What follows belongs to an exercise in optimizing a design on an open flow for small area; a production flow would make more cautious choices.
Some runs may be left out. An edit can pass the tests and still lose a function that they never use.
No functional check of the RTL was part of any run shown here.

Figure 1. Routing congestion (run 1).
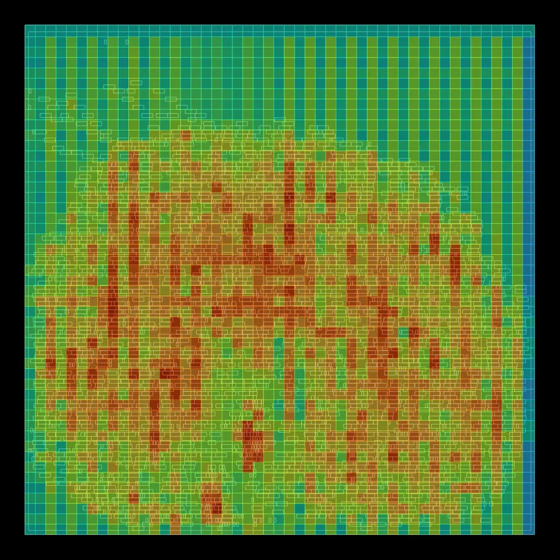
Figure 2. Drive-strength map (run 1).
Scale bar: 100 µm.
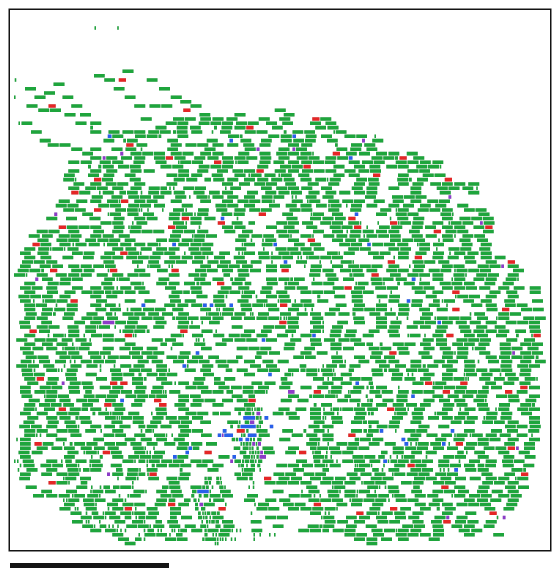
Figure 3. M1 wires (run 1).
Scale bar: 100 µm. Supply wires on this layer in gray.
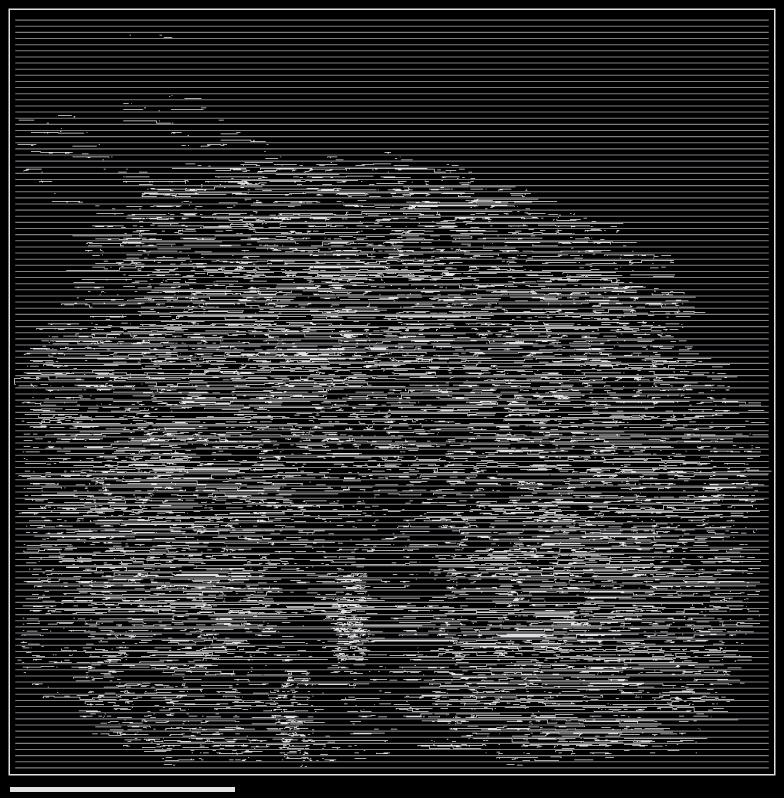
File: flow/run.sh
#!/bin/bash
# The standard layout (standard.sh) with the clock tree built without dummy load cells
# and the port buffers made of the smallest buffer cell.
set -euo pipefail
CTS="-sink_clustering_enable -repair_clock_nets -dont_use_dummy_load -sink_clustering_size 20 -sink_clustering_max_diameter 60 -buf_list {sky130_fd_sc_hd__clkbuf_2 sky130_fd_sc_hd__clkbuf_4 sky130_fd_sc_hd__clkbuf_8}"
bash standard.sh "CTS_ARGS=$CTS" "BUFFER_PORTS_ARGS=-buffer_cell sky130_fd_sc_hd__buf_1" finish > standard_flow.log 2>&1
File: standard.sh
#!/bin/bash
# synth_recipe.tcl (not shown) runs the flow's synth.tcl, then flattens the netlist and writes it again
# the make line also repeats each setting of config.mk as NAME=value (left out here)
make -C /OpenROAD-flow-scripts/flow DESIGN_CONFIG=/design/flow/config.mk WORK_HOME=/design/flow/orfs CLKGATE_MAP_FILE= SYNTH_SCRIPT=/design/flow/synth_recipe.tcl "${@:-finish}"
File: config.mk
export PLATFORM = sky130hd
export DESIGN_NAME = filter_fir
export DESIGN_NICKNAME = filter_fir
export VERILOG_FILES = /design/flow/design.v
export SDC_FILE = /design/flow/constraint.sdc
export NUM_CORES = 8
export LEC_CHECK = 0
export CAP_MARGIN = 20
export CORE_MARGIN = 2
export CORE_UTILIZATION = 40
export SLEW_MARGIN = 20
export SYNTH_HIERARCHICAL = 1
File: constraint.sdc
create_clock -name core_clock -period 6.5 [get_ports {clk}]
set_input_delay 1.3000 -clock core_clock [delete_from_list [all_inputs] [get_ports {clk}]]
set_output_delay 1.3000 -clock core_clock [all_outputs]
set_load 0.01 [all_outputs]
File: design.v
module filter_fir(input clk, input rst, input signed [15:0] din, output signed [15:0] dout);
  reg [15:0] d0;
  reg [15:0] d1;
  reg [15:0] d2;
  reg [15:0] d3;
  reg [15:0] d4;
  reg [15:0] d5;
  reg [15:0] d6;
  reg [6:0] cnt;
  reg [15:0] w0;   
  reg [15:0] w1;   
  reg [15:0] w2;   
  reg [15:0] w3;   
  reg [15:0] w4;   
  reg [15:0] w5;   
  reg [15:0] w6;   
  reg [15:0] w7;   
  reg [15:0] w8;   
  reg [15:0] w9;   
  reg [15:0] w10;   
  reg [15:0] w11;   
  reg [15:0] w12;   
  reg [15:0] w13;   
  reg [15:0] w14;   
  reg [15:0] w15;   
  reg [15:0] w16;   
  reg [15:0] w17;   
  reg [15:0] w18;   
  reg [15:0] w19;   
  reg [15:0] w20;   
  reg [15:0] w21;   
  reg [15:0] w22;   
  reg [15:0] w23;   
  reg [15:0] w24;   
  reg [15:0] w25;   
  reg [15:0] w26;   
  reg [15:0] w27;   
  reg [15:0] w28;   
  reg [15:0] w29;   
  reg [15:0] w30;   
  reg [15:0] w31;   
  reg [15:0] w32;   
  reg [15:0] w33;   
  reg [15:0] w34;   
  reg [15:0] w35;   
  reg [15:0] w36;   
  reg [15:0] w37;   
  reg [15:0] w38;   
  reg [15:0] w39;   
  reg [15:0] w40;   
  reg [15:0] w41;   
  reg [15:0] w42;   
  reg [15:0] w43;   
  reg [15:0] w44;   
  reg [15:0] w45;   
  reg [15:0] w46;   
  reg [15:0] w47;   
  reg [15:0] w48;   
  reg [15:0] w49;   
  reg [15:0] w50;   
  reg [15:0] w51;   
  reg [15:0] w52;   
  reg [15:0] w53;   
  reg [15:0] w54;   
  reg [15:0] w55;   
  reg [15:0] w56;   
  reg [15:0] w57;   
  reg [15:0] w58;   
  reg [15:0] w59;   
  reg [15:0] w60;   
  reg [15:0] w61;   
  reg [15:0] w62;   
  reg [30:0] s1;   
  reg s1_c9;
  reg s1_c15;
  reg s1_c20;
  reg s1_c26;
  reg [27:0] s2;   
  reg s2_c10;
  reg s2_c16;
  reg s2_c22;
  reg [24:0] s3;   
  reg s3_c11;
  reg s3_c19;
  reg [30:10] ya;
  reg ya_c10;
  reg ya_c15;
  reg ya_c17;
  reg ya_c25;
  reg [15:0] yo;
  wire ONE = 1'b1;
  wire rstn = ~rst;
  wire i25160;
  wire i25161;
  wire s27114;
  wire c27115;
  wire s27116;
  wire c27117;
  wire s27118;
  wire c27119;
  wire s27120;
  wire c27121;
  wire s27122;
  wire c27123;
  wire s27124;
  wire c27125;
  wire s27126;
  wire c27127;
  wire s27128;
  wire c27129;
  wire s27130;
  wire c27131;
  wire s27132;
  wire c27133;
  wire s27134;
  wire c27135;
  wire s27136;
  wire c27137;
  wire s27138;
  wire c27139;
  wire s27140;
  wire c27141;
  wire s27142;
  wire c27143;
  wire s27144;
  wire c27145;
  wire s27146;
  wire c27147;
  wire s27148;
  wire c27149;
  wire s27150;
  wire c27151;
  wire s27152;
  wire c27153;
  wire s27154;
  wire c27155;
  wire s27156;
  wire c27157;
  wire s27158;
  wire c27159;
  wire s27160;
  wire c27161;
  wire s27162;
  wire c27163;
  wire s27164;
  wire c27165;
  wire s27166;
  wire c27167;
  wire s27168;
  wire c27169;
  wire s27170;
  wire c27171;
  wire s27172;
  wire c27173;
  wire s27174;
  wire c27175;
  wire s27176;
  wire c27177;
  wire s27178;
  wire c27179;
  wire s27180;
  wire c27181;
  wire s27182;
  wire c27183;
  wire s27184;
  wire c27185;
  wire s27186;
  wire c27187;
  wire s27188;
  wire c27189;
  wire s27190;
  wire c27191;
  wire s27192;
  wire c27193;
  wire s27194;
  wire c27195;
  wire s27196;
  wire c27197;
  wire s27198;
  wire c27199;
  wire s27200;
  wire c27201;
  wire s27202;
  wire c27203;
  wire s27204;
  wire c27205;
  wire s27206;
  wire c27207;
  wire s27208;
  wire c27209;
  wire s27210;
  wire c27211;
  wire s27212;
  wire c27213;
  wire s27214;
  wire c27215;
  wire s27216;
  wire c27217;
  wire s27218;
  wire c27219;
  wire s27220;
  wire c27221;
  wire s27222;
  wire c27223;
  wire s27224;
  wire c27225;
  wire s27226;
  wire c27227;
  wire s27228;
  wire c27229;
  wire s27230;
  wire c27231;
  wire s27232;
  wire c27233;
  wire s27234;
  wire c27235;
  wire s27236;
  wire c27237;
  wire s27238;
  wire c27239;
  wire i27240;
  wire i27241;
  wire i27242;
  wire i27243;
  wire i27244;
  wire i27245;
  wire i27246;
  wire i27247;
  wire i27248;
  wire i27249;
  wire i27250;
  wire i27251;
  wire i27252;
  wire i27253;
  wire i27254;
  wire i27255;
  wire i27256;
  wire i27257;
  wire i27258;
  wire i27259;
  wire i27260;
  wire i27261;
  wire i27262;
  wire i27263;
  wire i27264;
  wire i27265;
  wire i27266;
  wire i27267;
  wire i27268;
  wire i27269;
  wire i27270;
  wire i27271;
  wire i27272;
  wire i27273;
  wire i27274;
  wire i27275;
  wire i27276;
  wire i27277;
  wire i27278;
  wire i27279;
  wire i27280;
  wire i27281;
  wire s27282;
  wire c27283;
  wire s27284;
  wire c27285;
  wire s27286;
  wire c27287;
  wire s27288;
  wire c27289;
  wire s27290;
  wire c27291;
  wire s27292;
  wire c27293;
  wire s27294;
  wire c27295;
  wire s27296;
  wire c27297;
  wire s27298;
  wire c27299;
  wire s27300;
  wire c27301;
  wire s27302;
  wire c27303;
  wire s27304;
  wire c27305;
  wire s27306;
  wire c27307;
  wire s27308;
  wire c27309;
  wire s27310;
  wire c27311;
  wire s27312;
  wire c27313;
  wire s27314;
  wire c27315;
  wire s27316;
  wire c27317;
  wire s27318;
  wire c27319;
  wire s27320;
  wire c27321;
  wire s27322;
  wire c27323;
  wire s27324;
  wire c27325;
  wire s27326;
  wire c27327;
  wire s27328;
  wire c27329;
  wire s27330;
  wire c27331;
  wire s27332;
  wire c27333;
  wire s27334;
  wire c27335;
  wire s27336;
  wire c27337;
  wire s27338;
  wire c27339;
  wire s27340;
  wire c27341;
  wire s27342;
  wire c27343;
  wire s27344;
  wire c27345;
  wire s27346;
  wire c27347;
  wire s27348;
  wire c27349;
  wire s27350;
  wire c27351;
  wire s27352;
  wire c27353;
  wire s27354;
  wire c27355;
  wire s27356;
  wire c27357;
  wire s27358;
  wire c27359;
  wire s27360;
  wire c27361;
  wire s27362;
  wire c27363;
  wire s27364;
  wire c27365;
  wire s27366;
  wire c27367;
  wire s27368;
  wire c27369;
  wire s27370;
  wire c27371;
  wire s27372;
  wire c27373;
  wire s27374;
  wire c27375;
  wire s27376;
  wire c27377;
  wire s27378;
  wire c27379;
  wire s27380;
  wire c27381;
  wire s27382;
  wire c27383;
  wire s27384;
  wire c27385;
  wire s27386;
  wire c27387;
  wire s27388;
  wire c27389;
  wire s27390;
  wire c27391;
  wire s27392;
  wire c27393;
  wire s27394;
  wire c27395;
  wire s27396;
  wire c27397;
  wire s27398;
  wire c27399;
  wire s27400;
  wire c27401;
  wire s27402;
  wire c27403;
  wire s27404;
  wire c27405;
  wire s27406;
  wire c27407;
  wire i27408;
  wire i27409;
  wire i27410;
  wire i31460;
  wire i31461;
  wire i31462;
  wire i31463;
  wire i31464;
  wire i31465;
  wire i31466;
  wire i31467;
  wire i31468;
  wire i31469;
  wire i31470;
  wire i31471;
  wire i31472;
  wire i31473;
  wire i31474;
  wire i31475;
  wire i31476;
  wire i31477;
  wire i31478;
  wire i31479;
  wire i31480;
  wire i31481;
  wire i31482;
  wire i31483;
  wire i31484;
  wire i31485;
  wire i31486;
  wire i31487;
  wire i31488;
  wire i31489;
  wire i31490;
  wire i31491;
  wire i31492;
  wire i31493;
  wire i31494;
  wire i31495;
  wire i31496;
  wire i31497;
  wire i31498;
  wire i31499;
  wire i31500;
  wire i31501;
  wire i31502;
  wire i31503;
  wire i31504;
  wire s31505;
  wire c31506;
  wire s31507;
  wire c31508;
  wire s31509;
  wire c31510;
  wire s31511;
  wire c31512;
  wire s31513;
  wire c31514;
  wire s31515;
  wire c31516;
  wire s31517;
  wire c31518;
  wire s31519;
  wire c31520;
  wire s31521;
  wire c31522;
  wire s31523;
  wire c31524;
  wire s31525;
  wire c31526;
  wire s31527;
  wire c31528;
  wire s31529;
  wire c31530;
  wire s31531;
  wire c31532;
  wire s31533;
  wire c31534;
  wire s31535;
  wire c31536;
  wire s31537;
  wire c31538;
  wire s31539;
  wire c31540;
  wire s31541;
  wire c31542;
  wire s31543;
  wire c31544;
  wire s31545;
  wire c31546;
  wire s31547;
  wire c31548;
  wire s31549;
  wire c31550;
  wire s31551;
  wire c31552;
  wire s31553;
  wire c31554;
  wire s31555;
  wire c31556;
  wire s31557;
  wire c31558;
  wire s31559;
  wire c31560;
  wire s31561;
  wire c31562;
  wire s31563;
  wire c31564;
  wire s31565;
  wire c31566;
  wire s31567;
  wire c31568;
  wire s31569;
  wire c31570;
  wire s31571;
  wire c31572;
  wire s31573;
  wire c31574;
  wire s31575;
  wire c31576;
  wire s31577;
  wire c31578;
  wire s31579;
  wire c31580;
  wire s31581;
  wire c31582;
  wire s31583;
  wire c31584;
  wire s31585;
  wire c31586;
  wire s31587;
  wire c31588;
  wire s31589;
  wire c31590;
  wire s31591;
  wire c31592;
  wire s31593;
  wire c31594;
  wire s31595;
  wire c31596;
  wire s31597;
  wire c31598;
  wire s31599;
  wire c31600;
  wire s31601;
  wire c31602;
  wire s31603;
  wire c31604;
  wire s31605;
  wire c31606;
  wire s31607;
  wire c31608;
  wire s31609;
  wire c31610;
  wire s31611;
  wire c31612;
  wire s31613;
  wire c31614;
  wire s31615;
  wire c31616;
  wire s31617;
  wire c31618;
  wire s31619;
  wire c31620;
  wire s31621;
  wire c31622;
  wire s31623;
  wire c31624;
  wire s31625;
  wire c31626;
  wire s31627;
  wire c31628;
  wire s31629;
  wire c31630;
  wire s31631;
  wire c31632;
  wire s31633;
  wire c31634;
  wire s31635;
  wire c31636;
  wire s31637;
  wire c31638;
  wire s31639;
  wire c31640;
  wire s31641;
  wire c31642;
  wire s31643;
  wire c31644;
  wire s31645;
  wire c31646;
  wire s31647;
  wire c31648;
  wire s31649;
  wire c31650;
  wire s31651;
  wire c31652;
  wire s31653;
  wire c31654;
  wire s31655;
  wire c31656;
  wire s31657;
  wire c31658;
  wire s31659;
  wire c31660;
  wire s31661;
  wire c31662;
  wire s31663;
  wire c31664;
  wire s31665;
  wire c31666;
  wire s31667;
  wire c31668;
  wire s31669;
  wire c31670;
  wire s31671;
  wire c31672;
  wire s31673;
  wire c31674;
  wire s31675;
  wire c31676;
  wire s31677;
  wire c31678;
  wire s31679;
  wire c31680;
  wire s31681;
  wire c31682;
  wire s31683;
  wire c31684;
  wire s31685;
  wire c31686;
  wire s31687;
  wire c31688;
  wire s31689;
  wire c31690;
  wire s31691;
  wire c31692;
  wire s31693;
  wire c31694;
  wire s31695;
  wire c31696;
  wire s31697;
  wire c31698;
  wire s31699;
  wire c31700;
  wire s31701;
  wire c31702;
  wire s31703;
  wire c31704;
  wire s31705;
  wire c31706;
  wire s31707;
  wire c31708;
  wire s31709;
  wire c31710;
  wire s31711;
  wire c31712;
  wire s31713;
  wire c31714;
  wire s31715;
  wire c31716;
  wire s31717;
  wire c31718;
  wire s31719;
  wire c31720;
  wire s31721;
  wire c31722;
  wire s31723;
  wire c31724;
  wire s31725;
  wire c31726;
  wire s31727;
  wire c31728;
  wire s31729;
  wire c31730;
  wire s31731;
  wire c31732;
  wire s31733;
  wire c31734;
  wire s31735;
  wire c31736;
  wire s31737;
  wire c31738;
  wire s31739;
  wire c31740;
  wire s31741;
  wire c31742;
  wire s31743;
  wire c31744;
  wire s31745;
  wire c31746;
  wire s31747;
  wire c31748;
  wire s31749;
  wire c31750;
  wire s31751;
  wire c31752;
  wire s31753;
  wire c31754;
  wire s31755;
  wire c31756;
  wire s31757;
  wire c31758;
  wire s31759;
  wire c31760;
  wire s31761;
  wire c31762;
  wire s31763;
  wire c31764;
  wire s31765;
  wire c31766;
  wire s31767;
  wire c31768;
  wire s31769;
  wire c31770;
  wire s31771;
  wire c31772;
  wire s31773;
  wire c31774;
  wire s31775;
  wire c31776;
  wire s31777;
  wire c31778;
  wire s31779;
  wire c31780;
  wire s31781;
  wire c31782;
  wire s31783;
  wire c31784;
  wire s31785;
  wire c31786;
  wire s31787;
  wire c31788;
  wire s31789;
  wire c31790;
  wire s31791;
  wire c31792;
  wire s31793;
  wire c31794;
  wire s31795;
  wire c31796;
  wire s31797;
  wire c31798;
  wire s31799;
  wire c31800;
  wire s31801;
  wire c31802;
  wire s31803;
  wire c31804;
  wire s31805;
  wire c31806;
  wire s31807;
  wire c31808;
  wire s31809;
  wire c31810;
  wire s31811;
  wire c31812;
  wire s31813;
  wire c31814;
  wire s31815;
  wire c31816;
  wire s31817;
  wire c31818;
  wire s31819;
  wire c31820;
  wire s31821;
  wire c31822;
  wire s31823;
  wire c31824;
  wire s31825;
  wire c31826;
  wire s31827;
  wire c31828;
  wire s31829;
  wire c31830;
  wire s31831;
  wire c31832;
  wire s31833;
  wire c31834;
  wire s31835;
  wire c31836;
  wire s31837;
  wire c31838;
  wire s31839;
  wire c31840;
  wire s31841;
  wire c31842;
  wire s31843;
  wire c31844;
  wire s31845;
  wire c31846;
  wire s31847;
  wire c31848;
  wire s31849;
  wire c31850;
  wire s31851;
  wire c31852;
  wire s31853;
  wire c31854;
  wire s31855;
  wire c31856;
  wire s31857;
  wire c31858;
  wire s31859;
  wire c31860;
  wire s31861;
  wire c31862;
  wire s31863;
  wire c31864;
  wire s31865;
  wire c31866;
  wire s31867;
  wire c31868;
  wire s31869;
  wire c31870;
  wire s31871;
  wire c31872;
  wire s31873;
  wire c31874;
  wire s31875;
  wire c31876;
  wire s31877;
  wire c31878;
  wire s31879;
  wire c31880;
  wire s31881;
  wire c31882;
  wire s31883;
  wire c31884;
  wire s31885;
  wire c31886;
  wire s31887;
  wire c31888;
  wire s31889;
  wire c31890;
  wire s31891;
  wire c31892;
  wire s31893;
  wire c31894;
  wire s31895;
  wire c31896;
  wire s31897;
  wire c31898;
  wire s31899;
  wire c31900;
  wire s31901;
  wire c31902;
  wire s31903;
  wire c31904;
  wire s31905;
  wire c31906;
  wire s31907;
  wire c31908;
  wire s31909;
  wire c31910;
  wire s31911;
  wire c31912;
  wire s31913;
  wire c31914;
  wire s31915;
  wire c31916;
  wire s31917;
  wire c31918;
  wire s31919;
  wire c31920;
  wire s31921;
  wire c31922;
  wire s31923;
  wire c31924;
  wire s31925;
  wire c31926;
  wire s31927;
  wire c31928;
  wire s31929;
  wire c31930;
  wire s31931;
  wire c31932;
  wire s31933;
  wire c31934;
  wire s31935;
  wire c31936;
  wire s31937;
  wire c31938;
  wire s31939;
  wire c31940;
  wire s31941;
  wire c31942;
  wire s31943;
  wire c31944;
  wire s31945;
  wire c31946;
  wire s31947;
  wire c31948;
  wire s31949;
  wire c31950;
  wire s31951;
  wire c31952;
  wire s31953;
  wire c31954;
  wire s31955;
  wire c31956;
  wire s31957;
  wire c31958;
  wire s31959;
  wire c31960;
  wire s31961;
  wire c31962;
  wire s31963;
  wire c31964;
  wire s31965;
  wire c31966;
  wire s31967;
  wire c31968;
  wire s31969;
  wire c31970;
  wire s31971;
  wire c31972;
  wire s31973;
  wire c31974;
  wire s31975;
  wire c31976;
  wire s31977;
  wire c31978;
  wire s31979;
  wire c31980;
  wire s31981;
  wire c31982;
  wire s31983;
  wire c31984;
  wire s31985;
  wire c31986;
  wire s31987;
  wire c31988;
  wire s31989;
  wire c31990;
  wire s31991;
  wire c31992;
  wire s31993;
  wire c31994;
  wire s31995;
  wire c31996;
  wire s31997;
  wire c31998;
  wire s31999;
  wire c32000;
  wire s32001;
  wire c32002;
  wire s32003;
  wire c32004;
  wire s32005;
  wire c32006;
  wire s32007;
  wire c32008;
  wire s32009;
  wire c32010;
  wire s32011;
  wire c32012;
  wire s32013;
  wire c32014;
  wire s32015;
  wire c32016;
  wire s32017;
  wire c32018;
  wire s32019;
  wire c32020;
  wire s32021;
  wire c32022;
  wire s32023;
  wire c32024;
  wire s32025;
  wire c32026;
  wire s32027;
  wire c32028;
  wire s32029;
  wire c32030;
  wire s32031;
  wire c32032;
  wire s32033;
  wire c32034;
  wire s32035;
  wire c32036;
  wire s32037;
  wire c32038;
  wire s32039;
  wire c32040;
  wire s32041;
  wire c32042;
  wire s32043;
  wire c32044;
  wire s32045;
  wire c32046;
  wire s32047;
  wire c32048;
  wire s32049;
  wire c32050;
  wire s32051;
  wire c32052;
  wire s32053;
  wire c32054;
  wire s32055;
  wire c32056;
  wire s32057;
  wire c32058;
  wire s32059;
  wire c32060;
  wire s32061;
  wire c32062;
  wire s32063;
  wire c32064;
  wire s32065;
  wire c32066;
  wire s32067;
  wire c32068;
  wire s32069;
  wire c32070;
  wire s32071;
  wire c32072;
  wire s32073;
  wire c32074;
  wire s32075;
  wire c32076;
  wire s32077;
  wire c32078;
  wire s32079;
  wire c32080;
  wire i32081;
  wire i32082;
  wire i32083;
  wire i32084;
  wire s35711;
  wire c35712;
  wire s35713;
  wire c35714;
  wire s35715;
  wire c35716;
  wire s35717;
  wire c35718;
  wire s35719;
  wire c35720;
  wire s35721;
  wire c35722;
  wire s35723;
  wire c35724;
  wire s35725;
  wire c35726;
  wire s35727;
  wire c35728;
  wire s35729;
  wire c35730;
  wire s35731;
  wire c35732;
  wire s35733;
  wire c35734;
  wire s35735;
  wire c35736;
  wire s35737;
  wire c35738;
  wire s35739;
  wire c35740;
  wire s35741;
  wire c35742;
  wire s35743;
  wire c35744;
  wire s35745;
  wire c35746;
  wire s35747;
  wire c35748;
  wire s35749;
  wire c35750;
  wire s35751;
  wire c35752;
  wire s35753;
  wire c35754;
  wire s35755;
  wire c35756;
  wire s35757;
  wire c35758;
  wire s35759;
  wire c35760;
  wire s35761;
  wire c35762;
  wire s35763;
  wire c35764;
  wire s35765;
  wire c35766;
  wire s35767;
  wire c35768;
  wire s35769;
  wire c35770;
  wire s35771;
  wire c35772;
  wire s35773;
  wire c35774;
  wire s35775;
  wire c35776;
  wire s35777;
  wire c35778;
  wire s35779;
  wire c35780;
  wire s35781;
  wire c35782;
  wire s35783;
  wire c35784;
  wire s35785;
  wire c35786;
  wire s35787;
  wire c35788;
  wire s35789;
  wire c35790;
  wire s35791;
  wire c35792;
  wire s35793;
  wire c35794;
  wire s35795;
  wire c35796;
  wire s35797;
  wire c35798;
  wire s35799;
  wire c35800;
  wire s35801;
  wire c35802;
  wire s35803;
  wire c35804;
  wire s35805;
  wire c35806;
  wire s35807;
  wire c35808;
  wire s35809;
  wire c35810;
  wire s35811;
  wire c35812;
  wire s35813;
  wire c35814;
  wire s35815;
  wire c35816;
  wire s35817;
  wire c35818;
  wire s35819;
  wire c35820;
  wire s35821;
  wire c35822;
  wire s35823;
  wire c35824;
  wire s35825;
  wire c35826;
  wire s35827;
  wire c35828;
  wire s35829;
  wire c35830;
  wire s35831;
  wire c35832;
  wire s35833;
  wire c35834;
  wire s35835;
  wire c35836;
  wire s35837;
  wire c35838;
  wire s35839;
  wire c35840;
  wire s35841;
  wire c35842;
  wire s35843;
  wire c35844;
  wire s35845;
  wire c35846;
  wire s35847;
  wire c35848;
  wire s35849;
  wire c35850;
  wire s35851;
  wire c35852;
  wire s35853;
  wire c35854;
  wire s35855;
  wire c35856;
  wire s35857;
  wire c35858;
  wire s35859;
  wire c35860;
  wire s35861;
  wire c35862;
  wire s35863;
  wire c35864;
  wire s35865;
  wire c35866;
  wire s35867;
  wire c35868;
  wire s35869;
  wire c35870;
  wire s35871;
  wire c35872;
  wire s35873;
  wire c35874;
  wire s35875;
  wire c35876;
  wire s35877;
  wire c35878;
  wire s35879;
  wire c35880;
  wire s35881;
  wire c35882;
  wire s35883;
  wire c35884;
  wire s35885;
  wire c35886;
  wire s35887;
  wire c35888;
  wire s35889;
  wire c35890;
  wire s35891;
  wire c35892;
  wire s35893;
  wire c35894;
  wire s35895;
  wire c35896;
  wire s35897;
  wire c35898;
  wire s35899;
  wire c35900;
  wire s35901;
  wire c35902;
  wire s35903;
  wire c35904;
  wire s35905;
  wire c35906;
  wire s35907;
  wire c35908;
  wire s35909;
  wire c35910;
  wire s35911;
  wire c35912;
  wire s35913;
  wire c35914;
  wire s35915;
  wire c35916;
  wire s35917;
  wire c35918;
  wire s35919;
  wire c35920;
  wire s35921;
  wire c35922;
  wire s35923;
  wire c35924;
  wire s35925;
  wire c35926;
  wire s35927;
  wire c35928;
  wire s35929;
  wire c35930;
  wire s35931;
  wire c35932;
  wire s35933;
  wire c35934;
  wire s35935;
  wire c35936;
  wire s35937;
  wire c35938;
  wire s35939;
  wire c35940;
  wire s35941;
  wire c35942;
  wire s35943;
  wire c35944;
  wire s35945;
  wire c35946;
  wire s35947;
  wire c35948;
  wire s35949;
  wire c35950;
  wire s35951;
  wire c35952;
  wire s35953;
  wire c35954;
  wire s35955;
  wire c35956;
  wire s35957;
  wire c35958;
  wire s35959;
  wire c35960;
  wire s35961;
  wire c35962;
  wire s35963;
  wire c35964;
  wire s35965;
  wire c35966;
  wire s35967;
  wire c35968;
  wire s35969;
  wire c35970;
  wire s35971;
  wire c35972;
  wire s35973;
  wire c35974;
  wire s35975;
  wire c35976;
  wire s35977;
  wire c35978;
  wire s35979;
  wire c35980;
  wire s35981;
  wire c35982;
  wire s35983;
  wire c35984;
  wire s35985;
  wire c35986;
  wire s35987;
  wire c35988;
  wire s35989;
  wire c35990;
  wire s35991;
  wire c35992;
  wire s35993;
  wire c35994;
  wire s35995;
  wire c35996;
  wire s35997;
  wire c35998;
  wire s35999;
  wire c36000;
  wire s36001;
  wire c36002;
  wire s36003;
  wire c36004;
  wire s36005;
  wire c36006;
  wire s36007;
  wire c36008;
  wire s36009;
  wire c36010;
  wire s36011;
  wire c36012;
  wire s36013;
  wire c36014;
  wire s36015;
  wire c36016;
  wire s36017;
  wire c36018;
  wire s36019;
  wire c36020;
  wire s36021;
  wire c36022;
  wire s36023;
  wire c36024;
  wire s36025;
  wire c36026;
  wire s36027;
  wire c36028;
  wire s36029;
  wire c36030;
  wire s36031;
  wire c36032;
  wire s36033;
  wire c36034;
  wire s36035;
  wire c36036;
  wire s36037;
  wire c36038;
  wire s36039;
  wire c36040;
  wire s36041;
  wire c36042;
  wire s36043;
  wire c36044;
  wire s36045;
  wire c36046;
  wire s36047;
  wire c36048;
  wire s36049;
  wire c36050;
  wire i36051;
  wire i36052;
  wire i36053;
  wire i36054;
  wire i36055;
  wire i36056;
  wire i36057;
  wire i36058;
  wire i36059;
  wire i36060;
  wire i36061;
  wire i36062;
  wire i36063;
  wire i36064;
  wire i36065;
  wire i36066;
  wire i36067;
  wire i36068;
  wire i36069;
  wire i36070;
  wire i36071;
  wire i36072;
  wire i36073;
  wire i36074;
  wire i36075;
  wire i36076;
  wire i36077;
  wire i36078;
  wire i36079;
  wire i36080;
  wire i36081;
  wire i36082;
  wire i36083;
  wire i36084;
  wire i36085;
  wire i36086;
  wire i36087;
  wire i36088;
  wire i36089;
  wire i36090;
  wire i36091;
  wire i36092;
  wire i36093;
  wire i36094;
  wire i36095;
  wire i36096;
  wire i36097;
  wire i36098;
  wire i36099;
  wire i36100;
  wire i36101;
  wire i36102;
  wire i36103;
  wire i36104;
  wire s36105;
  wire c36106;
  wire s36107;
  wire c36108;
  wire s36109;
  wire c36110;
  wire s36111;
  wire c36112;
  wire s36113;
  wire c36114;
  wire s36115;
  wire c36116;
  wire s36117;
  wire c36118;
  wire s36119;
  wire c36120;
  wire s36121;
  wire c36122;
  wire s36123;
  wire c36124;
  wire s36125;
  wire c36126;
  wire s36127;
  wire c36128;
  wire s36129;
  wire c36130;
  wire s36131;
  wire c36132;
  wire s36133;
  wire c36134;
  wire s36135;
  wire c36136;
  wire s36137;
  wire c36138;
  wire s36139;
  wire c36140;
  wire s36141;
  wire c36142;
  wire s36143;
  wire c36144;
  wire s36145;
  wire c36146;
  wire s36147;
  wire c36148;
  wire s36149;
  wire c36150;
  wire s36151;
  wire c36152;
  wire s36153;
  wire c36154;
  wire s36155;
  wire c36156;
  wire s36157;
  wire c36158;
  wire s36159;
  wire c36160;
  wire s36161;
  wire c36162;
  wire s36163;
  wire c36164;
  wire s36165;
  wire c36166;
  wire s36167;
  wire c36168;
  wire s36169;
  wire c36170;
  wire s36171;
  wire c36172;
  wire s36173;
  wire c36174;
  wire s36175;
  wire c36176;
  wire s36177;
  wire c36178;
  wire s36179;
  wire c36180;
  wire s36181;
  wire c36182;
  wire s36183;
  wire c36184;
  wire s36185;
  wire c36186;
  wire s36187;
  wire c36188;
  wire s36189;
  wire c36190;
  wire s36191;
  wire c36192;
  wire s36193;
  wire c36194;
  wire s36195;
  wire c36196;
  wire s36197;
  wire c36198;
  wire s36199;
  wire c36200;
  wire s36201;
  wire c36202;
  wire s36203;
  wire c36204;
  wire s36205;
  wire c36206;
  wire s36207;
  wire c36208;
  wire s36209;
  wire c36210;
  wire s36211;
  wire c36212;
  wire s36213;
  wire c36214;
  wire s36215;
  wire c36216;
  wire s36217;
  wire c36218;
  wire s36219;
  wire c36220;
  wire s36221;
  wire c36222;
  wire s36223;
  wire c36224;
  wire s36225;
  wire c36226;
  wire s36227;
  wire c36228;
  wire s36229;
  wire c36230;
  wire s36231;
  wire c36232;
  wire s36233;
  wire c36234;
  wire s36235;
  wire c36236;
  wire s36237;
  wire c36238;
  wire s36239;
  wire c36240;
  wire s36241;
  wire c36242;
  wire s36243;
  wire c36244;
  wire s36245;
  wire c36246;
  wire s36247;
  wire c36248;
  wire s36249;
  wire c36250;
  wire s36251;
  wire c36252;
  wire s36253;
  wire c36254;
  wire s36255;
  wire c36256;
  wire s36257;
  wire c36258;
  wire s36259;
  wire c36260;
  wire s36261;
  wire c36262;
  wire s36263;
  wire c36264;
  wire s36265;
  wire c36266;
  wire s36267;
  wire c36268;
  wire s36269;
  wire c36270;
  wire s37465;
  wire c37466;
  wire s37467;
  wire c37468;
  wire s37469;
  wire c37470;
  wire s37471;
  wire c37472;
  wire s37473;
  wire c37474;
  wire s37475;
  wire c37476;
  wire s37477;
  wire c37478;
  wire s37479;
  wire c37480;
  wire s37481;
  wire c37482;
  wire s37483;
  wire c37484;
  wire s37485;
  wire c37486;
  wire s37487;
  wire c37488;
  wire s37489;
  wire c37490;
  wire s37491;
  wire c37492;
  wire s37493;
  wire c37494;
  wire s37495;
  wire c37496;
  wire s37497;
  wire c37498;
  wire s37499;
  wire c37500;
  wire s37501;
  wire c37502;
  wire s37503;
  wire c37504;
  wire s37505;
  wire c37506;
  wire s37507;
  wire c37508;
  wire s37509;
  wire c37510;
  wire s37511;
  wire c37512;
  wire s37513;
  wire c37514;
  wire s37515;
  wire c37516;
  wire s37517;
  wire c37518;
  wire s37519;
  wire c37520;
  wire s37521;
  wire c37522;
  wire s37523;
  wire c37524;
  wire s37525;
  wire c37526;
  wire s37527;
  wire c37528;
  wire s37529;
  wire c37530;
  wire s37531;
  wire c37532;
  wire s37533;
  wire c37534;
  wire s37535;
  wire c37536;
  wire s37537;
  wire c37538;
  wire s37539;
  wire c37540;
  wire s37541;
  wire c37542;
  wire s37543;
  wire c37544;
  wire s37545;
  wire c37546;
  wire s37547;
  wire c37548;
  wire s37549;
  wire c37550;
  wire s37551;
  wire c37552;
  wire s37553;
  wire c37554;
  wire s37555;
  wire c37556;
  wire s37557;
  wire c37558;
  wire s37559;
  wire c37560;
  wire s37561;
  wire c37562;
  wire s37563;
  wire c37564;
  wire s37565;
  wire c37566;
  wire s37567;
  wire c37568;
  wire s37569;
  wire c37570;
  wire s37571;
  wire c37572;
  wire s37573;
  wire c37574;
  wire s37575;
  wire c37576;
  wire s37577;
  wire c37578;
  wire s37579;
  wire c37580;
  wire s37581;
  wire c37582;
  wire s37583;
  wire c37584;
  wire s37585;
  wire c37586;
  wire s37587;
  wire c37588;
  wire s37589;
  wire c37590;
  wire s37591;
  wire c37592;
  wire s37593;
  wire c37594;
  wire s37595;
  wire c37596;
  wire s37597;
  wire c37598;
  wire s37599;
  wire c37600;
  wire s37601;
  wire c37602;
  wire s37603;
  wire c37604;
  wire s37605;
  wire c37606;
  wire s37607;
  wire c37608;
  wire s37609;
  wire c37610;
  wire s37611;
  wire c37612;
  wire s37613;
  wire c37614;
  wire s37615;
  wire c37616;
  wire s37617;
  wire c37618;
  wire s37619;
  wire c37620;
  wire s37621;
  wire c37622;
  wire s37623;
  wire c37624;
  wire s37625;
  wire c37626;
  wire s37627;
  wire c37628;
  wire s37629;
  wire c37630;
  wire s37631;
  wire c37632;
  wire s37633;
  wire c37634;
  wire s37635;
  wire c37636;
  wire s37637;
  wire c37638;
  wire s37639;
  wire c37640;
  wire s37641;
  wire c37642;
  wire s37643;
  wire c37644;
  wire s37645;
  wire c37646;
  wire s37647;
  wire c37648;
  wire s37649;
  wire c37650;
  wire s37651;
  wire c37652;
  wire s37653;
  wire c37654;
  wire s37655;
  wire c37656;
  wire s37657;
  wire c37658;
  wire s37659;
  wire c37660;
  wire s37661;
  wire c37662;
  wire s37663;
  wire c37664;
  wire s37665;
  wire c37666;
  wire s37667;
  wire c37668;
  wire s37669;
  wire c37670;
  wire s37671;
  wire c37672;
  wire s37673;
  wire c37674;
  wire s37675;
  wire c37676;
  wire s37677;
  wire c37678;
  wire s37679;
  wire c37680;
  wire s37681;
  wire c37682;
  wire s37683;
  wire c37684;
  wire s37685;
  wire c37686;
  wire s37687;
  wire c37688;
  wire s37689;
  wire c37690;
  wire s37691;
  wire c37692;
  wire s37693;
  wire c37694;
  wire s37695;
  wire c37696;
  wire s37697;
  wire c37698;
  wire s37699;
  wire c37700;
  wire s37701;
  wire c37702;
  wire s37703;
  wire c37704;
  wire s37705;
  wire c37706;
  wire s37707;
  wire c37708;
  wire s37709;
  wire c37710;
  wire s37711;
  wire c37712;
  wire s37713;
  wire c37714;
  wire s37715;
  wire c37716;
  wire s37717;
  wire c37718;
  wire s37719;
  wire c37720;
  wire s37721;
  wire c37722;
  wire s37723;
  wire c37724;
  wire s37725;
  wire c37726;
  wire s37727;
  wire c37728;
  wire s37729;
  wire c37730;
  wire s37731;
  wire c37732;
  wire s37733;
  wire c37734;
  wire s37735;
  wire c37736;
  wire s37737;
  wire c37738;
  wire s37739;
  wire c37740;
  wire s37741;
  wire c37742;
  wire s37743;
  wire c37744;
  wire s37745;
  wire c37746;
  wire s37747;
  wire c37748;
  wire s37749;
  wire c37750;
  wire s37751;
  wire c37752;
  wire s37753;
  wire c37754;
  wire s37755;
  wire c37756;
  wire s37757;
  wire c37758;
  wire s37759;
  wire c37760;
  wire s37761;
  wire c37762;
  wire s37763;
  wire c37764;
  wire s37765;
  wire c37766;
  wire s37767;
  wire c37768;
  wire s37769;
  wire c37770;
  wire s37771;
  wire c37772;
  wire s37773;
  wire c37774;
  wire s37775;
  wire c37776;
  wire s37777;
  wire c37778;
  wire s37779;
  wire c37780;
  wire s37781;
  wire c37782;
  wire s37783;
  wire c37784;
  wire s37785;
  wire c37786;
  wire s37787;
  wire c37788;
  wire s37789;
  wire c37790;
  wire s37791;
  wire c37792;
  wire s37793;
  wire c37794;
  wire s37795;
  wire c37796;
  wire s37797;
  wire c37798;
  wire s37799;
  wire c37800;
  wire s37801;
  wire c37802;
  wire s37803;
  wire c37804;
  wire s37805;
  wire c37806;
  wire s37807;
  wire c37808;
  wire s37809;
  wire c37810;
  wire s37811;
  wire c37812;
  wire s37813;
  wire c37814;
  wire s37815;
  wire c37816;
  wire s37817;
  wire c37818;
  wire s37819;
  wire c37820;
  wire s37821;
  wire c37822;
  wire s37823;
  wire c37824;
  wire s37825;
  wire c37826;
  wire s37827;
  wire c37828;
  wire s37829;
  wire c37830;
  wire s37831;
  wire c37832;
  wire s37833;
  wire c37834;
  wire s37835;
  wire c37836;
  wire s37837;
  wire c37838;
  wire s37839;
  wire c37840;
  wire s37841;
  wire c37842;
  wire s37843;
  wire c37844;
  wire s37845;
  wire c37846;
  wire s37847;
  wire c37848;
  wire s37849;
  wire c37850;
  wire s37851;
  wire c37852;
  wire s37853;
  wire c37854;
  wire s37855;
  wire c37856;
  wire s37857;
  wire c37858;
  wire s37859;
  wire c37860;
  wire s37861;
  wire c37862;
  wire k37863;
  wire k37864;
  wire k37865;
  wire k37866;
  wire k37867;
  wire k37868;
  wire k37869;
  wire k37870;
  wire k37871;
  wire k37872;
  wire s37873;
  wire c37874;
  wire s37875;
  wire c37876;
  wire s37877;
  wire c37878;
  wire s37879;
  wire c37880;
  wire s37881;
  wire c37882;
  wire s37883;
  wire c37884;
  wire s37885;
  wire c37886;
  wire s37887;
  wire c37888;
  wire s37889;
  wire c37890;
  wire s37891;
  wire c37892;
  wire s37893;
  wire c37894;
  wire s37895;
  wire c37896;
  wire s37897;
  wire c37898;
  wire s37899;
  wire c37900;
  wire s37901;
  wire c37902;
  wire s37903;
  wire c37904;
  wire s37905;
  wire c37906;
  wire s37907;
  wire c37908;
  wire s37909;
  wire c37910;
  wire s37911;
  wire c37912;
  assign i25160 = ~s3_c11;
  assign i25161 = ~s3_c19;
  assign s27114 = ~(w12[1] ^ w38[1]);
  assign c27115 = w12[1] | w38[1];
  fir_fa u_s27116 (.a(w12[2]), .b(w38[2]), .ci(w47[2]), .s(s27116), .co(c27117));
  fir_fa u_s27118 (.a(w12[3]), .b(w38[3]), .ci(w47[3]), .s(s27118), .co(c27119));
  fir_fa u_s27120 (.a(w12[4]), .b(w38[4]), .ci(w47[4]), .s(s27120), .co(c27121));
  fir_fa u_s27122 (.a(w12[5]), .b(w38[5]), .ci(w47[5]), .s(s27122), .co(c27123));
  fir_fa u_s27124 (.a(w12[6]), .b(w38[6]), .ci(w47[6]), .s(s27124), .co(c27125));
  fir_fa u_s27126 (.a(w12[7]), .b(w38[7]), .ci(w47[7]), .s(s27126), .co(c27127));
  fir_fa u_s27128 (.a(w12[8]), .b(w38[8]), .ci(w47[8]), .s(s27128), .co(c27129));
  fir_fa u_s27130 (.a(w12[9]), .b(w38[9]), .ci(w47[9]), .s(s27130), .co(c27131));
  fir_fa u_s27132 (.a(w12[10]), .b(w38[10]), .ci(w47[10]), .s(s27132), .co(c27133));
  fir_fa u_s27134 (.a(w12[11]), .b(w38[11]), .ci(w47[11]), .s(s27134), .co(c27135));
  fir_fa u_s27136 (.a(w12[12]), .b(w38[12]), .ci(w47[12]), .s(s27136), .co(c27137));
  fir_fa u_s27138 (.a(w12[13]), .b(w38[13]), .ci(w47[13]), .s(s27138), .co(c27139));
  fir_fa u_s27140 (.a(w12[14]), .b(w38[14]), .ci(w47[14]), .s(s27140), .co(c27141));
  fir_fa u_s27142 (.a(w12[15]), .b(w38[15]), .ci(w47[15]), .s(s27142), .co(c27143));
  fir_fa u_s27144 (.a(w12[0]), .b(w38[0]), .ci(w47[0]), .s(s27144), .co(c27145));
  fir_fa u_s27146 (.a(w47[1]), .b(w61[1]), .ci(s27114), .s(s27146), .co(c27147));
  fir_fa u_s27148 (.a(w61[2]), .b(c27115), .ci(s27116), .s(s27148), .co(c27149));
  fir_fa u_s27150 (.a(w61[3]), .b(c27117), .ci(s27118), .s(s27150), .co(c27151));
  fir_fa u_s27152 (.a(w61[4]), .b(c27119), .ci(s27120), .s(s27152), .co(c27153));
  fir_fa u_s27154 (.a(w61[5]), .b(c27121), .ci(s27122), .s(s27154), .co(c27155));
  fir_fa u_s27156 (.a(w61[6]), .b(c27123), .ci(s27124), .s(s27156), .co(c27157));
  fir_fa u_s27158 (.a(w61[7]), .b(c27125), .ci(s27126), .s(s27158), .co(c27159));
  fir_fa u_s27160 (.a(w61[8]), .b(c27127), .ci(s27128), .s(s27160), .co(c27161));
  fir_fa u_s27162 (.a(w61[9]), .b(c27129), .ci(s27130), .s(s27162), .co(c27163));
  fir_fa u_s27164 (.a(w61[10]), .b(c27131), .ci(s27132), .s(s27164), .co(c27165));
  fir_fa u_s27166 (.a(w61[11]), .b(c27133), .ci(s27134), .s(s27166), .co(c27167));
  fir_fa u_s27168 (.a(w61[12]), .b(c27135), .ci(s27136), .s(s27168), .co(c27169));
  fir_fa u_s27170 (.a(w61[13]), .b(c27137), .ci(s27138), .s(s27170), .co(c27171));
  fir_fa u_s27172 (.a(w61[14]), .b(c27139), .ci(s27140), .s(s27172), .co(c27173));
  fir_fa u_s27174 (.a(w61[15]), .b(c27141), .ci(s27142), .s(s27174), .co(c27175));
  fir_fa u_s27176 (.a(w0[1]), .b(w20[0]), .ci(w42[1]), .s(s27176), .co(c27177));
  fir_fa u_s27178 (.a(w0[2]), .b(w20[1]), .ci(w42[2]), .s(s27178), .co(c27179));
  fir_fa u_s27180 (.a(w0[3]), .b(w20[2]), .ci(w42[3]), .s(s27180), .co(c27181));
  fir_fa u_s27182 (.a(w0[4]), .b(w20[3]), .ci(w42[4]), .s(s27182), .co(c27183));
  fir_fa u_s27184 (.a(w0[5]), .b(w20[4]), .ci(w42[5]), .s(s27184), .co(c27185));
  fir_fa u_s27186 (.a(w0[6]), .b(w20[5]), .ci(w42[6]), .s(s27186), .co(c27187));
  fir_fa u_s27188 (.a(w0[7]), .b(w20[6]), .ci(w42[7]), .s(s27188), .co(c27189));
  fir_fa u_s27190 (.a(w0[8]), .b(w20[7]), .ci(w42[8]), .s(s27190), .co(c27191));
  fir_fa u_s27192 (.a(w0[9]), .b(w20[8]), .ci(w42[9]), .s(s27192), .co(c27193));
  fir_fa u_s27194 (.a(w0[10]), .b(w20[9]), .ci(w42[10]), .s(s27194), .co(c27195));
  fir_fa u_s27196 (.a(w0[11]), .b(w20[10]), .ci(w42[11]), .s(s27196), .co(c27197));
  fir_fa u_s27198 (.a(w0[12]), .b(w20[11]), .ci(w42[12]), .s(s27198), .co(c27199));
  fir_fa u_s27200 (.a(w0[13]), .b(w20[12]), .ci(w42[13]), .s(s27200), .co(c27201));
  fir_fa u_s27202 (.a(w0[14]), .b(w20[13]), .ci(w42[14]), .s(s27202), .co(c27203));
  fir_fa u_s27204 (.a(w0[15]), .b(w20[14]), .ci(w42[15]), .s(s27204), .co(c27205));
  fir_fa u_s27206 (.a(w0[0]), .b(w42[0]), .ci(s3[1]), .s(s27206), .co(c27207));
  fir_ha u_s27208 (.a(s3[2]), .b(s27176), .s(s27208), .co(c27209));
  fir_fa u_s27210 (.a(s3[3]), .b(c27177), .ci(s27178), .s(s27210), .co(c27211));
  fir_fa u_s27212 (.a(s3[4]), .b(c27179), .ci(s27180), .s(s27212), .co(c27213));
  fir_fa u_s27214 (.a(s3[5]), .b(c27181), .ci(s27182), .s(s27214), .co(c27215));
  fir_fa u_s27216 (.a(s3[6]), .b(c27183), .ci(s27184), .s(s27216), .co(c27217));
  fir_fa u_s27218 (.a(s3[7]), .b(c27185), .ci(s27186), .s(s27218), .co(c27219));
  fir_fa u_s27220 (.a(s3[8]), .b(c27187), .ci(s27188), .s(s27220), .co(c27221));
  fir_fa u_s27222 (.a(s3[9]), .b(c27189), .ci(s27190), .s(s27222), .co(c27223));
  fir_fa u_s27224 (.a(s3[10]), .b(c27191), .ci(s27192), .s(s27224), .co(c27225));
  fir_fa u_s27226 (.a(s3[11]), .b(c27193), .ci(s27194), .s(s27226), .co(c27227));
  fir_fa u_s27228 (.a(s3[12]), .b(c27195), .ci(s27196), .s(s27228), .co(c27229));
  fir_fa u_s27230 (.a(s3[13]), .b(c27197), .ci(s27198), .s(s27230), .co(c27231));
  fir_fa u_s27232 (.a(s3[14]), .b(c27199), .ci(s27200), .s(s27232), .co(c27233));
  fir_fa u_s27234 (.a(s3[15]), .b(c27201), .ci(s27202), .s(s27234), .co(c27235));
  fir_fa u_s27236 (.a(s3[16]), .b(c27203), .ci(s27204), .s(s27236), .co(c27237));
  fir_fa u_s27238 (.a(w20[15]), .b(s3[17]), .ci(c27205), .s(s27238), .co(c27239));
  assign i27240 = ~s3[0];
  assign i27241 = ~s27206;
  assign i27242 = ~c27207;
  assign i27243 = ~s27208;
  assign i27244 = ~c27209;
  assign i27245 = ~s27210;
  assign i27246 = ~c27211;
  assign i27247 = ~s27212;
  assign i27248 = ~c27213;
  assign i27249 = ~s27214;
  assign i27250 = ~c27215;
  assign i27251 = ~s27216;
  assign i27252 = ~c27217;
  assign i27253 = ~s27218;
  assign i27254 = ~c27219;
  assign i27255 = ~s27220;
  assign i27256 = ~c27221;
  assign i27257 = ~s27222;
  assign i27258 = ~c27223;
  assign i27259 = ~s27224;
  assign i27260 = ~c27225;
  assign i27261 = ~s27226;
  assign i27262 = ~c27227;
  assign i27263 = ~s27228;
  assign i27264 = ~c27229;
  assign i27265 = ~s27230;
  assign i27266 = ~c27231;
  assign i27267 = ~s27232;
  assign i27268 = ~c27233;
  assign i27269 = ~s27234;
  assign i27270 = ~c27235;
  assign i27271 = ~s27236;
  assign i27272 = ~c27237;
  assign i27273 = ~s27238;
  assign i27274 = ~c27239;
  assign i27275 = ~s3[18];
  assign i27276 = ~s3[19];
  assign i27277 = ~s3[20];
  assign i27278 = ~s3[21];
  assign i27279 = ~s3[22];
  assign i27280 = ~s3[23];
  assign i27281 = ~s3[24];
  fir_fa u_s27282 (.a(c27145), .b(i27242), .ci(s27146), .s(s27282), .co(c27283));
  fir_fa u_s27284 (.a(c27147), .b(i27244), .ci(s27148), .s(s27284), .co(c27285));
  fir_fa u_s27286 (.a(c27149), .b(i27246), .ci(s27150), .s(s27286), .co(c27287));
  fir_fa u_s27288 (.a(c27151), .b(i27248), .ci(s27152), .s(s27288), .co(c27289));
  fir_fa u_s27290 (.a(c27153), .b(i27250), .ci(s27154), .s(s27290), .co(c27291));
  fir_fa u_s27292 (.a(c27155), .b(i27252), .ci(s27156), .s(s27292), .co(c27293));
  fir_fa u_s27294 (.a(c27157), .b(i27254), .ci(s27158), .s(s27294), .co(c27295));
  fir_fa u_s27296 (.a(c27159), .b(i27256), .ci(s27160), .s(s27296), .co(c27297));
  fir_fa u_s27298 (.a(c27161), .b(i27258), .ci(s27162), .s(s27298), .co(c27299));
  fir_fa u_s27300 (.a(c27163), .b(i27260), .ci(s27164), .s(s27300), .co(c27301));
  fir_fa u_s27302 (.a(c27165), .b(i27262), .ci(s27166), .s(s27302), .co(c27303));
  fir_fa u_s27304 (.a(c27167), .b(i27264), .ci(s27168), .s(s27304), .co(c27305));
  fir_fa u_s27306 (.a(c27169), .b(i27266), .ci(s27170), .s(s27306), .co(c27307));
  fir_fa u_s27308 (.a(c27171), .b(i27268), .ci(s27172), .s(s27308), .co(c27309));
  fir_fa u_s27310 (.a(c27173), .b(i27270), .ci(s27174), .s(s27310), .co(c27311));
  fir_fa u_s27312 (.a(c27143), .b(c27175), .ci(i27272), .s(s27312), .co(c27313));
  fir_fa u_s27314 (.a(w61[0]), .b(s27144), .ci(i27241), .s(s27314), .co(c27315));
  fir_ha u_s27316 (.a(i27243), .b(s27282), .s(s27316), .co(c27317));
  fir_fa u_s27318 (.a(i27245), .b(c27283), .ci(s27284), .s(s27318), .co(c27319));
  fir_fa u_s27320 (.a(i27247), .b(c27285), .ci(s27286), .s(s27320), .co(c27321));
  fir_fa u_s27322 (.a(i27249), .b(c27287), .ci(s27288), .s(s27322), .co(c27323));
  fir_fa u_s27324 (.a(i27251), .b(c27289), .ci(s27290), .s(s27324), .co(c27325));
  fir_fa u_s27326 (.a(i27253), .b(c27291), .ci(s27292), .s(s27326), .co(c27327));
  fir_fa u_s27328 (.a(i27255), .b(c27293), .ci(s27294), .s(s27328), .co(c27329));
  fir_fa u_s27330 (.a(i27257), .b(c27295), .ci(s27296), .s(s27330), .co(c27331));
  fir_fa u_s27332 (.a(i27259), .b(c27297), .ci(s27298), .s(s27332), .co(c27333));
  fir_fa u_s27334 (.a(i27261), .b(c27299), .ci(s27300), .s(s27334), .co(c27335));
  fir_fa u_s27336 (.a(i27263), .b(c27301), .ci(s27302), .s(s27336), .co(c27337));
  fir_fa u_s27338 (.a(i27265), .b(c27303), .ci(s27304), .s(s27338), .co(c27339));
  fir_fa u_s27340 (.a(i27267), .b(c27305), .ci(s27306), .s(s27340), .co(c27341));
  fir_fa u_s27342 (.a(i27269), .b(c27307), .ci(s27308), .s(s27342), .co(c27343));
  fir_fa u_s27344 (.a(i27271), .b(c27309), .ci(s27310), .s(s27344), .co(c27345));
  fir_fa u_s27346 (.a(i27273), .b(c27311), .ci(s27312), .s(s27346), .co(c27347));
  fir_fa u_s27348 (.a(i27275), .b(i27274), .ci(c27313), .s(s27348), .co(c27349));
  assign s27350 = ~i27276;
  assign c27351 = i27276;
  assign s27352 = ~i27277;
  assign c27353 = i27277;
  assign s27354 = ~i27278;
  assign c27355 = i27278;
  assign s27356 = ~i27279;
  assign c27357 = i27279;
  assign s27358 = ~i27280;
  assign c27359 = i27280;
  assign s27360 = ~i27281;
  assign c27361 = i27281;
  fir_ha u_s27362 (.a(c27315), .b(s27316), .s(s27362), .co(c27363));
  fir_fa u_s27364 (.a(c27317), .b(s27318), .ci(c27363), .s(s27364), .co(c27365));
  fir_fa u_s27366 (.a(c27319), .b(s27320), .ci(c27365), .s(s27366), .co(c27367));
  fir_fa u_s27368 (.a(c27321), .b(s27322), .ci(c27367), .s(s27368), .co(c27369));
  fir_fa u_s27370 (.a(c27323), .b(s27324), .ci(c27369), .s(s27370), .co(c27371));
  fir_fa u_s27372 (.a(c27325), .b(s27326), .ci(c27371), .s(s27372), .co(c27373));
  fir_fa u_s27374 (.a(c27327), .b(s27328), .ci(c27373), .s(s27374), .co(c27375));
  fir_fa u_s27376 (.a(c27329), .b(s27330), .ci(c27375), .s(s27376), .co(c27377));
  fir_fa u_s27378 (.a(c27331), .b(s27332), .ci(c27377), .s(s27378), .co(c27379));
  fir_fa u_s27380 (.a(c27333), .b(s27334), .ci(i25160), .s(s27380), .co(c27381));
  fir_fa u_s27382 (.a(c27335), .b(s27336), .ci(c27381), .s(s27382), .co(c27383));
  fir_fa u_s27384 (.a(c27337), .b(s27338), .ci(c27383), .s(s27384), .co(c27385));
  fir_fa u_s27386 (.a(c27339), .b(s27340), .ci(c27385), .s(s27386), .co(c27387));
  fir_fa u_s27388 (.a(c27341), .b(s27342), .ci(c27387), .s(s27388), .co(c27389));
  fir_fa u_s27390 (.a(c27343), .b(s27344), .ci(c27389), .s(s27390), .co(c27391));
  fir_fa u_s27392 (.a(c27345), .b(s27346), .ci(c27391), .s(s27392), .co(c27393));
  fir_fa u_s27394 (.a(c27347), .b(s27348), .ci(c27393), .s(s27394), .co(c27395));
  fir_fa u_s27396 (.a(c27349), .b(s27350), .ci(i25161), .s(s27396), .co(c27397));
  fir_fa u_s27398 (.a(c27351), .b(s27352), .ci(c27397), .s(s27398), .co(c27399));
  fir_fa u_s27400 (.a(c27353), .b(s27354), .ci(c27399), .s(s27400), .co(c27401));
  fir_fa u_s27402 (.a(c27355), .b(s27356), .ci(c27401), .s(s27402), .co(c27403));
  fir_fa u_s27404 (.a(c27357), .b(s27358), .ci(c27403), .s(s27404), .co(c27405));
  fir_fa u_s27406 (.a(c27359), .b(s27360), .ci(c27405), .s(s27406), .co(c27407));
  assign i27408 = ~s2_c10;
  assign i27409 = ~s2_c16;
  assign i27410 = ~s2_c22;
  assign i31460 = ~s2[0];
  assign i31461 = ~s2[1];
  assign i31462 = ~w62[0];
  assign i31463 = ~s2[2];
  assign i31464 = ~w62[1];
  assign i31465 = ~s2[3];
  assign i31466 = ~w62[2];
  assign i31467 = ~s2[4];
  assign i31468 = ~w62[3];
  assign i31469 = ~s2[5];
  assign i31470 = ~w62[4];
  assign i31471 = ~s2[6];
  assign i31472 = ~w62[5];
  assign i31473 = ~s2[7];
  assign i31474 = ~w62[6];
  assign i31475 = ~s2[8];
  assign i31476 = ~w62[7];
  assign i31477 = ~s2[9];
  assign i31478 = ~w62[8];
  assign i31479 = ~s2[10];
  assign i31480 = ~w62[9];
  assign i31481 = ~s2[11];
  assign i31482 = ~w62[10];
  assign i31483 = ~s2[12];
  assign i31484 = ~w62[11];
  assign i31485 = ~s2[13];
  assign i31486 = ~w62[12];
  assign i31487 = ~s2[14];
  assign i31488 = ~w62[13];
  assign i31489 = ~s2[15];
  assign i31490 = ~w62[14];
  assign i31491 = ~s2[16];
  assign i31492 = ~w62[15];
  assign i31493 = ~s2[17];
  assign i31494 = ~s2[18];
  assign i31495 = ~s2[19];
  assign i31496 = ~s2[20];
  assign i31497 = ~s2[21];
  assign i31498 = ~s2[22];
  assign i31499 = ~s2[23];
  assign i31500 = ~s2[24];
  assign i31501 = ~s3[24];
  assign i31502 = ~s2[25];
  assign i31503 = ~s2[26];
  assign i31504 = ~s2[27];
  fir_fa u_s31505 (.a(w3[1]), .b(w5[2]), .ci(w7[1]), .s(s31505), .co(c31506));
  fir_fa u_s31507 (.a(w15[2]), .b(w18[0]), .ci(w26[2]), .s(s31507), .co(c31508));
  fir_fa u_s31509 (.a(w28[1]), .b(w31[0]), .ci(w34[2]), .s(s31509), .co(c31510));
  fir_fa u_s31511 (.a(w41[2]), .b(w52[2]), .ci(w56[0]), .s(s31511), .co(c31512));
  fir_fa u_s31513 (.a(s3[2]), .b(i31462), .ci(i31463), .s(s31513), .co(c31514));
  fir_fa u_s31515 (.a(w3[2]), .b(w5[3]), .ci(w7[2]), .s(s31515), .co(c31516));
  fir_fa u_s31517 (.a(w15[3]), .b(w18[1]), .ci(w26[3]), .s(s31517), .co(c31518));
  fir_fa u_s31519 (.a(w28[2]), .b(w31[1]), .ci(w34[3]), .s(s31519), .co(c31520));
  fir_fa u_s31521 (.a(w41[3]), .b(w52[3]), .ci(w56[1]), .s(s31521), .co(c31522));
  fir_fa u_s31523 (.a(s3[3]), .b(i31464), .ci(i31465), .s(s31523), .co(c31524));
  fir_fa u_s31525 (.a(w0[0]), .b(w3[3]), .ci(w5[4]), .s(s31525), .co(c31526));
  fir_fa u_s31527 (.a(w7[3]), .b(w15[4]), .ci(w18[2]), .s(s31527), .co(c31528));
  fir_fa u_s31529 (.a(w26[4]), .b(w28[3]), .ci(w31[2]), .s(s31529), .co(c31530));
  fir_fa u_s31531 (.a(w34[4]), .b(w41[4]), .ci(w52[4]), .s(s31531), .co(c31532));
  fir_fa u_s31533 (.a(w56[2]), .b(w60[0]), .ci(s3[4]), .s(s31533), .co(c31534));
  fir_fa u_s31535 (.a(w0[1]), .b(w3[4]), .ci(w5[5]), .s(s31535), .co(c31536));
  fir_fa u_s31537 (.a(w7[4]), .b(w15[5]), .ci(w18[3]), .s(s31537), .co(c31538));
  fir_fa u_s31539 (.a(w26[5]), .b(w28[4]), .ci(w31[3]), .s(s31539), .co(c31540));
  fir_fa u_s31541 (.a(w34[5]), .b(w41[5]), .ci(w52[5]), .s(s31541), .co(c31542));
  fir_fa u_s31543 (.a(w56[3]), .b(w60[1]), .ci(s3[5]), .s(s31543), .co(c31544));
  fir_fa u_s31545 (.a(w0[2]), .b(w3[5]), .ci(w5[6]), .s(s31545), .co(c31546));
  fir_fa u_s31547 (.a(w7[5]), .b(w15[6]), .ci(w18[4]), .s(s31547), .co(c31548));
  fir_fa u_s31549 (.a(w26[6]), .b(w28[5]), .ci(w31[4]), .s(s31549), .co(c31550));
  fir_fa u_s31551 (.a(w34[6]), .b(w41[6]), .ci(w52[6]), .s(s31551), .co(c31552));
  fir_fa u_s31553 (.a(w56[4]), .b(w60[2]), .ci(s3[6]), .s(s31553), .co(c31554));
  fir_fa u_s31555 (.a(w0[3]), .b(w3[6]), .ci(w5[7]), .s(s31555), .co(c31556));
  fir_fa u_s31557 (.a(w7[6]), .b(w15[7]), .ci(w18[5]), .s(s31557), .co(c31558));
  fir_fa u_s31559 (.a(w26[7]), .b(w28[6]), .ci(w31[5]), .s(s31559), .co(c31560));
  fir_fa u_s31561 (.a(w34[7]), .b(w41[7]), .ci(w52[7]), .s(s31561), .co(c31562));
  fir_fa u_s31563 (.a(w56[5]), .b(w60[3]), .ci(s3[7]), .s(s31563), .co(c31564));
  fir_fa u_s31565 (.a(w0[4]), .b(w3[7]), .ci(w5[8]), .s(s31565), .co(c31566));
  fir_fa u_s31567 (.a(w7[7]), .b(w15[8]), .ci(w18[6]), .s(s31567), .co(c31568));
  fir_fa u_s31569 (.a(w26[8]), .b(w28[7]), .ci(w31[6]), .s(s31569), .co(c31570));
  fir_fa u_s31571 (.a(w34[8]), .b(w41[8]), .ci(w52[8]), .s(s31571), .co(c31572));
  fir_fa u_s31573 (.a(w56[6]), .b(w60[4]), .ci(s3[8]), .s(s31573), .co(c31574));
  fir_fa u_s31575 (.a(w0[5]), .b(w3[8]), .ci(w5[9]), .s(s31575), .co(c31576));
  fir_fa u_s31577 (.a(w7[8]), .b(w15[9]), .ci(w18[7]), .s(s31577), .co(c31578));
  fir_fa u_s31579 (.a(w26[9]), .b(w28[8]), .ci(w31[7]), .s(s31579), .co(c31580));
  fir_fa u_s31581 (.a(w34[9]), .b(w41[9]), .ci(w52[9]), .s(s31581), .co(c31582));
  fir_fa u_s31583 (.a(w56[7]), .b(w60[5]), .ci(s3[9]), .s(s31583), .co(c31584));
  fir_fa u_s31585 (.a(w0[6]), .b(w3[9]), .ci(w5[10]), .s(s31585), .co(c31586));
  fir_fa u_s31587 (.a(w7[9]), .b(w15[10]), .ci(w18[8]), .s(s31587), .co(c31588));
  fir_fa u_s31589 (.a(w26[10]), .b(w28[9]), .ci(w31[8]), .s(s31589), .co(c31590));
  fir_fa u_s31591 (.a(w34[10]), .b(w41[10]), .ci(w52[10]), .s(s31591), .co(c31592));
  fir_fa u_s31593 (.a(w56[8]), .b(w60[6]), .ci(s3[10]), .s(s31593), .co(c31594));
  fir_fa u_s31595 (.a(w0[7]), .b(w3[10]), .ci(w5[11]), .s(s31595), .co(c31596));
  fir_fa u_s31597 (.a(w7[10]), .b(w15[11]), .ci(w18[9]), .s(s31597), .co(c31598));
  fir_fa u_s31599 (.a(w26[11]), .b(w28[10]), .ci(w31[9]), .s(s31599), .co(c31600));
  fir_fa u_s31601 (.a(w34[11]), .b(w41[11]), .ci(w52[11]), .s(s31601), .co(c31602));
  fir_fa u_s31603 (.a(w56[9]), .b(w60[7]), .ci(s3[11]), .s(s31603), .co(c31604));
  fir_fa u_s31605 (.a(s3_c11), .b(i31480), .ci(i31481), .s(s31605), .co(c31606));
  fir_fa u_s31607 (.a(w0[8]), .b(w3[11]), .ci(w5[12]), .s(s31607), .co(c31608));
  fir_fa u_s31609 (.a(w7[11]), .b(w15[12]), .ci(w18[10]), .s(s31609), .co(c31610));
  fir_fa u_s31611 (.a(w26[12]), .b(w28[11]), .ci(w31[10]), .s(s31611), .co(c31612));
  fir_fa u_s31613 (.a(w34[12]), .b(w41[12]), .ci(w52[12]), .s(s31613), .co(c31614));
  fir_fa u_s31615 (.a(w56[10]), .b(w60[8]), .ci(s3[12]), .s(s31615), .co(c31616));
  fir_fa u_s31617 (.a(w0[9]), .b(w3[12]), .ci(w5[13]), .s(s31617), .co(c31618));
  fir_fa u_s31619 (.a(w7[12]), .b(w15[13]), .ci(w18[11]), .s(s31619), .co(c31620));
  fir_fa u_s31621 (.a(w26[13]), .b(w28[12]), .ci(w31[11]), .s(s31621), .co(c31622));
  fir_fa u_s31623 (.a(w34[13]), .b(w41[13]), .ci(w52[13]), .s(s31623), .co(c31624));
  fir_fa u_s31625 (.a(w56[11]), .b(w60[9]), .ci(s3[13]), .s(s31625), .co(c31626));
  fir_fa u_s31627 (.a(w0[10]), .b(w3[13]), .ci(w5[14]), .s(s31627), .co(c31628));
  fir_fa u_s31629 (.a(w7[13]), .b(w15[14]), .ci(w18[12]), .s(s31629), .co(c31630));
  fir_fa u_s31631 (.a(w26[14]), .b(w28[13]), .ci(w31[12]), .s(s31631), .co(c31632));
  fir_fa u_s31633 (.a(w34[14]), .b(w41[14]), .ci(w52[14]), .s(s31633), .co(c31634));
  fir_fa u_s31635 (.a(w56[12]), .b(w60[10]), .ci(s3[14]), .s(s31635), .co(c31636));
  fir_fa u_s31637 (.a(w0[11]), .b(w3[14]), .ci(w5[15]), .s(s31637), .co(c31638));
  fir_fa u_s31639 (.a(w7[14]), .b(w15[15]), .ci(w18[13]), .s(s31639), .co(c31640));
  fir_fa u_s31641 (.a(w26[15]), .b(w28[14]), .ci(w31[13]), .s(s31641), .co(c31642));
  fir_fa u_s31643 (.a(w34[15]), .b(w41[15]), .ci(w52[15]), .s(s31643), .co(c31644));
  fir_fa u_s31645 (.a(w56[13]), .b(w60[11]), .ci(s3[15]), .s(s31645), .co(c31646));
  fir_fa u_s31647 (.a(w0[12]), .b(w3[15]), .ci(w7[15]), .s(s31647), .co(c31648));
  fir_fa u_s31649 (.a(w18[14]), .b(w28[15]), .ci(w31[14]), .s(s31649), .co(c31650));
  fir_fa u_s31651 (.a(w56[14]), .b(w60[12]), .ci(s3[16]), .s(s31651), .co(c31652));
  fir_fa u_s31653 (.a(w3[0]), .b(w5[1]), .ci(w7[0]), .s(s31653), .co(c31654));
  fir_fa u_s31655 (.a(w15[1]), .b(w26[1]), .ci(w28[0]), .s(s31655), .co(c31656));
  fir_fa u_s31657 (.a(w34[1]), .b(w41[1]), .ci(w52[1]), .s(s31657), .co(c31658));
  fir_fa u_s31659 (.a(c31506), .b(c31508), .ci(c31510), .s(s31659), .co(c31660));
  fir_fa u_s31661 (.a(c31512), .b(c31514), .ci(s31515), .s(s31661), .co(c31662));
  fir_fa u_s31663 (.a(s31517), .b(s31519), .ci(s31521), .s(s31663), .co(c31664));
  fir_fa u_s31665 (.a(i31466), .b(i31467), .ci(c31516), .s(s31665), .co(c31666));
  fir_fa u_s31667 (.a(c31518), .b(c31520), .ci(c31522), .s(s31667), .co(c31668));
  fir_fa u_s31669 (.a(c31524), .b(s31525), .ci(s31527), .s(s31669), .co(c31670));
  fir_fa u_s31671 (.a(s31529), .b(s31531), .ci(s31533), .s(s31671), .co(c31672));
  fir_fa u_s31673 (.a(i31468), .b(i31469), .ci(c31526), .s(s31673), .co(c31674));
  fir_fa u_s31675 (.a(c31528), .b(c31530), .ci(c31532), .s(s31675), .co(c31676));
  fir_fa u_s31677 (.a(c31534), .b(s31535), .ci(s31537), .s(s31677), .co(c31678));
  fir_fa u_s31679 (.a(s31539), .b(s31541), .ci(s31543), .s(s31679), .co(c31680));
  fir_fa u_s31681 (.a(i31470), .b(i31471), .ci(c31536), .s(s31681), .co(c31682));
  fir_fa u_s31683 (.a(c31538), .b(c31540), .ci(c31542), .s(s31683), .co(c31684));
  fir_fa u_s31685 (.a(c31544), .b(s31545), .ci(s31547), .s(s31685), .co(c31686));
  fir_fa u_s31687 (.a(s31549), .b(s31551), .ci(s31553), .s(s31687), .co(c31688));
  fir_fa u_s31689 (.a(i31472), .b(i31473), .ci(c31546), .s(s31689), .co(c31690));
  fir_fa u_s31691 (.a(c31548), .b(c31550), .ci(c31552), .s(s31691), .co(c31692));
  fir_fa u_s31693 (.a(c31554), .b(s31555), .ci(s31557), .s(s31693), .co(c31694));
  fir_fa u_s31695 (.a(s31559), .b(s31561), .ci(s31563), .s(s31695), .co(c31696));
  fir_fa u_s31697 (.a(i31474), .b(i31475), .ci(c31556), .s(s31697), .co(c31698));
  fir_fa u_s31699 (.a(c31558), .b(c31560), .ci(c31562), .s(s31699), .co(c31700));
  fir_fa u_s31701 (.a(c31564), .b(s31565), .ci(s31567), .s(s31701), .co(c31702));
  fir_fa u_s31703 (.a(s31569), .b(s31571), .ci(s31573), .s(s31703), .co(c31704));
  fir_fa u_s31705 (.a(i31476), .b(i31477), .ci(c31566), .s(s31705), .co(c31706));
  fir_fa u_s31707 (.a(c31568), .b(c31570), .ci(c31572), .s(s31707), .co(c31708));
  fir_fa u_s31709 (.a(c31574), .b(s31575), .ci(s31577), .s(s31709), .co(c31710));
  fir_fa u_s31711 (.a(s31579), .b(s31581), .ci(s31583), .s(s31711), .co(c31712));
  fir_fa u_s31713 (.a(i31478), .b(i31479), .ci(c31576), .s(s31713), .co(c31714));
  fir_fa u_s31715 (.a(c31578), .b(c31580), .ci(c31582), .s(s31715), .co(c31716));
  fir_fa u_s31717 (.a(c31584), .b(s31585), .ci(s31587), .s(s31717), .co(c31718));
  fir_fa u_s31719 (.a(s31589), .b(s31591), .ci(s31593), .s(s31719), .co(c31720));
  fir_fa u_s31721 (.a(c31586), .b(c31588), .ci(c31590), .s(s31721), .co(c31722));
  fir_fa u_s31723 (.a(c31592), .b(c31594), .ci(s31595), .s(s31723), .co(c31724));
  fir_fa u_s31725 (.a(s31597), .b(s31599), .ci(s31601), .s(s31725), .co(c31726));
  fir_fa u_s31727 (.a(i31482), .b(i31483), .ci(c31596), .s(s31727), .co(c31728));
  fir_fa u_s31729 (.a(c31598), .b(c31600), .ci(c31602), .s(s31729), .co(c31730));
  fir_fa u_s31731 (.a(c31604), .b(c31606), .ci(s31607), .s(s31731), .co(c31732));
  fir_fa u_s31733 (.a(s31609), .b(s31611), .ci(s31613), .s(s31733), .co(c31734));
  fir_fa u_s31735 (.a(i31484), .b(i31485), .ci(c31608), .s(s31735), .co(c31736));
  fir_fa u_s31737 (.a(c31610), .b(c31612), .ci(c31614), .s(s31737), .co(c31738));
  fir_fa u_s31739 (.a(c31616), .b(s31617), .ci(s31619), .s(s31739), .co(c31740));
  fir_fa u_s31741 (.a(s31621), .b(s31623), .ci(s31625), .s(s31741), .co(c31742));
  fir_fa u_s31743 (.a(i31486), .b(i31487), .ci(c31618), .s(s31743), .co(c31744));
  fir_fa u_s31745 (.a(c31620), .b(c31622), .ci(c31624), .s(s31745), .co(c31746));
  fir_fa u_s31747 (.a(c31626), .b(s31627), .ci(s31629), .s(s31747), .co(c31748));
  fir_fa u_s31749 (.a(s31631), .b(s31633), .ci(s31635), .s(s31749), .co(c31750));
  fir_fa u_s31751 (.a(i31488), .b(i31489), .ci(c31628), .s(s31751), .co(c31752));
  fir_fa u_s31753 (.a(c31630), .b(c31632), .ci(c31634), .s(s31753), .co(c31754));
  fir_fa u_s31755 (.a(c31636), .b(s31637), .ci(s31639), .s(s31755), .co(c31756));
  fir_fa u_s31757 (.a(s31641), .b(s31643), .ci(s31645), .s(s31757), .co(c31758));
  fir_fa u_s31759 (.a(i31490), .b(i31491), .ci(c31638), .s(s31759), .co(c31760));
  fir_fa u_s31761 (.a(c31640), .b(c31642), .ci(c31644), .s(s31761), .co(c31762));
  fir_fa u_s31763 (.a(c31646), .b(s31647), .ci(s31649), .s(s31763), .co(c31764));
  fir_fa u_s31765 (.a(w0[13]), .b(w18[15]), .ci(w31[15]), .s(s31765), .co(c31766));
  fir_fa u_s31767 (.a(w56[15]), .b(w60[13]), .ci(s3[17]), .s(s31767), .co(c31768));
  fir_fa u_s31769 (.a(i31492), .b(i31493), .ci(c31648), .s(s31769), .co(c31770));
  fir_fa u_s31771 (.a(w5[0]), .b(w15[0]), .ci(w26[0]), .s(s31771), .co(c31772));
  fir_fa u_s31773 (.a(w34[0]), .b(w41[0]), .ci(w52[0]), .s(s31773), .co(c31774));
  fir_fa u_s31775 (.a(s3[1]), .b(i31461), .ci(s31653), .s(s31775), .co(c31776));
  fir_fa u_s31777 (.a(c31654), .b(c31656), .ci(c31658), .s(s31777), .co(c31778));
  fir_fa u_s31779 (.a(s31505), .b(s31507), .ci(s31509), .s(s31779), .co(c31780));
  fir_fa u_s31781 (.a(c31660), .b(c31662), .ci(c31664), .s(s31781), .co(c31782));
  fir_fa u_s31783 (.a(s31665), .b(s31667), .ci(s31669), .s(s31783), .co(c31784));
  fir_fa u_s31785 (.a(c31666), .b(c31668), .ci(c31670), .s(s31785), .co(c31786));
  fir_fa u_s31787 (.a(c31672), .b(s31673), .ci(s31675), .s(s31787), .co(c31788));
  fir_fa u_s31789 (.a(c31674), .b(c31676), .ci(c31678), .s(s31789), .co(c31790));
  fir_fa u_s31791 (.a(c31680), .b(s31681), .ci(s31683), .s(s31791), .co(c31792));
  fir_fa u_s31793 (.a(c31682), .b(c31684), .ci(c31686), .s(s31793), .co(c31794));
  fir_fa u_s31795 (.a(c31688), .b(s31689), .ci(s31691), .s(s31795), .co(c31796));
  fir_fa u_s31797 (.a(c31690), .b(c31692), .ci(c31694), .s(s31797), .co(c31798));
  fir_fa u_s31799 (.a(c31696), .b(s31697), .ci(s31699), .s(s31799), .co(c31800));
  fir_fa u_s31801 (.a(c31698), .b(c31700), .ci(c31702), .s(s31801), .co(c31802));
  fir_fa u_s31803 (.a(c31704), .b(s31705), .ci(s31707), .s(s31803), .co(c31804));
  fir_fa u_s31805 (.a(c31706), .b(c31708), .ci(c31710), .s(s31805), .co(c31806));
  fir_fa u_s31807 (.a(c31712), .b(s31713), .ci(s31715), .s(s31807), .co(c31808));
  fir_fa u_s31809 (.a(s31603), .b(s31605), .ci(c31714), .s(s31809), .co(c31810));
  fir_fa u_s31811 (.a(c31716), .b(c31718), .ci(c31720), .s(s31811), .co(c31812));
  fir_fa u_s31813 (.a(s31721), .b(s31723), .ci(s31725), .s(s31813), .co(c31814));
  fir_fa u_s31815 (.a(s31615), .b(c31722), .ci(c31724), .s(s31815), .co(c31816));
  fir_fa u_s31817 (.a(c31726), .b(s31727), .ci(s31729), .s(s31817), .co(c31818));
  fir_ha u_s31819 (.a(s31731), .b(s31733), .s(s31819), .co(c31820));
  fir_fa u_s31821 (.a(c31728), .b(c31730), .ci(c31732), .s(s31821), .co(c31822));
  fir_fa u_s31823 (.a(c31734), .b(s31735), .ci(s31737), .s(s31823), .co(c31824));
  fir_ha u_s31825 (.a(s31739), .b(s31741), .s(s31825), .co(c31826));
  fir_fa u_s31827 (.a(c31736), .b(c31738), .ci(c31740), .s(s31827), .co(c31828));
  fir_fa u_s31829 (.a(c31742), .b(s31743), .ci(s31745), .s(s31829), .co(c31830));
  fir_ha u_s31831 (.a(s31747), .b(s31749), .s(s31831), .co(c31832));
  fir_fa u_s31833 (.a(c31744), .b(c31746), .ci(c31748), .s(s31833), .co(c31834));
  fir_fa u_s31835 (.a(c31750), .b(s31751), .ci(s31753), .s(s31835), .co(c31836));
  fir_ha u_s31837 (.a(s31755), .b(s31757), .s(s31837), .co(c31838));
  fir_fa u_s31839 (.a(s31651), .b(c31752), .ci(c31754), .s(s31839), .co(c31840));
  fir_fa u_s31841 (.a(c31756), .b(c31758), .ci(s31759), .s(s31841), .co(c31842));
  fir_ha u_s31843 (.a(s31761), .b(s31763), .s(s31843), .co(c31844));
  fir_fa u_s31845 (.a(c31650), .b(c31652), .ci(s31765), .s(s31845), .co(c31846));
  fir_fa u_s31847 (.a(s31767), .b(c31760), .ci(c31762), .s(s31847), .co(c31848));
  fir_ha u_s31849 (.a(c31764), .b(s31769), .s(s31849), .co(c31850));
  fir_fa u_s31851 (.a(w0[14]), .b(w60[14]), .ci(s3[18]), .s(s31851), .co(c31852));
  fir_fa u_s31853 (.a(i31494), .b(c31766), .ci(c31768), .s(s31853), .co(c31854));
  fir_fa u_s31855 (.a(w0[15]), .b(w60[15]), .ci(s3[19]), .s(s31855), .co(c31856));
  fir_fa u_s31857 (.a(c31772), .b(c31774), .ci(s31655), .s(s31857), .co(c31858));
  fir_fa u_s31859 (.a(s31511), .b(s31513), .ci(c31776), .s(s31859), .co(c31860));
  fir_fa u_s31861 (.a(s31523), .b(c31778), .ci(c31780), .s(s31861), .co(c31862));
  fir_fa u_s31863 (.a(s31659), .b(s31661), .ci(s31663), .s(s31863), .co(c31864));
  fir_fa u_s31865 (.a(s31671), .b(s31781), .ci(s31783), .s(s31865), .co(c31866));
  fir_fa u_s31867 (.a(s31677), .b(s31679), .ci(c31782), .s(s31867), .co(c31868));
  fir_fa u_s31869 (.a(c31784), .b(s31785), .ci(s31787), .s(s31869), .co(c31870));
  fir_fa u_s31871 (.a(s31685), .b(s31687), .ci(c31786), .s(s31871), .co(c31872));
  fir_fa u_s31873 (.a(c31788), .b(s31789), .ci(s31791), .s(s31873), .co(c31874));
  fir_fa u_s31875 (.a(s31693), .b(s31695), .ci(c31790), .s(s31875), .co(c31876));
  fir_fa u_s31877 (.a(c31792), .b(s31793), .ci(s31795), .s(s31877), .co(c31878));
  fir_fa u_s31879 (.a(s31701), .b(s31703), .ci(c31794), .s(s31879), .co(c31880));
  fir_fa u_s31881 (.a(c31796), .b(s31797), .ci(s31799), .s(s31881), .co(c31882));
  fir_fa u_s31883 (.a(s31709), .b(s31711), .ci(c31798), .s(s31883), .co(c31884));
  fir_fa u_s31885 (.a(c31800), .b(s31801), .ci(s31803), .s(s31885), .co(c31886));
  fir_fa u_s31887 (.a(s31717), .b(s31719), .ci(c31802), .s(s31887), .co(c31888));
  fir_fa u_s31889 (.a(c31804), .b(s31805), .ci(s31807), .s(s31889), .co(c31890));
  fir_fa u_s31891 (.a(c31806), .b(c31808), .ci(s31809), .s(s31891), .co(c31892));
  fir_ha u_s31893 (.a(s31811), .b(s31813), .s(s31893), .co(c31894));
  fir_fa u_s31895 (.a(c31810), .b(c31812), .ci(s31819), .s(s31895), .co(c31896));
  fir_fa u_s31897 (.a(c31814), .b(s31815), .ci(s31817), .s(s31897), .co(c31898));
  fir_fa u_s31899 (.a(c31820), .b(c31816), .ci(c31818), .s(s31899), .co(c31900));
  fir_fa u_s31901 (.a(s31825), .b(s31821), .ci(s31823), .s(s31901), .co(c31902));
  fir_fa u_s31903 (.a(c31826), .b(c31822), .ci(c31824), .s(s31903), .co(c31904));
  fir_fa u_s31905 (.a(s31831), .b(s31827), .ci(s31829), .s(s31905), .co(c31906));
  fir_fa u_s31907 (.a(c31832), .b(c31828), .ci(c31830), .s(s31907), .co(c31908));
  fir_fa u_s31909 (.a(s31837), .b(s31833), .ci(s31835), .s(s31909), .co(c31910));
  fir_fa u_s31911 (.a(c31838), .b(c31834), .ci(c31836), .s(s31911), .co(c31912));
  fir_fa u_s31913 (.a(s31839), .b(s31843), .ci(s31841), .s(s31913), .co(c31914));
  fir_fa u_s31915 (.a(s31845), .b(c31840), .ci(s31849), .s(s31915), .co(c31916));
  fir_fa u_s31917 (.a(c31844), .b(c31842), .ci(s31847), .s(s31917), .co(c31918));
  fir_fa u_s31919 (.a(s31851), .b(c31770), .ci(c31846), .s(s31919), .co(c31920));
  fir_fa u_s31921 (.a(s31853), .b(c31850), .ci(c31848), .s(s31921), .co(c31922));
  fir_fa u_s31923 (.a(s3_c19), .b(i31495), .ci(c31852), .s(s31923), .co(c31924));
  fir_ha u_s31925 (.a(s31855), .b(c31854), .s(s31925), .co(c31926));
  fir_fa u_s31927 (.a(s3[20]), .b(i31496), .ci(c31856), .s(s31927), .co(c31928));
  fir_fa u_s31929 (.a(s3[0]), .b(i31460), .ci(s31771), .s(s31929), .co(c31930));
  fir_fa u_s31931 (.a(s31657), .b(s31857), .ci(s31775), .s(s31931), .co(c31932));
  fir_fa u_s31933 (.a(c31858), .b(s31777), .ci(s31779), .s(s31933), .co(c31934));
  fir_fa u_s31935 (.a(c31860), .b(s31861), .ci(s31863), .s(s31935), .co(c31936));
  fir_fa u_s31937 (.a(c31862), .b(c31864), .ci(s31865), .s(s31937), .co(c31938));
  fir_fa u_s31939 (.a(s31867), .b(c31866), .ci(s31869), .s(s31939), .co(c31940));
  fir_fa u_s31941 (.a(c31868), .b(c31870), .ci(s31871), .s(s31941), .co(c31942));
  fir_fa u_s31943 (.a(c31872), .b(c31874), .ci(s31875), .s(s31943), .co(c31944));
  fir_fa u_s31945 (.a(c31876), .b(c31878), .ci(s31879), .s(s31945), .co(c31946));
  fir_fa u_s31947 (.a(c31880), .b(c31882), .ci(s31883), .s(s31947), .co(c31948));
  fir_fa u_s31949 (.a(c31884), .b(c31886), .ci(s31887), .s(s31949), .co(c31950));
  fir_fa u_s31951 (.a(c31888), .b(c31890), .ci(s31891), .s(s31951), .co(c31952));
  fir_fa u_s31953 (.a(c31892), .b(c31894), .ci(s31895), .s(s31953), .co(c31954));
  fir_fa u_s31955 (.a(c31896), .b(c31898), .ci(s31899), .s(s31955), .co(c31956));
  fir_fa u_s31957 (.a(c31900), .b(c31902), .ci(s31903), .s(s31957), .co(c31958));
  fir_fa u_s31959 (.a(c31904), .b(c31906), .ci(s31907), .s(s31959), .co(c31960));
  fir_fa u_s31961 (.a(c31908), .b(c31910), .ci(s31911), .s(s31961), .co(c31962));
  fir_fa u_s31963 (.a(c31912), .b(s31915), .ci(c31914), .s(s31963), .co(c31964));
  fir_fa u_s31965 (.a(s31919), .b(c31916), .ci(c31918), .s(s31965), .co(c31966));
  fir_fa u_s31967 (.a(s31923), .b(s31925), .ci(c31920), .s(s31967), .co(c31968));
  fir_fa u_s31969 (.a(c31924), .b(s31927), .ci(c31926), .s(s31969), .co(c31970));
  fir_fa u_s31971 (.a(s3[21]), .b(i31497), .ci(c31928), .s(s31971), .co(c31972));
  fir_fa u_s31973 (.a(c31932), .b(s31859), .ci(s31933), .s(s31973), .co(c31974));
  fir_ha u_s31975 (.a(c31934), .b(s31935), .s(s31975), .co(c31976));
  fir_ha u_s31977 (.a(c31936), .b(s31937), .s(s31977), .co(c31978));
  fir_ha u_s31979 (.a(c31938), .b(s31939), .s(s31979), .co(c31980));
  fir_fa u_s31981 (.a(s31873), .b(c31940), .ci(s31941), .s(s31981), .co(c31982));
  fir_fa u_s31983 (.a(s31877), .b(c31942), .ci(s31943), .s(s31983), .co(c31984));
  fir_fa u_s31985 (.a(s31881), .b(c31944), .ci(s31945), .s(s31985), .co(c31986));
  fir_fa u_s31987 (.a(s31885), .b(c31946), .ci(s31947), .s(s31987), .co(c31988));
  fir_fa u_s31989 (.a(s31889), .b(c31948), .ci(s31949), .s(s31989), .co(c31990));
  fir_fa u_s31991 (.a(s31893), .b(c31950), .ci(s31951), .s(s31991), .co(c31992));
  fir_fa u_s31993 (.a(s31897), .b(c31952), .ci(s31953), .s(s31993), .co(c31994));
  fir_fa u_s31995 (.a(s31901), .b(c31954), .ci(s31955), .s(s31995), .co(c31996));
  fir_fa u_s31997 (.a(s31905), .b(c31956), .ci(s31957), .s(s31997), .co(c31998));
  fir_fa u_s31999 (.a(s31909), .b(c31958), .ci(s31959), .s(s31999), .co(c32000));
  fir_fa u_s32001 (.a(s31913), .b(c31960), .ci(s31961), .s(s32001), .co(c32002));
  fir_fa u_s32003 (.a(s31917), .b(c31962), .ci(s31963), .s(s32003), .co(c32004));
  fir_fa u_s32005 (.a(s31921), .b(c31964), .ci(s31965), .s(s32005), .co(c32006));
  fir_fa u_s32007 (.a(c31922), .b(s31967), .ci(c31966), .s(s32007), .co(c32008));
  fir_ha u_s32009 (.a(s31969), .b(c31968), .s(s32009), .co(c32010));
  fir_ha u_s32011 (.a(s31971), .b(c31970), .s(s32011), .co(c32012));
  fir_fa u_s32013 (.a(s3[22]), .b(i31498), .ci(c31972), .s(s32013), .co(c32014));
  fir_ha u_s32015 (.a(s3[23]), .b(i31499), .s(s32015), .co(c32016));
  assign s32017 = ~(i31500 ^ i31501);
  assign c32018 = i31500 | i31501;
  assign s32019 = ~i31502;
  assign c32020 = i31502;
  assign s32021 = ~i31503;
  assign c32022 = i31503;
  assign s32023 = ~i31504;
  assign c32024 = i31504;
  fir_ha u_s32025 (.a(s31773), .b(s31929), .s(s32025), .co(c32026));
  fir_fa u_s32027 (.a(c31930), .b(s31931), .ci(c32026), .s(s32027), .co(c32028));
  fir_ha u_s32029 (.a(s31973), .b(c32028), .s(s32029), .co(c32030));
  fir_fa u_s32031 (.a(c31974), .b(s31975), .ci(c32030), .s(s32031), .co(c32032));
  fir_fa u_s32033 (.a(c31976), .b(s31977), .ci(c32032), .s(s32033), .co(c32034));
  fir_fa u_s32035 (.a(c31978), .b(s31979), .ci(c32034), .s(s32035), .co(c32036));
  fir_fa u_s32037 (.a(c31980), .b(s31981), .ci(c32036), .s(s32037), .co(c32038));
  fir_fa u_s32039 (.a(c31982), .b(s31983), .ci(c32038), .s(s32039), .co(c32040));
  fir_fa u_s32041 (.a(c31984), .b(s31985), .ci(c32040), .s(s32041), .co(c32042));
  fir_fa u_s32043 (.a(c31986), .b(s31987), .ci(c32042), .s(s32043), .co(c32044));
  fir_fa u_s32045 (.a(c31988), .b(s31989), .ci(i27408), .s(s32045), .co(c32046));
  fir_fa u_s32047 (.a(c31990), .b(s31991), .ci(c32046), .s(s32047), .co(c32048));
  fir_fa u_s32049 (.a(c31992), .b(s31993), .ci(c32048), .s(s32049), .co(c32050));
  fir_fa u_s32051 (.a(c31994), .b(s31995), .ci(c32050), .s(s32051), .co(c32052));
  fir_fa u_s32053 (.a(c31996), .b(s31997), .ci(c32052), .s(s32053), .co(c32054));
  fir_fa u_s32055 (.a(c31998), .b(s31999), .ci(c32054), .s(s32055), .co(c32056));
  fir_fa u_s32057 (.a(c32000), .b(s32001), .ci(i27409), .s(s32057), .co(c32058));
  fir_fa u_s32059 (.a(c32002), .b(s32003), .ci(c32058), .s(s32059), .co(c32060));
  fir_fa u_s32061 (.a(c32004), .b(s32005), .ci(c32060), .s(s32061), .co(c32062));
  fir_fa u_s32063 (.a(c32006), .b(s32007), .ci(c32062), .s(s32063), .co(c32064));
  fir_fa u_s32065 (.a(c32008), .b(s32009), .ci(c32064), .s(s32065), .co(c32066));
  fir_fa u_s32067 (.a(c32010), .b(s32011), .ci(c32066), .s(s32067), .co(c32068));
  fir_fa u_s32069 (.a(c32012), .b(s32013), .ci(i27410), .s(s32069), .co(c32070));
  fir_fa u_s32071 (.a(c32014), .b(s32015), .ci(c32070), .s(s32071), .co(c32072));
  fir_fa u_s32073 (.a(c32016), .b(s32017), .ci(c32072), .s(s32073), .co(c32074));
  fir_fa u_s32075 (.a(c32018), .b(s32019), .ci(c32074), .s(s32075), .co(c32076));
  fir_fa u_s32077 (.a(c32020), .b(s32021), .ci(c32076), .s(s32077), .co(c32078));
  fir_fa u_s32079 (.a(c32022), .b(s32023), .ci(c32078), .s(s32079), .co(c32080));
  assign i32081 = ~s1_c9;
  assign i32082 = ~s1_c15;
  assign i32083 = ~s1_c20;
  assign i32084 = ~s1_c26;
  fir_fa u_s35711 (.a(w0[6]), .b(w12[10]), .ci(w21[9]), .s(s35711), .co(c35712));
  fir_fa u_s35713 (.a(w22[10]), .b(w39[10]), .ci(w44[9]), .s(s35713), .co(c35714));
  fir_fa u_s35715 (.a(w49[10]), .b(w62[4]), .ci(s2[10]), .s(s35715), .co(c35716));
  fir_fa u_s35717 (.a(w0[7]), .b(w12[11]), .ci(w21[10]), .s(s35717), .co(c35718));
  fir_fa u_s35719 (.a(w22[11]), .b(w39[11]), .ci(w44[10]), .s(s35719), .co(c35720));
  fir_fa u_s35721 (.a(w49[11]), .b(w62[5]), .ci(s2[11]), .s(s35721), .co(c35722));
  fir_fa u_s35723 (.a(w0[8]), .b(w12[12]), .ci(w21[11]), .s(s35723), .co(c35724));
  fir_fa u_s35725 (.a(w22[12]), .b(w39[12]), .ci(w44[11]), .s(s35725), .co(c35726));
  fir_fa u_s35727 (.a(w49[12]), .b(w62[6]), .ci(s2[12]), .s(s35727), .co(c35728));
  fir_fa u_s35729 (.a(w0[9]), .b(w12[13]), .ci(w21[12]), .s(s35729), .co(c35730));
  fir_fa u_s35731 (.a(w22[13]), .b(w39[13]), .ci(w44[12]), .s(s35731), .co(c35732));
  fir_fa u_s35733 (.a(w49[13]), .b(w62[7]), .ci(s2[13]), .s(s35733), .co(c35734));
  fir_fa u_s35735 (.a(w0[10]), .b(w12[14]), .ci(w21[13]), .s(s35735), .co(c35736));
  fir_fa u_s35737 (.a(w22[14]), .b(w39[14]), .ci(w44[13]), .s(s35737), .co(c35738));
  fir_fa u_s35739 (.a(w49[14]), .b(w62[8]), .ci(s2[14]), .s(s35739), .co(c35740));
  fir_fa u_s35741 (.a(w0[11]), .b(w12[15]), .ci(w21[14]), .s(s35741), .co(c35742));
  fir_fa u_s35743 (.a(w22[15]), .b(w39[15]), .ci(w44[14]), .s(s35743), .co(c35744));
  fir_fa u_s35745 (.a(w49[15]), .b(w62[9]), .ci(s2[15]), .s(s35745), .co(c35746));
  fir_fa u_s35747 (.a(w12[1]), .b(w21[0]), .ci(w22[1]), .s(s35747), .co(c35748));
  fir_fa u_s35749 (.a(w39[1]), .b(w44[0]), .ci(w49[1]), .s(s35749), .co(c35750));
  fir_fa u_s35751 (.a(w12[2]), .b(w21[1]), .ci(w22[2]), .s(s35751), .co(c35752));
  fir_fa u_s35753 (.a(w39[2]), .b(w44[1]), .ci(w49[2]), .s(s35753), .co(c35754));
  fir_fa u_s35755 (.a(w12[3]), .b(w21[2]), .ci(w22[3]), .s(s35755), .co(c35756));
  fir_fa u_s35757 (.a(w39[3]), .b(w44[2]), .ci(w49[3]), .s(s35757), .co(c35758));
  fir_fa u_s35759 (.a(w0[0]), .b(w12[4]), .ci(w21[3]), .s(s35759), .co(c35760));
  fir_fa u_s35761 (.a(w22[4]), .b(w39[4]), .ci(w44[3]), .s(s35761), .co(c35762));
  fir_fa u_s35763 (.a(w0[1]), .b(w12[5]), .ci(w21[4]), .s(s35763), .co(c35764));
  fir_fa u_s35765 (.a(w22[5]), .b(w39[5]), .ci(w44[4]), .s(s35765), .co(c35766));
  fir_fa u_s35767 (.a(w0[2]), .b(w12[6]), .ci(w21[5]), .s(s35767), .co(c35768));
  fir_fa u_s35769 (.a(w22[6]), .b(w39[6]), .ci(w44[5]), .s(s35769), .co(c35770));
  fir_fa u_s35771 (.a(w49[6]), .b(w62[0]), .ci(s2[6]), .s(s35771), .co(c35772));
  fir_fa u_s35773 (.a(w0[3]), .b(w12[7]), .ci(w21[6]), .s(s35773), .co(c35774));
  fir_fa u_s35775 (.a(w22[7]), .b(w39[7]), .ci(w44[6]), .s(s35775), .co(c35776));
  fir_fa u_s35777 (.a(w49[7]), .b(w62[1]), .ci(s2[7]), .s(s35777), .co(c35778));
  fir_fa u_s35779 (.a(w0[4]), .b(w12[8]), .ci(w21[7]), .s(s35779), .co(c35780));
  fir_fa u_s35781 (.a(w22[8]), .b(w39[8]), .ci(w44[7]), .s(s35781), .co(c35782));
  fir_fa u_s35783 (.a(w49[8]), .b(w62[2]), .ci(s2[8]), .s(s35783), .co(c35784));
  fir_fa u_s35785 (.a(w0[5]), .b(w12[9]), .ci(w21[8]), .s(s35785), .co(c35786));
  fir_fa u_s35787 (.a(w22[9]), .b(w39[9]), .ci(w44[8]), .s(s35787), .co(c35788));
  fir_fa u_s35789 (.a(w49[9]), .b(w62[3]), .ci(s2[9]), .s(s35789), .co(c35790));
  fir_fa u_s35791 (.a(s2_c10), .b(s35711), .ci(s35713), .s(s35791), .co(c35792));
  fir_fa u_s35793 (.a(c35712), .b(c35714), .ci(c35716), .s(s35793), .co(c35794));
  fir_fa u_s35795 (.a(s35717), .b(s35719), .ci(s35721), .s(s35795), .co(c35796));
  fir_fa u_s35797 (.a(c35718), .b(c35720), .ci(c35722), .s(s35797), .co(c35798));
  fir_fa u_s35799 (.a(s35723), .b(s35725), .ci(s35727), .s(s35799), .co(c35800));
  fir_fa u_s35801 (.a(c35724), .b(c35726), .ci(c35728), .s(s35801), .co(c35802));
  fir_fa u_s35803 (.a(s35729), .b(s35731), .ci(s35733), .s(s35803), .co(c35804));
  fir_fa u_s35805 (.a(c35730), .b(c35732), .ci(c35734), .s(s35805), .co(c35806));
  fir_fa u_s35807 (.a(s35735), .b(s35737), .ci(s35739), .s(s35807), .co(c35808));
  fir_fa u_s35809 (.a(c35736), .b(c35738), .ci(c35740), .s(s35809), .co(c35810));
  fir_fa u_s35811 (.a(s35741), .b(s35743), .ci(s35745), .s(s35811), .co(c35812));
  fir_fa u_s35813 (.a(w0[12]), .b(w21[15]), .ci(w44[15]), .s(s35813), .co(c35814));
  fir_fa u_s35815 (.a(w62[10]), .b(s2[16]), .ci(s2_c16), .s(s35815), .co(c35816));
  fir_fa u_s35817 (.a(c35742), .b(c35744), .ci(c35746), .s(s35817), .co(c35818));
  fir_fa u_s35819 (.a(w12[0]), .b(w22[0]), .ci(w39[0]), .s(s35819), .co(c35820));
  fir_fa u_s35821 (.a(s2[2]), .b(c35748), .ci(c35750), .s(s35821), .co(c35822));
  fir_fa u_s35823 (.a(s2[3]), .b(c35752), .ci(c35754), .s(s35823), .co(c35824));
  fir_fa u_s35825 (.a(w49[4]), .b(s2[4]), .ci(c35756), .s(s35825), .co(c35826));
  fir_fa u_s35827 (.a(c35758), .b(s35759), .ci(s35761), .s(s35827), .co(c35828));
  fir_fa u_s35829 (.a(w49[5]), .b(s2[5]), .ci(c35760), .s(s35829), .co(c35830));
  fir_fa u_s35831 (.a(c35762), .b(s35763), .ci(s35765), .s(s35831), .co(c35832));
  fir_fa u_s35833 (.a(c35764), .b(c35766), .ci(s35767), .s(s35833), .co(c35834));
  fir_ha u_s35835 (.a(s35769), .b(s35771), .s(s35835), .co(c35836));
  fir_fa u_s35837 (.a(c35768), .b(c35770), .ci(c35772), .s(s35837), .co(c35838));
  fir_fa u_s35839 (.a(s35773), .b(s35775), .ci(s35777), .s(s35839), .co(c35840));
  fir_fa u_s35841 (.a(c35774), .b(c35776), .ci(c35778), .s(s35841), .co(c35842));
  fir_fa u_s35843 (.a(s35779), .b(s35781), .ci(s35783), .s(s35843), .co(c35844));
  fir_fa u_s35845 (.a(c35780), .b(c35782), .ci(c35784), .s(s35845), .co(c35846));
  fir_fa u_s35847 (.a(s35785), .b(s35787), .ci(s35789), .s(s35847), .co(c35848));
  fir_fa u_s35849 (.a(c35786), .b(c35788), .ci(c35790), .s(s35849), .co(c35850));
  fir_ha u_s35851 (.a(s35715), .b(s35791), .s(s35851), .co(c35852));
  fir_fa u_s35853 (.a(c35792), .b(s35793), .ci(s35795), .s(s35853), .co(c35854));
  fir_fa u_s35855 (.a(c35794), .b(c35796), .ci(s35797), .s(s35855), .co(c35856));
  fir_fa u_s35857 (.a(c35798), .b(c35800), .ci(s35801), .s(s35857), .co(c35858));
  fir_fa u_s35859 (.a(c35802), .b(c35804), .ci(s35805), .s(s35859), .co(c35860));
  fir_fa u_s35861 (.a(c35806), .b(c35808), .ci(s35809), .s(s35861), .co(c35862));
  fir_fa u_s35863 (.a(s35813), .b(s35815), .ci(c35810), .s(s35863), .co(c35864));
  fir_fa u_s35865 (.a(w0[13]), .b(w62[11]), .ci(s2[17]), .s(s35865), .co(c35866));
  fir_fa u_s35867 (.a(c35814), .b(c35816), .ci(c35818), .s(s35867), .co(c35868));
  fir_fa u_s35869 (.a(w0[14]), .b(w62[12]), .ci(s2[18]), .s(s35869), .co(c35870));
  fir_fa u_s35871 (.a(s2[1]), .b(c35820), .ci(s35747), .s(s35871), .co(c35872));
  fir_fa u_s35873 (.a(s35751), .b(s35753), .ci(s35821), .s(s35873), .co(c35874));
  fir_fa u_s35875 (.a(s35755), .b(s35757), .ci(c35822), .s(s35875), .co(c35876));
  fir_fa u_s35877 (.a(c35824), .b(s35825), .ci(s35827), .s(s35877), .co(c35878));
  fir_fa u_s35879 (.a(c35826), .b(c35828), .ci(s35829), .s(s35879), .co(c35880));
  fir_fa u_s35881 (.a(c35830), .b(s35835), .ci(c35832), .s(s35881), .co(c35882));
  fir_fa u_s35883 (.a(c35836), .b(c35834), .ci(s35837), .s(s35883), .co(c35884));
  fir_fa u_s35885 (.a(c35838), .b(c35840), .ci(s35841), .s(s35885), .co(c35886));
  fir_fa u_s35887 (.a(c35842), .b(c35844), .ci(s35845), .s(s35887), .co(c35888));
  fir_fa u_s35889 (.a(c35846), .b(c35848), .ci(s35849), .s(s35889), .co(c35890));
  fir_fa u_s35891 (.a(c35850), .b(c35852), .ci(s35853), .s(s35891), .co(c35892));
  fir_fa u_s35893 (.a(s35799), .b(c35854), .ci(s35855), .s(s35893), .co(c35894));
  fir_fa u_s35895 (.a(s35803), .b(c35856), .ci(s35857), .s(s35895), .co(c35896));
  fir_fa u_s35897 (.a(s35807), .b(c35858), .ci(s35859), .s(s35897), .co(c35898));
  fir_fa u_s35899 (.a(s35811), .b(c35860), .ci(s35861), .s(s35899), .co(c35900));
  fir_fa u_s35901 (.a(c35812), .b(s35817), .ci(c35862), .s(s35901), .co(c35902));
  fir_fa u_s35903 (.a(s35865), .b(c35864), .ci(s35867), .s(s35903), .co(c35904));
  fir_fa u_s35905 (.a(c35866), .b(s35869), .ci(c35868), .s(s35905), .co(c35906));
  fir_fa u_s35907 (.a(w0[15]), .b(w62[13]), .ci(s2[19]), .s(s35907), .co(c35908));
  fir_fa u_s35909 (.a(w49[0]), .b(s2[0]), .ci(s35819), .s(s35909), .co(c35910));
  fir_ha u_s35911 (.a(s35749), .b(s35871), .s(s35911), .co(c35912));
  fir_ha u_s35913 (.a(c35872), .b(s35873), .s(s35913), .co(c35914));
  fir_fa u_s35915 (.a(s35823), .b(c35874), .ci(s35875), .s(s35915), .co(c35916));
  fir_ha u_s35917 (.a(c35876), .b(s35877), .s(s35917), .co(c35918));
  fir_fa u_s35919 (.a(s35831), .b(c35878), .ci(s35879), .s(s35919), .co(c35920));
  fir_fa u_s35921 (.a(s35833), .b(c35880), .ci(s35881), .s(s35921), .co(c35922));
  fir_fa u_s35923 (.a(s35839), .b(c35882), .ci(s35883), .s(s35923), .co(c35924));
  fir_fa u_s35925 (.a(s35843), .b(c35884), .ci(s35885), .s(s35925), .co(c35926));
  fir_fa u_s35927 (.a(s35847), .b(c35886), .ci(s35887), .s(s35927), .co(c35928));
  fir_fa u_s35929 (.a(c35888), .b(s35851), .ci(s35889), .s(s35929), .co(c35930));
  fir_ha u_s35931 (.a(c35890), .b(s35891), .s(s35931), .co(c35932));
  fir_ha u_s35933 (.a(c35892), .b(s35893), .s(s35933), .co(c35934));
  fir_ha u_s35935 (.a(c35894), .b(s35895), .s(s35935), .co(c35936));
  fir_ha u_s35937 (.a(c35896), .b(s35897), .s(s35937), .co(c35938));
  fir_ha u_s35939 (.a(c35898), .b(s35899), .s(s35939), .co(c35940));
  fir_fa u_s35941 (.a(s35863), .b(c35900), .ci(s35901), .s(s35941), .co(c35942));
  fir_ha u_s35943 (.a(c35902), .b(s35903), .s(s35943), .co(c35944));
  fir_ha u_s35945 (.a(c35904), .b(s35905), .s(s35945), .co(c35946));
  fir_fa u_s35947 (.a(c35870), .b(s35907), .ci(c35906), .s(s35947), .co(c35948));
  fir_fa u_s35949 (.a(w62[14]), .b(s2[20]), .ci(c35908), .s(s35949), .co(c35950));
  fir_ha u_s35951 (.a(w62[15]), .b(s2[21]), .s(s35951), .co(c35952));
  fir_ha u_s35953 (.a(s2[22]), .b(s2_c22), .s(s35953), .co(c35954));
  fir_fa u_s35955 (.a(w0[5]), .b(w0[0]), .ci(w55[6]), .s(s35955), .co(c35956));
  fir_fa u_s35957 (.a(w0[6]), .b(w0[1]), .ci(w55[7]), .s(s35957), .co(c35958));
  fir_fa u_s35959 (.a(w0[7]), .b(w0[2]), .ci(w55[8]), .s(s35959), .co(c35960));
  fir_fa u_s35961 (.a(w0[8]), .b(w0[3]), .ci(w55[9]), .s(s35961), .co(c35962));
  fir_fa u_s35963 (.a(w0[9]), .b(w0[4]), .ci(w55[10]), .s(s35963), .co(c35964));
  fir_fa u_s35965 (.a(w0[10]), .b(w0[5]), .ci(w55[11]), .s(s35965), .co(c35966));
  fir_fa u_s35967 (.a(w0[11]), .b(w0[6]), .ci(w55[12]), .s(s35967), .co(c35968));
  fir_fa u_s35969 (.a(w0[12]), .b(w0[7]), .ci(w55[13]), .s(s35969), .co(c35970));
  fir_fa u_s35971 (.a(w0[13]), .b(w0[8]), .ci(w55[14]), .s(s35971), .co(c35972));
  fir_fa u_s35973 (.a(w0[14]), .b(w0[9]), .ci(w55[15]), .s(s35973), .co(c35974));
  fir_fa u_s35975 (.a(w0[15]), .b(w0[10]), .ci(w61[13]), .s(s35975), .co(c35976));
  fir_fa u_s35977 (.a(w0[2]), .b(w55[3]), .ci(w61[0]), .s(s35977), .co(c35978));
  fir_fa u_s35979 (.a(w0[3]), .b(w55[4]), .ci(w61[1]), .s(s35979), .co(c35980));
  fir_fa u_s35981 (.a(w0[4]), .b(w55[5]), .ci(w61[2]), .s(s35981), .co(c35982));
  fir_fa u_s35983 (.a(w61[3]), .b(s1[6]), .ci(s35955), .s(s35983), .co(c35984));
  fir_fa u_s35985 (.a(w61[4]), .b(s1[7]), .ci(c35956), .s(s35985), .co(c35986));
  fir_fa u_s35987 (.a(w61[5]), .b(s1[8]), .ci(c35958), .s(s35987), .co(c35988));
  fir_fa u_s35989 (.a(w61[6]), .b(s1[9]), .ci(c35960), .s(s35989), .co(c35990));
  fir_fa u_s35991 (.a(w61[7]), .b(s1[10]), .ci(c35962), .s(s35991), .co(c35992));
  fir_fa u_s35993 (.a(w61[8]), .b(s1[11]), .ci(c35964), .s(s35993), .co(c35994));
  fir_fa u_s35995 (.a(w61[9]), .b(s1[12]), .ci(c35966), .s(s35995), .co(c35996));
  fir_fa u_s35997 (.a(w61[10]), .b(s1[13]), .ci(c35968), .s(s35997), .co(c35998));
  fir_fa u_s35999 (.a(w61[11]), .b(s1[14]), .ci(c35970), .s(s35999), .co(c36000));
  fir_fa u_s36001 (.a(w61[12]), .b(s1[15]), .ci(c35972), .s(s36001), .co(c36002));
  fir_fa u_s36003 (.a(s1[16]), .b(c35974), .ci(s35975), .s(s36003), .co(c36004));
  fir_fa u_s36005 (.a(w0[11]), .b(w61[14]), .ci(s1[17]), .s(s36005), .co(c36006));
  fir_fa u_s36007 (.a(w0[12]), .b(w61[15]), .ci(s1[18]), .s(s36007), .co(c36008));
  fir_fa u_s36009 (.a(w0[0]), .b(w55[1]), .ci(s1[1]), .s(s36009), .co(c36010));
  fir_fa u_s36011 (.a(w0[1]), .b(w55[2]), .ci(s1[2]), .s(s36011), .co(c36012));
  fir_ha u_s36013 (.a(s1[3]), .b(s35977), .s(s36013), .co(c36014));
  fir_fa u_s36015 (.a(s1[4]), .b(c35978), .ci(s35979), .s(s36015), .co(c36016));
  fir_fa u_s36017 (.a(s1[5]), .b(c35980), .ci(s35981), .s(s36017), .co(c36018));
  fir_ha u_s36019 (.a(c35982), .b(s35983), .s(s36019), .co(c36020));
  fir_fa u_s36021 (.a(s35957), .b(c35984), .ci(s35985), .s(s36021), .co(c36022));
  fir_fa u_s36023 (.a(s35959), .b(c35986), .ci(s35987), .s(s36023), .co(c36024));
  fir_fa u_s36025 (.a(s35961), .b(c35988), .ci(s35989), .s(s36025), .co(c36026));
  fir_fa u_s36027 (.a(s35963), .b(c35990), .ci(s35991), .s(s36027), .co(c36028));
  fir_fa u_s36029 (.a(s35965), .b(c35992), .ci(s35993), .s(s36029), .co(c36030));
  fir_fa u_s36031 (.a(s35967), .b(c35994), .ci(s35995), .s(s36031), .co(c36032));
  fir_fa u_s36033 (.a(s35969), .b(c35996), .ci(s35997), .s(s36033), .co(c36034));
  fir_fa u_s36035 (.a(s35971), .b(c35998), .ci(s35999), .s(s36035), .co(c36036));
  fir_fa u_s36037 (.a(s35973), .b(c36000), .ci(s36001), .s(s36037), .co(c36038));
  fir_ha u_s36039 (.a(c36002), .b(s36003), .s(s36039), .co(c36040));
  fir_fa u_s36041 (.a(c35976), .b(s36005), .ci(c36004), .s(s36041), .co(c36042));
  fir_ha u_s36043 (.a(c36006), .b(s36007), .s(s36043), .co(c36044));
  fir_fa u_s36045 (.a(w0[13]), .b(s1[19]), .ci(c36008), .s(s36045), .co(c36046));
  fir_ha u_s36047 (.a(w0[14]), .b(s1[20]), .s(s36047), .co(c36048));
  fir_ha u_s36049 (.a(w0[15]), .b(s1[21]), .s(s36049), .co(c36050));
  assign i36051 = ~w55[0];
  assign i36052 = ~s1[0];
  assign i36053 = ~s36009;
  assign i36054 = ~c36010;
  assign i36055 = ~s36011;
  assign i36056 = ~c36012;
  assign i36057 = ~s36013;
  assign i36058 = ~c36014;
  assign i36059 = ~s36015;
  assign i36060 = ~c36016;
  assign i36061 = ~s36017;
  assign i36062 = ~c36018;
  assign i36063 = ~s36019;
  assign i36064 = ~c36020;
  assign i36065 = ~s36021;
  assign i36066 = ~c36022;
  assign i36067 = ~s36023;
  assign i36068 = ~c36024;
  assign i36069 = ~s36025;
  assign i36070 = ~c36026;
  assign i36071 = ~s36027;
  assign i36072 = ~c36028;
  assign i36073 = ~s36029;
  assign i36074 = ~c36030;
  assign i36075 = ~s36031;
  assign i36076 = ~c36032;
  assign i36077 = ~s36033;
  assign i36078 = ~c36034;
  assign i36079 = ~s36035;
  assign i36080 = ~c36036;
  assign i36081 = ~s36037;
  assign i36082 = ~c36038;
  assign i36083 = ~s36039;
  assign i36084 = ~c36040;
  assign i36085 = ~s36041;
  assign i36086 = ~c36042;
  assign i36087 = ~s36043;
  assign i36088 = ~c36044;
  assign i36089 = ~s36045;
  assign i36090 = ~c36046;
  assign i36091 = ~s36047;
  assign i36092 = ~c36048;
  assign i36093 = ~s36049;
  assign i36094 = ~c36050;
  assign i36095 = ~s1[22];
  assign i36096 = ~s1[23];
  assign i36097 = ~s1[24];
  assign i36098 = ~s1[25];
  assign i36099 = ~s1[26];
  assign i36100 = ~s1[27];
  assign i36101 = ~s2[27];
  assign i36102 = ~s1[28];
  assign i36103 = ~s1[29];
  assign i36104 = ~s1[30];
  fir_fa u_s36105 (.a(i36054), .b(i36055), .ci(c35912), .s(s36105), .co(c36106));
  fir_fa u_s36107 (.a(i36056), .b(i36057), .ci(c35914), .s(s36107), .co(c36108));
  fir_fa u_s36109 (.a(i36058), .b(i36059), .ci(c35916), .s(s36109), .co(c36110));
  fir_fa u_s36111 (.a(i36060), .b(i36061), .ci(c35918), .s(s36111), .co(c36112));
  fir_fa u_s36113 (.a(i36062), .b(i36063), .ci(c35920), .s(s36113), .co(c36114));
  fir_fa u_s36115 (.a(i36064), .b(i36065), .ci(c35922), .s(s36115), .co(c36116));
  fir_fa u_s36117 (.a(i36066), .b(i36067), .ci(c35924), .s(s36117), .co(c36118));
  fir_fa u_s36119 (.a(i36068), .b(i36069), .ci(c35926), .s(s36119), .co(c36120));
  fir_fa u_s36121 (.a(i36070), .b(i36071), .ci(c35928), .s(s36121), .co(c36122));
  fir_fa u_s36123 (.a(i36072), .b(i36073), .ci(c35930), .s(s36123), .co(c36124));
  fir_fa u_s36125 (.a(i36074), .b(i36075), .ci(s35933), .s(s36125), .co(c36126));
  fir_fa u_s36127 (.a(i36076), .b(i36077), .ci(c35934), .s(s36127), .co(c36128));
  fir_fa u_s36129 (.a(i36078), .b(i36079), .ci(c35936), .s(s36129), .co(c36130));
  fir_fa u_s36131 (.a(i36080), .b(i36081), .ci(c35938), .s(s36131), .co(c36132));
  fir_fa u_s36133 (.a(i36082), .b(i36083), .ci(c35940), .s(s36133), .co(c36134));
  fir_fa u_s36135 (.a(i36084), .b(i36085), .ci(s35943), .s(s36135), .co(c36136));
  fir_fa u_s36137 (.a(i36087), .b(i36086), .ci(s35945), .s(s36137), .co(c36138));
  fir_fa u_s36139 (.a(i36088), .b(i36089), .ci(c35946), .s(s36139), .co(c36140));
  fir_fa u_s36141 (.a(i36091), .b(i36090), .ci(s35949), .s(s36141), .co(c36142));
  fir_fa u_s36143 (.a(s35951), .b(i36092), .ci(i36093), .s(s36143), .co(c36144));
  fir_fa u_s36145 (.a(i36095), .b(c35952), .ci(s35953), .s(s36145), .co(c36146));
  fir_fa u_s36147 (.a(s2[23]), .b(i36096), .ci(c35954), .s(s36147), .co(c36148));
  fir_fa u_s36149 (.a(i36051), .b(i36052), .ci(s35909), .s(s36149), .co(c36150));
  fir_fa u_s36151 (.a(i36053), .b(c35910), .ci(s35911), .s(s36151), .co(c36152));
  fir_ha u_s36153 (.a(s35913), .b(s36105), .s(s36153), .co(c36154));
  fir_fa u_s36155 (.a(c36106), .b(s35915), .ci(s36107), .s(s36155), .co(c36156));
  fir_fa u_s36157 (.a(s35917), .b(c36108), .ci(s36109), .s(s36157), .co(c36158));
  fir_fa u_s36159 (.a(s35919), .b(c36110), .ci(s36111), .s(s36159), .co(c36160));
  fir_fa u_s36161 (.a(s35921), .b(c36112), .ci(s36113), .s(s36161), .co(c36162));
  fir_fa u_s36163 (.a(s35923), .b(c36114), .ci(s36115), .s(s36163), .co(c36164));
  fir_fa u_s36165 (.a(s35925), .b(c36116), .ci(s36117), .s(s36165), .co(c36166));
  fir_fa u_s36167 (.a(s35927), .b(c36118), .ci(s36119), .s(s36167), .co(c36168));
  fir_fa u_s36169 (.a(s35929), .b(c36120), .ci(s36121), .s(s36169), .co(c36170));
  fir_fa u_s36171 (.a(c36122), .b(s36123), .ci(s35931), .s(s36171), .co(c36172));
  fir_fa u_s36173 (.a(c36124), .b(c35932), .ci(s36125), .s(s36173), .co(c36174));
  fir_fa u_s36175 (.a(s35935), .b(c36126), .ci(s36127), .s(s36175), .co(c36176));
  fir_fa u_s36177 (.a(s35937), .b(c36128), .ci(s36129), .s(s36177), .co(c36178));
  fir_fa u_s36179 (.a(s35939), .b(c36130), .ci(s36131), .s(s36179), .co(c36180));
  fir_fa u_s36181 (.a(s35941), .b(c36132), .ci(s36133), .s(s36181), .co(c36182));
  fir_fa u_s36183 (.a(c35942), .b(c36134), .ci(s36135), .s(s36183), .co(c36184));
  fir_fa u_s36185 (.a(c35944), .b(c36136), .ci(s36137), .s(s36185), .co(c36186));
  fir_fa u_s36187 (.a(s35947), .b(c36138), .ci(s36139), .s(s36187), .co(c36188));
  fir_fa u_s36189 (.a(s36141), .b(c35948), .ci(c36140), .s(s36189), .co(c36190));
  fir_fa u_s36191 (.a(c35950), .b(s36143), .ci(c36142), .s(s36191), .co(c36192));
  fir_fa u_s36193 (.a(i36094), .b(c36144), .ci(s36145), .s(s36193), .co(c36194));
  fir_ha u_s36195 (.a(c36146), .b(s36147), .s(s36195), .co(c36196));
  fir_fa u_s36197 (.a(s2[24]), .b(i36097), .ci(c36148), .s(s36197), .co(c36198));
  fir_ha u_s36199 (.a(s2[25]), .b(i36098), .s(s36199), .co(c36200));
  fir_ha u_s36201 (.a(s2[26]), .b(i36099), .s(s36201), .co(c36202));
  assign s36203 = ~(i36100 ^ i36101);
  assign c36204 = i36100 | i36101;
  assign s36205 = ~i36102;
  assign c36206 = i36102;
  assign s36207 = ~i36103;
  assign c36208 = i36103;
  assign s36209 = ~i36104;
  assign c36210 = i36104;
  fir_ha u_s36211 (.a(c36150), .b(s36151), .s(s36211), .co(c36212));
  fir_fa u_s36213 (.a(c36152), .b(s36153), .ci(c36212), .s(s36213), .co(c36214));
  fir_fa u_s36215 (.a(c36154), .b(s36155), .ci(c36214), .s(s36215), .co(c36216));
  fir_fa u_s36217 (.a(c36156), .b(s36157), .ci(c36216), .s(s36217), .co(c36218));
  fir_fa u_s36219 (.a(c36158), .b(s36159), .ci(c36218), .s(s36219), .co(c36220));
  fir_fa u_s36221 (.a(c36160), .b(s36161), .ci(c36220), .s(s36221), .co(c36222));
  fir_fa u_s36223 (.a(c36162), .b(s36163), .ci(c36222), .s(s36223), .co(c36224));
  fir_fa u_s36225 (.a(c36164), .b(s36165), .ci(c36224), .s(s36225), .co(c36226));
  fir_fa u_s36227 (.a(c36166), .b(s36167), .ci(i32081), .s(s36227), .co(c36228));
  fir_fa u_s36229 (.a(c36168), .b(s36169), .ci(c36228), .s(s36229), .co(c36230));
  fir_fa u_s36231 (.a(c36170), .b(s36171), .ci(c36230), .s(s36231), .co(c36232));
  fir_fa u_s36233 (.a(c36172), .b(s36173), .ci(c36232), .s(s36233), .co(c36234));
  fir_fa u_s36235 (.a(c36174), .b(s36175), .ci(c36234), .s(s36235), .co(c36236));
  fir_fa u_s36237 (.a(c36176), .b(s36177), .ci(c36236), .s(s36237), .co(c36238));
  fir_fa u_s36239 (.a(c36178), .b(s36179), .ci(i32082), .s(s36239), .co(c36240));
  fir_fa u_s36241 (.a(c36180), .b(s36181), .ci(c36240), .s(s36241), .co(c36242));
  fir_fa u_s36243 (.a(c36182), .b(s36183), .ci(c36242), .s(s36243), .co(c36244));
  fir_fa u_s36245 (.a(c36184), .b(s36185), .ci(c36244), .s(s36245), .co(c36246));
  fir_fa u_s36247 (.a(c36186), .b(s36187), .ci(c36246), .s(s36247), .co(c36248));
  fir_fa u_s36249 (.a(c36188), .b(s36189), .ci(i32083), .s(s36249), .co(c36250));
  fir_fa u_s36251 (.a(c36190), .b(s36191), .ci(c36250), .s(s36251), .co(c36252));
  fir_fa u_s36253 (.a(c36192), .b(s36193), .ci(c36252), .s(s36253), .co(c36254));
  fir_fa u_s36255 (.a(c36194), .b(s36195), .ci(c36254), .s(s36255), .co(c36256));
  fir_fa u_s36257 (.a(c36196), .b(s36197), .ci(c36256), .s(s36257), .co(c36258));
  fir_fa u_s36259 (.a(c36198), .b(s36199), .ci(c36258), .s(s36259), .co(c36260));
  fir_fa u_s36261 (.a(c36200), .b(s36201), .ci(i32084), .s(s36261), .co(c36262));
  fir_fa u_s36263 (.a(c36202), .b(s36203), .ci(c36262), .s(s36263), .co(c36264));
  fir_fa u_s36265 (.a(c36204), .b(s36205), .ci(c36264), .s(s36265), .co(c36266));
  fir_fa u_s36267 (.a(c36206), .b(s36207), .ci(c36266), .s(s36267), .co(c36268));
  fir_fa u_s36269 (.a(c36208), .b(s36209), .ci(c36268), .s(s36269), .co(c36270));
  fir_fa u_s37465 (.a(w0[6]), .b(w0[4]), .ci(w0[3]), .s(s37465), .co(c37466));
  fir_fa u_s37467 (.a(w0[0]), .b(w8[6]), .ci(w19[6]), .s(s37467), .co(c37468));
  fir_fa u_s37469 (.a(w24[6]), .b(w32[5]), .ci(w38[6]), .s(s37469), .co(c37470));
  fir_fa u_s37471 (.a(w45[6]), .b(w57[5]), .ci(w62[6]), .s(s37471), .co(c37472));
  fir_fa u_s37473 (.a(w0[7]), .b(w0[5]), .ci(w0[4]), .s(s37473), .co(c37474));
  fir_fa u_s37475 (.a(w0[1]), .b(w8[7]), .ci(w19[7]), .s(s37475), .co(c37476));
  fir_fa u_s37477 (.a(w24[7]), .b(w32[6]), .ci(w38[7]), .s(s37477), .co(c37478));
  fir_fa u_s37479 (.a(w45[7]), .b(w57[6]), .ci(w62[7]), .s(s37479), .co(c37480));
  fir_fa u_s37481 (.a(w0[8]), .b(w0[6]), .ci(w0[5]), .s(s37481), .co(c37482));
  fir_fa u_s37483 (.a(w0[2]), .b(w8[8]), .ci(w19[8]), .s(s37483), .co(c37484));
  fir_fa u_s37485 (.a(w24[8]), .b(w32[7]), .ci(w38[8]), .s(s37485), .co(c37486));
  fir_fa u_s37487 (.a(w45[8]), .b(w57[7]), .ci(w62[8]), .s(s37487), .co(c37488));
  fir_fa u_s37489 (.a(w0[9]), .b(w0[7]), .ci(w0[6]), .s(s37489), .co(c37490));
  fir_fa u_s37491 (.a(w0[3]), .b(w8[9]), .ci(w19[9]), .s(s37491), .co(c37492));
  fir_fa u_s37493 (.a(w24[9]), .b(w32[8]), .ci(w38[9]), .s(s37493), .co(c37494));
  fir_fa u_s37495 (.a(w45[9]), .b(w57[8]), .ci(w62[9]), .s(s37495), .co(c37496));
  fir_fa u_s37497 (.a(w62[5]), .b(s1[9]), .ci(s1_c9), .s(s37497), .co(c37498));
  fir_fa u_s37499 (.a(w0[10]), .b(w0[8]), .ci(w0[7]), .s(s37499), .co(c37500));
  fir_fa u_s37501 (.a(w0[4]), .b(w8[10]), .ci(w19[10]), .s(s37501), .co(c37502));
  fir_fa u_s37503 (.a(w24[10]), .b(w32[9]), .ci(w38[10]), .s(s37503), .co(c37504));
  fir_fa u_s37505 (.a(w45[10]), .b(w57[9]), .ci(w62[10]), .s(s37505), .co(c37506));
  fir_fa u_s37507 (.a(w0[11]), .b(w0[9]), .ci(w0[8]), .s(s37507), .co(c37508));
  fir_fa u_s37509 (.a(w0[5]), .b(w8[11]), .ci(w19[11]), .s(s37509), .co(c37510));
  fir_fa u_s37511 (.a(w24[11]), .b(w32[10]), .ci(w38[11]), .s(s37511), .co(c37512));
  fir_fa u_s37513 (.a(w45[11]), .b(w57[10]), .ci(w62[11]), .s(s37513), .co(c37514));
  fir_fa u_s37515 (.a(w0[12]), .b(w0[10]), .ci(w0[9]), .s(s37515), .co(c37516));
  fir_fa u_s37517 (.a(w0[6]), .b(w8[12]), .ci(w19[12]), .s(s37517), .co(c37518));
  fir_fa u_s37519 (.a(w24[12]), .b(w32[11]), .ci(w38[12]), .s(s37519), .co(c37520));
  fir_fa u_s37521 (.a(w45[12]), .b(w57[11]), .ci(w62[12]), .s(s37521), .co(c37522));
  fir_fa u_s37523 (.a(w0[13]), .b(w0[11]), .ci(w0[10]), .s(s37523), .co(c37524));
  fir_fa u_s37525 (.a(w0[7]), .b(w8[13]), .ci(w19[13]), .s(s37525), .co(c37526));
  fir_fa u_s37527 (.a(w24[13]), .b(w32[12]), .ci(w38[13]), .s(s37527), .co(c37528));
  fir_fa u_s37529 (.a(w45[13]), .b(w57[12]), .ci(w62[13]), .s(s37529), .co(c37530));
  fir_fa u_s37531 (.a(w0[14]), .b(w0[12]), .ci(w0[11]), .s(s37531), .co(c37532));
  fir_fa u_s37533 (.a(w0[8]), .b(w8[14]), .ci(w19[14]), .s(s37533), .co(c37534));
  fir_fa u_s37535 (.a(w24[14]), .b(w32[13]), .ci(w38[14]), .s(s37535), .co(c37536));
  fir_fa u_s37537 (.a(w45[14]), .b(w57[13]), .ci(w62[14]), .s(s37537), .co(c37538));
  fir_fa u_s37539 (.a(w0[15]), .b(w0[13]), .ci(w0[12]), .s(s37539), .co(c37540));
  fir_fa u_s37541 (.a(w0[9]), .b(w8[15]), .ci(w19[15]), .s(s37541), .co(c37542));
  fir_fa u_s37543 (.a(w24[15]), .b(w32[14]), .ci(w38[15]), .s(s37543), .co(c37544));
  fir_fa u_s37545 (.a(w45[15]), .b(w57[14]), .ci(w62[15]), .s(s37545), .co(c37546));
  fir_fa u_s37547 (.a(w62[11]), .b(s1[15]), .ci(s1_c15), .s(s37547), .co(c37548));
  fir_fa u_s37549 (.a(w0[1]), .b(w8[1]), .ci(w19[1]), .s(s37549), .co(c37550));
  fir_fa u_s37551 (.a(w24[1]), .b(w32[0]), .ci(w38[1]), .s(s37551), .co(c37552));
  fir_fa u_s37553 (.a(w45[1]), .b(w57[0]), .ci(w62[1]), .s(s37553), .co(c37554));
  fir_fa u_s37555 (.a(w0[2]), .b(w0[0]), .ci(w8[2]), .s(s37555), .co(c37556));
  fir_fa u_s37557 (.a(w19[2]), .b(w24[2]), .ci(w32[1]), .s(s37557), .co(c37558));
  fir_fa u_s37559 (.a(w38[2]), .b(w45[2]), .ci(w57[1]), .s(s37559), .co(c37560));
  fir_fa u_s37561 (.a(w0[3]), .b(w0[1]), .ci(w0[0]), .s(s37561), .co(c37562));
  fir_fa u_s37563 (.a(w8[3]), .b(w19[3]), .ci(w24[3]), .s(s37563), .co(c37564));
  fir_fa u_s37565 (.a(w32[2]), .b(w38[3]), .ci(w45[3]), .s(s37565), .co(c37566));
  fir_fa u_s37567 (.a(w57[2]), .b(w62[3]), .ci(s1[3]), .s(s37567), .co(c37568));
  fir_fa u_s37569 (.a(w0[4]), .b(w0[2]), .ci(w0[1]), .s(s37569), .co(c37570));
  fir_fa u_s37571 (.a(w8[4]), .b(w19[4]), .ci(w24[4]), .s(s37571), .co(c37572));
  fir_fa u_s37573 (.a(w32[3]), .b(w38[4]), .ci(w45[4]), .s(s37573), .co(c37574));
  fir_fa u_s37575 (.a(w57[3]), .b(w62[4]), .ci(w62[0]), .s(s37575), .co(c37576));
  fir_fa u_s37577 (.a(w0[5]), .b(w0[3]), .ci(w0[2]), .s(s37577), .co(c37578));
  fir_fa u_s37579 (.a(w8[5]), .b(w19[5]), .ci(w24[5]), .s(s37579), .co(c37580));
  fir_fa u_s37581 (.a(w32[4]), .b(w38[5]), .ci(w45[5]), .s(s37581), .co(c37582));
  fir_fa u_s37583 (.a(w57[4]), .b(w62[5]), .ci(w62[1]), .s(s37583), .co(c37584));
  fir_fa u_s37585 (.a(w62[2]), .b(s1[6]), .ci(s37465), .s(s37585), .co(c37586));
  fir_fa u_s37587 (.a(s37467), .b(s37469), .ci(s37471), .s(s37587), .co(c37588));
  fir_fa u_s37589 (.a(w62[3]), .b(s1[7]), .ci(c37466), .s(s37589), .co(c37590));
  fir_fa u_s37591 (.a(c37468), .b(c37470), .ci(c37472), .s(s37591), .co(c37592));
  fir_fa u_s37593 (.a(s37473), .b(s37475), .ci(s37477), .s(s37593), .co(c37594));
  fir_fa u_s37595 (.a(w62[4]), .b(s1[8]), .ci(c37474), .s(s37595), .co(c37596));
  fir_fa u_s37597 (.a(c37476), .b(c37478), .ci(c37480), .s(s37597), .co(c37598));
  fir_fa u_s37599 (.a(s37481), .b(s37483), .ci(s37485), .s(s37599), .co(c37600));
  fir_fa u_s37601 (.a(c37482), .b(c37484), .ci(c37486), .s(s37601), .co(c37602));
  fir_fa u_s37603 (.a(c37488), .b(s37489), .ci(s37491), .s(s37603), .co(c37604));
  fir_fa u_s37605 (.a(s37493), .b(s37495), .ci(s37497), .s(s37605), .co(c37606));
  fir_fa u_s37607 (.a(w62[6]), .b(s1[10]), .ci(c37490), .s(s37607), .co(c37608));
  fir_fa u_s37609 (.a(c37492), .b(c37494), .ci(c37496), .s(s37609), .co(c37610));
  fir_fa u_s37611 (.a(c37498), .b(s37499), .ci(s37501), .s(s37611), .co(c37612));
  fir_fa u_s37613 (.a(w62[7]), .b(s1[11]), .ci(c37500), .s(s37613), .co(c37614));
  fir_fa u_s37615 (.a(c37502), .b(c37504), .ci(c37506), .s(s37615), .co(c37616));
  fir_fa u_s37617 (.a(s37507), .b(s37509), .ci(s37511), .s(s37617), .co(c37618));
  fir_fa u_s37619 (.a(w62[8]), .b(s1[12]), .ci(c37508), .s(s37619), .co(c37620));
  fir_fa u_s37621 (.a(c37510), .b(c37512), .ci(c37514), .s(s37621), .co(c37622));
  fir_fa u_s37623 (.a(s37515), .b(s37517), .ci(s37519), .s(s37623), .co(c37624));
  fir_fa u_s37625 (.a(w62[9]), .b(s1[13]), .ci(c37516), .s(s37625), .co(c37626));
  fir_fa u_s37627 (.a(c37518), .b(c37520), .ci(c37522), .s(s37627), .co(c37628));
  fir_fa u_s37629 (.a(s37523), .b(s37525), .ci(s37527), .s(s37629), .co(c37630));
  fir_fa u_s37631 (.a(w62[10]), .b(s1[14]), .ci(c37524), .s(s37631), .co(c37632));
  fir_fa u_s37633 (.a(c37526), .b(c37528), .ci(c37530), .s(s37633), .co(c37634));
  fir_fa u_s37635 (.a(s37531), .b(s37533), .ci(s37535), .s(s37635), .co(c37636));
  fir_fa u_s37637 (.a(c37532), .b(c37534), .ci(c37536), .s(s37637), .co(c37638));
  fir_fa u_s37639 (.a(c37538), .b(s37539), .ci(s37541), .s(s37639), .co(c37640));
  fir_fa u_s37641 (.a(s37543), .b(s37545), .ci(s37547), .s(s37641), .co(c37642));
  fir_fa u_s37643 (.a(w0[14]), .b(w0[13]), .ci(w0[10]), .s(s37643), .co(c37644));
  fir_fa u_s37645 (.a(w32[15]), .b(w57[15]), .ci(w62[12]), .s(s37645), .co(c37646));
  fir_fa u_s37647 (.a(s1[16]), .b(c37540), .ci(c37542), .s(s37647), .co(c37648));
  fir_fa u_s37649 (.a(c37544), .b(c37546), .ci(c37548), .s(s37649), .co(c37650));
  fir_fa u_s37651 (.a(w0[0]), .b(w8[0]), .ci(w19[0]), .s(s37651), .co(c37652));
  fir_fa u_s37653 (.a(w24[0]), .b(w38[0]), .ci(w45[0]), .s(s37653), .co(c37654));
  fir_fa u_s37655 (.a(w62[2]), .b(s1[2]), .ci(c37550), .s(s37655), .co(c37656));
  fir_fa u_s37657 (.a(c37552), .b(c37554), .ci(s37555), .s(s37657), .co(c37658));
  fir_fa u_s37659 (.a(c37556), .b(c37558), .ci(c37560), .s(s37659), .co(c37660));
  fir_fa u_s37661 (.a(s37561), .b(s37563), .ci(s37565), .s(s37661), .co(c37662));
  fir_fa u_s37663 (.a(s1[4]), .b(c37562), .ci(c37564), .s(s37663), .co(c37664));
  fir_fa u_s37665 (.a(c37566), .b(c37568), .ci(s37569), .s(s37665), .co(c37666));
  fir_fa u_s37667 (.a(s37571), .b(s37573), .ci(s37575), .s(s37667), .co(c37668));
  fir_fa u_s37669 (.a(s1[5]), .b(c37570), .ci(c37572), .s(s37669), .co(c37670));
  fir_fa u_s37671 (.a(c37574), .b(c37576), .ci(s37577), .s(s37671), .co(c37672));
  fir_fa u_s37673 (.a(s37579), .b(s37581), .ci(s37583), .s(s37673), .co(c37674));
  fir_fa u_s37675 (.a(c37578), .b(c37580), .ci(c37582), .s(s37675), .co(c37676));
  fir_fa u_s37677 (.a(c37584), .b(s37585), .ci(s37587), .s(s37677), .co(c37678));
  fir_fa u_s37679 (.a(s37479), .b(c37586), .ci(c37588), .s(s37679), .co(c37680));
  fir_fa u_s37681 (.a(s37589), .b(s37591), .ci(s37593), .s(s37681), .co(c37682));
  fir_fa u_s37683 (.a(s37487), .b(c37590), .ci(c37592), .s(s37683), .co(c37684));
  fir_fa u_s37685 (.a(c37594), .b(s37595), .ci(s37597), .s(s37685), .co(c37686));
  fir_fa u_s37687 (.a(c37596), .b(c37598), .ci(c37600), .s(s37687), .co(c37688));
  fir_fa u_s37689 (.a(s37601), .b(s37603), .ci(s37605), .s(s37689), .co(c37690));
  fir_fa u_s37691 (.a(s37503), .b(s37505), .ci(c37602), .s(s37691), .co(c37692));
  fir_fa u_s37693 (.a(c37604), .b(c37606), .ci(s37607), .s(s37693), .co(c37694));
  fir_fa u_s37695 (.a(s37513), .b(c37608), .ci(c37610), .s(s37695), .co(c37696));
  fir_fa u_s37697 (.a(c37612), .b(s37613), .ci(s37615), .s(s37697), .co(c37698));
  fir_fa u_s37699 (.a(s37521), .b(c37614), .ci(c37616), .s(s37699), .co(c37700));
  fir_fa u_s37701 (.a(c37618), .b(s37619), .ci(s37621), .s(s37701), .co(c37702));
  fir_fa u_s37703 (.a(s37529), .b(c37620), .ci(c37622), .s(s37703), .co(c37704));
  fir_fa u_s37705 (.a(c37624), .b(s37625), .ci(s37627), .s(s37705), .co(c37706));
  fir_fa u_s37707 (.a(s37537), .b(c37626), .ci(c37628), .s(s37707), .co(c37708));
  fir_fa u_s37709 (.a(c37630), .b(s37631), .ci(s37633), .s(s37709), .co(c37710));
  fir_fa u_s37711 (.a(c37632), .b(c37634), .ci(c37636), .s(s37711), .co(c37712));
  fir_fa u_s37713 (.a(s37637), .b(s37639), .ci(s37641), .s(s37713), .co(c37714));
  fir_fa u_s37715 (.a(s37643), .b(s37645), .ci(c37638), .s(s37715), .co(c37716));
  fir_fa u_s37717 (.a(c37640), .b(c37642), .ci(s37647), .s(s37717), .co(c37718));
  fir_fa u_s37719 (.a(w0[15]), .b(w0[14]), .ci(w0[11]), .s(s37719), .co(c37720));
  fir_fa u_s37721 (.a(w62[13]), .b(s1[17]), .ci(c37644), .s(s37721), .co(c37722));
  fir_fa u_s37723 (.a(c37646), .b(c37648), .ci(c37650), .s(s37723), .co(c37724));
  fir_fa u_s37725 (.a(w0[15]), .b(w0[12]), .ci(w62[14]), .s(s37725), .co(c37726));
  fir_fa u_s37727 (.a(s1[1]), .b(c37652), .ci(c37654), .s(s37727), .co(c37728));
  fir_fa u_s37729 (.a(s37549), .b(s37551), .ci(s37553), .s(s37729), .co(c37730));
  fir_fa u_s37731 (.a(s37557), .b(s37559), .ci(s37655), .s(s37731), .co(c37732));
  fir_fa u_s37733 (.a(s37567), .b(c37656), .ci(c37658), .s(s37733), .co(c37734));
  fir_fa u_s37735 (.a(c37660), .b(c37662), .ci(s37663), .s(s37735), .co(c37736));
  fir_fa u_s37737 (.a(c37664), .b(c37666), .ci(c37668), .s(s37737), .co(c37738));
  fir_fa u_s37739 (.a(s37669), .b(s37671), .ci(s37673), .s(s37739), .co(c37740));
  fir_fa u_s37741 (.a(c37670), .b(c37672), .ci(c37674), .s(s37741), .co(c37742));
  fir_ha u_s37743 (.a(s37675), .b(s37677), .s(s37743), .co(c37744));
  fir_fa u_s37745 (.a(c37676), .b(c37678), .ci(s37679), .s(s37745), .co(c37746));
  fir_fa u_s37747 (.a(s37599), .b(c37680), .ci(s37683), .s(s37747), .co(c37748));
  fir_fa u_s37749 (.a(c37684), .b(c37686), .ci(s37687), .s(s37749), .co(c37750));
  fir_fa u_s37751 (.a(s37609), .b(s37611), .ci(c37688), .s(s37751), .co(c37752));
  fir_fa u_s37753 (.a(s37691), .b(c37690), .ci(s37693), .s(s37753), .co(c37754));
  fir_fa u_s37755 (.a(s37617), .b(c37692), .ci(c37694), .s(s37755), .co(c37756));
  fir_ha u_s37757 (.a(s37695), .b(s37697), .s(s37757), .co(c37758));
  fir_fa u_s37759 (.a(s37623), .b(c37696), .ci(c37698), .s(s37759), .co(c37760));
  fir_ha u_s37761 (.a(s37699), .b(s37701), .s(s37761), .co(c37762));
  fir_fa u_s37763 (.a(s37629), .b(c37700), .ci(c37702), .s(s37763), .co(c37764));
  fir_ha u_s37765 (.a(s37703), .b(s37705), .s(s37765), .co(c37766));
  fir_fa u_s37767 (.a(s37635), .b(c37704), .ci(c37706), .s(s37767), .co(c37768));
  fir_ha u_s37769 (.a(s37707), .b(s37709), .s(s37769), .co(c37770));
  fir_fa u_s37771 (.a(c37708), .b(c37710), .ci(s37711), .s(s37771), .co(c37772));
  fir_fa u_s37773 (.a(s37649), .b(c37712), .ci(s37715), .s(s37773), .co(c37774));
  fir_fa u_s37775 (.a(s37719), .b(s37721), .ci(c37716), .s(s37775), .co(c37776));
  fir_fa u_s37777 (.a(s1[18]), .b(c37720), .ci(s37725), .s(s37777), .co(c37778));
  fir_fa u_s37779 (.a(w0[13]), .b(w62[15]), .ci(s1[19]), .s(s37779), .co(c37780));
  fir_fa u_s37781 (.a(w62[0]), .b(s1[0]), .ci(s37651), .s(s37781), .co(c37782));
  fir_fa u_s37783 (.a(c37728), .b(c37730), .ci(s37657), .s(s37783), .co(c37784));
  fir_fa u_s37785 (.a(s37659), .b(s37661), .ci(c37732), .s(s37785), .co(c37786));
  fir_fa u_s37787 (.a(s37665), .b(s37667), .ci(c37734), .s(s37787), .co(c37788));
  fir_fa u_s37789 (.a(c37736), .b(s37737), .ci(s37739), .s(s37789), .co(c37790));
  fir_fa u_s37791 (.a(c37738), .b(c37740), .ci(s37741), .s(s37791), .co(c37792));
  fir_fa u_s37793 (.a(c37742), .b(s37681), .ci(c37744), .s(s37793), .co(c37794));
  fir_fa u_s37795 (.a(c37682), .b(s37685), .ci(c37746), .s(s37795), .co(c37796));
  fir_fa u_s37797 (.a(s37689), .b(c37748), .ci(s37749), .s(s37797), .co(c37798));
  fir_fa u_s37799 (.a(c37750), .b(s37751), .ci(s37753), .s(s37799), .co(c37800));
  fir_fa u_s37801 (.a(c37752), .b(s37757), .ci(c37754), .s(s37801), .co(c37802));
  fir_fa u_s37803 (.a(c37758), .b(c37756), .ci(s37761), .s(s37803), .co(c37804));
  fir_fa u_s37805 (.a(c37762), .b(c37760), .ci(s37765), .s(s37805), .co(c37806));
  fir_fa u_s37807 (.a(c37766), .b(c37764), .ci(s37769), .s(s37807), .co(c37808));
  fir_fa u_s37809 (.a(s37713), .b(c37770), .ci(c37768), .s(s37809), .co(c37810));
  fir_fa u_s37811 (.a(c37714), .b(s37717), .ci(c37772), .s(s37811), .co(c37812));
  fir_fa u_s37813 (.a(c37718), .b(s37723), .ci(c37774), .s(s37813), .co(c37814));
  fir_fa u_s37815 (.a(c37722), .b(s37777), .ci(c37724), .s(s37815), .co(c37816));
  fir_fa u_s37817 (.a(c37726), .b(s37779), .ci(c37778), .s(s37817), .co(c37818));
  fir_fa u_s37819 (.a(w0[14]), .b(s1[20]), .ci(s1_c20), .s(s37819), .co(c37820));
  fir_fa u_s37821 (.a(c37782), .b(s37727), .ci(s37729), .s(s37821), .co(c37822));
  fir_ha u_s37823 (.a(s37731), .b(s37783), .s(s37823), .co(c37824));
  fir_fa u_s37825 (.a(c37784), .b(s37733), .ci(s37785), .s(s37825), .co(c37826));
  fir_fa u_s37827 (.a(s37735), .b(c37786), .ci(s37787), .s(s37827), .co(c37828));
  fir_ha u_s37829 (.a(c37788), .b(s37789), .s(s37829), .co(c37830));
  fir_fa u_s37831 (.a(s37743), .b(c37790), .ci(s37791), .s(s37831), .co(c37832));
  fir_fa u_s37833 (.a(c37792), .b(s37745), .ci(s37793), .s(s37833), .co(c37834));
  fir_fa u_s37835 (.a(s37747), .b(c37794), .ci(s37795), .s(s37835), .co(c37836));
  fir_ha u_s37837 (.a(c37796), .b(s37797), .s(s37837), .co(c37838));
  fir_ha u_s37839 (.a(c37798), .b(s37799), .s(s37839), .co(c37840));
  fir_fa u_s37841 (.a(s37755), .b(c37800), .ci(s37801), .s(s37841), .co(c37842));
  fir_fa u_s37843 (.a(s37759), .b(c37802), .ci(s37803), .s(s37843), .co(c37844));
  fir_fa u_s37845 (.a(s37763), .b(c37804), .ci(s37805), .s(s37845), .co(c37846));
  fir_fa u_s37847 (.a(s37767), .b(c37806), .ci(s37807), .s(s37847), .co(c37848));
  fir_fa u_s37849 (.a(s37771), .b(c37808), .ci(s37809), .s(s37849), .co(c37850));
  fir_fa u_s37851 (.a(s37773), .b(c37810), .ci(s37811), .s(s37851), .co(c37852));
  fir_fa u_s37853 (.a(s37775), .b(c37812), .ci(s37813), .s(s37853), .co(c37854));
  fir_fa u_s37855 (.a(c37776), .b(s37815), .ci(c37814), .s(s37855), .co(c37856));
  fir_ha u_s37857 (.a(s37817), .b(c37816), .s(s37857), .co(c37858));
  fir_fa u_s37859 (.a(c37780), .b(s37819), .ci(c37818), .s(s37859), .co(c37860));
  fir_fa u_s37861 (.a(w0[15]), .b(s1[21]), .ci(c37820), .s(s37861), .co(c37862));
  assign k37863 = s37653 & s37781;
  assign k37864 = s37821 & k37863;
  assign k37865 = (c37822 & s37823) | (k37864 & (c37822 | s37823));
  assign k37866 = (c37824 & s37825) | (k37865 & (c37824 | s37825));
  assign k37867 = (c37826 & s37827) | (k37866 & (c37826 | s37827));
  assign k37868 = (c37828 & s37829) | (k37867 & (c37828 | s37829));
  assign k37869 = (c37830 & s37831) | (k37868 & (c37830 | s37831));
  assign k37870 = (c37832 & s37833) | (k37869 & (c37832 | s37833));
  assign k37871 = (c37834 & s37835) | (k37870 & (c37834 | s37835));
  assign k37872 = (c37836 & s37837) | (k37871 & (c37836 | s37837));
  fir_ha u_s37873 (.a(c37838), .b(s37839), .s(s37873), .co(c37874));
  fir_fa u_s37875 (.a(c37840), .b(s37841), .ci(c37874), .s(s37875), .co(c37876));
  fir_fa u_s37877 (.a(c37842), .b(s37843), .ci(c37876), .s(s37877), .co(c37878));
  fir_fa u_s37879 (.a(c37844), .b(s37845), .ci(c37878), .s(s37879), .co(c37880));
  fir_fa u_s37881 (.a(c37846), .b(s37847), .ci(c37880), .s(s37881), .co(c37882));
  fir_ha u_s37883 (.a(c37848), .b(s37849), .s(s37883), .co(c37884));
  fir_fa u_s37885 (.a(c37850), .b(s37851), .ci(c37884), .s(s37885), .co(c37886));
  fir_ha u_s37887 (.a(c37852), .b(s37853), .s(s37887), .co(c37888));
  fir_fa u_s37889 (.a(c37854), .b(s37855), .ci(c37888), .s(s37889), .co(c37890));
  fir_fa u_s37891 (.a(c37856), .b(s37857), .ci(c37890), .s(s37891), .co(c37892));
  fir_fa u_s37893 (.a(c37858), .b(s37859), .ci(c37892), .s(s37893), .co(c37894));
  fir_fa u_s37895 (.a(c37860), .b(s37861), .ci(c37894), .s(s37895), .co(c37896));
  fir_fa u_s37897 (.a(c37862), .b(s1[22]), .ci(c37896), .s(s37897), .co(c37898));
  fir_ha u_s37899 (.a(s1[23]), .b(c37898), .s(s37899), .co(c37900));
  fir_ha u_s37901 (.a(s1[24]), .b(c37900), .s(s37901), .co(c37902));
  fir_ha u_s37903 (.a(s1[26]), .b(s1_c26), .s(s37903), .co(c37904));
  fir_ha u_s37905 (.a(s1[27]), .b(c37904), .s(s37905), .co(c37906));
  fir_ha u_s37907 (.a(s1[28]), .b(c37906), .s(s37907), .co(c37908));
  fir_ha u_s37909 (.a(s1[29]), .b(c37908), .s(s37909), .co(c37910));
  fir_ha u_s37911 (.a(s1[30]), .b(c37910), .s(s37911), .co(c37912));
  wire g7 = rst | (cnt >= 7'd62);    
  wire gn7 = ~g7;
  wire g8 = rst | (cnt >= 7'd61);    
  wire gn8 = ~g8;
  wire g9 = rst | (cnt >= 7'd60);    
  wire gn9 = ~g9;
  wire g19 = rst | (cnt >= 7'd50);    
  wire gn19 = ~g19;
  wire g28 = rst | (cnt >= 7'd41);    
  wire gn28 = ~g28;
  wire g38 = rst | (cnt >= 7'd31);    
  wire gn38 = ~g38;
  wire g48 = rst | (cnt >= 7'd21);    
  wire gn48 = ~g48;
  wire g59 = rst | (cnt >= 7'd10);    
  wire gn59 = ~g59;
  wire g68 = rst | (cnt >= 7'd1);    
  wire gn68 = ~g68;
  wire [15:0] wn0;
  assign wn0[14:0] = d6[14:0] & {15{gn7}};
  assign wn0[15:15] = d6[15:15] | {1{g7}};
  wire [15:0] wn1 = w0;
  wire [15:0] wn2 = w1;
  wire [15:0] wn3 = w2;
  wire [15:0] wn4 = w3;
  wire [15:0] wn5 = w4;
  wire [15:0] wn6 = w5;
  wire [15:0] wn7 = w6;
  wire [15:0] wn8 = w7;
  wire [15:0] wn9 = w8;
  wire [15:0] wn10 = w9;
  wire [15:0] wn11 = w10;
  wire [15:0] wn12;
  assign wn12[14:0] = w11[14:0] & {15{gn19}};
  assign wn12[15:15] = w11[15:15] | {1{g19}};
  wire [15:0] wn13 = w12;
  wire [15:0] wn14 = w13;
  wire [15:0] wn15 = w14;
  wire [15:0] wn16 = w15;
  wire [15:0] wn17 = w16;
  wire [15:0] wn18 = ~w17;
  wire [15:0] wn19 = w18;
  wire [15:0] wn20 = w19;
  wire [15:0] wn21;
  fir_nor2 #(15) u_g21 (.a({15{g28}}), .b(w20[14:0]), .y(wn21[14:0]));
  fir_nand2 #(1) u_h21 (.a(gn28), .b(w20[15]), .y(wn21[15]));
  wire [15:0] wn22 = w21;
  wire [15:0] wn23 = w22;
  wire [15:0] wn24 = ~w23;
  wire [15:0] wn25 = w24;
  wire [15:0] wn26 = w25;
  wire [15:0] wn27 = w26;
  wire [15:0] wn28 = w27;
  wire [15:0] wn29 = w28;
  wire [15:0] wn30 = w29;
  wire [15:0] wn31;
  assign wn31[14:0] = w30[14:0] | {15{g38}};
  assign wn31[15:15] = w30[15:15] & {1{gn38}};
  wire [15:0] wn32 = w31;
  wire [15:0] wn33 = w32;
  wire [15:0] wn34 = w33;
  wire [15:0] wn35 = w34;
  wire [15:0] wn36 = w35;
  wire [15:0] wn37 = w36;
  wire [15:0] wn38 = w37;
  wire [15:0] wn39 = w38;
  wire [15:0] wn40 = w39;
  wire [15:0] wn41;
  fir_nor2 #(15) u_g41 (.a({15{g48}}), .b(w40[14:0]), .y(wn41[14:0]));
  fir_nand2 #(1) u_h41 (.a(gn48), .b(w40[15]), .y(wn41[15]));
  wire [15:0] wn42 = w41;
  wire [15:0] wn43 = w42;
  wire [15:0] wn44 = w43;
  wire [15:0] wn45 = w44;
  wire [15:0] wn46 = w45;
  wire [15:0] wn47 = ~w46;
  wire [15:0] wn48 = w47;
  wire [15:0] wn49 = w48;
  wire [15:0] wn50 = w49;
  wire [15:0] wn51 = w50;
  wire [15:0] wn52;
  fir_nor2 #(15) u_g52 (.a({15{g59}}), .b(w51[14:0]), .y(wn52[14:0]));
  fir_nand2 #(1) u_h52 (.a(gn59), .b(w51[15]), .y(wn52[15]));
  wire [15:0] wn53 = w52;
  wire [15:0] wn54 = w53;
  wire [15:0] wn55 = w54;
  wire [15:0] wn56 = w55;
  wire [15:0] wn57 = w56;
  wire [15:0] wn58 = w57;
  wire [15:0] wn59 = w58;
  wire [15:0] wn60 = w59;
  wire [15:0] wn61;
  assign wn61[14:0] = w60[14:0] & {15{gn68}};
  assign wn61[15:15] = w60[15:15] | {1{g68}};
  wire [15:0] wn62 = w61;
  wire [30:0] s1_n;
  wire [30:0] s1_d = {s36269, s36267, s36265, s36263, s36261, s36259, s36257, s36255, s36253, s36251, s36249, s36247, s36245, s36243, s36241, s36239, s36237, s36235, s36233, s36231, s36229, s36227, s36225, s36223, s36221, s36219, s36217, s36215, s36213, s36211, s36149};
  fir_nand2 #(1) u_s1_0 (.a(gn8), .b(s1_d[0]), .y(s1_n[0]));
  fir_nor2 #(1) u_s1_1 (.a(g8), .b(s1_d[1]), .y(s1_n[1]));
  fir_nand2 #(1) u_s1_2 (.a(gn8), .b(s1_d[2]), .y(s1_n[2]));
  fir_nor2 #(1) u_s1_3 (.a(g8), .b(s1_d[3]), .y(s1_n[3]));
  fir_nor2 #(1) u_s1_4 (.a(g8), .b(s1_d[4]), .y(s1_n[4]));
  fir_nor2 #(1) u_s1_5 (.a(g8), .b(s1_d[5]), .y(s1_n[5]));
  fir_nor2 #(1) u_s1_6 (.a(g8), .b(s1_d[6]), .y(s1_n[6]));
  fir_nor2 #(1) u_s1_7 (.a(g8), .b(s1_d[7]), .y(s1_n[7]));
  fir_nor2 #(1) u_s1_8 (.a(g8), .b(s1_d[8]), .y(s1_n[8]));
  fir_nand2 #(1) u_s1_9 (.a(gn8), .b(s1_d[9]), .y(s1_n[9]));
  fir_nand2 #(1) u_s1_10 (.a(gn8), .b(s1_d[10]), .y(s1_n[10]));
  fir_nand2 #(1) u_s1_11 (.a(gn8), .b(s1_d[11]), .y(s1_n[11]));
  fir_nand2 #(1) u_s1_12 (.a(gn8), .b(s1_d[12]), .y(s1_n[12]));
  fir_nand2 #(1) u_s1_13 (.a(gn8), .b(s1_d[13]), .y(s1_n[13]));
  fir_nand2 #(1) u_s1_14 (.a(gn8), .b(s1_d[14]), .y(s1_n[14]));
  fir_nand2 #(1) u_s1_15 (.a(gn8), .b(s1_d[15]), .y(s1_n[15]));
  fir_nand2 #(1) u_s1_16 (.a(gn8), .b(s1_d[16]), .y(s1_n[16]));
  fir_nand2 #(1) u_s1_17 (.a(gn8), .b(s1_d[17]), .y(s1_n[17]));
  fir_nor2 #(1) u_s1_18 (.a(g8), .b(s1_d[18]), .y(s1_n[18]));
  fir_nand2 #(1) u_s1_19 (.a(gn8), .b(s1_d[19]), .y(s1_n[19]));
  fir_nand2 #(1) u_s1_20 (.a(gn8), .b(s1_d[20]), .y(s1_n[20]));
  fir_nand2 #(1) u_s1_21 (.a(gn8), .b(s1_d[21]), .y(s1_n[21]));
  fir_nor2 #(1) u_s1_22 (.a(g8), .b(s1_d[22]), .y(s1_n[22]));
  fir_nand2 #(1) u_s1_23 (.a(gn8), .b(s1_d[23]), .y(s1_n[23]));
  fir_nand2 #(1) u_s1_24 (.a(gn8), .b(s1_d[24]), .y(s1_n[24]));
  fir_nand2 #(1) u_s1_25 (.a(gn8), .b(s1_d[25]), .y(s1_n[25]));
  fir_nor2 #(1) u_s1_26 (.a(g8), .b(s1_d[26]), .y(s1_n[26]));
  fir_nand2 #(1) u_s1_27 (.a(gn8), .b(s1_d[27]), .y(s1_n[27]));
  fir_nand2 #(1) u_s1_28 (.a(gn8), .b(s1_d[28]), .y(s1_n[28]));
  fir_nand2 #(1) u_s1_29 (.a(gn8), .b(s1_d[29]), .y(s1_n[29]));
  fir_nand2 #(1) u_s1_30 (.a(gn8), .b(s1_d[30]), .y(s1_n[30]));
  wire [0:0] s1_c9_n;
  fir_nand2 #(1) u_s1_c9 (.a({1{gn8}}), .b(c36226), .y(s1_c9_n));
  wire [0:0] s1_c15_n;
  fir_nand2 #(1) u_s1_c15 (.a({1{gn8}}), .b(c36238), .y(s1_c15_n));
  wire [0:0] s1_c20_n;
  fir_nand2 #(1) u_s1_c20 (.a({1{gn8}}), .b(c36248), .y(s1_c20_n));
  wire [0:0] s1_c26_n;
  fir_nand2 #(1) u_s1_c26 (.a({1{gn8}}), .b(c36260), .y(s1_c26_n));
  wire [27:0] s2_n;
  wire [27:0] s2_d = {s32079, s32077, s32075, s32073, s32071, s32069, s32067, s32065, s32063, s32061, s32059, s32057, s32055, s32053, s32051, s32049, s32047, s32045, s32043, s32041, s32039, s32037, s32035, s32033, s32031, s32029, s32027, s32025};
  fir_nand2 #(1) u_s2_0 (.a(gn8), .b(s2_d[0]), .y(s2_n[0]));
  fir_nor2 #(1) u_s2_1 (.a(g8), .b(s2_d[1]), .y(s2_n[1]));
  fir_nand2 #(1) u_s2_2 (.a(gn8), .b(s2_d[2]), .y(s2_n[2]));
  fir_nor2 #(1) u_s2_3 (.a(g8), .b(s2_d[3]), .y(s2_n[3]));
  fir_nor2 #(1) u_s2_4 (.a(g8), .b(s2_d[4]), .y(s2_n[4]));
  fir_nor2 #(1) u_s2_5 (.a(g8), .b(s2_d[5]), .y(s2_n[5]));
  fir_nor2 #(1) u_s2_6 (.a(g8), .b(s2_d[6]), .y(s2_n[6]));
  fir_nor2 #(1) u_s2_7 (.a(g8), .b(s2_d[7]), .y(s2_n[7]));
  fir_nor2 #(1) u_s2_8 (.a(g8), .b(s2_d[8]), .y(s2_n[8]));
  fir_nor2 #(1) u_s2_9 (.a(g8), .b(s2_d[9]), .y(s2_n[9]));
  fir_nand2 #(1) u_s2_10 (.a(gn8), .b(s2_d[10]), .y(s2_n[10]));
  fir_nand2 #(1) u_s2_11 (.a(gn8), .b(s2_d[11]), .y(s2_n[11]));
  fir_nand2 #(1) u_s2_12 (.a(gn8), .b(s2_d[12]), .y(s2_n[12]));
  fir_nand2 #(1) u_s2_13 (.a(gn8), .b(s2_d[13]), .y(s2_n[13]));
  fir_nand2 #(1) u_s2_14 (.a(gn8), .b(s2_d[14]), .y(s2_n[14]));
  fir_nor2 #(1) u_s2_15 (.a(g8), .b(s2_d[15]), .y(s2_n[15]));
  fir_nor2 #(1) u_s2_16 (.a(g8), .b(s2_d[16]), .y(s2_n[16]));
  fir_nor2 #(1) u_s2_17 (.a(g8), .b(s2_d[17]), .y(s2_n[17]));
  fir_nor2 #(1) u_s2_18 (.a(g8), .b(s2_d[18]), .y(s2_n[18]));
  fir_nand2 #(1) u_s2_19 (.a(gn8), .b(s2_d[19]), .y(s2_n[19]));
  fir_nand2 #(1) u_s2_20 (.a(gn8), .b(s2_d[20]), .y(s2_n[20]));
  fir_nand2 #(1) u_s2_21 (.a(gn8), .b(s2_d[21]), .y(s2_n[21]));
  fir_nor2 #(1) u_s2_22 (.a(g8), .b(s2_d[22]), .y(s2_n[22]));
  fir_nor2 #(1) u_s2_23 (.a(g8), .b(s2_d[23]), .y(s2_n[23]));
  fir_nand2 #(1) u_s2_24 (.a(gn8), .b(s2_d[24]), .y(s2_n[24]));
  fir_nand2 #(1) u_s2_25 (.a(gn8), .b(s2_d[25]), .y(s2_n[25]));
  fir_nand2 #(1) u_s2_26 (.a(gn8), .b(s2_d[26]), .y(s2_n[26]));
  fir_nand2 #(1) u_s2_27 (.a(gn8), .b(s2_d[27]), .y(s2_n[27]));
  wire [0:0] s2_c10_n;
  fir_nand2 #(1) u_s2_c10 (.a({1{gn8}}), .b(c32044), .y(s2_c10_n));
  wire [0:0] s2_c16_n;
  fir_nand2 #(1) u_s2_c16 (.a({1{gn8}}), .b(c32056), .y(s2_c16_n));
  wire [0:0] s2_c22_n;
  fir_nand2 #(1) u_s2_c22 (.a({1{gn8}}), .b(c32068), .y(s2_c22_n));
  wire [24:0] s3_n;
  wire [24:0] s3_d = {s27406, s27404, s27402, s27400, s27398, s27396, s27394, s27392, s27390, s27388, s27386, s27384, s27382, s27380, s27378, s27376, s27374, s27372, s27370, s27368, s27366, s27364, s27362, s27314, i27240};
  fir_nor2 #(1) u_s3_0 (.a(g8), .b(s3_d[0]), .y(s3_n[0]));
  fir_nor2 #(1) u_s3_1 (.a(g8), .b(s3_d[1]), .y(s3_n[1]));
  fir_nor2 #(1) u_s3_2 (.a(g8), .b(s3_d[2]), .y(s3_n[2]));
  fir_nor2 #(1) u_s3_3 (.a(g8), .b(s3_d[3]), .y(s3_n[3]));
  fir_nand2 #(1) u_s3_4 (.a(gn8), .b(s3_d[4]), .y(s3_n[4]));
  fir_nor2 #(1) u_s3_5 (.a(g8), .b(s3_d[5]), .y(s3_n[5]));
  fir_nor2 #(1) u_s3_6 (.a(g8), .b(s3_d[6]), .y(s3_n[6]));
  fir_nor2 #(1) u_s3_7 (.a(g8), .b(s3_d[7]), .y(s3_n[7]));
  fir_nor2 #(1) u_s3_8 (.a(g8), .b(s3_d[8]), .y(s3_n[8]));
  fir_nor2 #(1) u_s3_9 (.a(g8), .b(s3_d[9]), .y(s3_n[9]));
  fir_nor2 #(1) u_s3_10 (.a(g8), .b(s3_d[10]), .y(s3_n[10]));
  fir_nand2 #(1) u_s3_11 (.a(gn8), .b(s3_d[11]), .y(s3_n[11]));
  fir_nand2 #(1) u_s3_12 (.a(gn8), .b(s3_d[12]), .y(s3_n[12]));
  fir_nand2 #(1) u_s3_13 (.a(gn8), .b(s3_d[13]), .y(s3_n[13]));
  fir_nand2 #(1) u_s3_14 (.a(gn8), .b(s3_d[14]), .y(s3_n[14]));
  fir_nand2 #(1) u_s3_15 (.a(gn8), .b(s3_d[15]), .y(s3_n[15]));
  fir_nand2 #(1) u_s3_16 (.a(gn8), .b(s3_d[16]), .y(s3_n[16]));
  fir_nor2 #(1) u_s3_17 (.a(g8), .b(s3_d[17]), .y(s3_n[17]));
  fir_nor2 #(1) u_s3_18 (.a(g8), .b(s3_d[18]), .y(s3_n[18]));
  fir_nand2 #(1) u_s3_19 (.a(gn8), .b(s3_d[19]), .y(s3_n[19]));
  fir_nand2 #(1) u_s3_20 (.a(gn8), .b(s3_d[20]), .y(s3_n[20]));
  fir_nor2 #(1) u_s3_21 (.a(g8), .b(s3_d[21]), .y(s3_n[21]));
  fir_nand2 #(1) u_s3_22 (.a(gn8), .b(s3_d[22]), .y(s3_n[22]));
  fir_nand2 #(1) u_s3_23 (.a(gn8), .b(s3_d[23]), .y(s3_n[23]));
  fir_nand2 #(1) u_s3_24 (.a(gn8), .b(s3_d[24]), .y(s3_n[24]));
  wire [0:0] s3_c11_n;
  fir_nand2 #(1) u_s3_c11 (.a({1{gn8}}), .b(c27379), .y(s3_c11_n));
  wire [0:0] s3_c19_n;
  fir_nand2 #(1) u_s3_c19 (.a({1{gn8}}), .b(c27395), .y(s3_c19_n));
  wire [30:10] yan = {s37911, s37909, s37907, s37905, s37903, s1[25], s37901, s37899, s37897, s37895, s37893, s37891, s37889, s37887, s37885, s37883, s37881, s37879, s37877, s37875, s37873};
  wire [30:0] yfull = {ya, 10'd0} + ({30'd0, ya_c10} << 10) + ({30'd0, ya_c15} << 15) + ({30'd0, ya_c17} << 17) + ({30'd0, ya_c25} << 25);
  always @(posedge clk) begin
    d0 <= {~din[15], din[14:0]};    
    d1 <= d0;
    d2 <= d1;
    d3 <= d2;
    d4 <= d3;
    d5 <= d4;
    d6 <= d5;
    if (rst) cnt <= 7'd68; else if (cnt != 7'd0) cnt <= cnt - 7'd1;
    w0 <= wn0;
    w1 <= wn1;
    w2 <= wn2;
    w3 <= wn3;
    w4 <= wn4;
    w5 <= wn5;
    w6 <= wn6;
    w7 <= wn7;
    w8 <= wn8;
    w9 <= wn9;
    w10 <= wn10;
    w11 <= wn11;
    w12 <= wn12;
    w13 <= wn13;
    w14 <= wn14;
    w15 <= wn15;
    w16 <= wn16;
    w17 <= wn17;
    w18 <= wn18;
    w19 <= wn19;
    w20 <= wn20;
    w21 <= wn21;
    w22 <= wn22;
    w23 <= wn23;
    w24 <= wn24;
    w25 <= wn25;
    w26 <= wn26;
    w27 <= wn27;
    w28 <= wn28;
    w29 <= wn29;
    w30 <= wn30;
    w31 <= wn31;
    w32 <= wn32;
    w33 <= wn33;
    w34 <= wn34;
    w35 <= wn35;
    w36 <= wn36;
    w37 <= wn37;
    w38 <= wn38;
    w39 <= wn39;
    w40 <= wn40;
    w41 <= wn41;
    w42 <= wn42;
    w43 <= wn43;
    w44 <= wn44;
    w45 <= wn45;
    w46 <= wn46;
    w47 <= wn47;
    w48 <= wn48;
    w49 <= wn49;
    w50 <= wn50;
    w51 <= wn51;
    w52 <= wn52;
    w53 <= wn53;
    w54 <= wn54;
    w55 <= wn55;
    w56 <= wn56;
    w57 <= wn57;
    w58 <= wn58;
    w59 <= wn59;
    w60 <= wn60;
    w61 <= wn61;
    w62 <= wn62;
    s1 <= s1_n;
    s1_c9 <= s1_c9_n;
    s1_c15 <= s1_c15_n;
    s1_c20 <= s1_c20_n;
    s1_c26 <= s1_c26_n;
    s2 <= s2_n;
    s2_c10 <= s2_c10_n;
    s2_c16 <= s2_c16_n;
    s2_c22 <= s2_c22_n;
    s3 <= s3_n;
    s3_c11 <= s3_c11_n;
    s3_c19 <= s3_c19_n;
    ya <= yan;
    ya_c10 <= k37872;
    ya_c15 <= c37882;
    ya_c17 <= c37886;
    ya_c25 <= c37902;
    if (g9) yo <= 16'd0; else yo <= yfull[30:15];
  end
  assign dout = yo;
endmodule
module fir_fa(input a, input b, input ci, output s, output co);
  assign s = a ^ b ^ ci;
  assign co = (a & b) | (ci & (a ^ b));
endmodule
module fir_ha(input a, input b, output s, output co);
  assign s = a ^ b;
  assign co = a & b;
endmodule
module fir_nand2 #(parameter N = 1) (input [N-1:0] a, input [N-1:0] b, output [N-1:0] y);
  assign y = ~(a & b);
endmodule
module fir_nor2 #(parameter N = 1) (input [N-1:0] a, input [N-1:0] b, output [N-1:0] y);
  assign y = ~(a | b);
endmodule
==> notes.md, run 1 <==
* Grt total ovfl at 0
* Worst path cell trace: buf_4 > fa_1 > fa_1 > fa_1 > fa_1 > ha_1 > fa_1 > fa_1 > fa_1 > fa_1 > fa_1 > fa_1 > fa_1 > nand2_1
* Die width at 339 µm
* Setup violations, final at 0
* Least-Margin Pin Slew at 0.919 ns
* Status: complete, no violations
* Synth top area share at 56.2%
* Max Used Layer: met4
* H-tree levels at 3
* Routed wire length per instance at 22.3 µm
* Post-synth top area cell: dfxtp_1
* Worst Hold End: w10[12]$_DFF_P_
* Final GP Congestion at 0.885
* HPWL after DPL at 77100 µm
* Post-synthesis mux area share at 0.0446%
* I/O pins at 34
* Fraction of area in multi-input gates at 38.9%
* R2R setup slack at 0.28 ns
* Vias/cell at 4.40
* FF+latch count, synth at 1261
* Met2 WL at 48000 µm
* DIE AREA at 115000 µm²
* Min Hold Slack at 0.264 ns
* Count leader, synth: dfxtp_1
* Synth Area per Inst at 16.7 µm²
* Clock transition at the registers of the reported paths at 0.11 ns
* Hold path start: w9[12]$_DFF_P_
* Post-Layout Cell Count at 4336
* Seq/total area at 52.1%
* Reg2reg end: s1[19]$_DFF_P_
* Primary FF master, synth: dfxtp_1
* Vias at 19100
* Simple-Gate Fraction of Synth Area at 2.91%
* WHS Path Cells at 0
* Initial Util at 40.5%
* Core Area at 111000 µm²
* Max Cap Viol at 0
* Worst R2R Start: w0[7]$_DFF_P_
* Remaining DRCs at 0
## Picture notes: Figure 1
utilization after layout: 43.6%
met2 Resource Use GR: 29.7%

## Picture notes: Figure 2
| color | size | cells |
|---|---|---|
| blue | _3 and _4 cells | 47 |
| red | _6 and larger | 90 |
| green | _0 and _1 cells | 2682 |
| purple | _2 cells | 27 |
number of non-clock buffers: 76
Final WS setup: 0.280 ns
P&R area growth vs syn: 7.86%
fin area: 48400 µm²

## Picture notes: Figure 3
wire length on this layer: 43.4 mm
longest straight run: 81.0 µm
main direction: horizontal
nets with wire on the layer: 3575
share of all routed wire: 45%

--- run 2: outline of the changes from run 1 ---
design.v: 3397 -> 3504 lines; modules unchanged: 4
  filter_fir: edited, 3383 -> 3490 lines
==> flow/run.sh (replaced) <==
#!/bin/bash
# The standard layout (standard.sh) with the clock tree built without dummy load cells
# and the port buffers made of the smallest buffer cell.
set -euo pipefail
CTS="-sink_clustering_enable -repair_clock_nets -dont_use_dummy_load -sink_clustering_size 19 -sink_clustering_max_diameter 58 -buf_list {sky130_fd_sc_hd__clkbuf_2 sky130_fd_sc_hd__clkbuf_4 sky130_fd_sc_hd__clkbuf_8}"
bash standard.sh "CTS_ARGS=$CTS" "BUFFER_PORTS_ARGS=-buffer_cell sky130_fd_sc_hd__buf_1" finish > standard_flow.log 2>&1
==> run 2 against run 1 <==
  * Non-clock buffer count up 9
  * Still clean
  * First-iteration DRC count up 6.6%
  * Core utilization barely moved
  * Clock skew increased by 0.013 ns
  * Wire length increased by 2.6%
  * Critical path type unchanged
  * Largest cell class unchanged
==> notes.md, run 2 <==
* Post-synthesis net count at 3574
* I/O pins at 34 (unchanged)
* Post-Layout Cell Count at 4340 (+0.092%)
* DIE HEIGHT at 338 µm
* Simple-Gate Fraction of Synth Area at 2.64% (-0.28 points)
* Cell row count at 122
* Drt first-iter violations at 1029
* Max Cap Viol at 0 (unchanged)
* Status: complete, no violations
* Reg2reg path depth at 13
* CLK BUF at 91
* Slowest CP cell: dfxtp_1
* # port buffers at 33
* Clock Tree Buf Depth at 3
* Post-synth top area cell: dfxtp_1
* Vias/cell at 4.41 (+0.30%)
* Top post-synthesis cells by area: dfxtp_1 (56%), fa_1 (36%), ha_1 (1.9%), inv_1 (1.9%), nand2_1 (0.85%)
* Post-CTS Repair Setup Buffers at 0
* Fraction of area in multi-input gates at 38.5% (-0.46 points)
* CTS sink count at 1260
* Root Buffer Master: clkbuf_8
* Remaining DRCs at 0 (unchanged)
* Clock transition at the registers of the reported paths at 0.11 ns (about the same)
* Mapped Area at 44700 µm²
* Setup Skew at 0.124 ns
* Register area at 25200 µm²
* Compound-Gate Fraction of Synth Area at 0.639%
* GRT busiest layer: met2
* Met3 Usage GRT at 4.37%
* CP bufs+invs at 0
* HPWL after DPL at 80700 µm (+4.7%)
* Cell variety after synth at 43
* Primary FF master, synth: dfxtp_1
* Arrival @ worst endpoint at 6.81 ns
* DIE AREA at 114000 µm² (-0.52%)
* Seq/total area at 52.3% (+0.14 points)
* Setup TNS Final at 0 ns
* Logic inverters at 222
* Routed wire length per instance at 22.9 µm (+2.5%)
* Final GP Congestion at 0.894 (+1.1%)
* Core Area at 111000 µm² (-0.27%)
* Hold-fix buffers, CTS at 0
* Count leader, synth: dfxtp_1
* Synth Area per Inst at 16.6 µm² (-0.27%)
* Largest register FFs at 31
* Reg2reg end: s2[21]$_DFF_P_
* Min Hold Slack at 0.253 ns (-0.0112 ns)
* Grt total ovfl at 0 (unchanged)
* Delay-heaviest family, CP: adder cells
* Worst skew pair latency at 0.76 ns
* Levels on crit path at 13
* Initial Util at 40.4% (-0.10 points)
* Post-synth top cells: dfxtp_1 (1260), fa_1 (804), inv_1 (222)
* Area occupied by multi-input gates at 18600 µm²
* Max Used Layer: met4
* CTS buffer count at 91
* Met2 Resource Use GR at 29.5% (-0.26 points)
* Largest family of logic cells by synthesized area: adder cells
* Data buffer area share at 1.07%
* Global-route wire length before repair at 149000 µm
* H-tree levels at 3 (unchanged)
* Nets@finish at 3740
* Final Slew Violations at 0
* Number of fill cells in the layout at 9710
* Fraction of final layout cells with drive strength greater than 1 at 5.48%
* Worst setup SP type: register
* Post-synthesis mux area share at 0.0224% (-0.022 points)
* Worst Hold End: w34[12]$_DFF_P_
* Least-Margin Pin Slew at 1.10 ns (+0.177 ns)
* Worst R2R Start: w1[7]$_DFF_P_
* Setup violations, final at 0 (unchanged)
* Wire length on met1 at 42500 µm
* FF+latch count, synth at 1260 (-0.079%)
* Met2 WL at 47800 µm (-0.44%)
* Total wire length at 99200 µm
* Placement Cell Area at 47000 µm²
* Synth top area share at 56.5% (+0.25 points)
* R2R setup slack at 0.28 ns (about the same)
* Hold path start: w33[12]$_DFF_P_
* CTS tree: yes
* Final Hold Vio Count at 0
* Clk cell area share at 2.59%
* WL met3 at 5740 µm
* Worst path cell trace: fa_1 > fa_1 > fa_1 > fa_1 > fa_1 > fa_1 > fa_1 > fa_1 > fa_1 > fa_1 > fa_1 > fa_1 > nand2_1
* Dominant class by area: sequential cells
* Die width at 338 µm (-0.26%)
* Fmax achieved at 161 MHz
* WHS Path Cells at 0 (unchanged)
* Initial antenna violation count at 5
* Vias at 19200 (+0.39%)
* Utilization after layout at 43.6% (about the same)
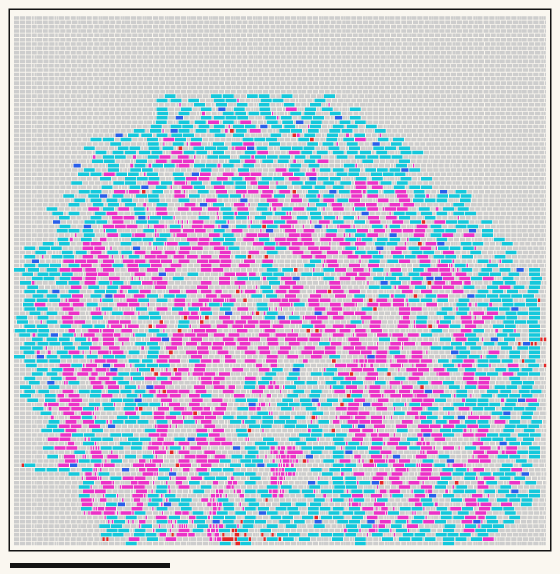
Figure 4: run 2, placement by cell class.
Scale bar: 100 µm. Fill, decap, tap and diode cells in gray.
| color | class | cells | share of their area |
|---|---|---|---|
| blue | clock drivers | 91 | 2.7% |
| magenta | combinational and other logic | 1412 | 42% |
| red | remaining buffers and delay cells | 85 | 1.1% |
| cyan | sequential cells | 1260 | 54% |

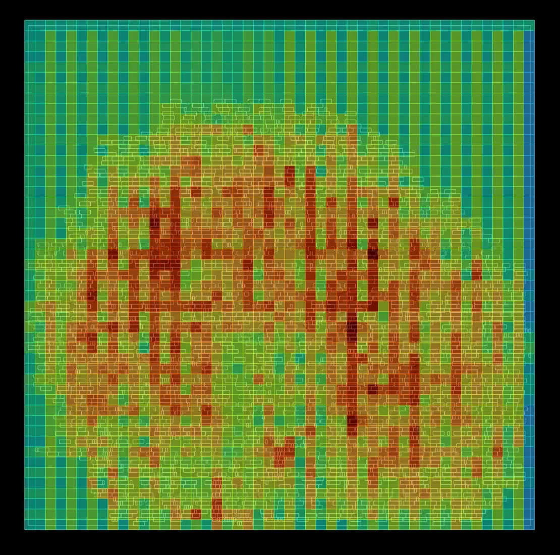
Figure 5: run 2, routing congestion.
M1 GR Usage: 23.9%
GRT Util Overall: 18.1%

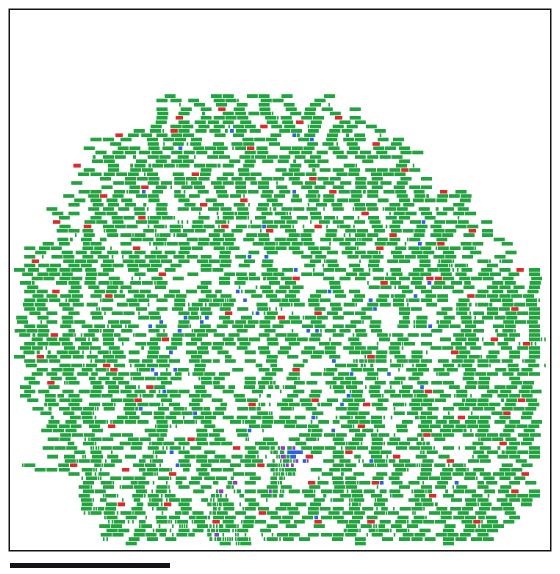
Figure 6: run 2, drive-strength map.
Scale bar: 100 µm.
| color | size | cells |
|---|---|---|
| purple | _2 cells | 11 |
| blue | _3 and _4 cells | 54 |
| red | _6 and larger | 91 |
| green | _0 and _1 cells | 2692 |
Final WS setup: 0.284 ns
P&R area growth vs syn: 8.06%
number of non-clock buffers: 85
fin area: 48300 µm²

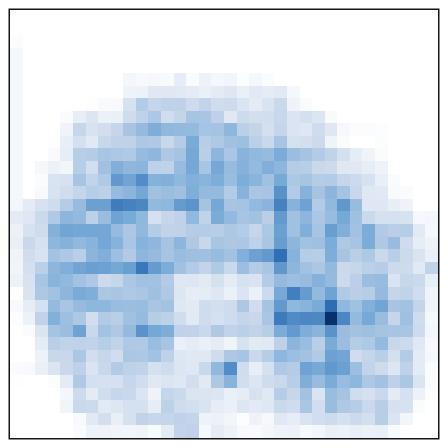
Figure 7: run 2, wiring heat map.
The die is cut into 34 by 34 equal tiles; white is low, dark blue is high, scaled to the fullest tile. Values are wire area over tile area, all layers added.
mean over tiles: 0.14
emptiest ninth of the die: upper right
densest ninth of the die: center
nearly empty tiles: 27%

port drivers added, routing unchanged:
No port has a modelled driver above. Below, the same layouts with a new extraction and two added sets of constraints.
Step 1 assumes that a clkbuf_16 drives the clock port and a buf_2 every other input.
Step 2, shift: input delay + t, output delay - t, t = (earliest + latest rising clock arrival at the registers) / 2. This alone moves slack from input paths to output paths.
Three values: ideal ports, drivers, drivers and shift; two values: the first two.
| run | t, ns | setup slack, ns | worst hold slack (ns) | worst register clock-pin slew, ns | worst data-port slew with drivers (ns) |
|---|---|---|---|---|---|
| run 1 | 0.776 | 0.280 / 0.280 / 0.280 | 0.264 / 0.264 / 0.264 | 0.12 / 0.12 | 0.05 |
| run 2 | 0.769 | 0.284 / 0.284 / 0.284 | 0.253 / 0.253 / 0.253 | 0.12 / 0.12 | 0.04 |
After both steps every run listed still meets setup and hold.
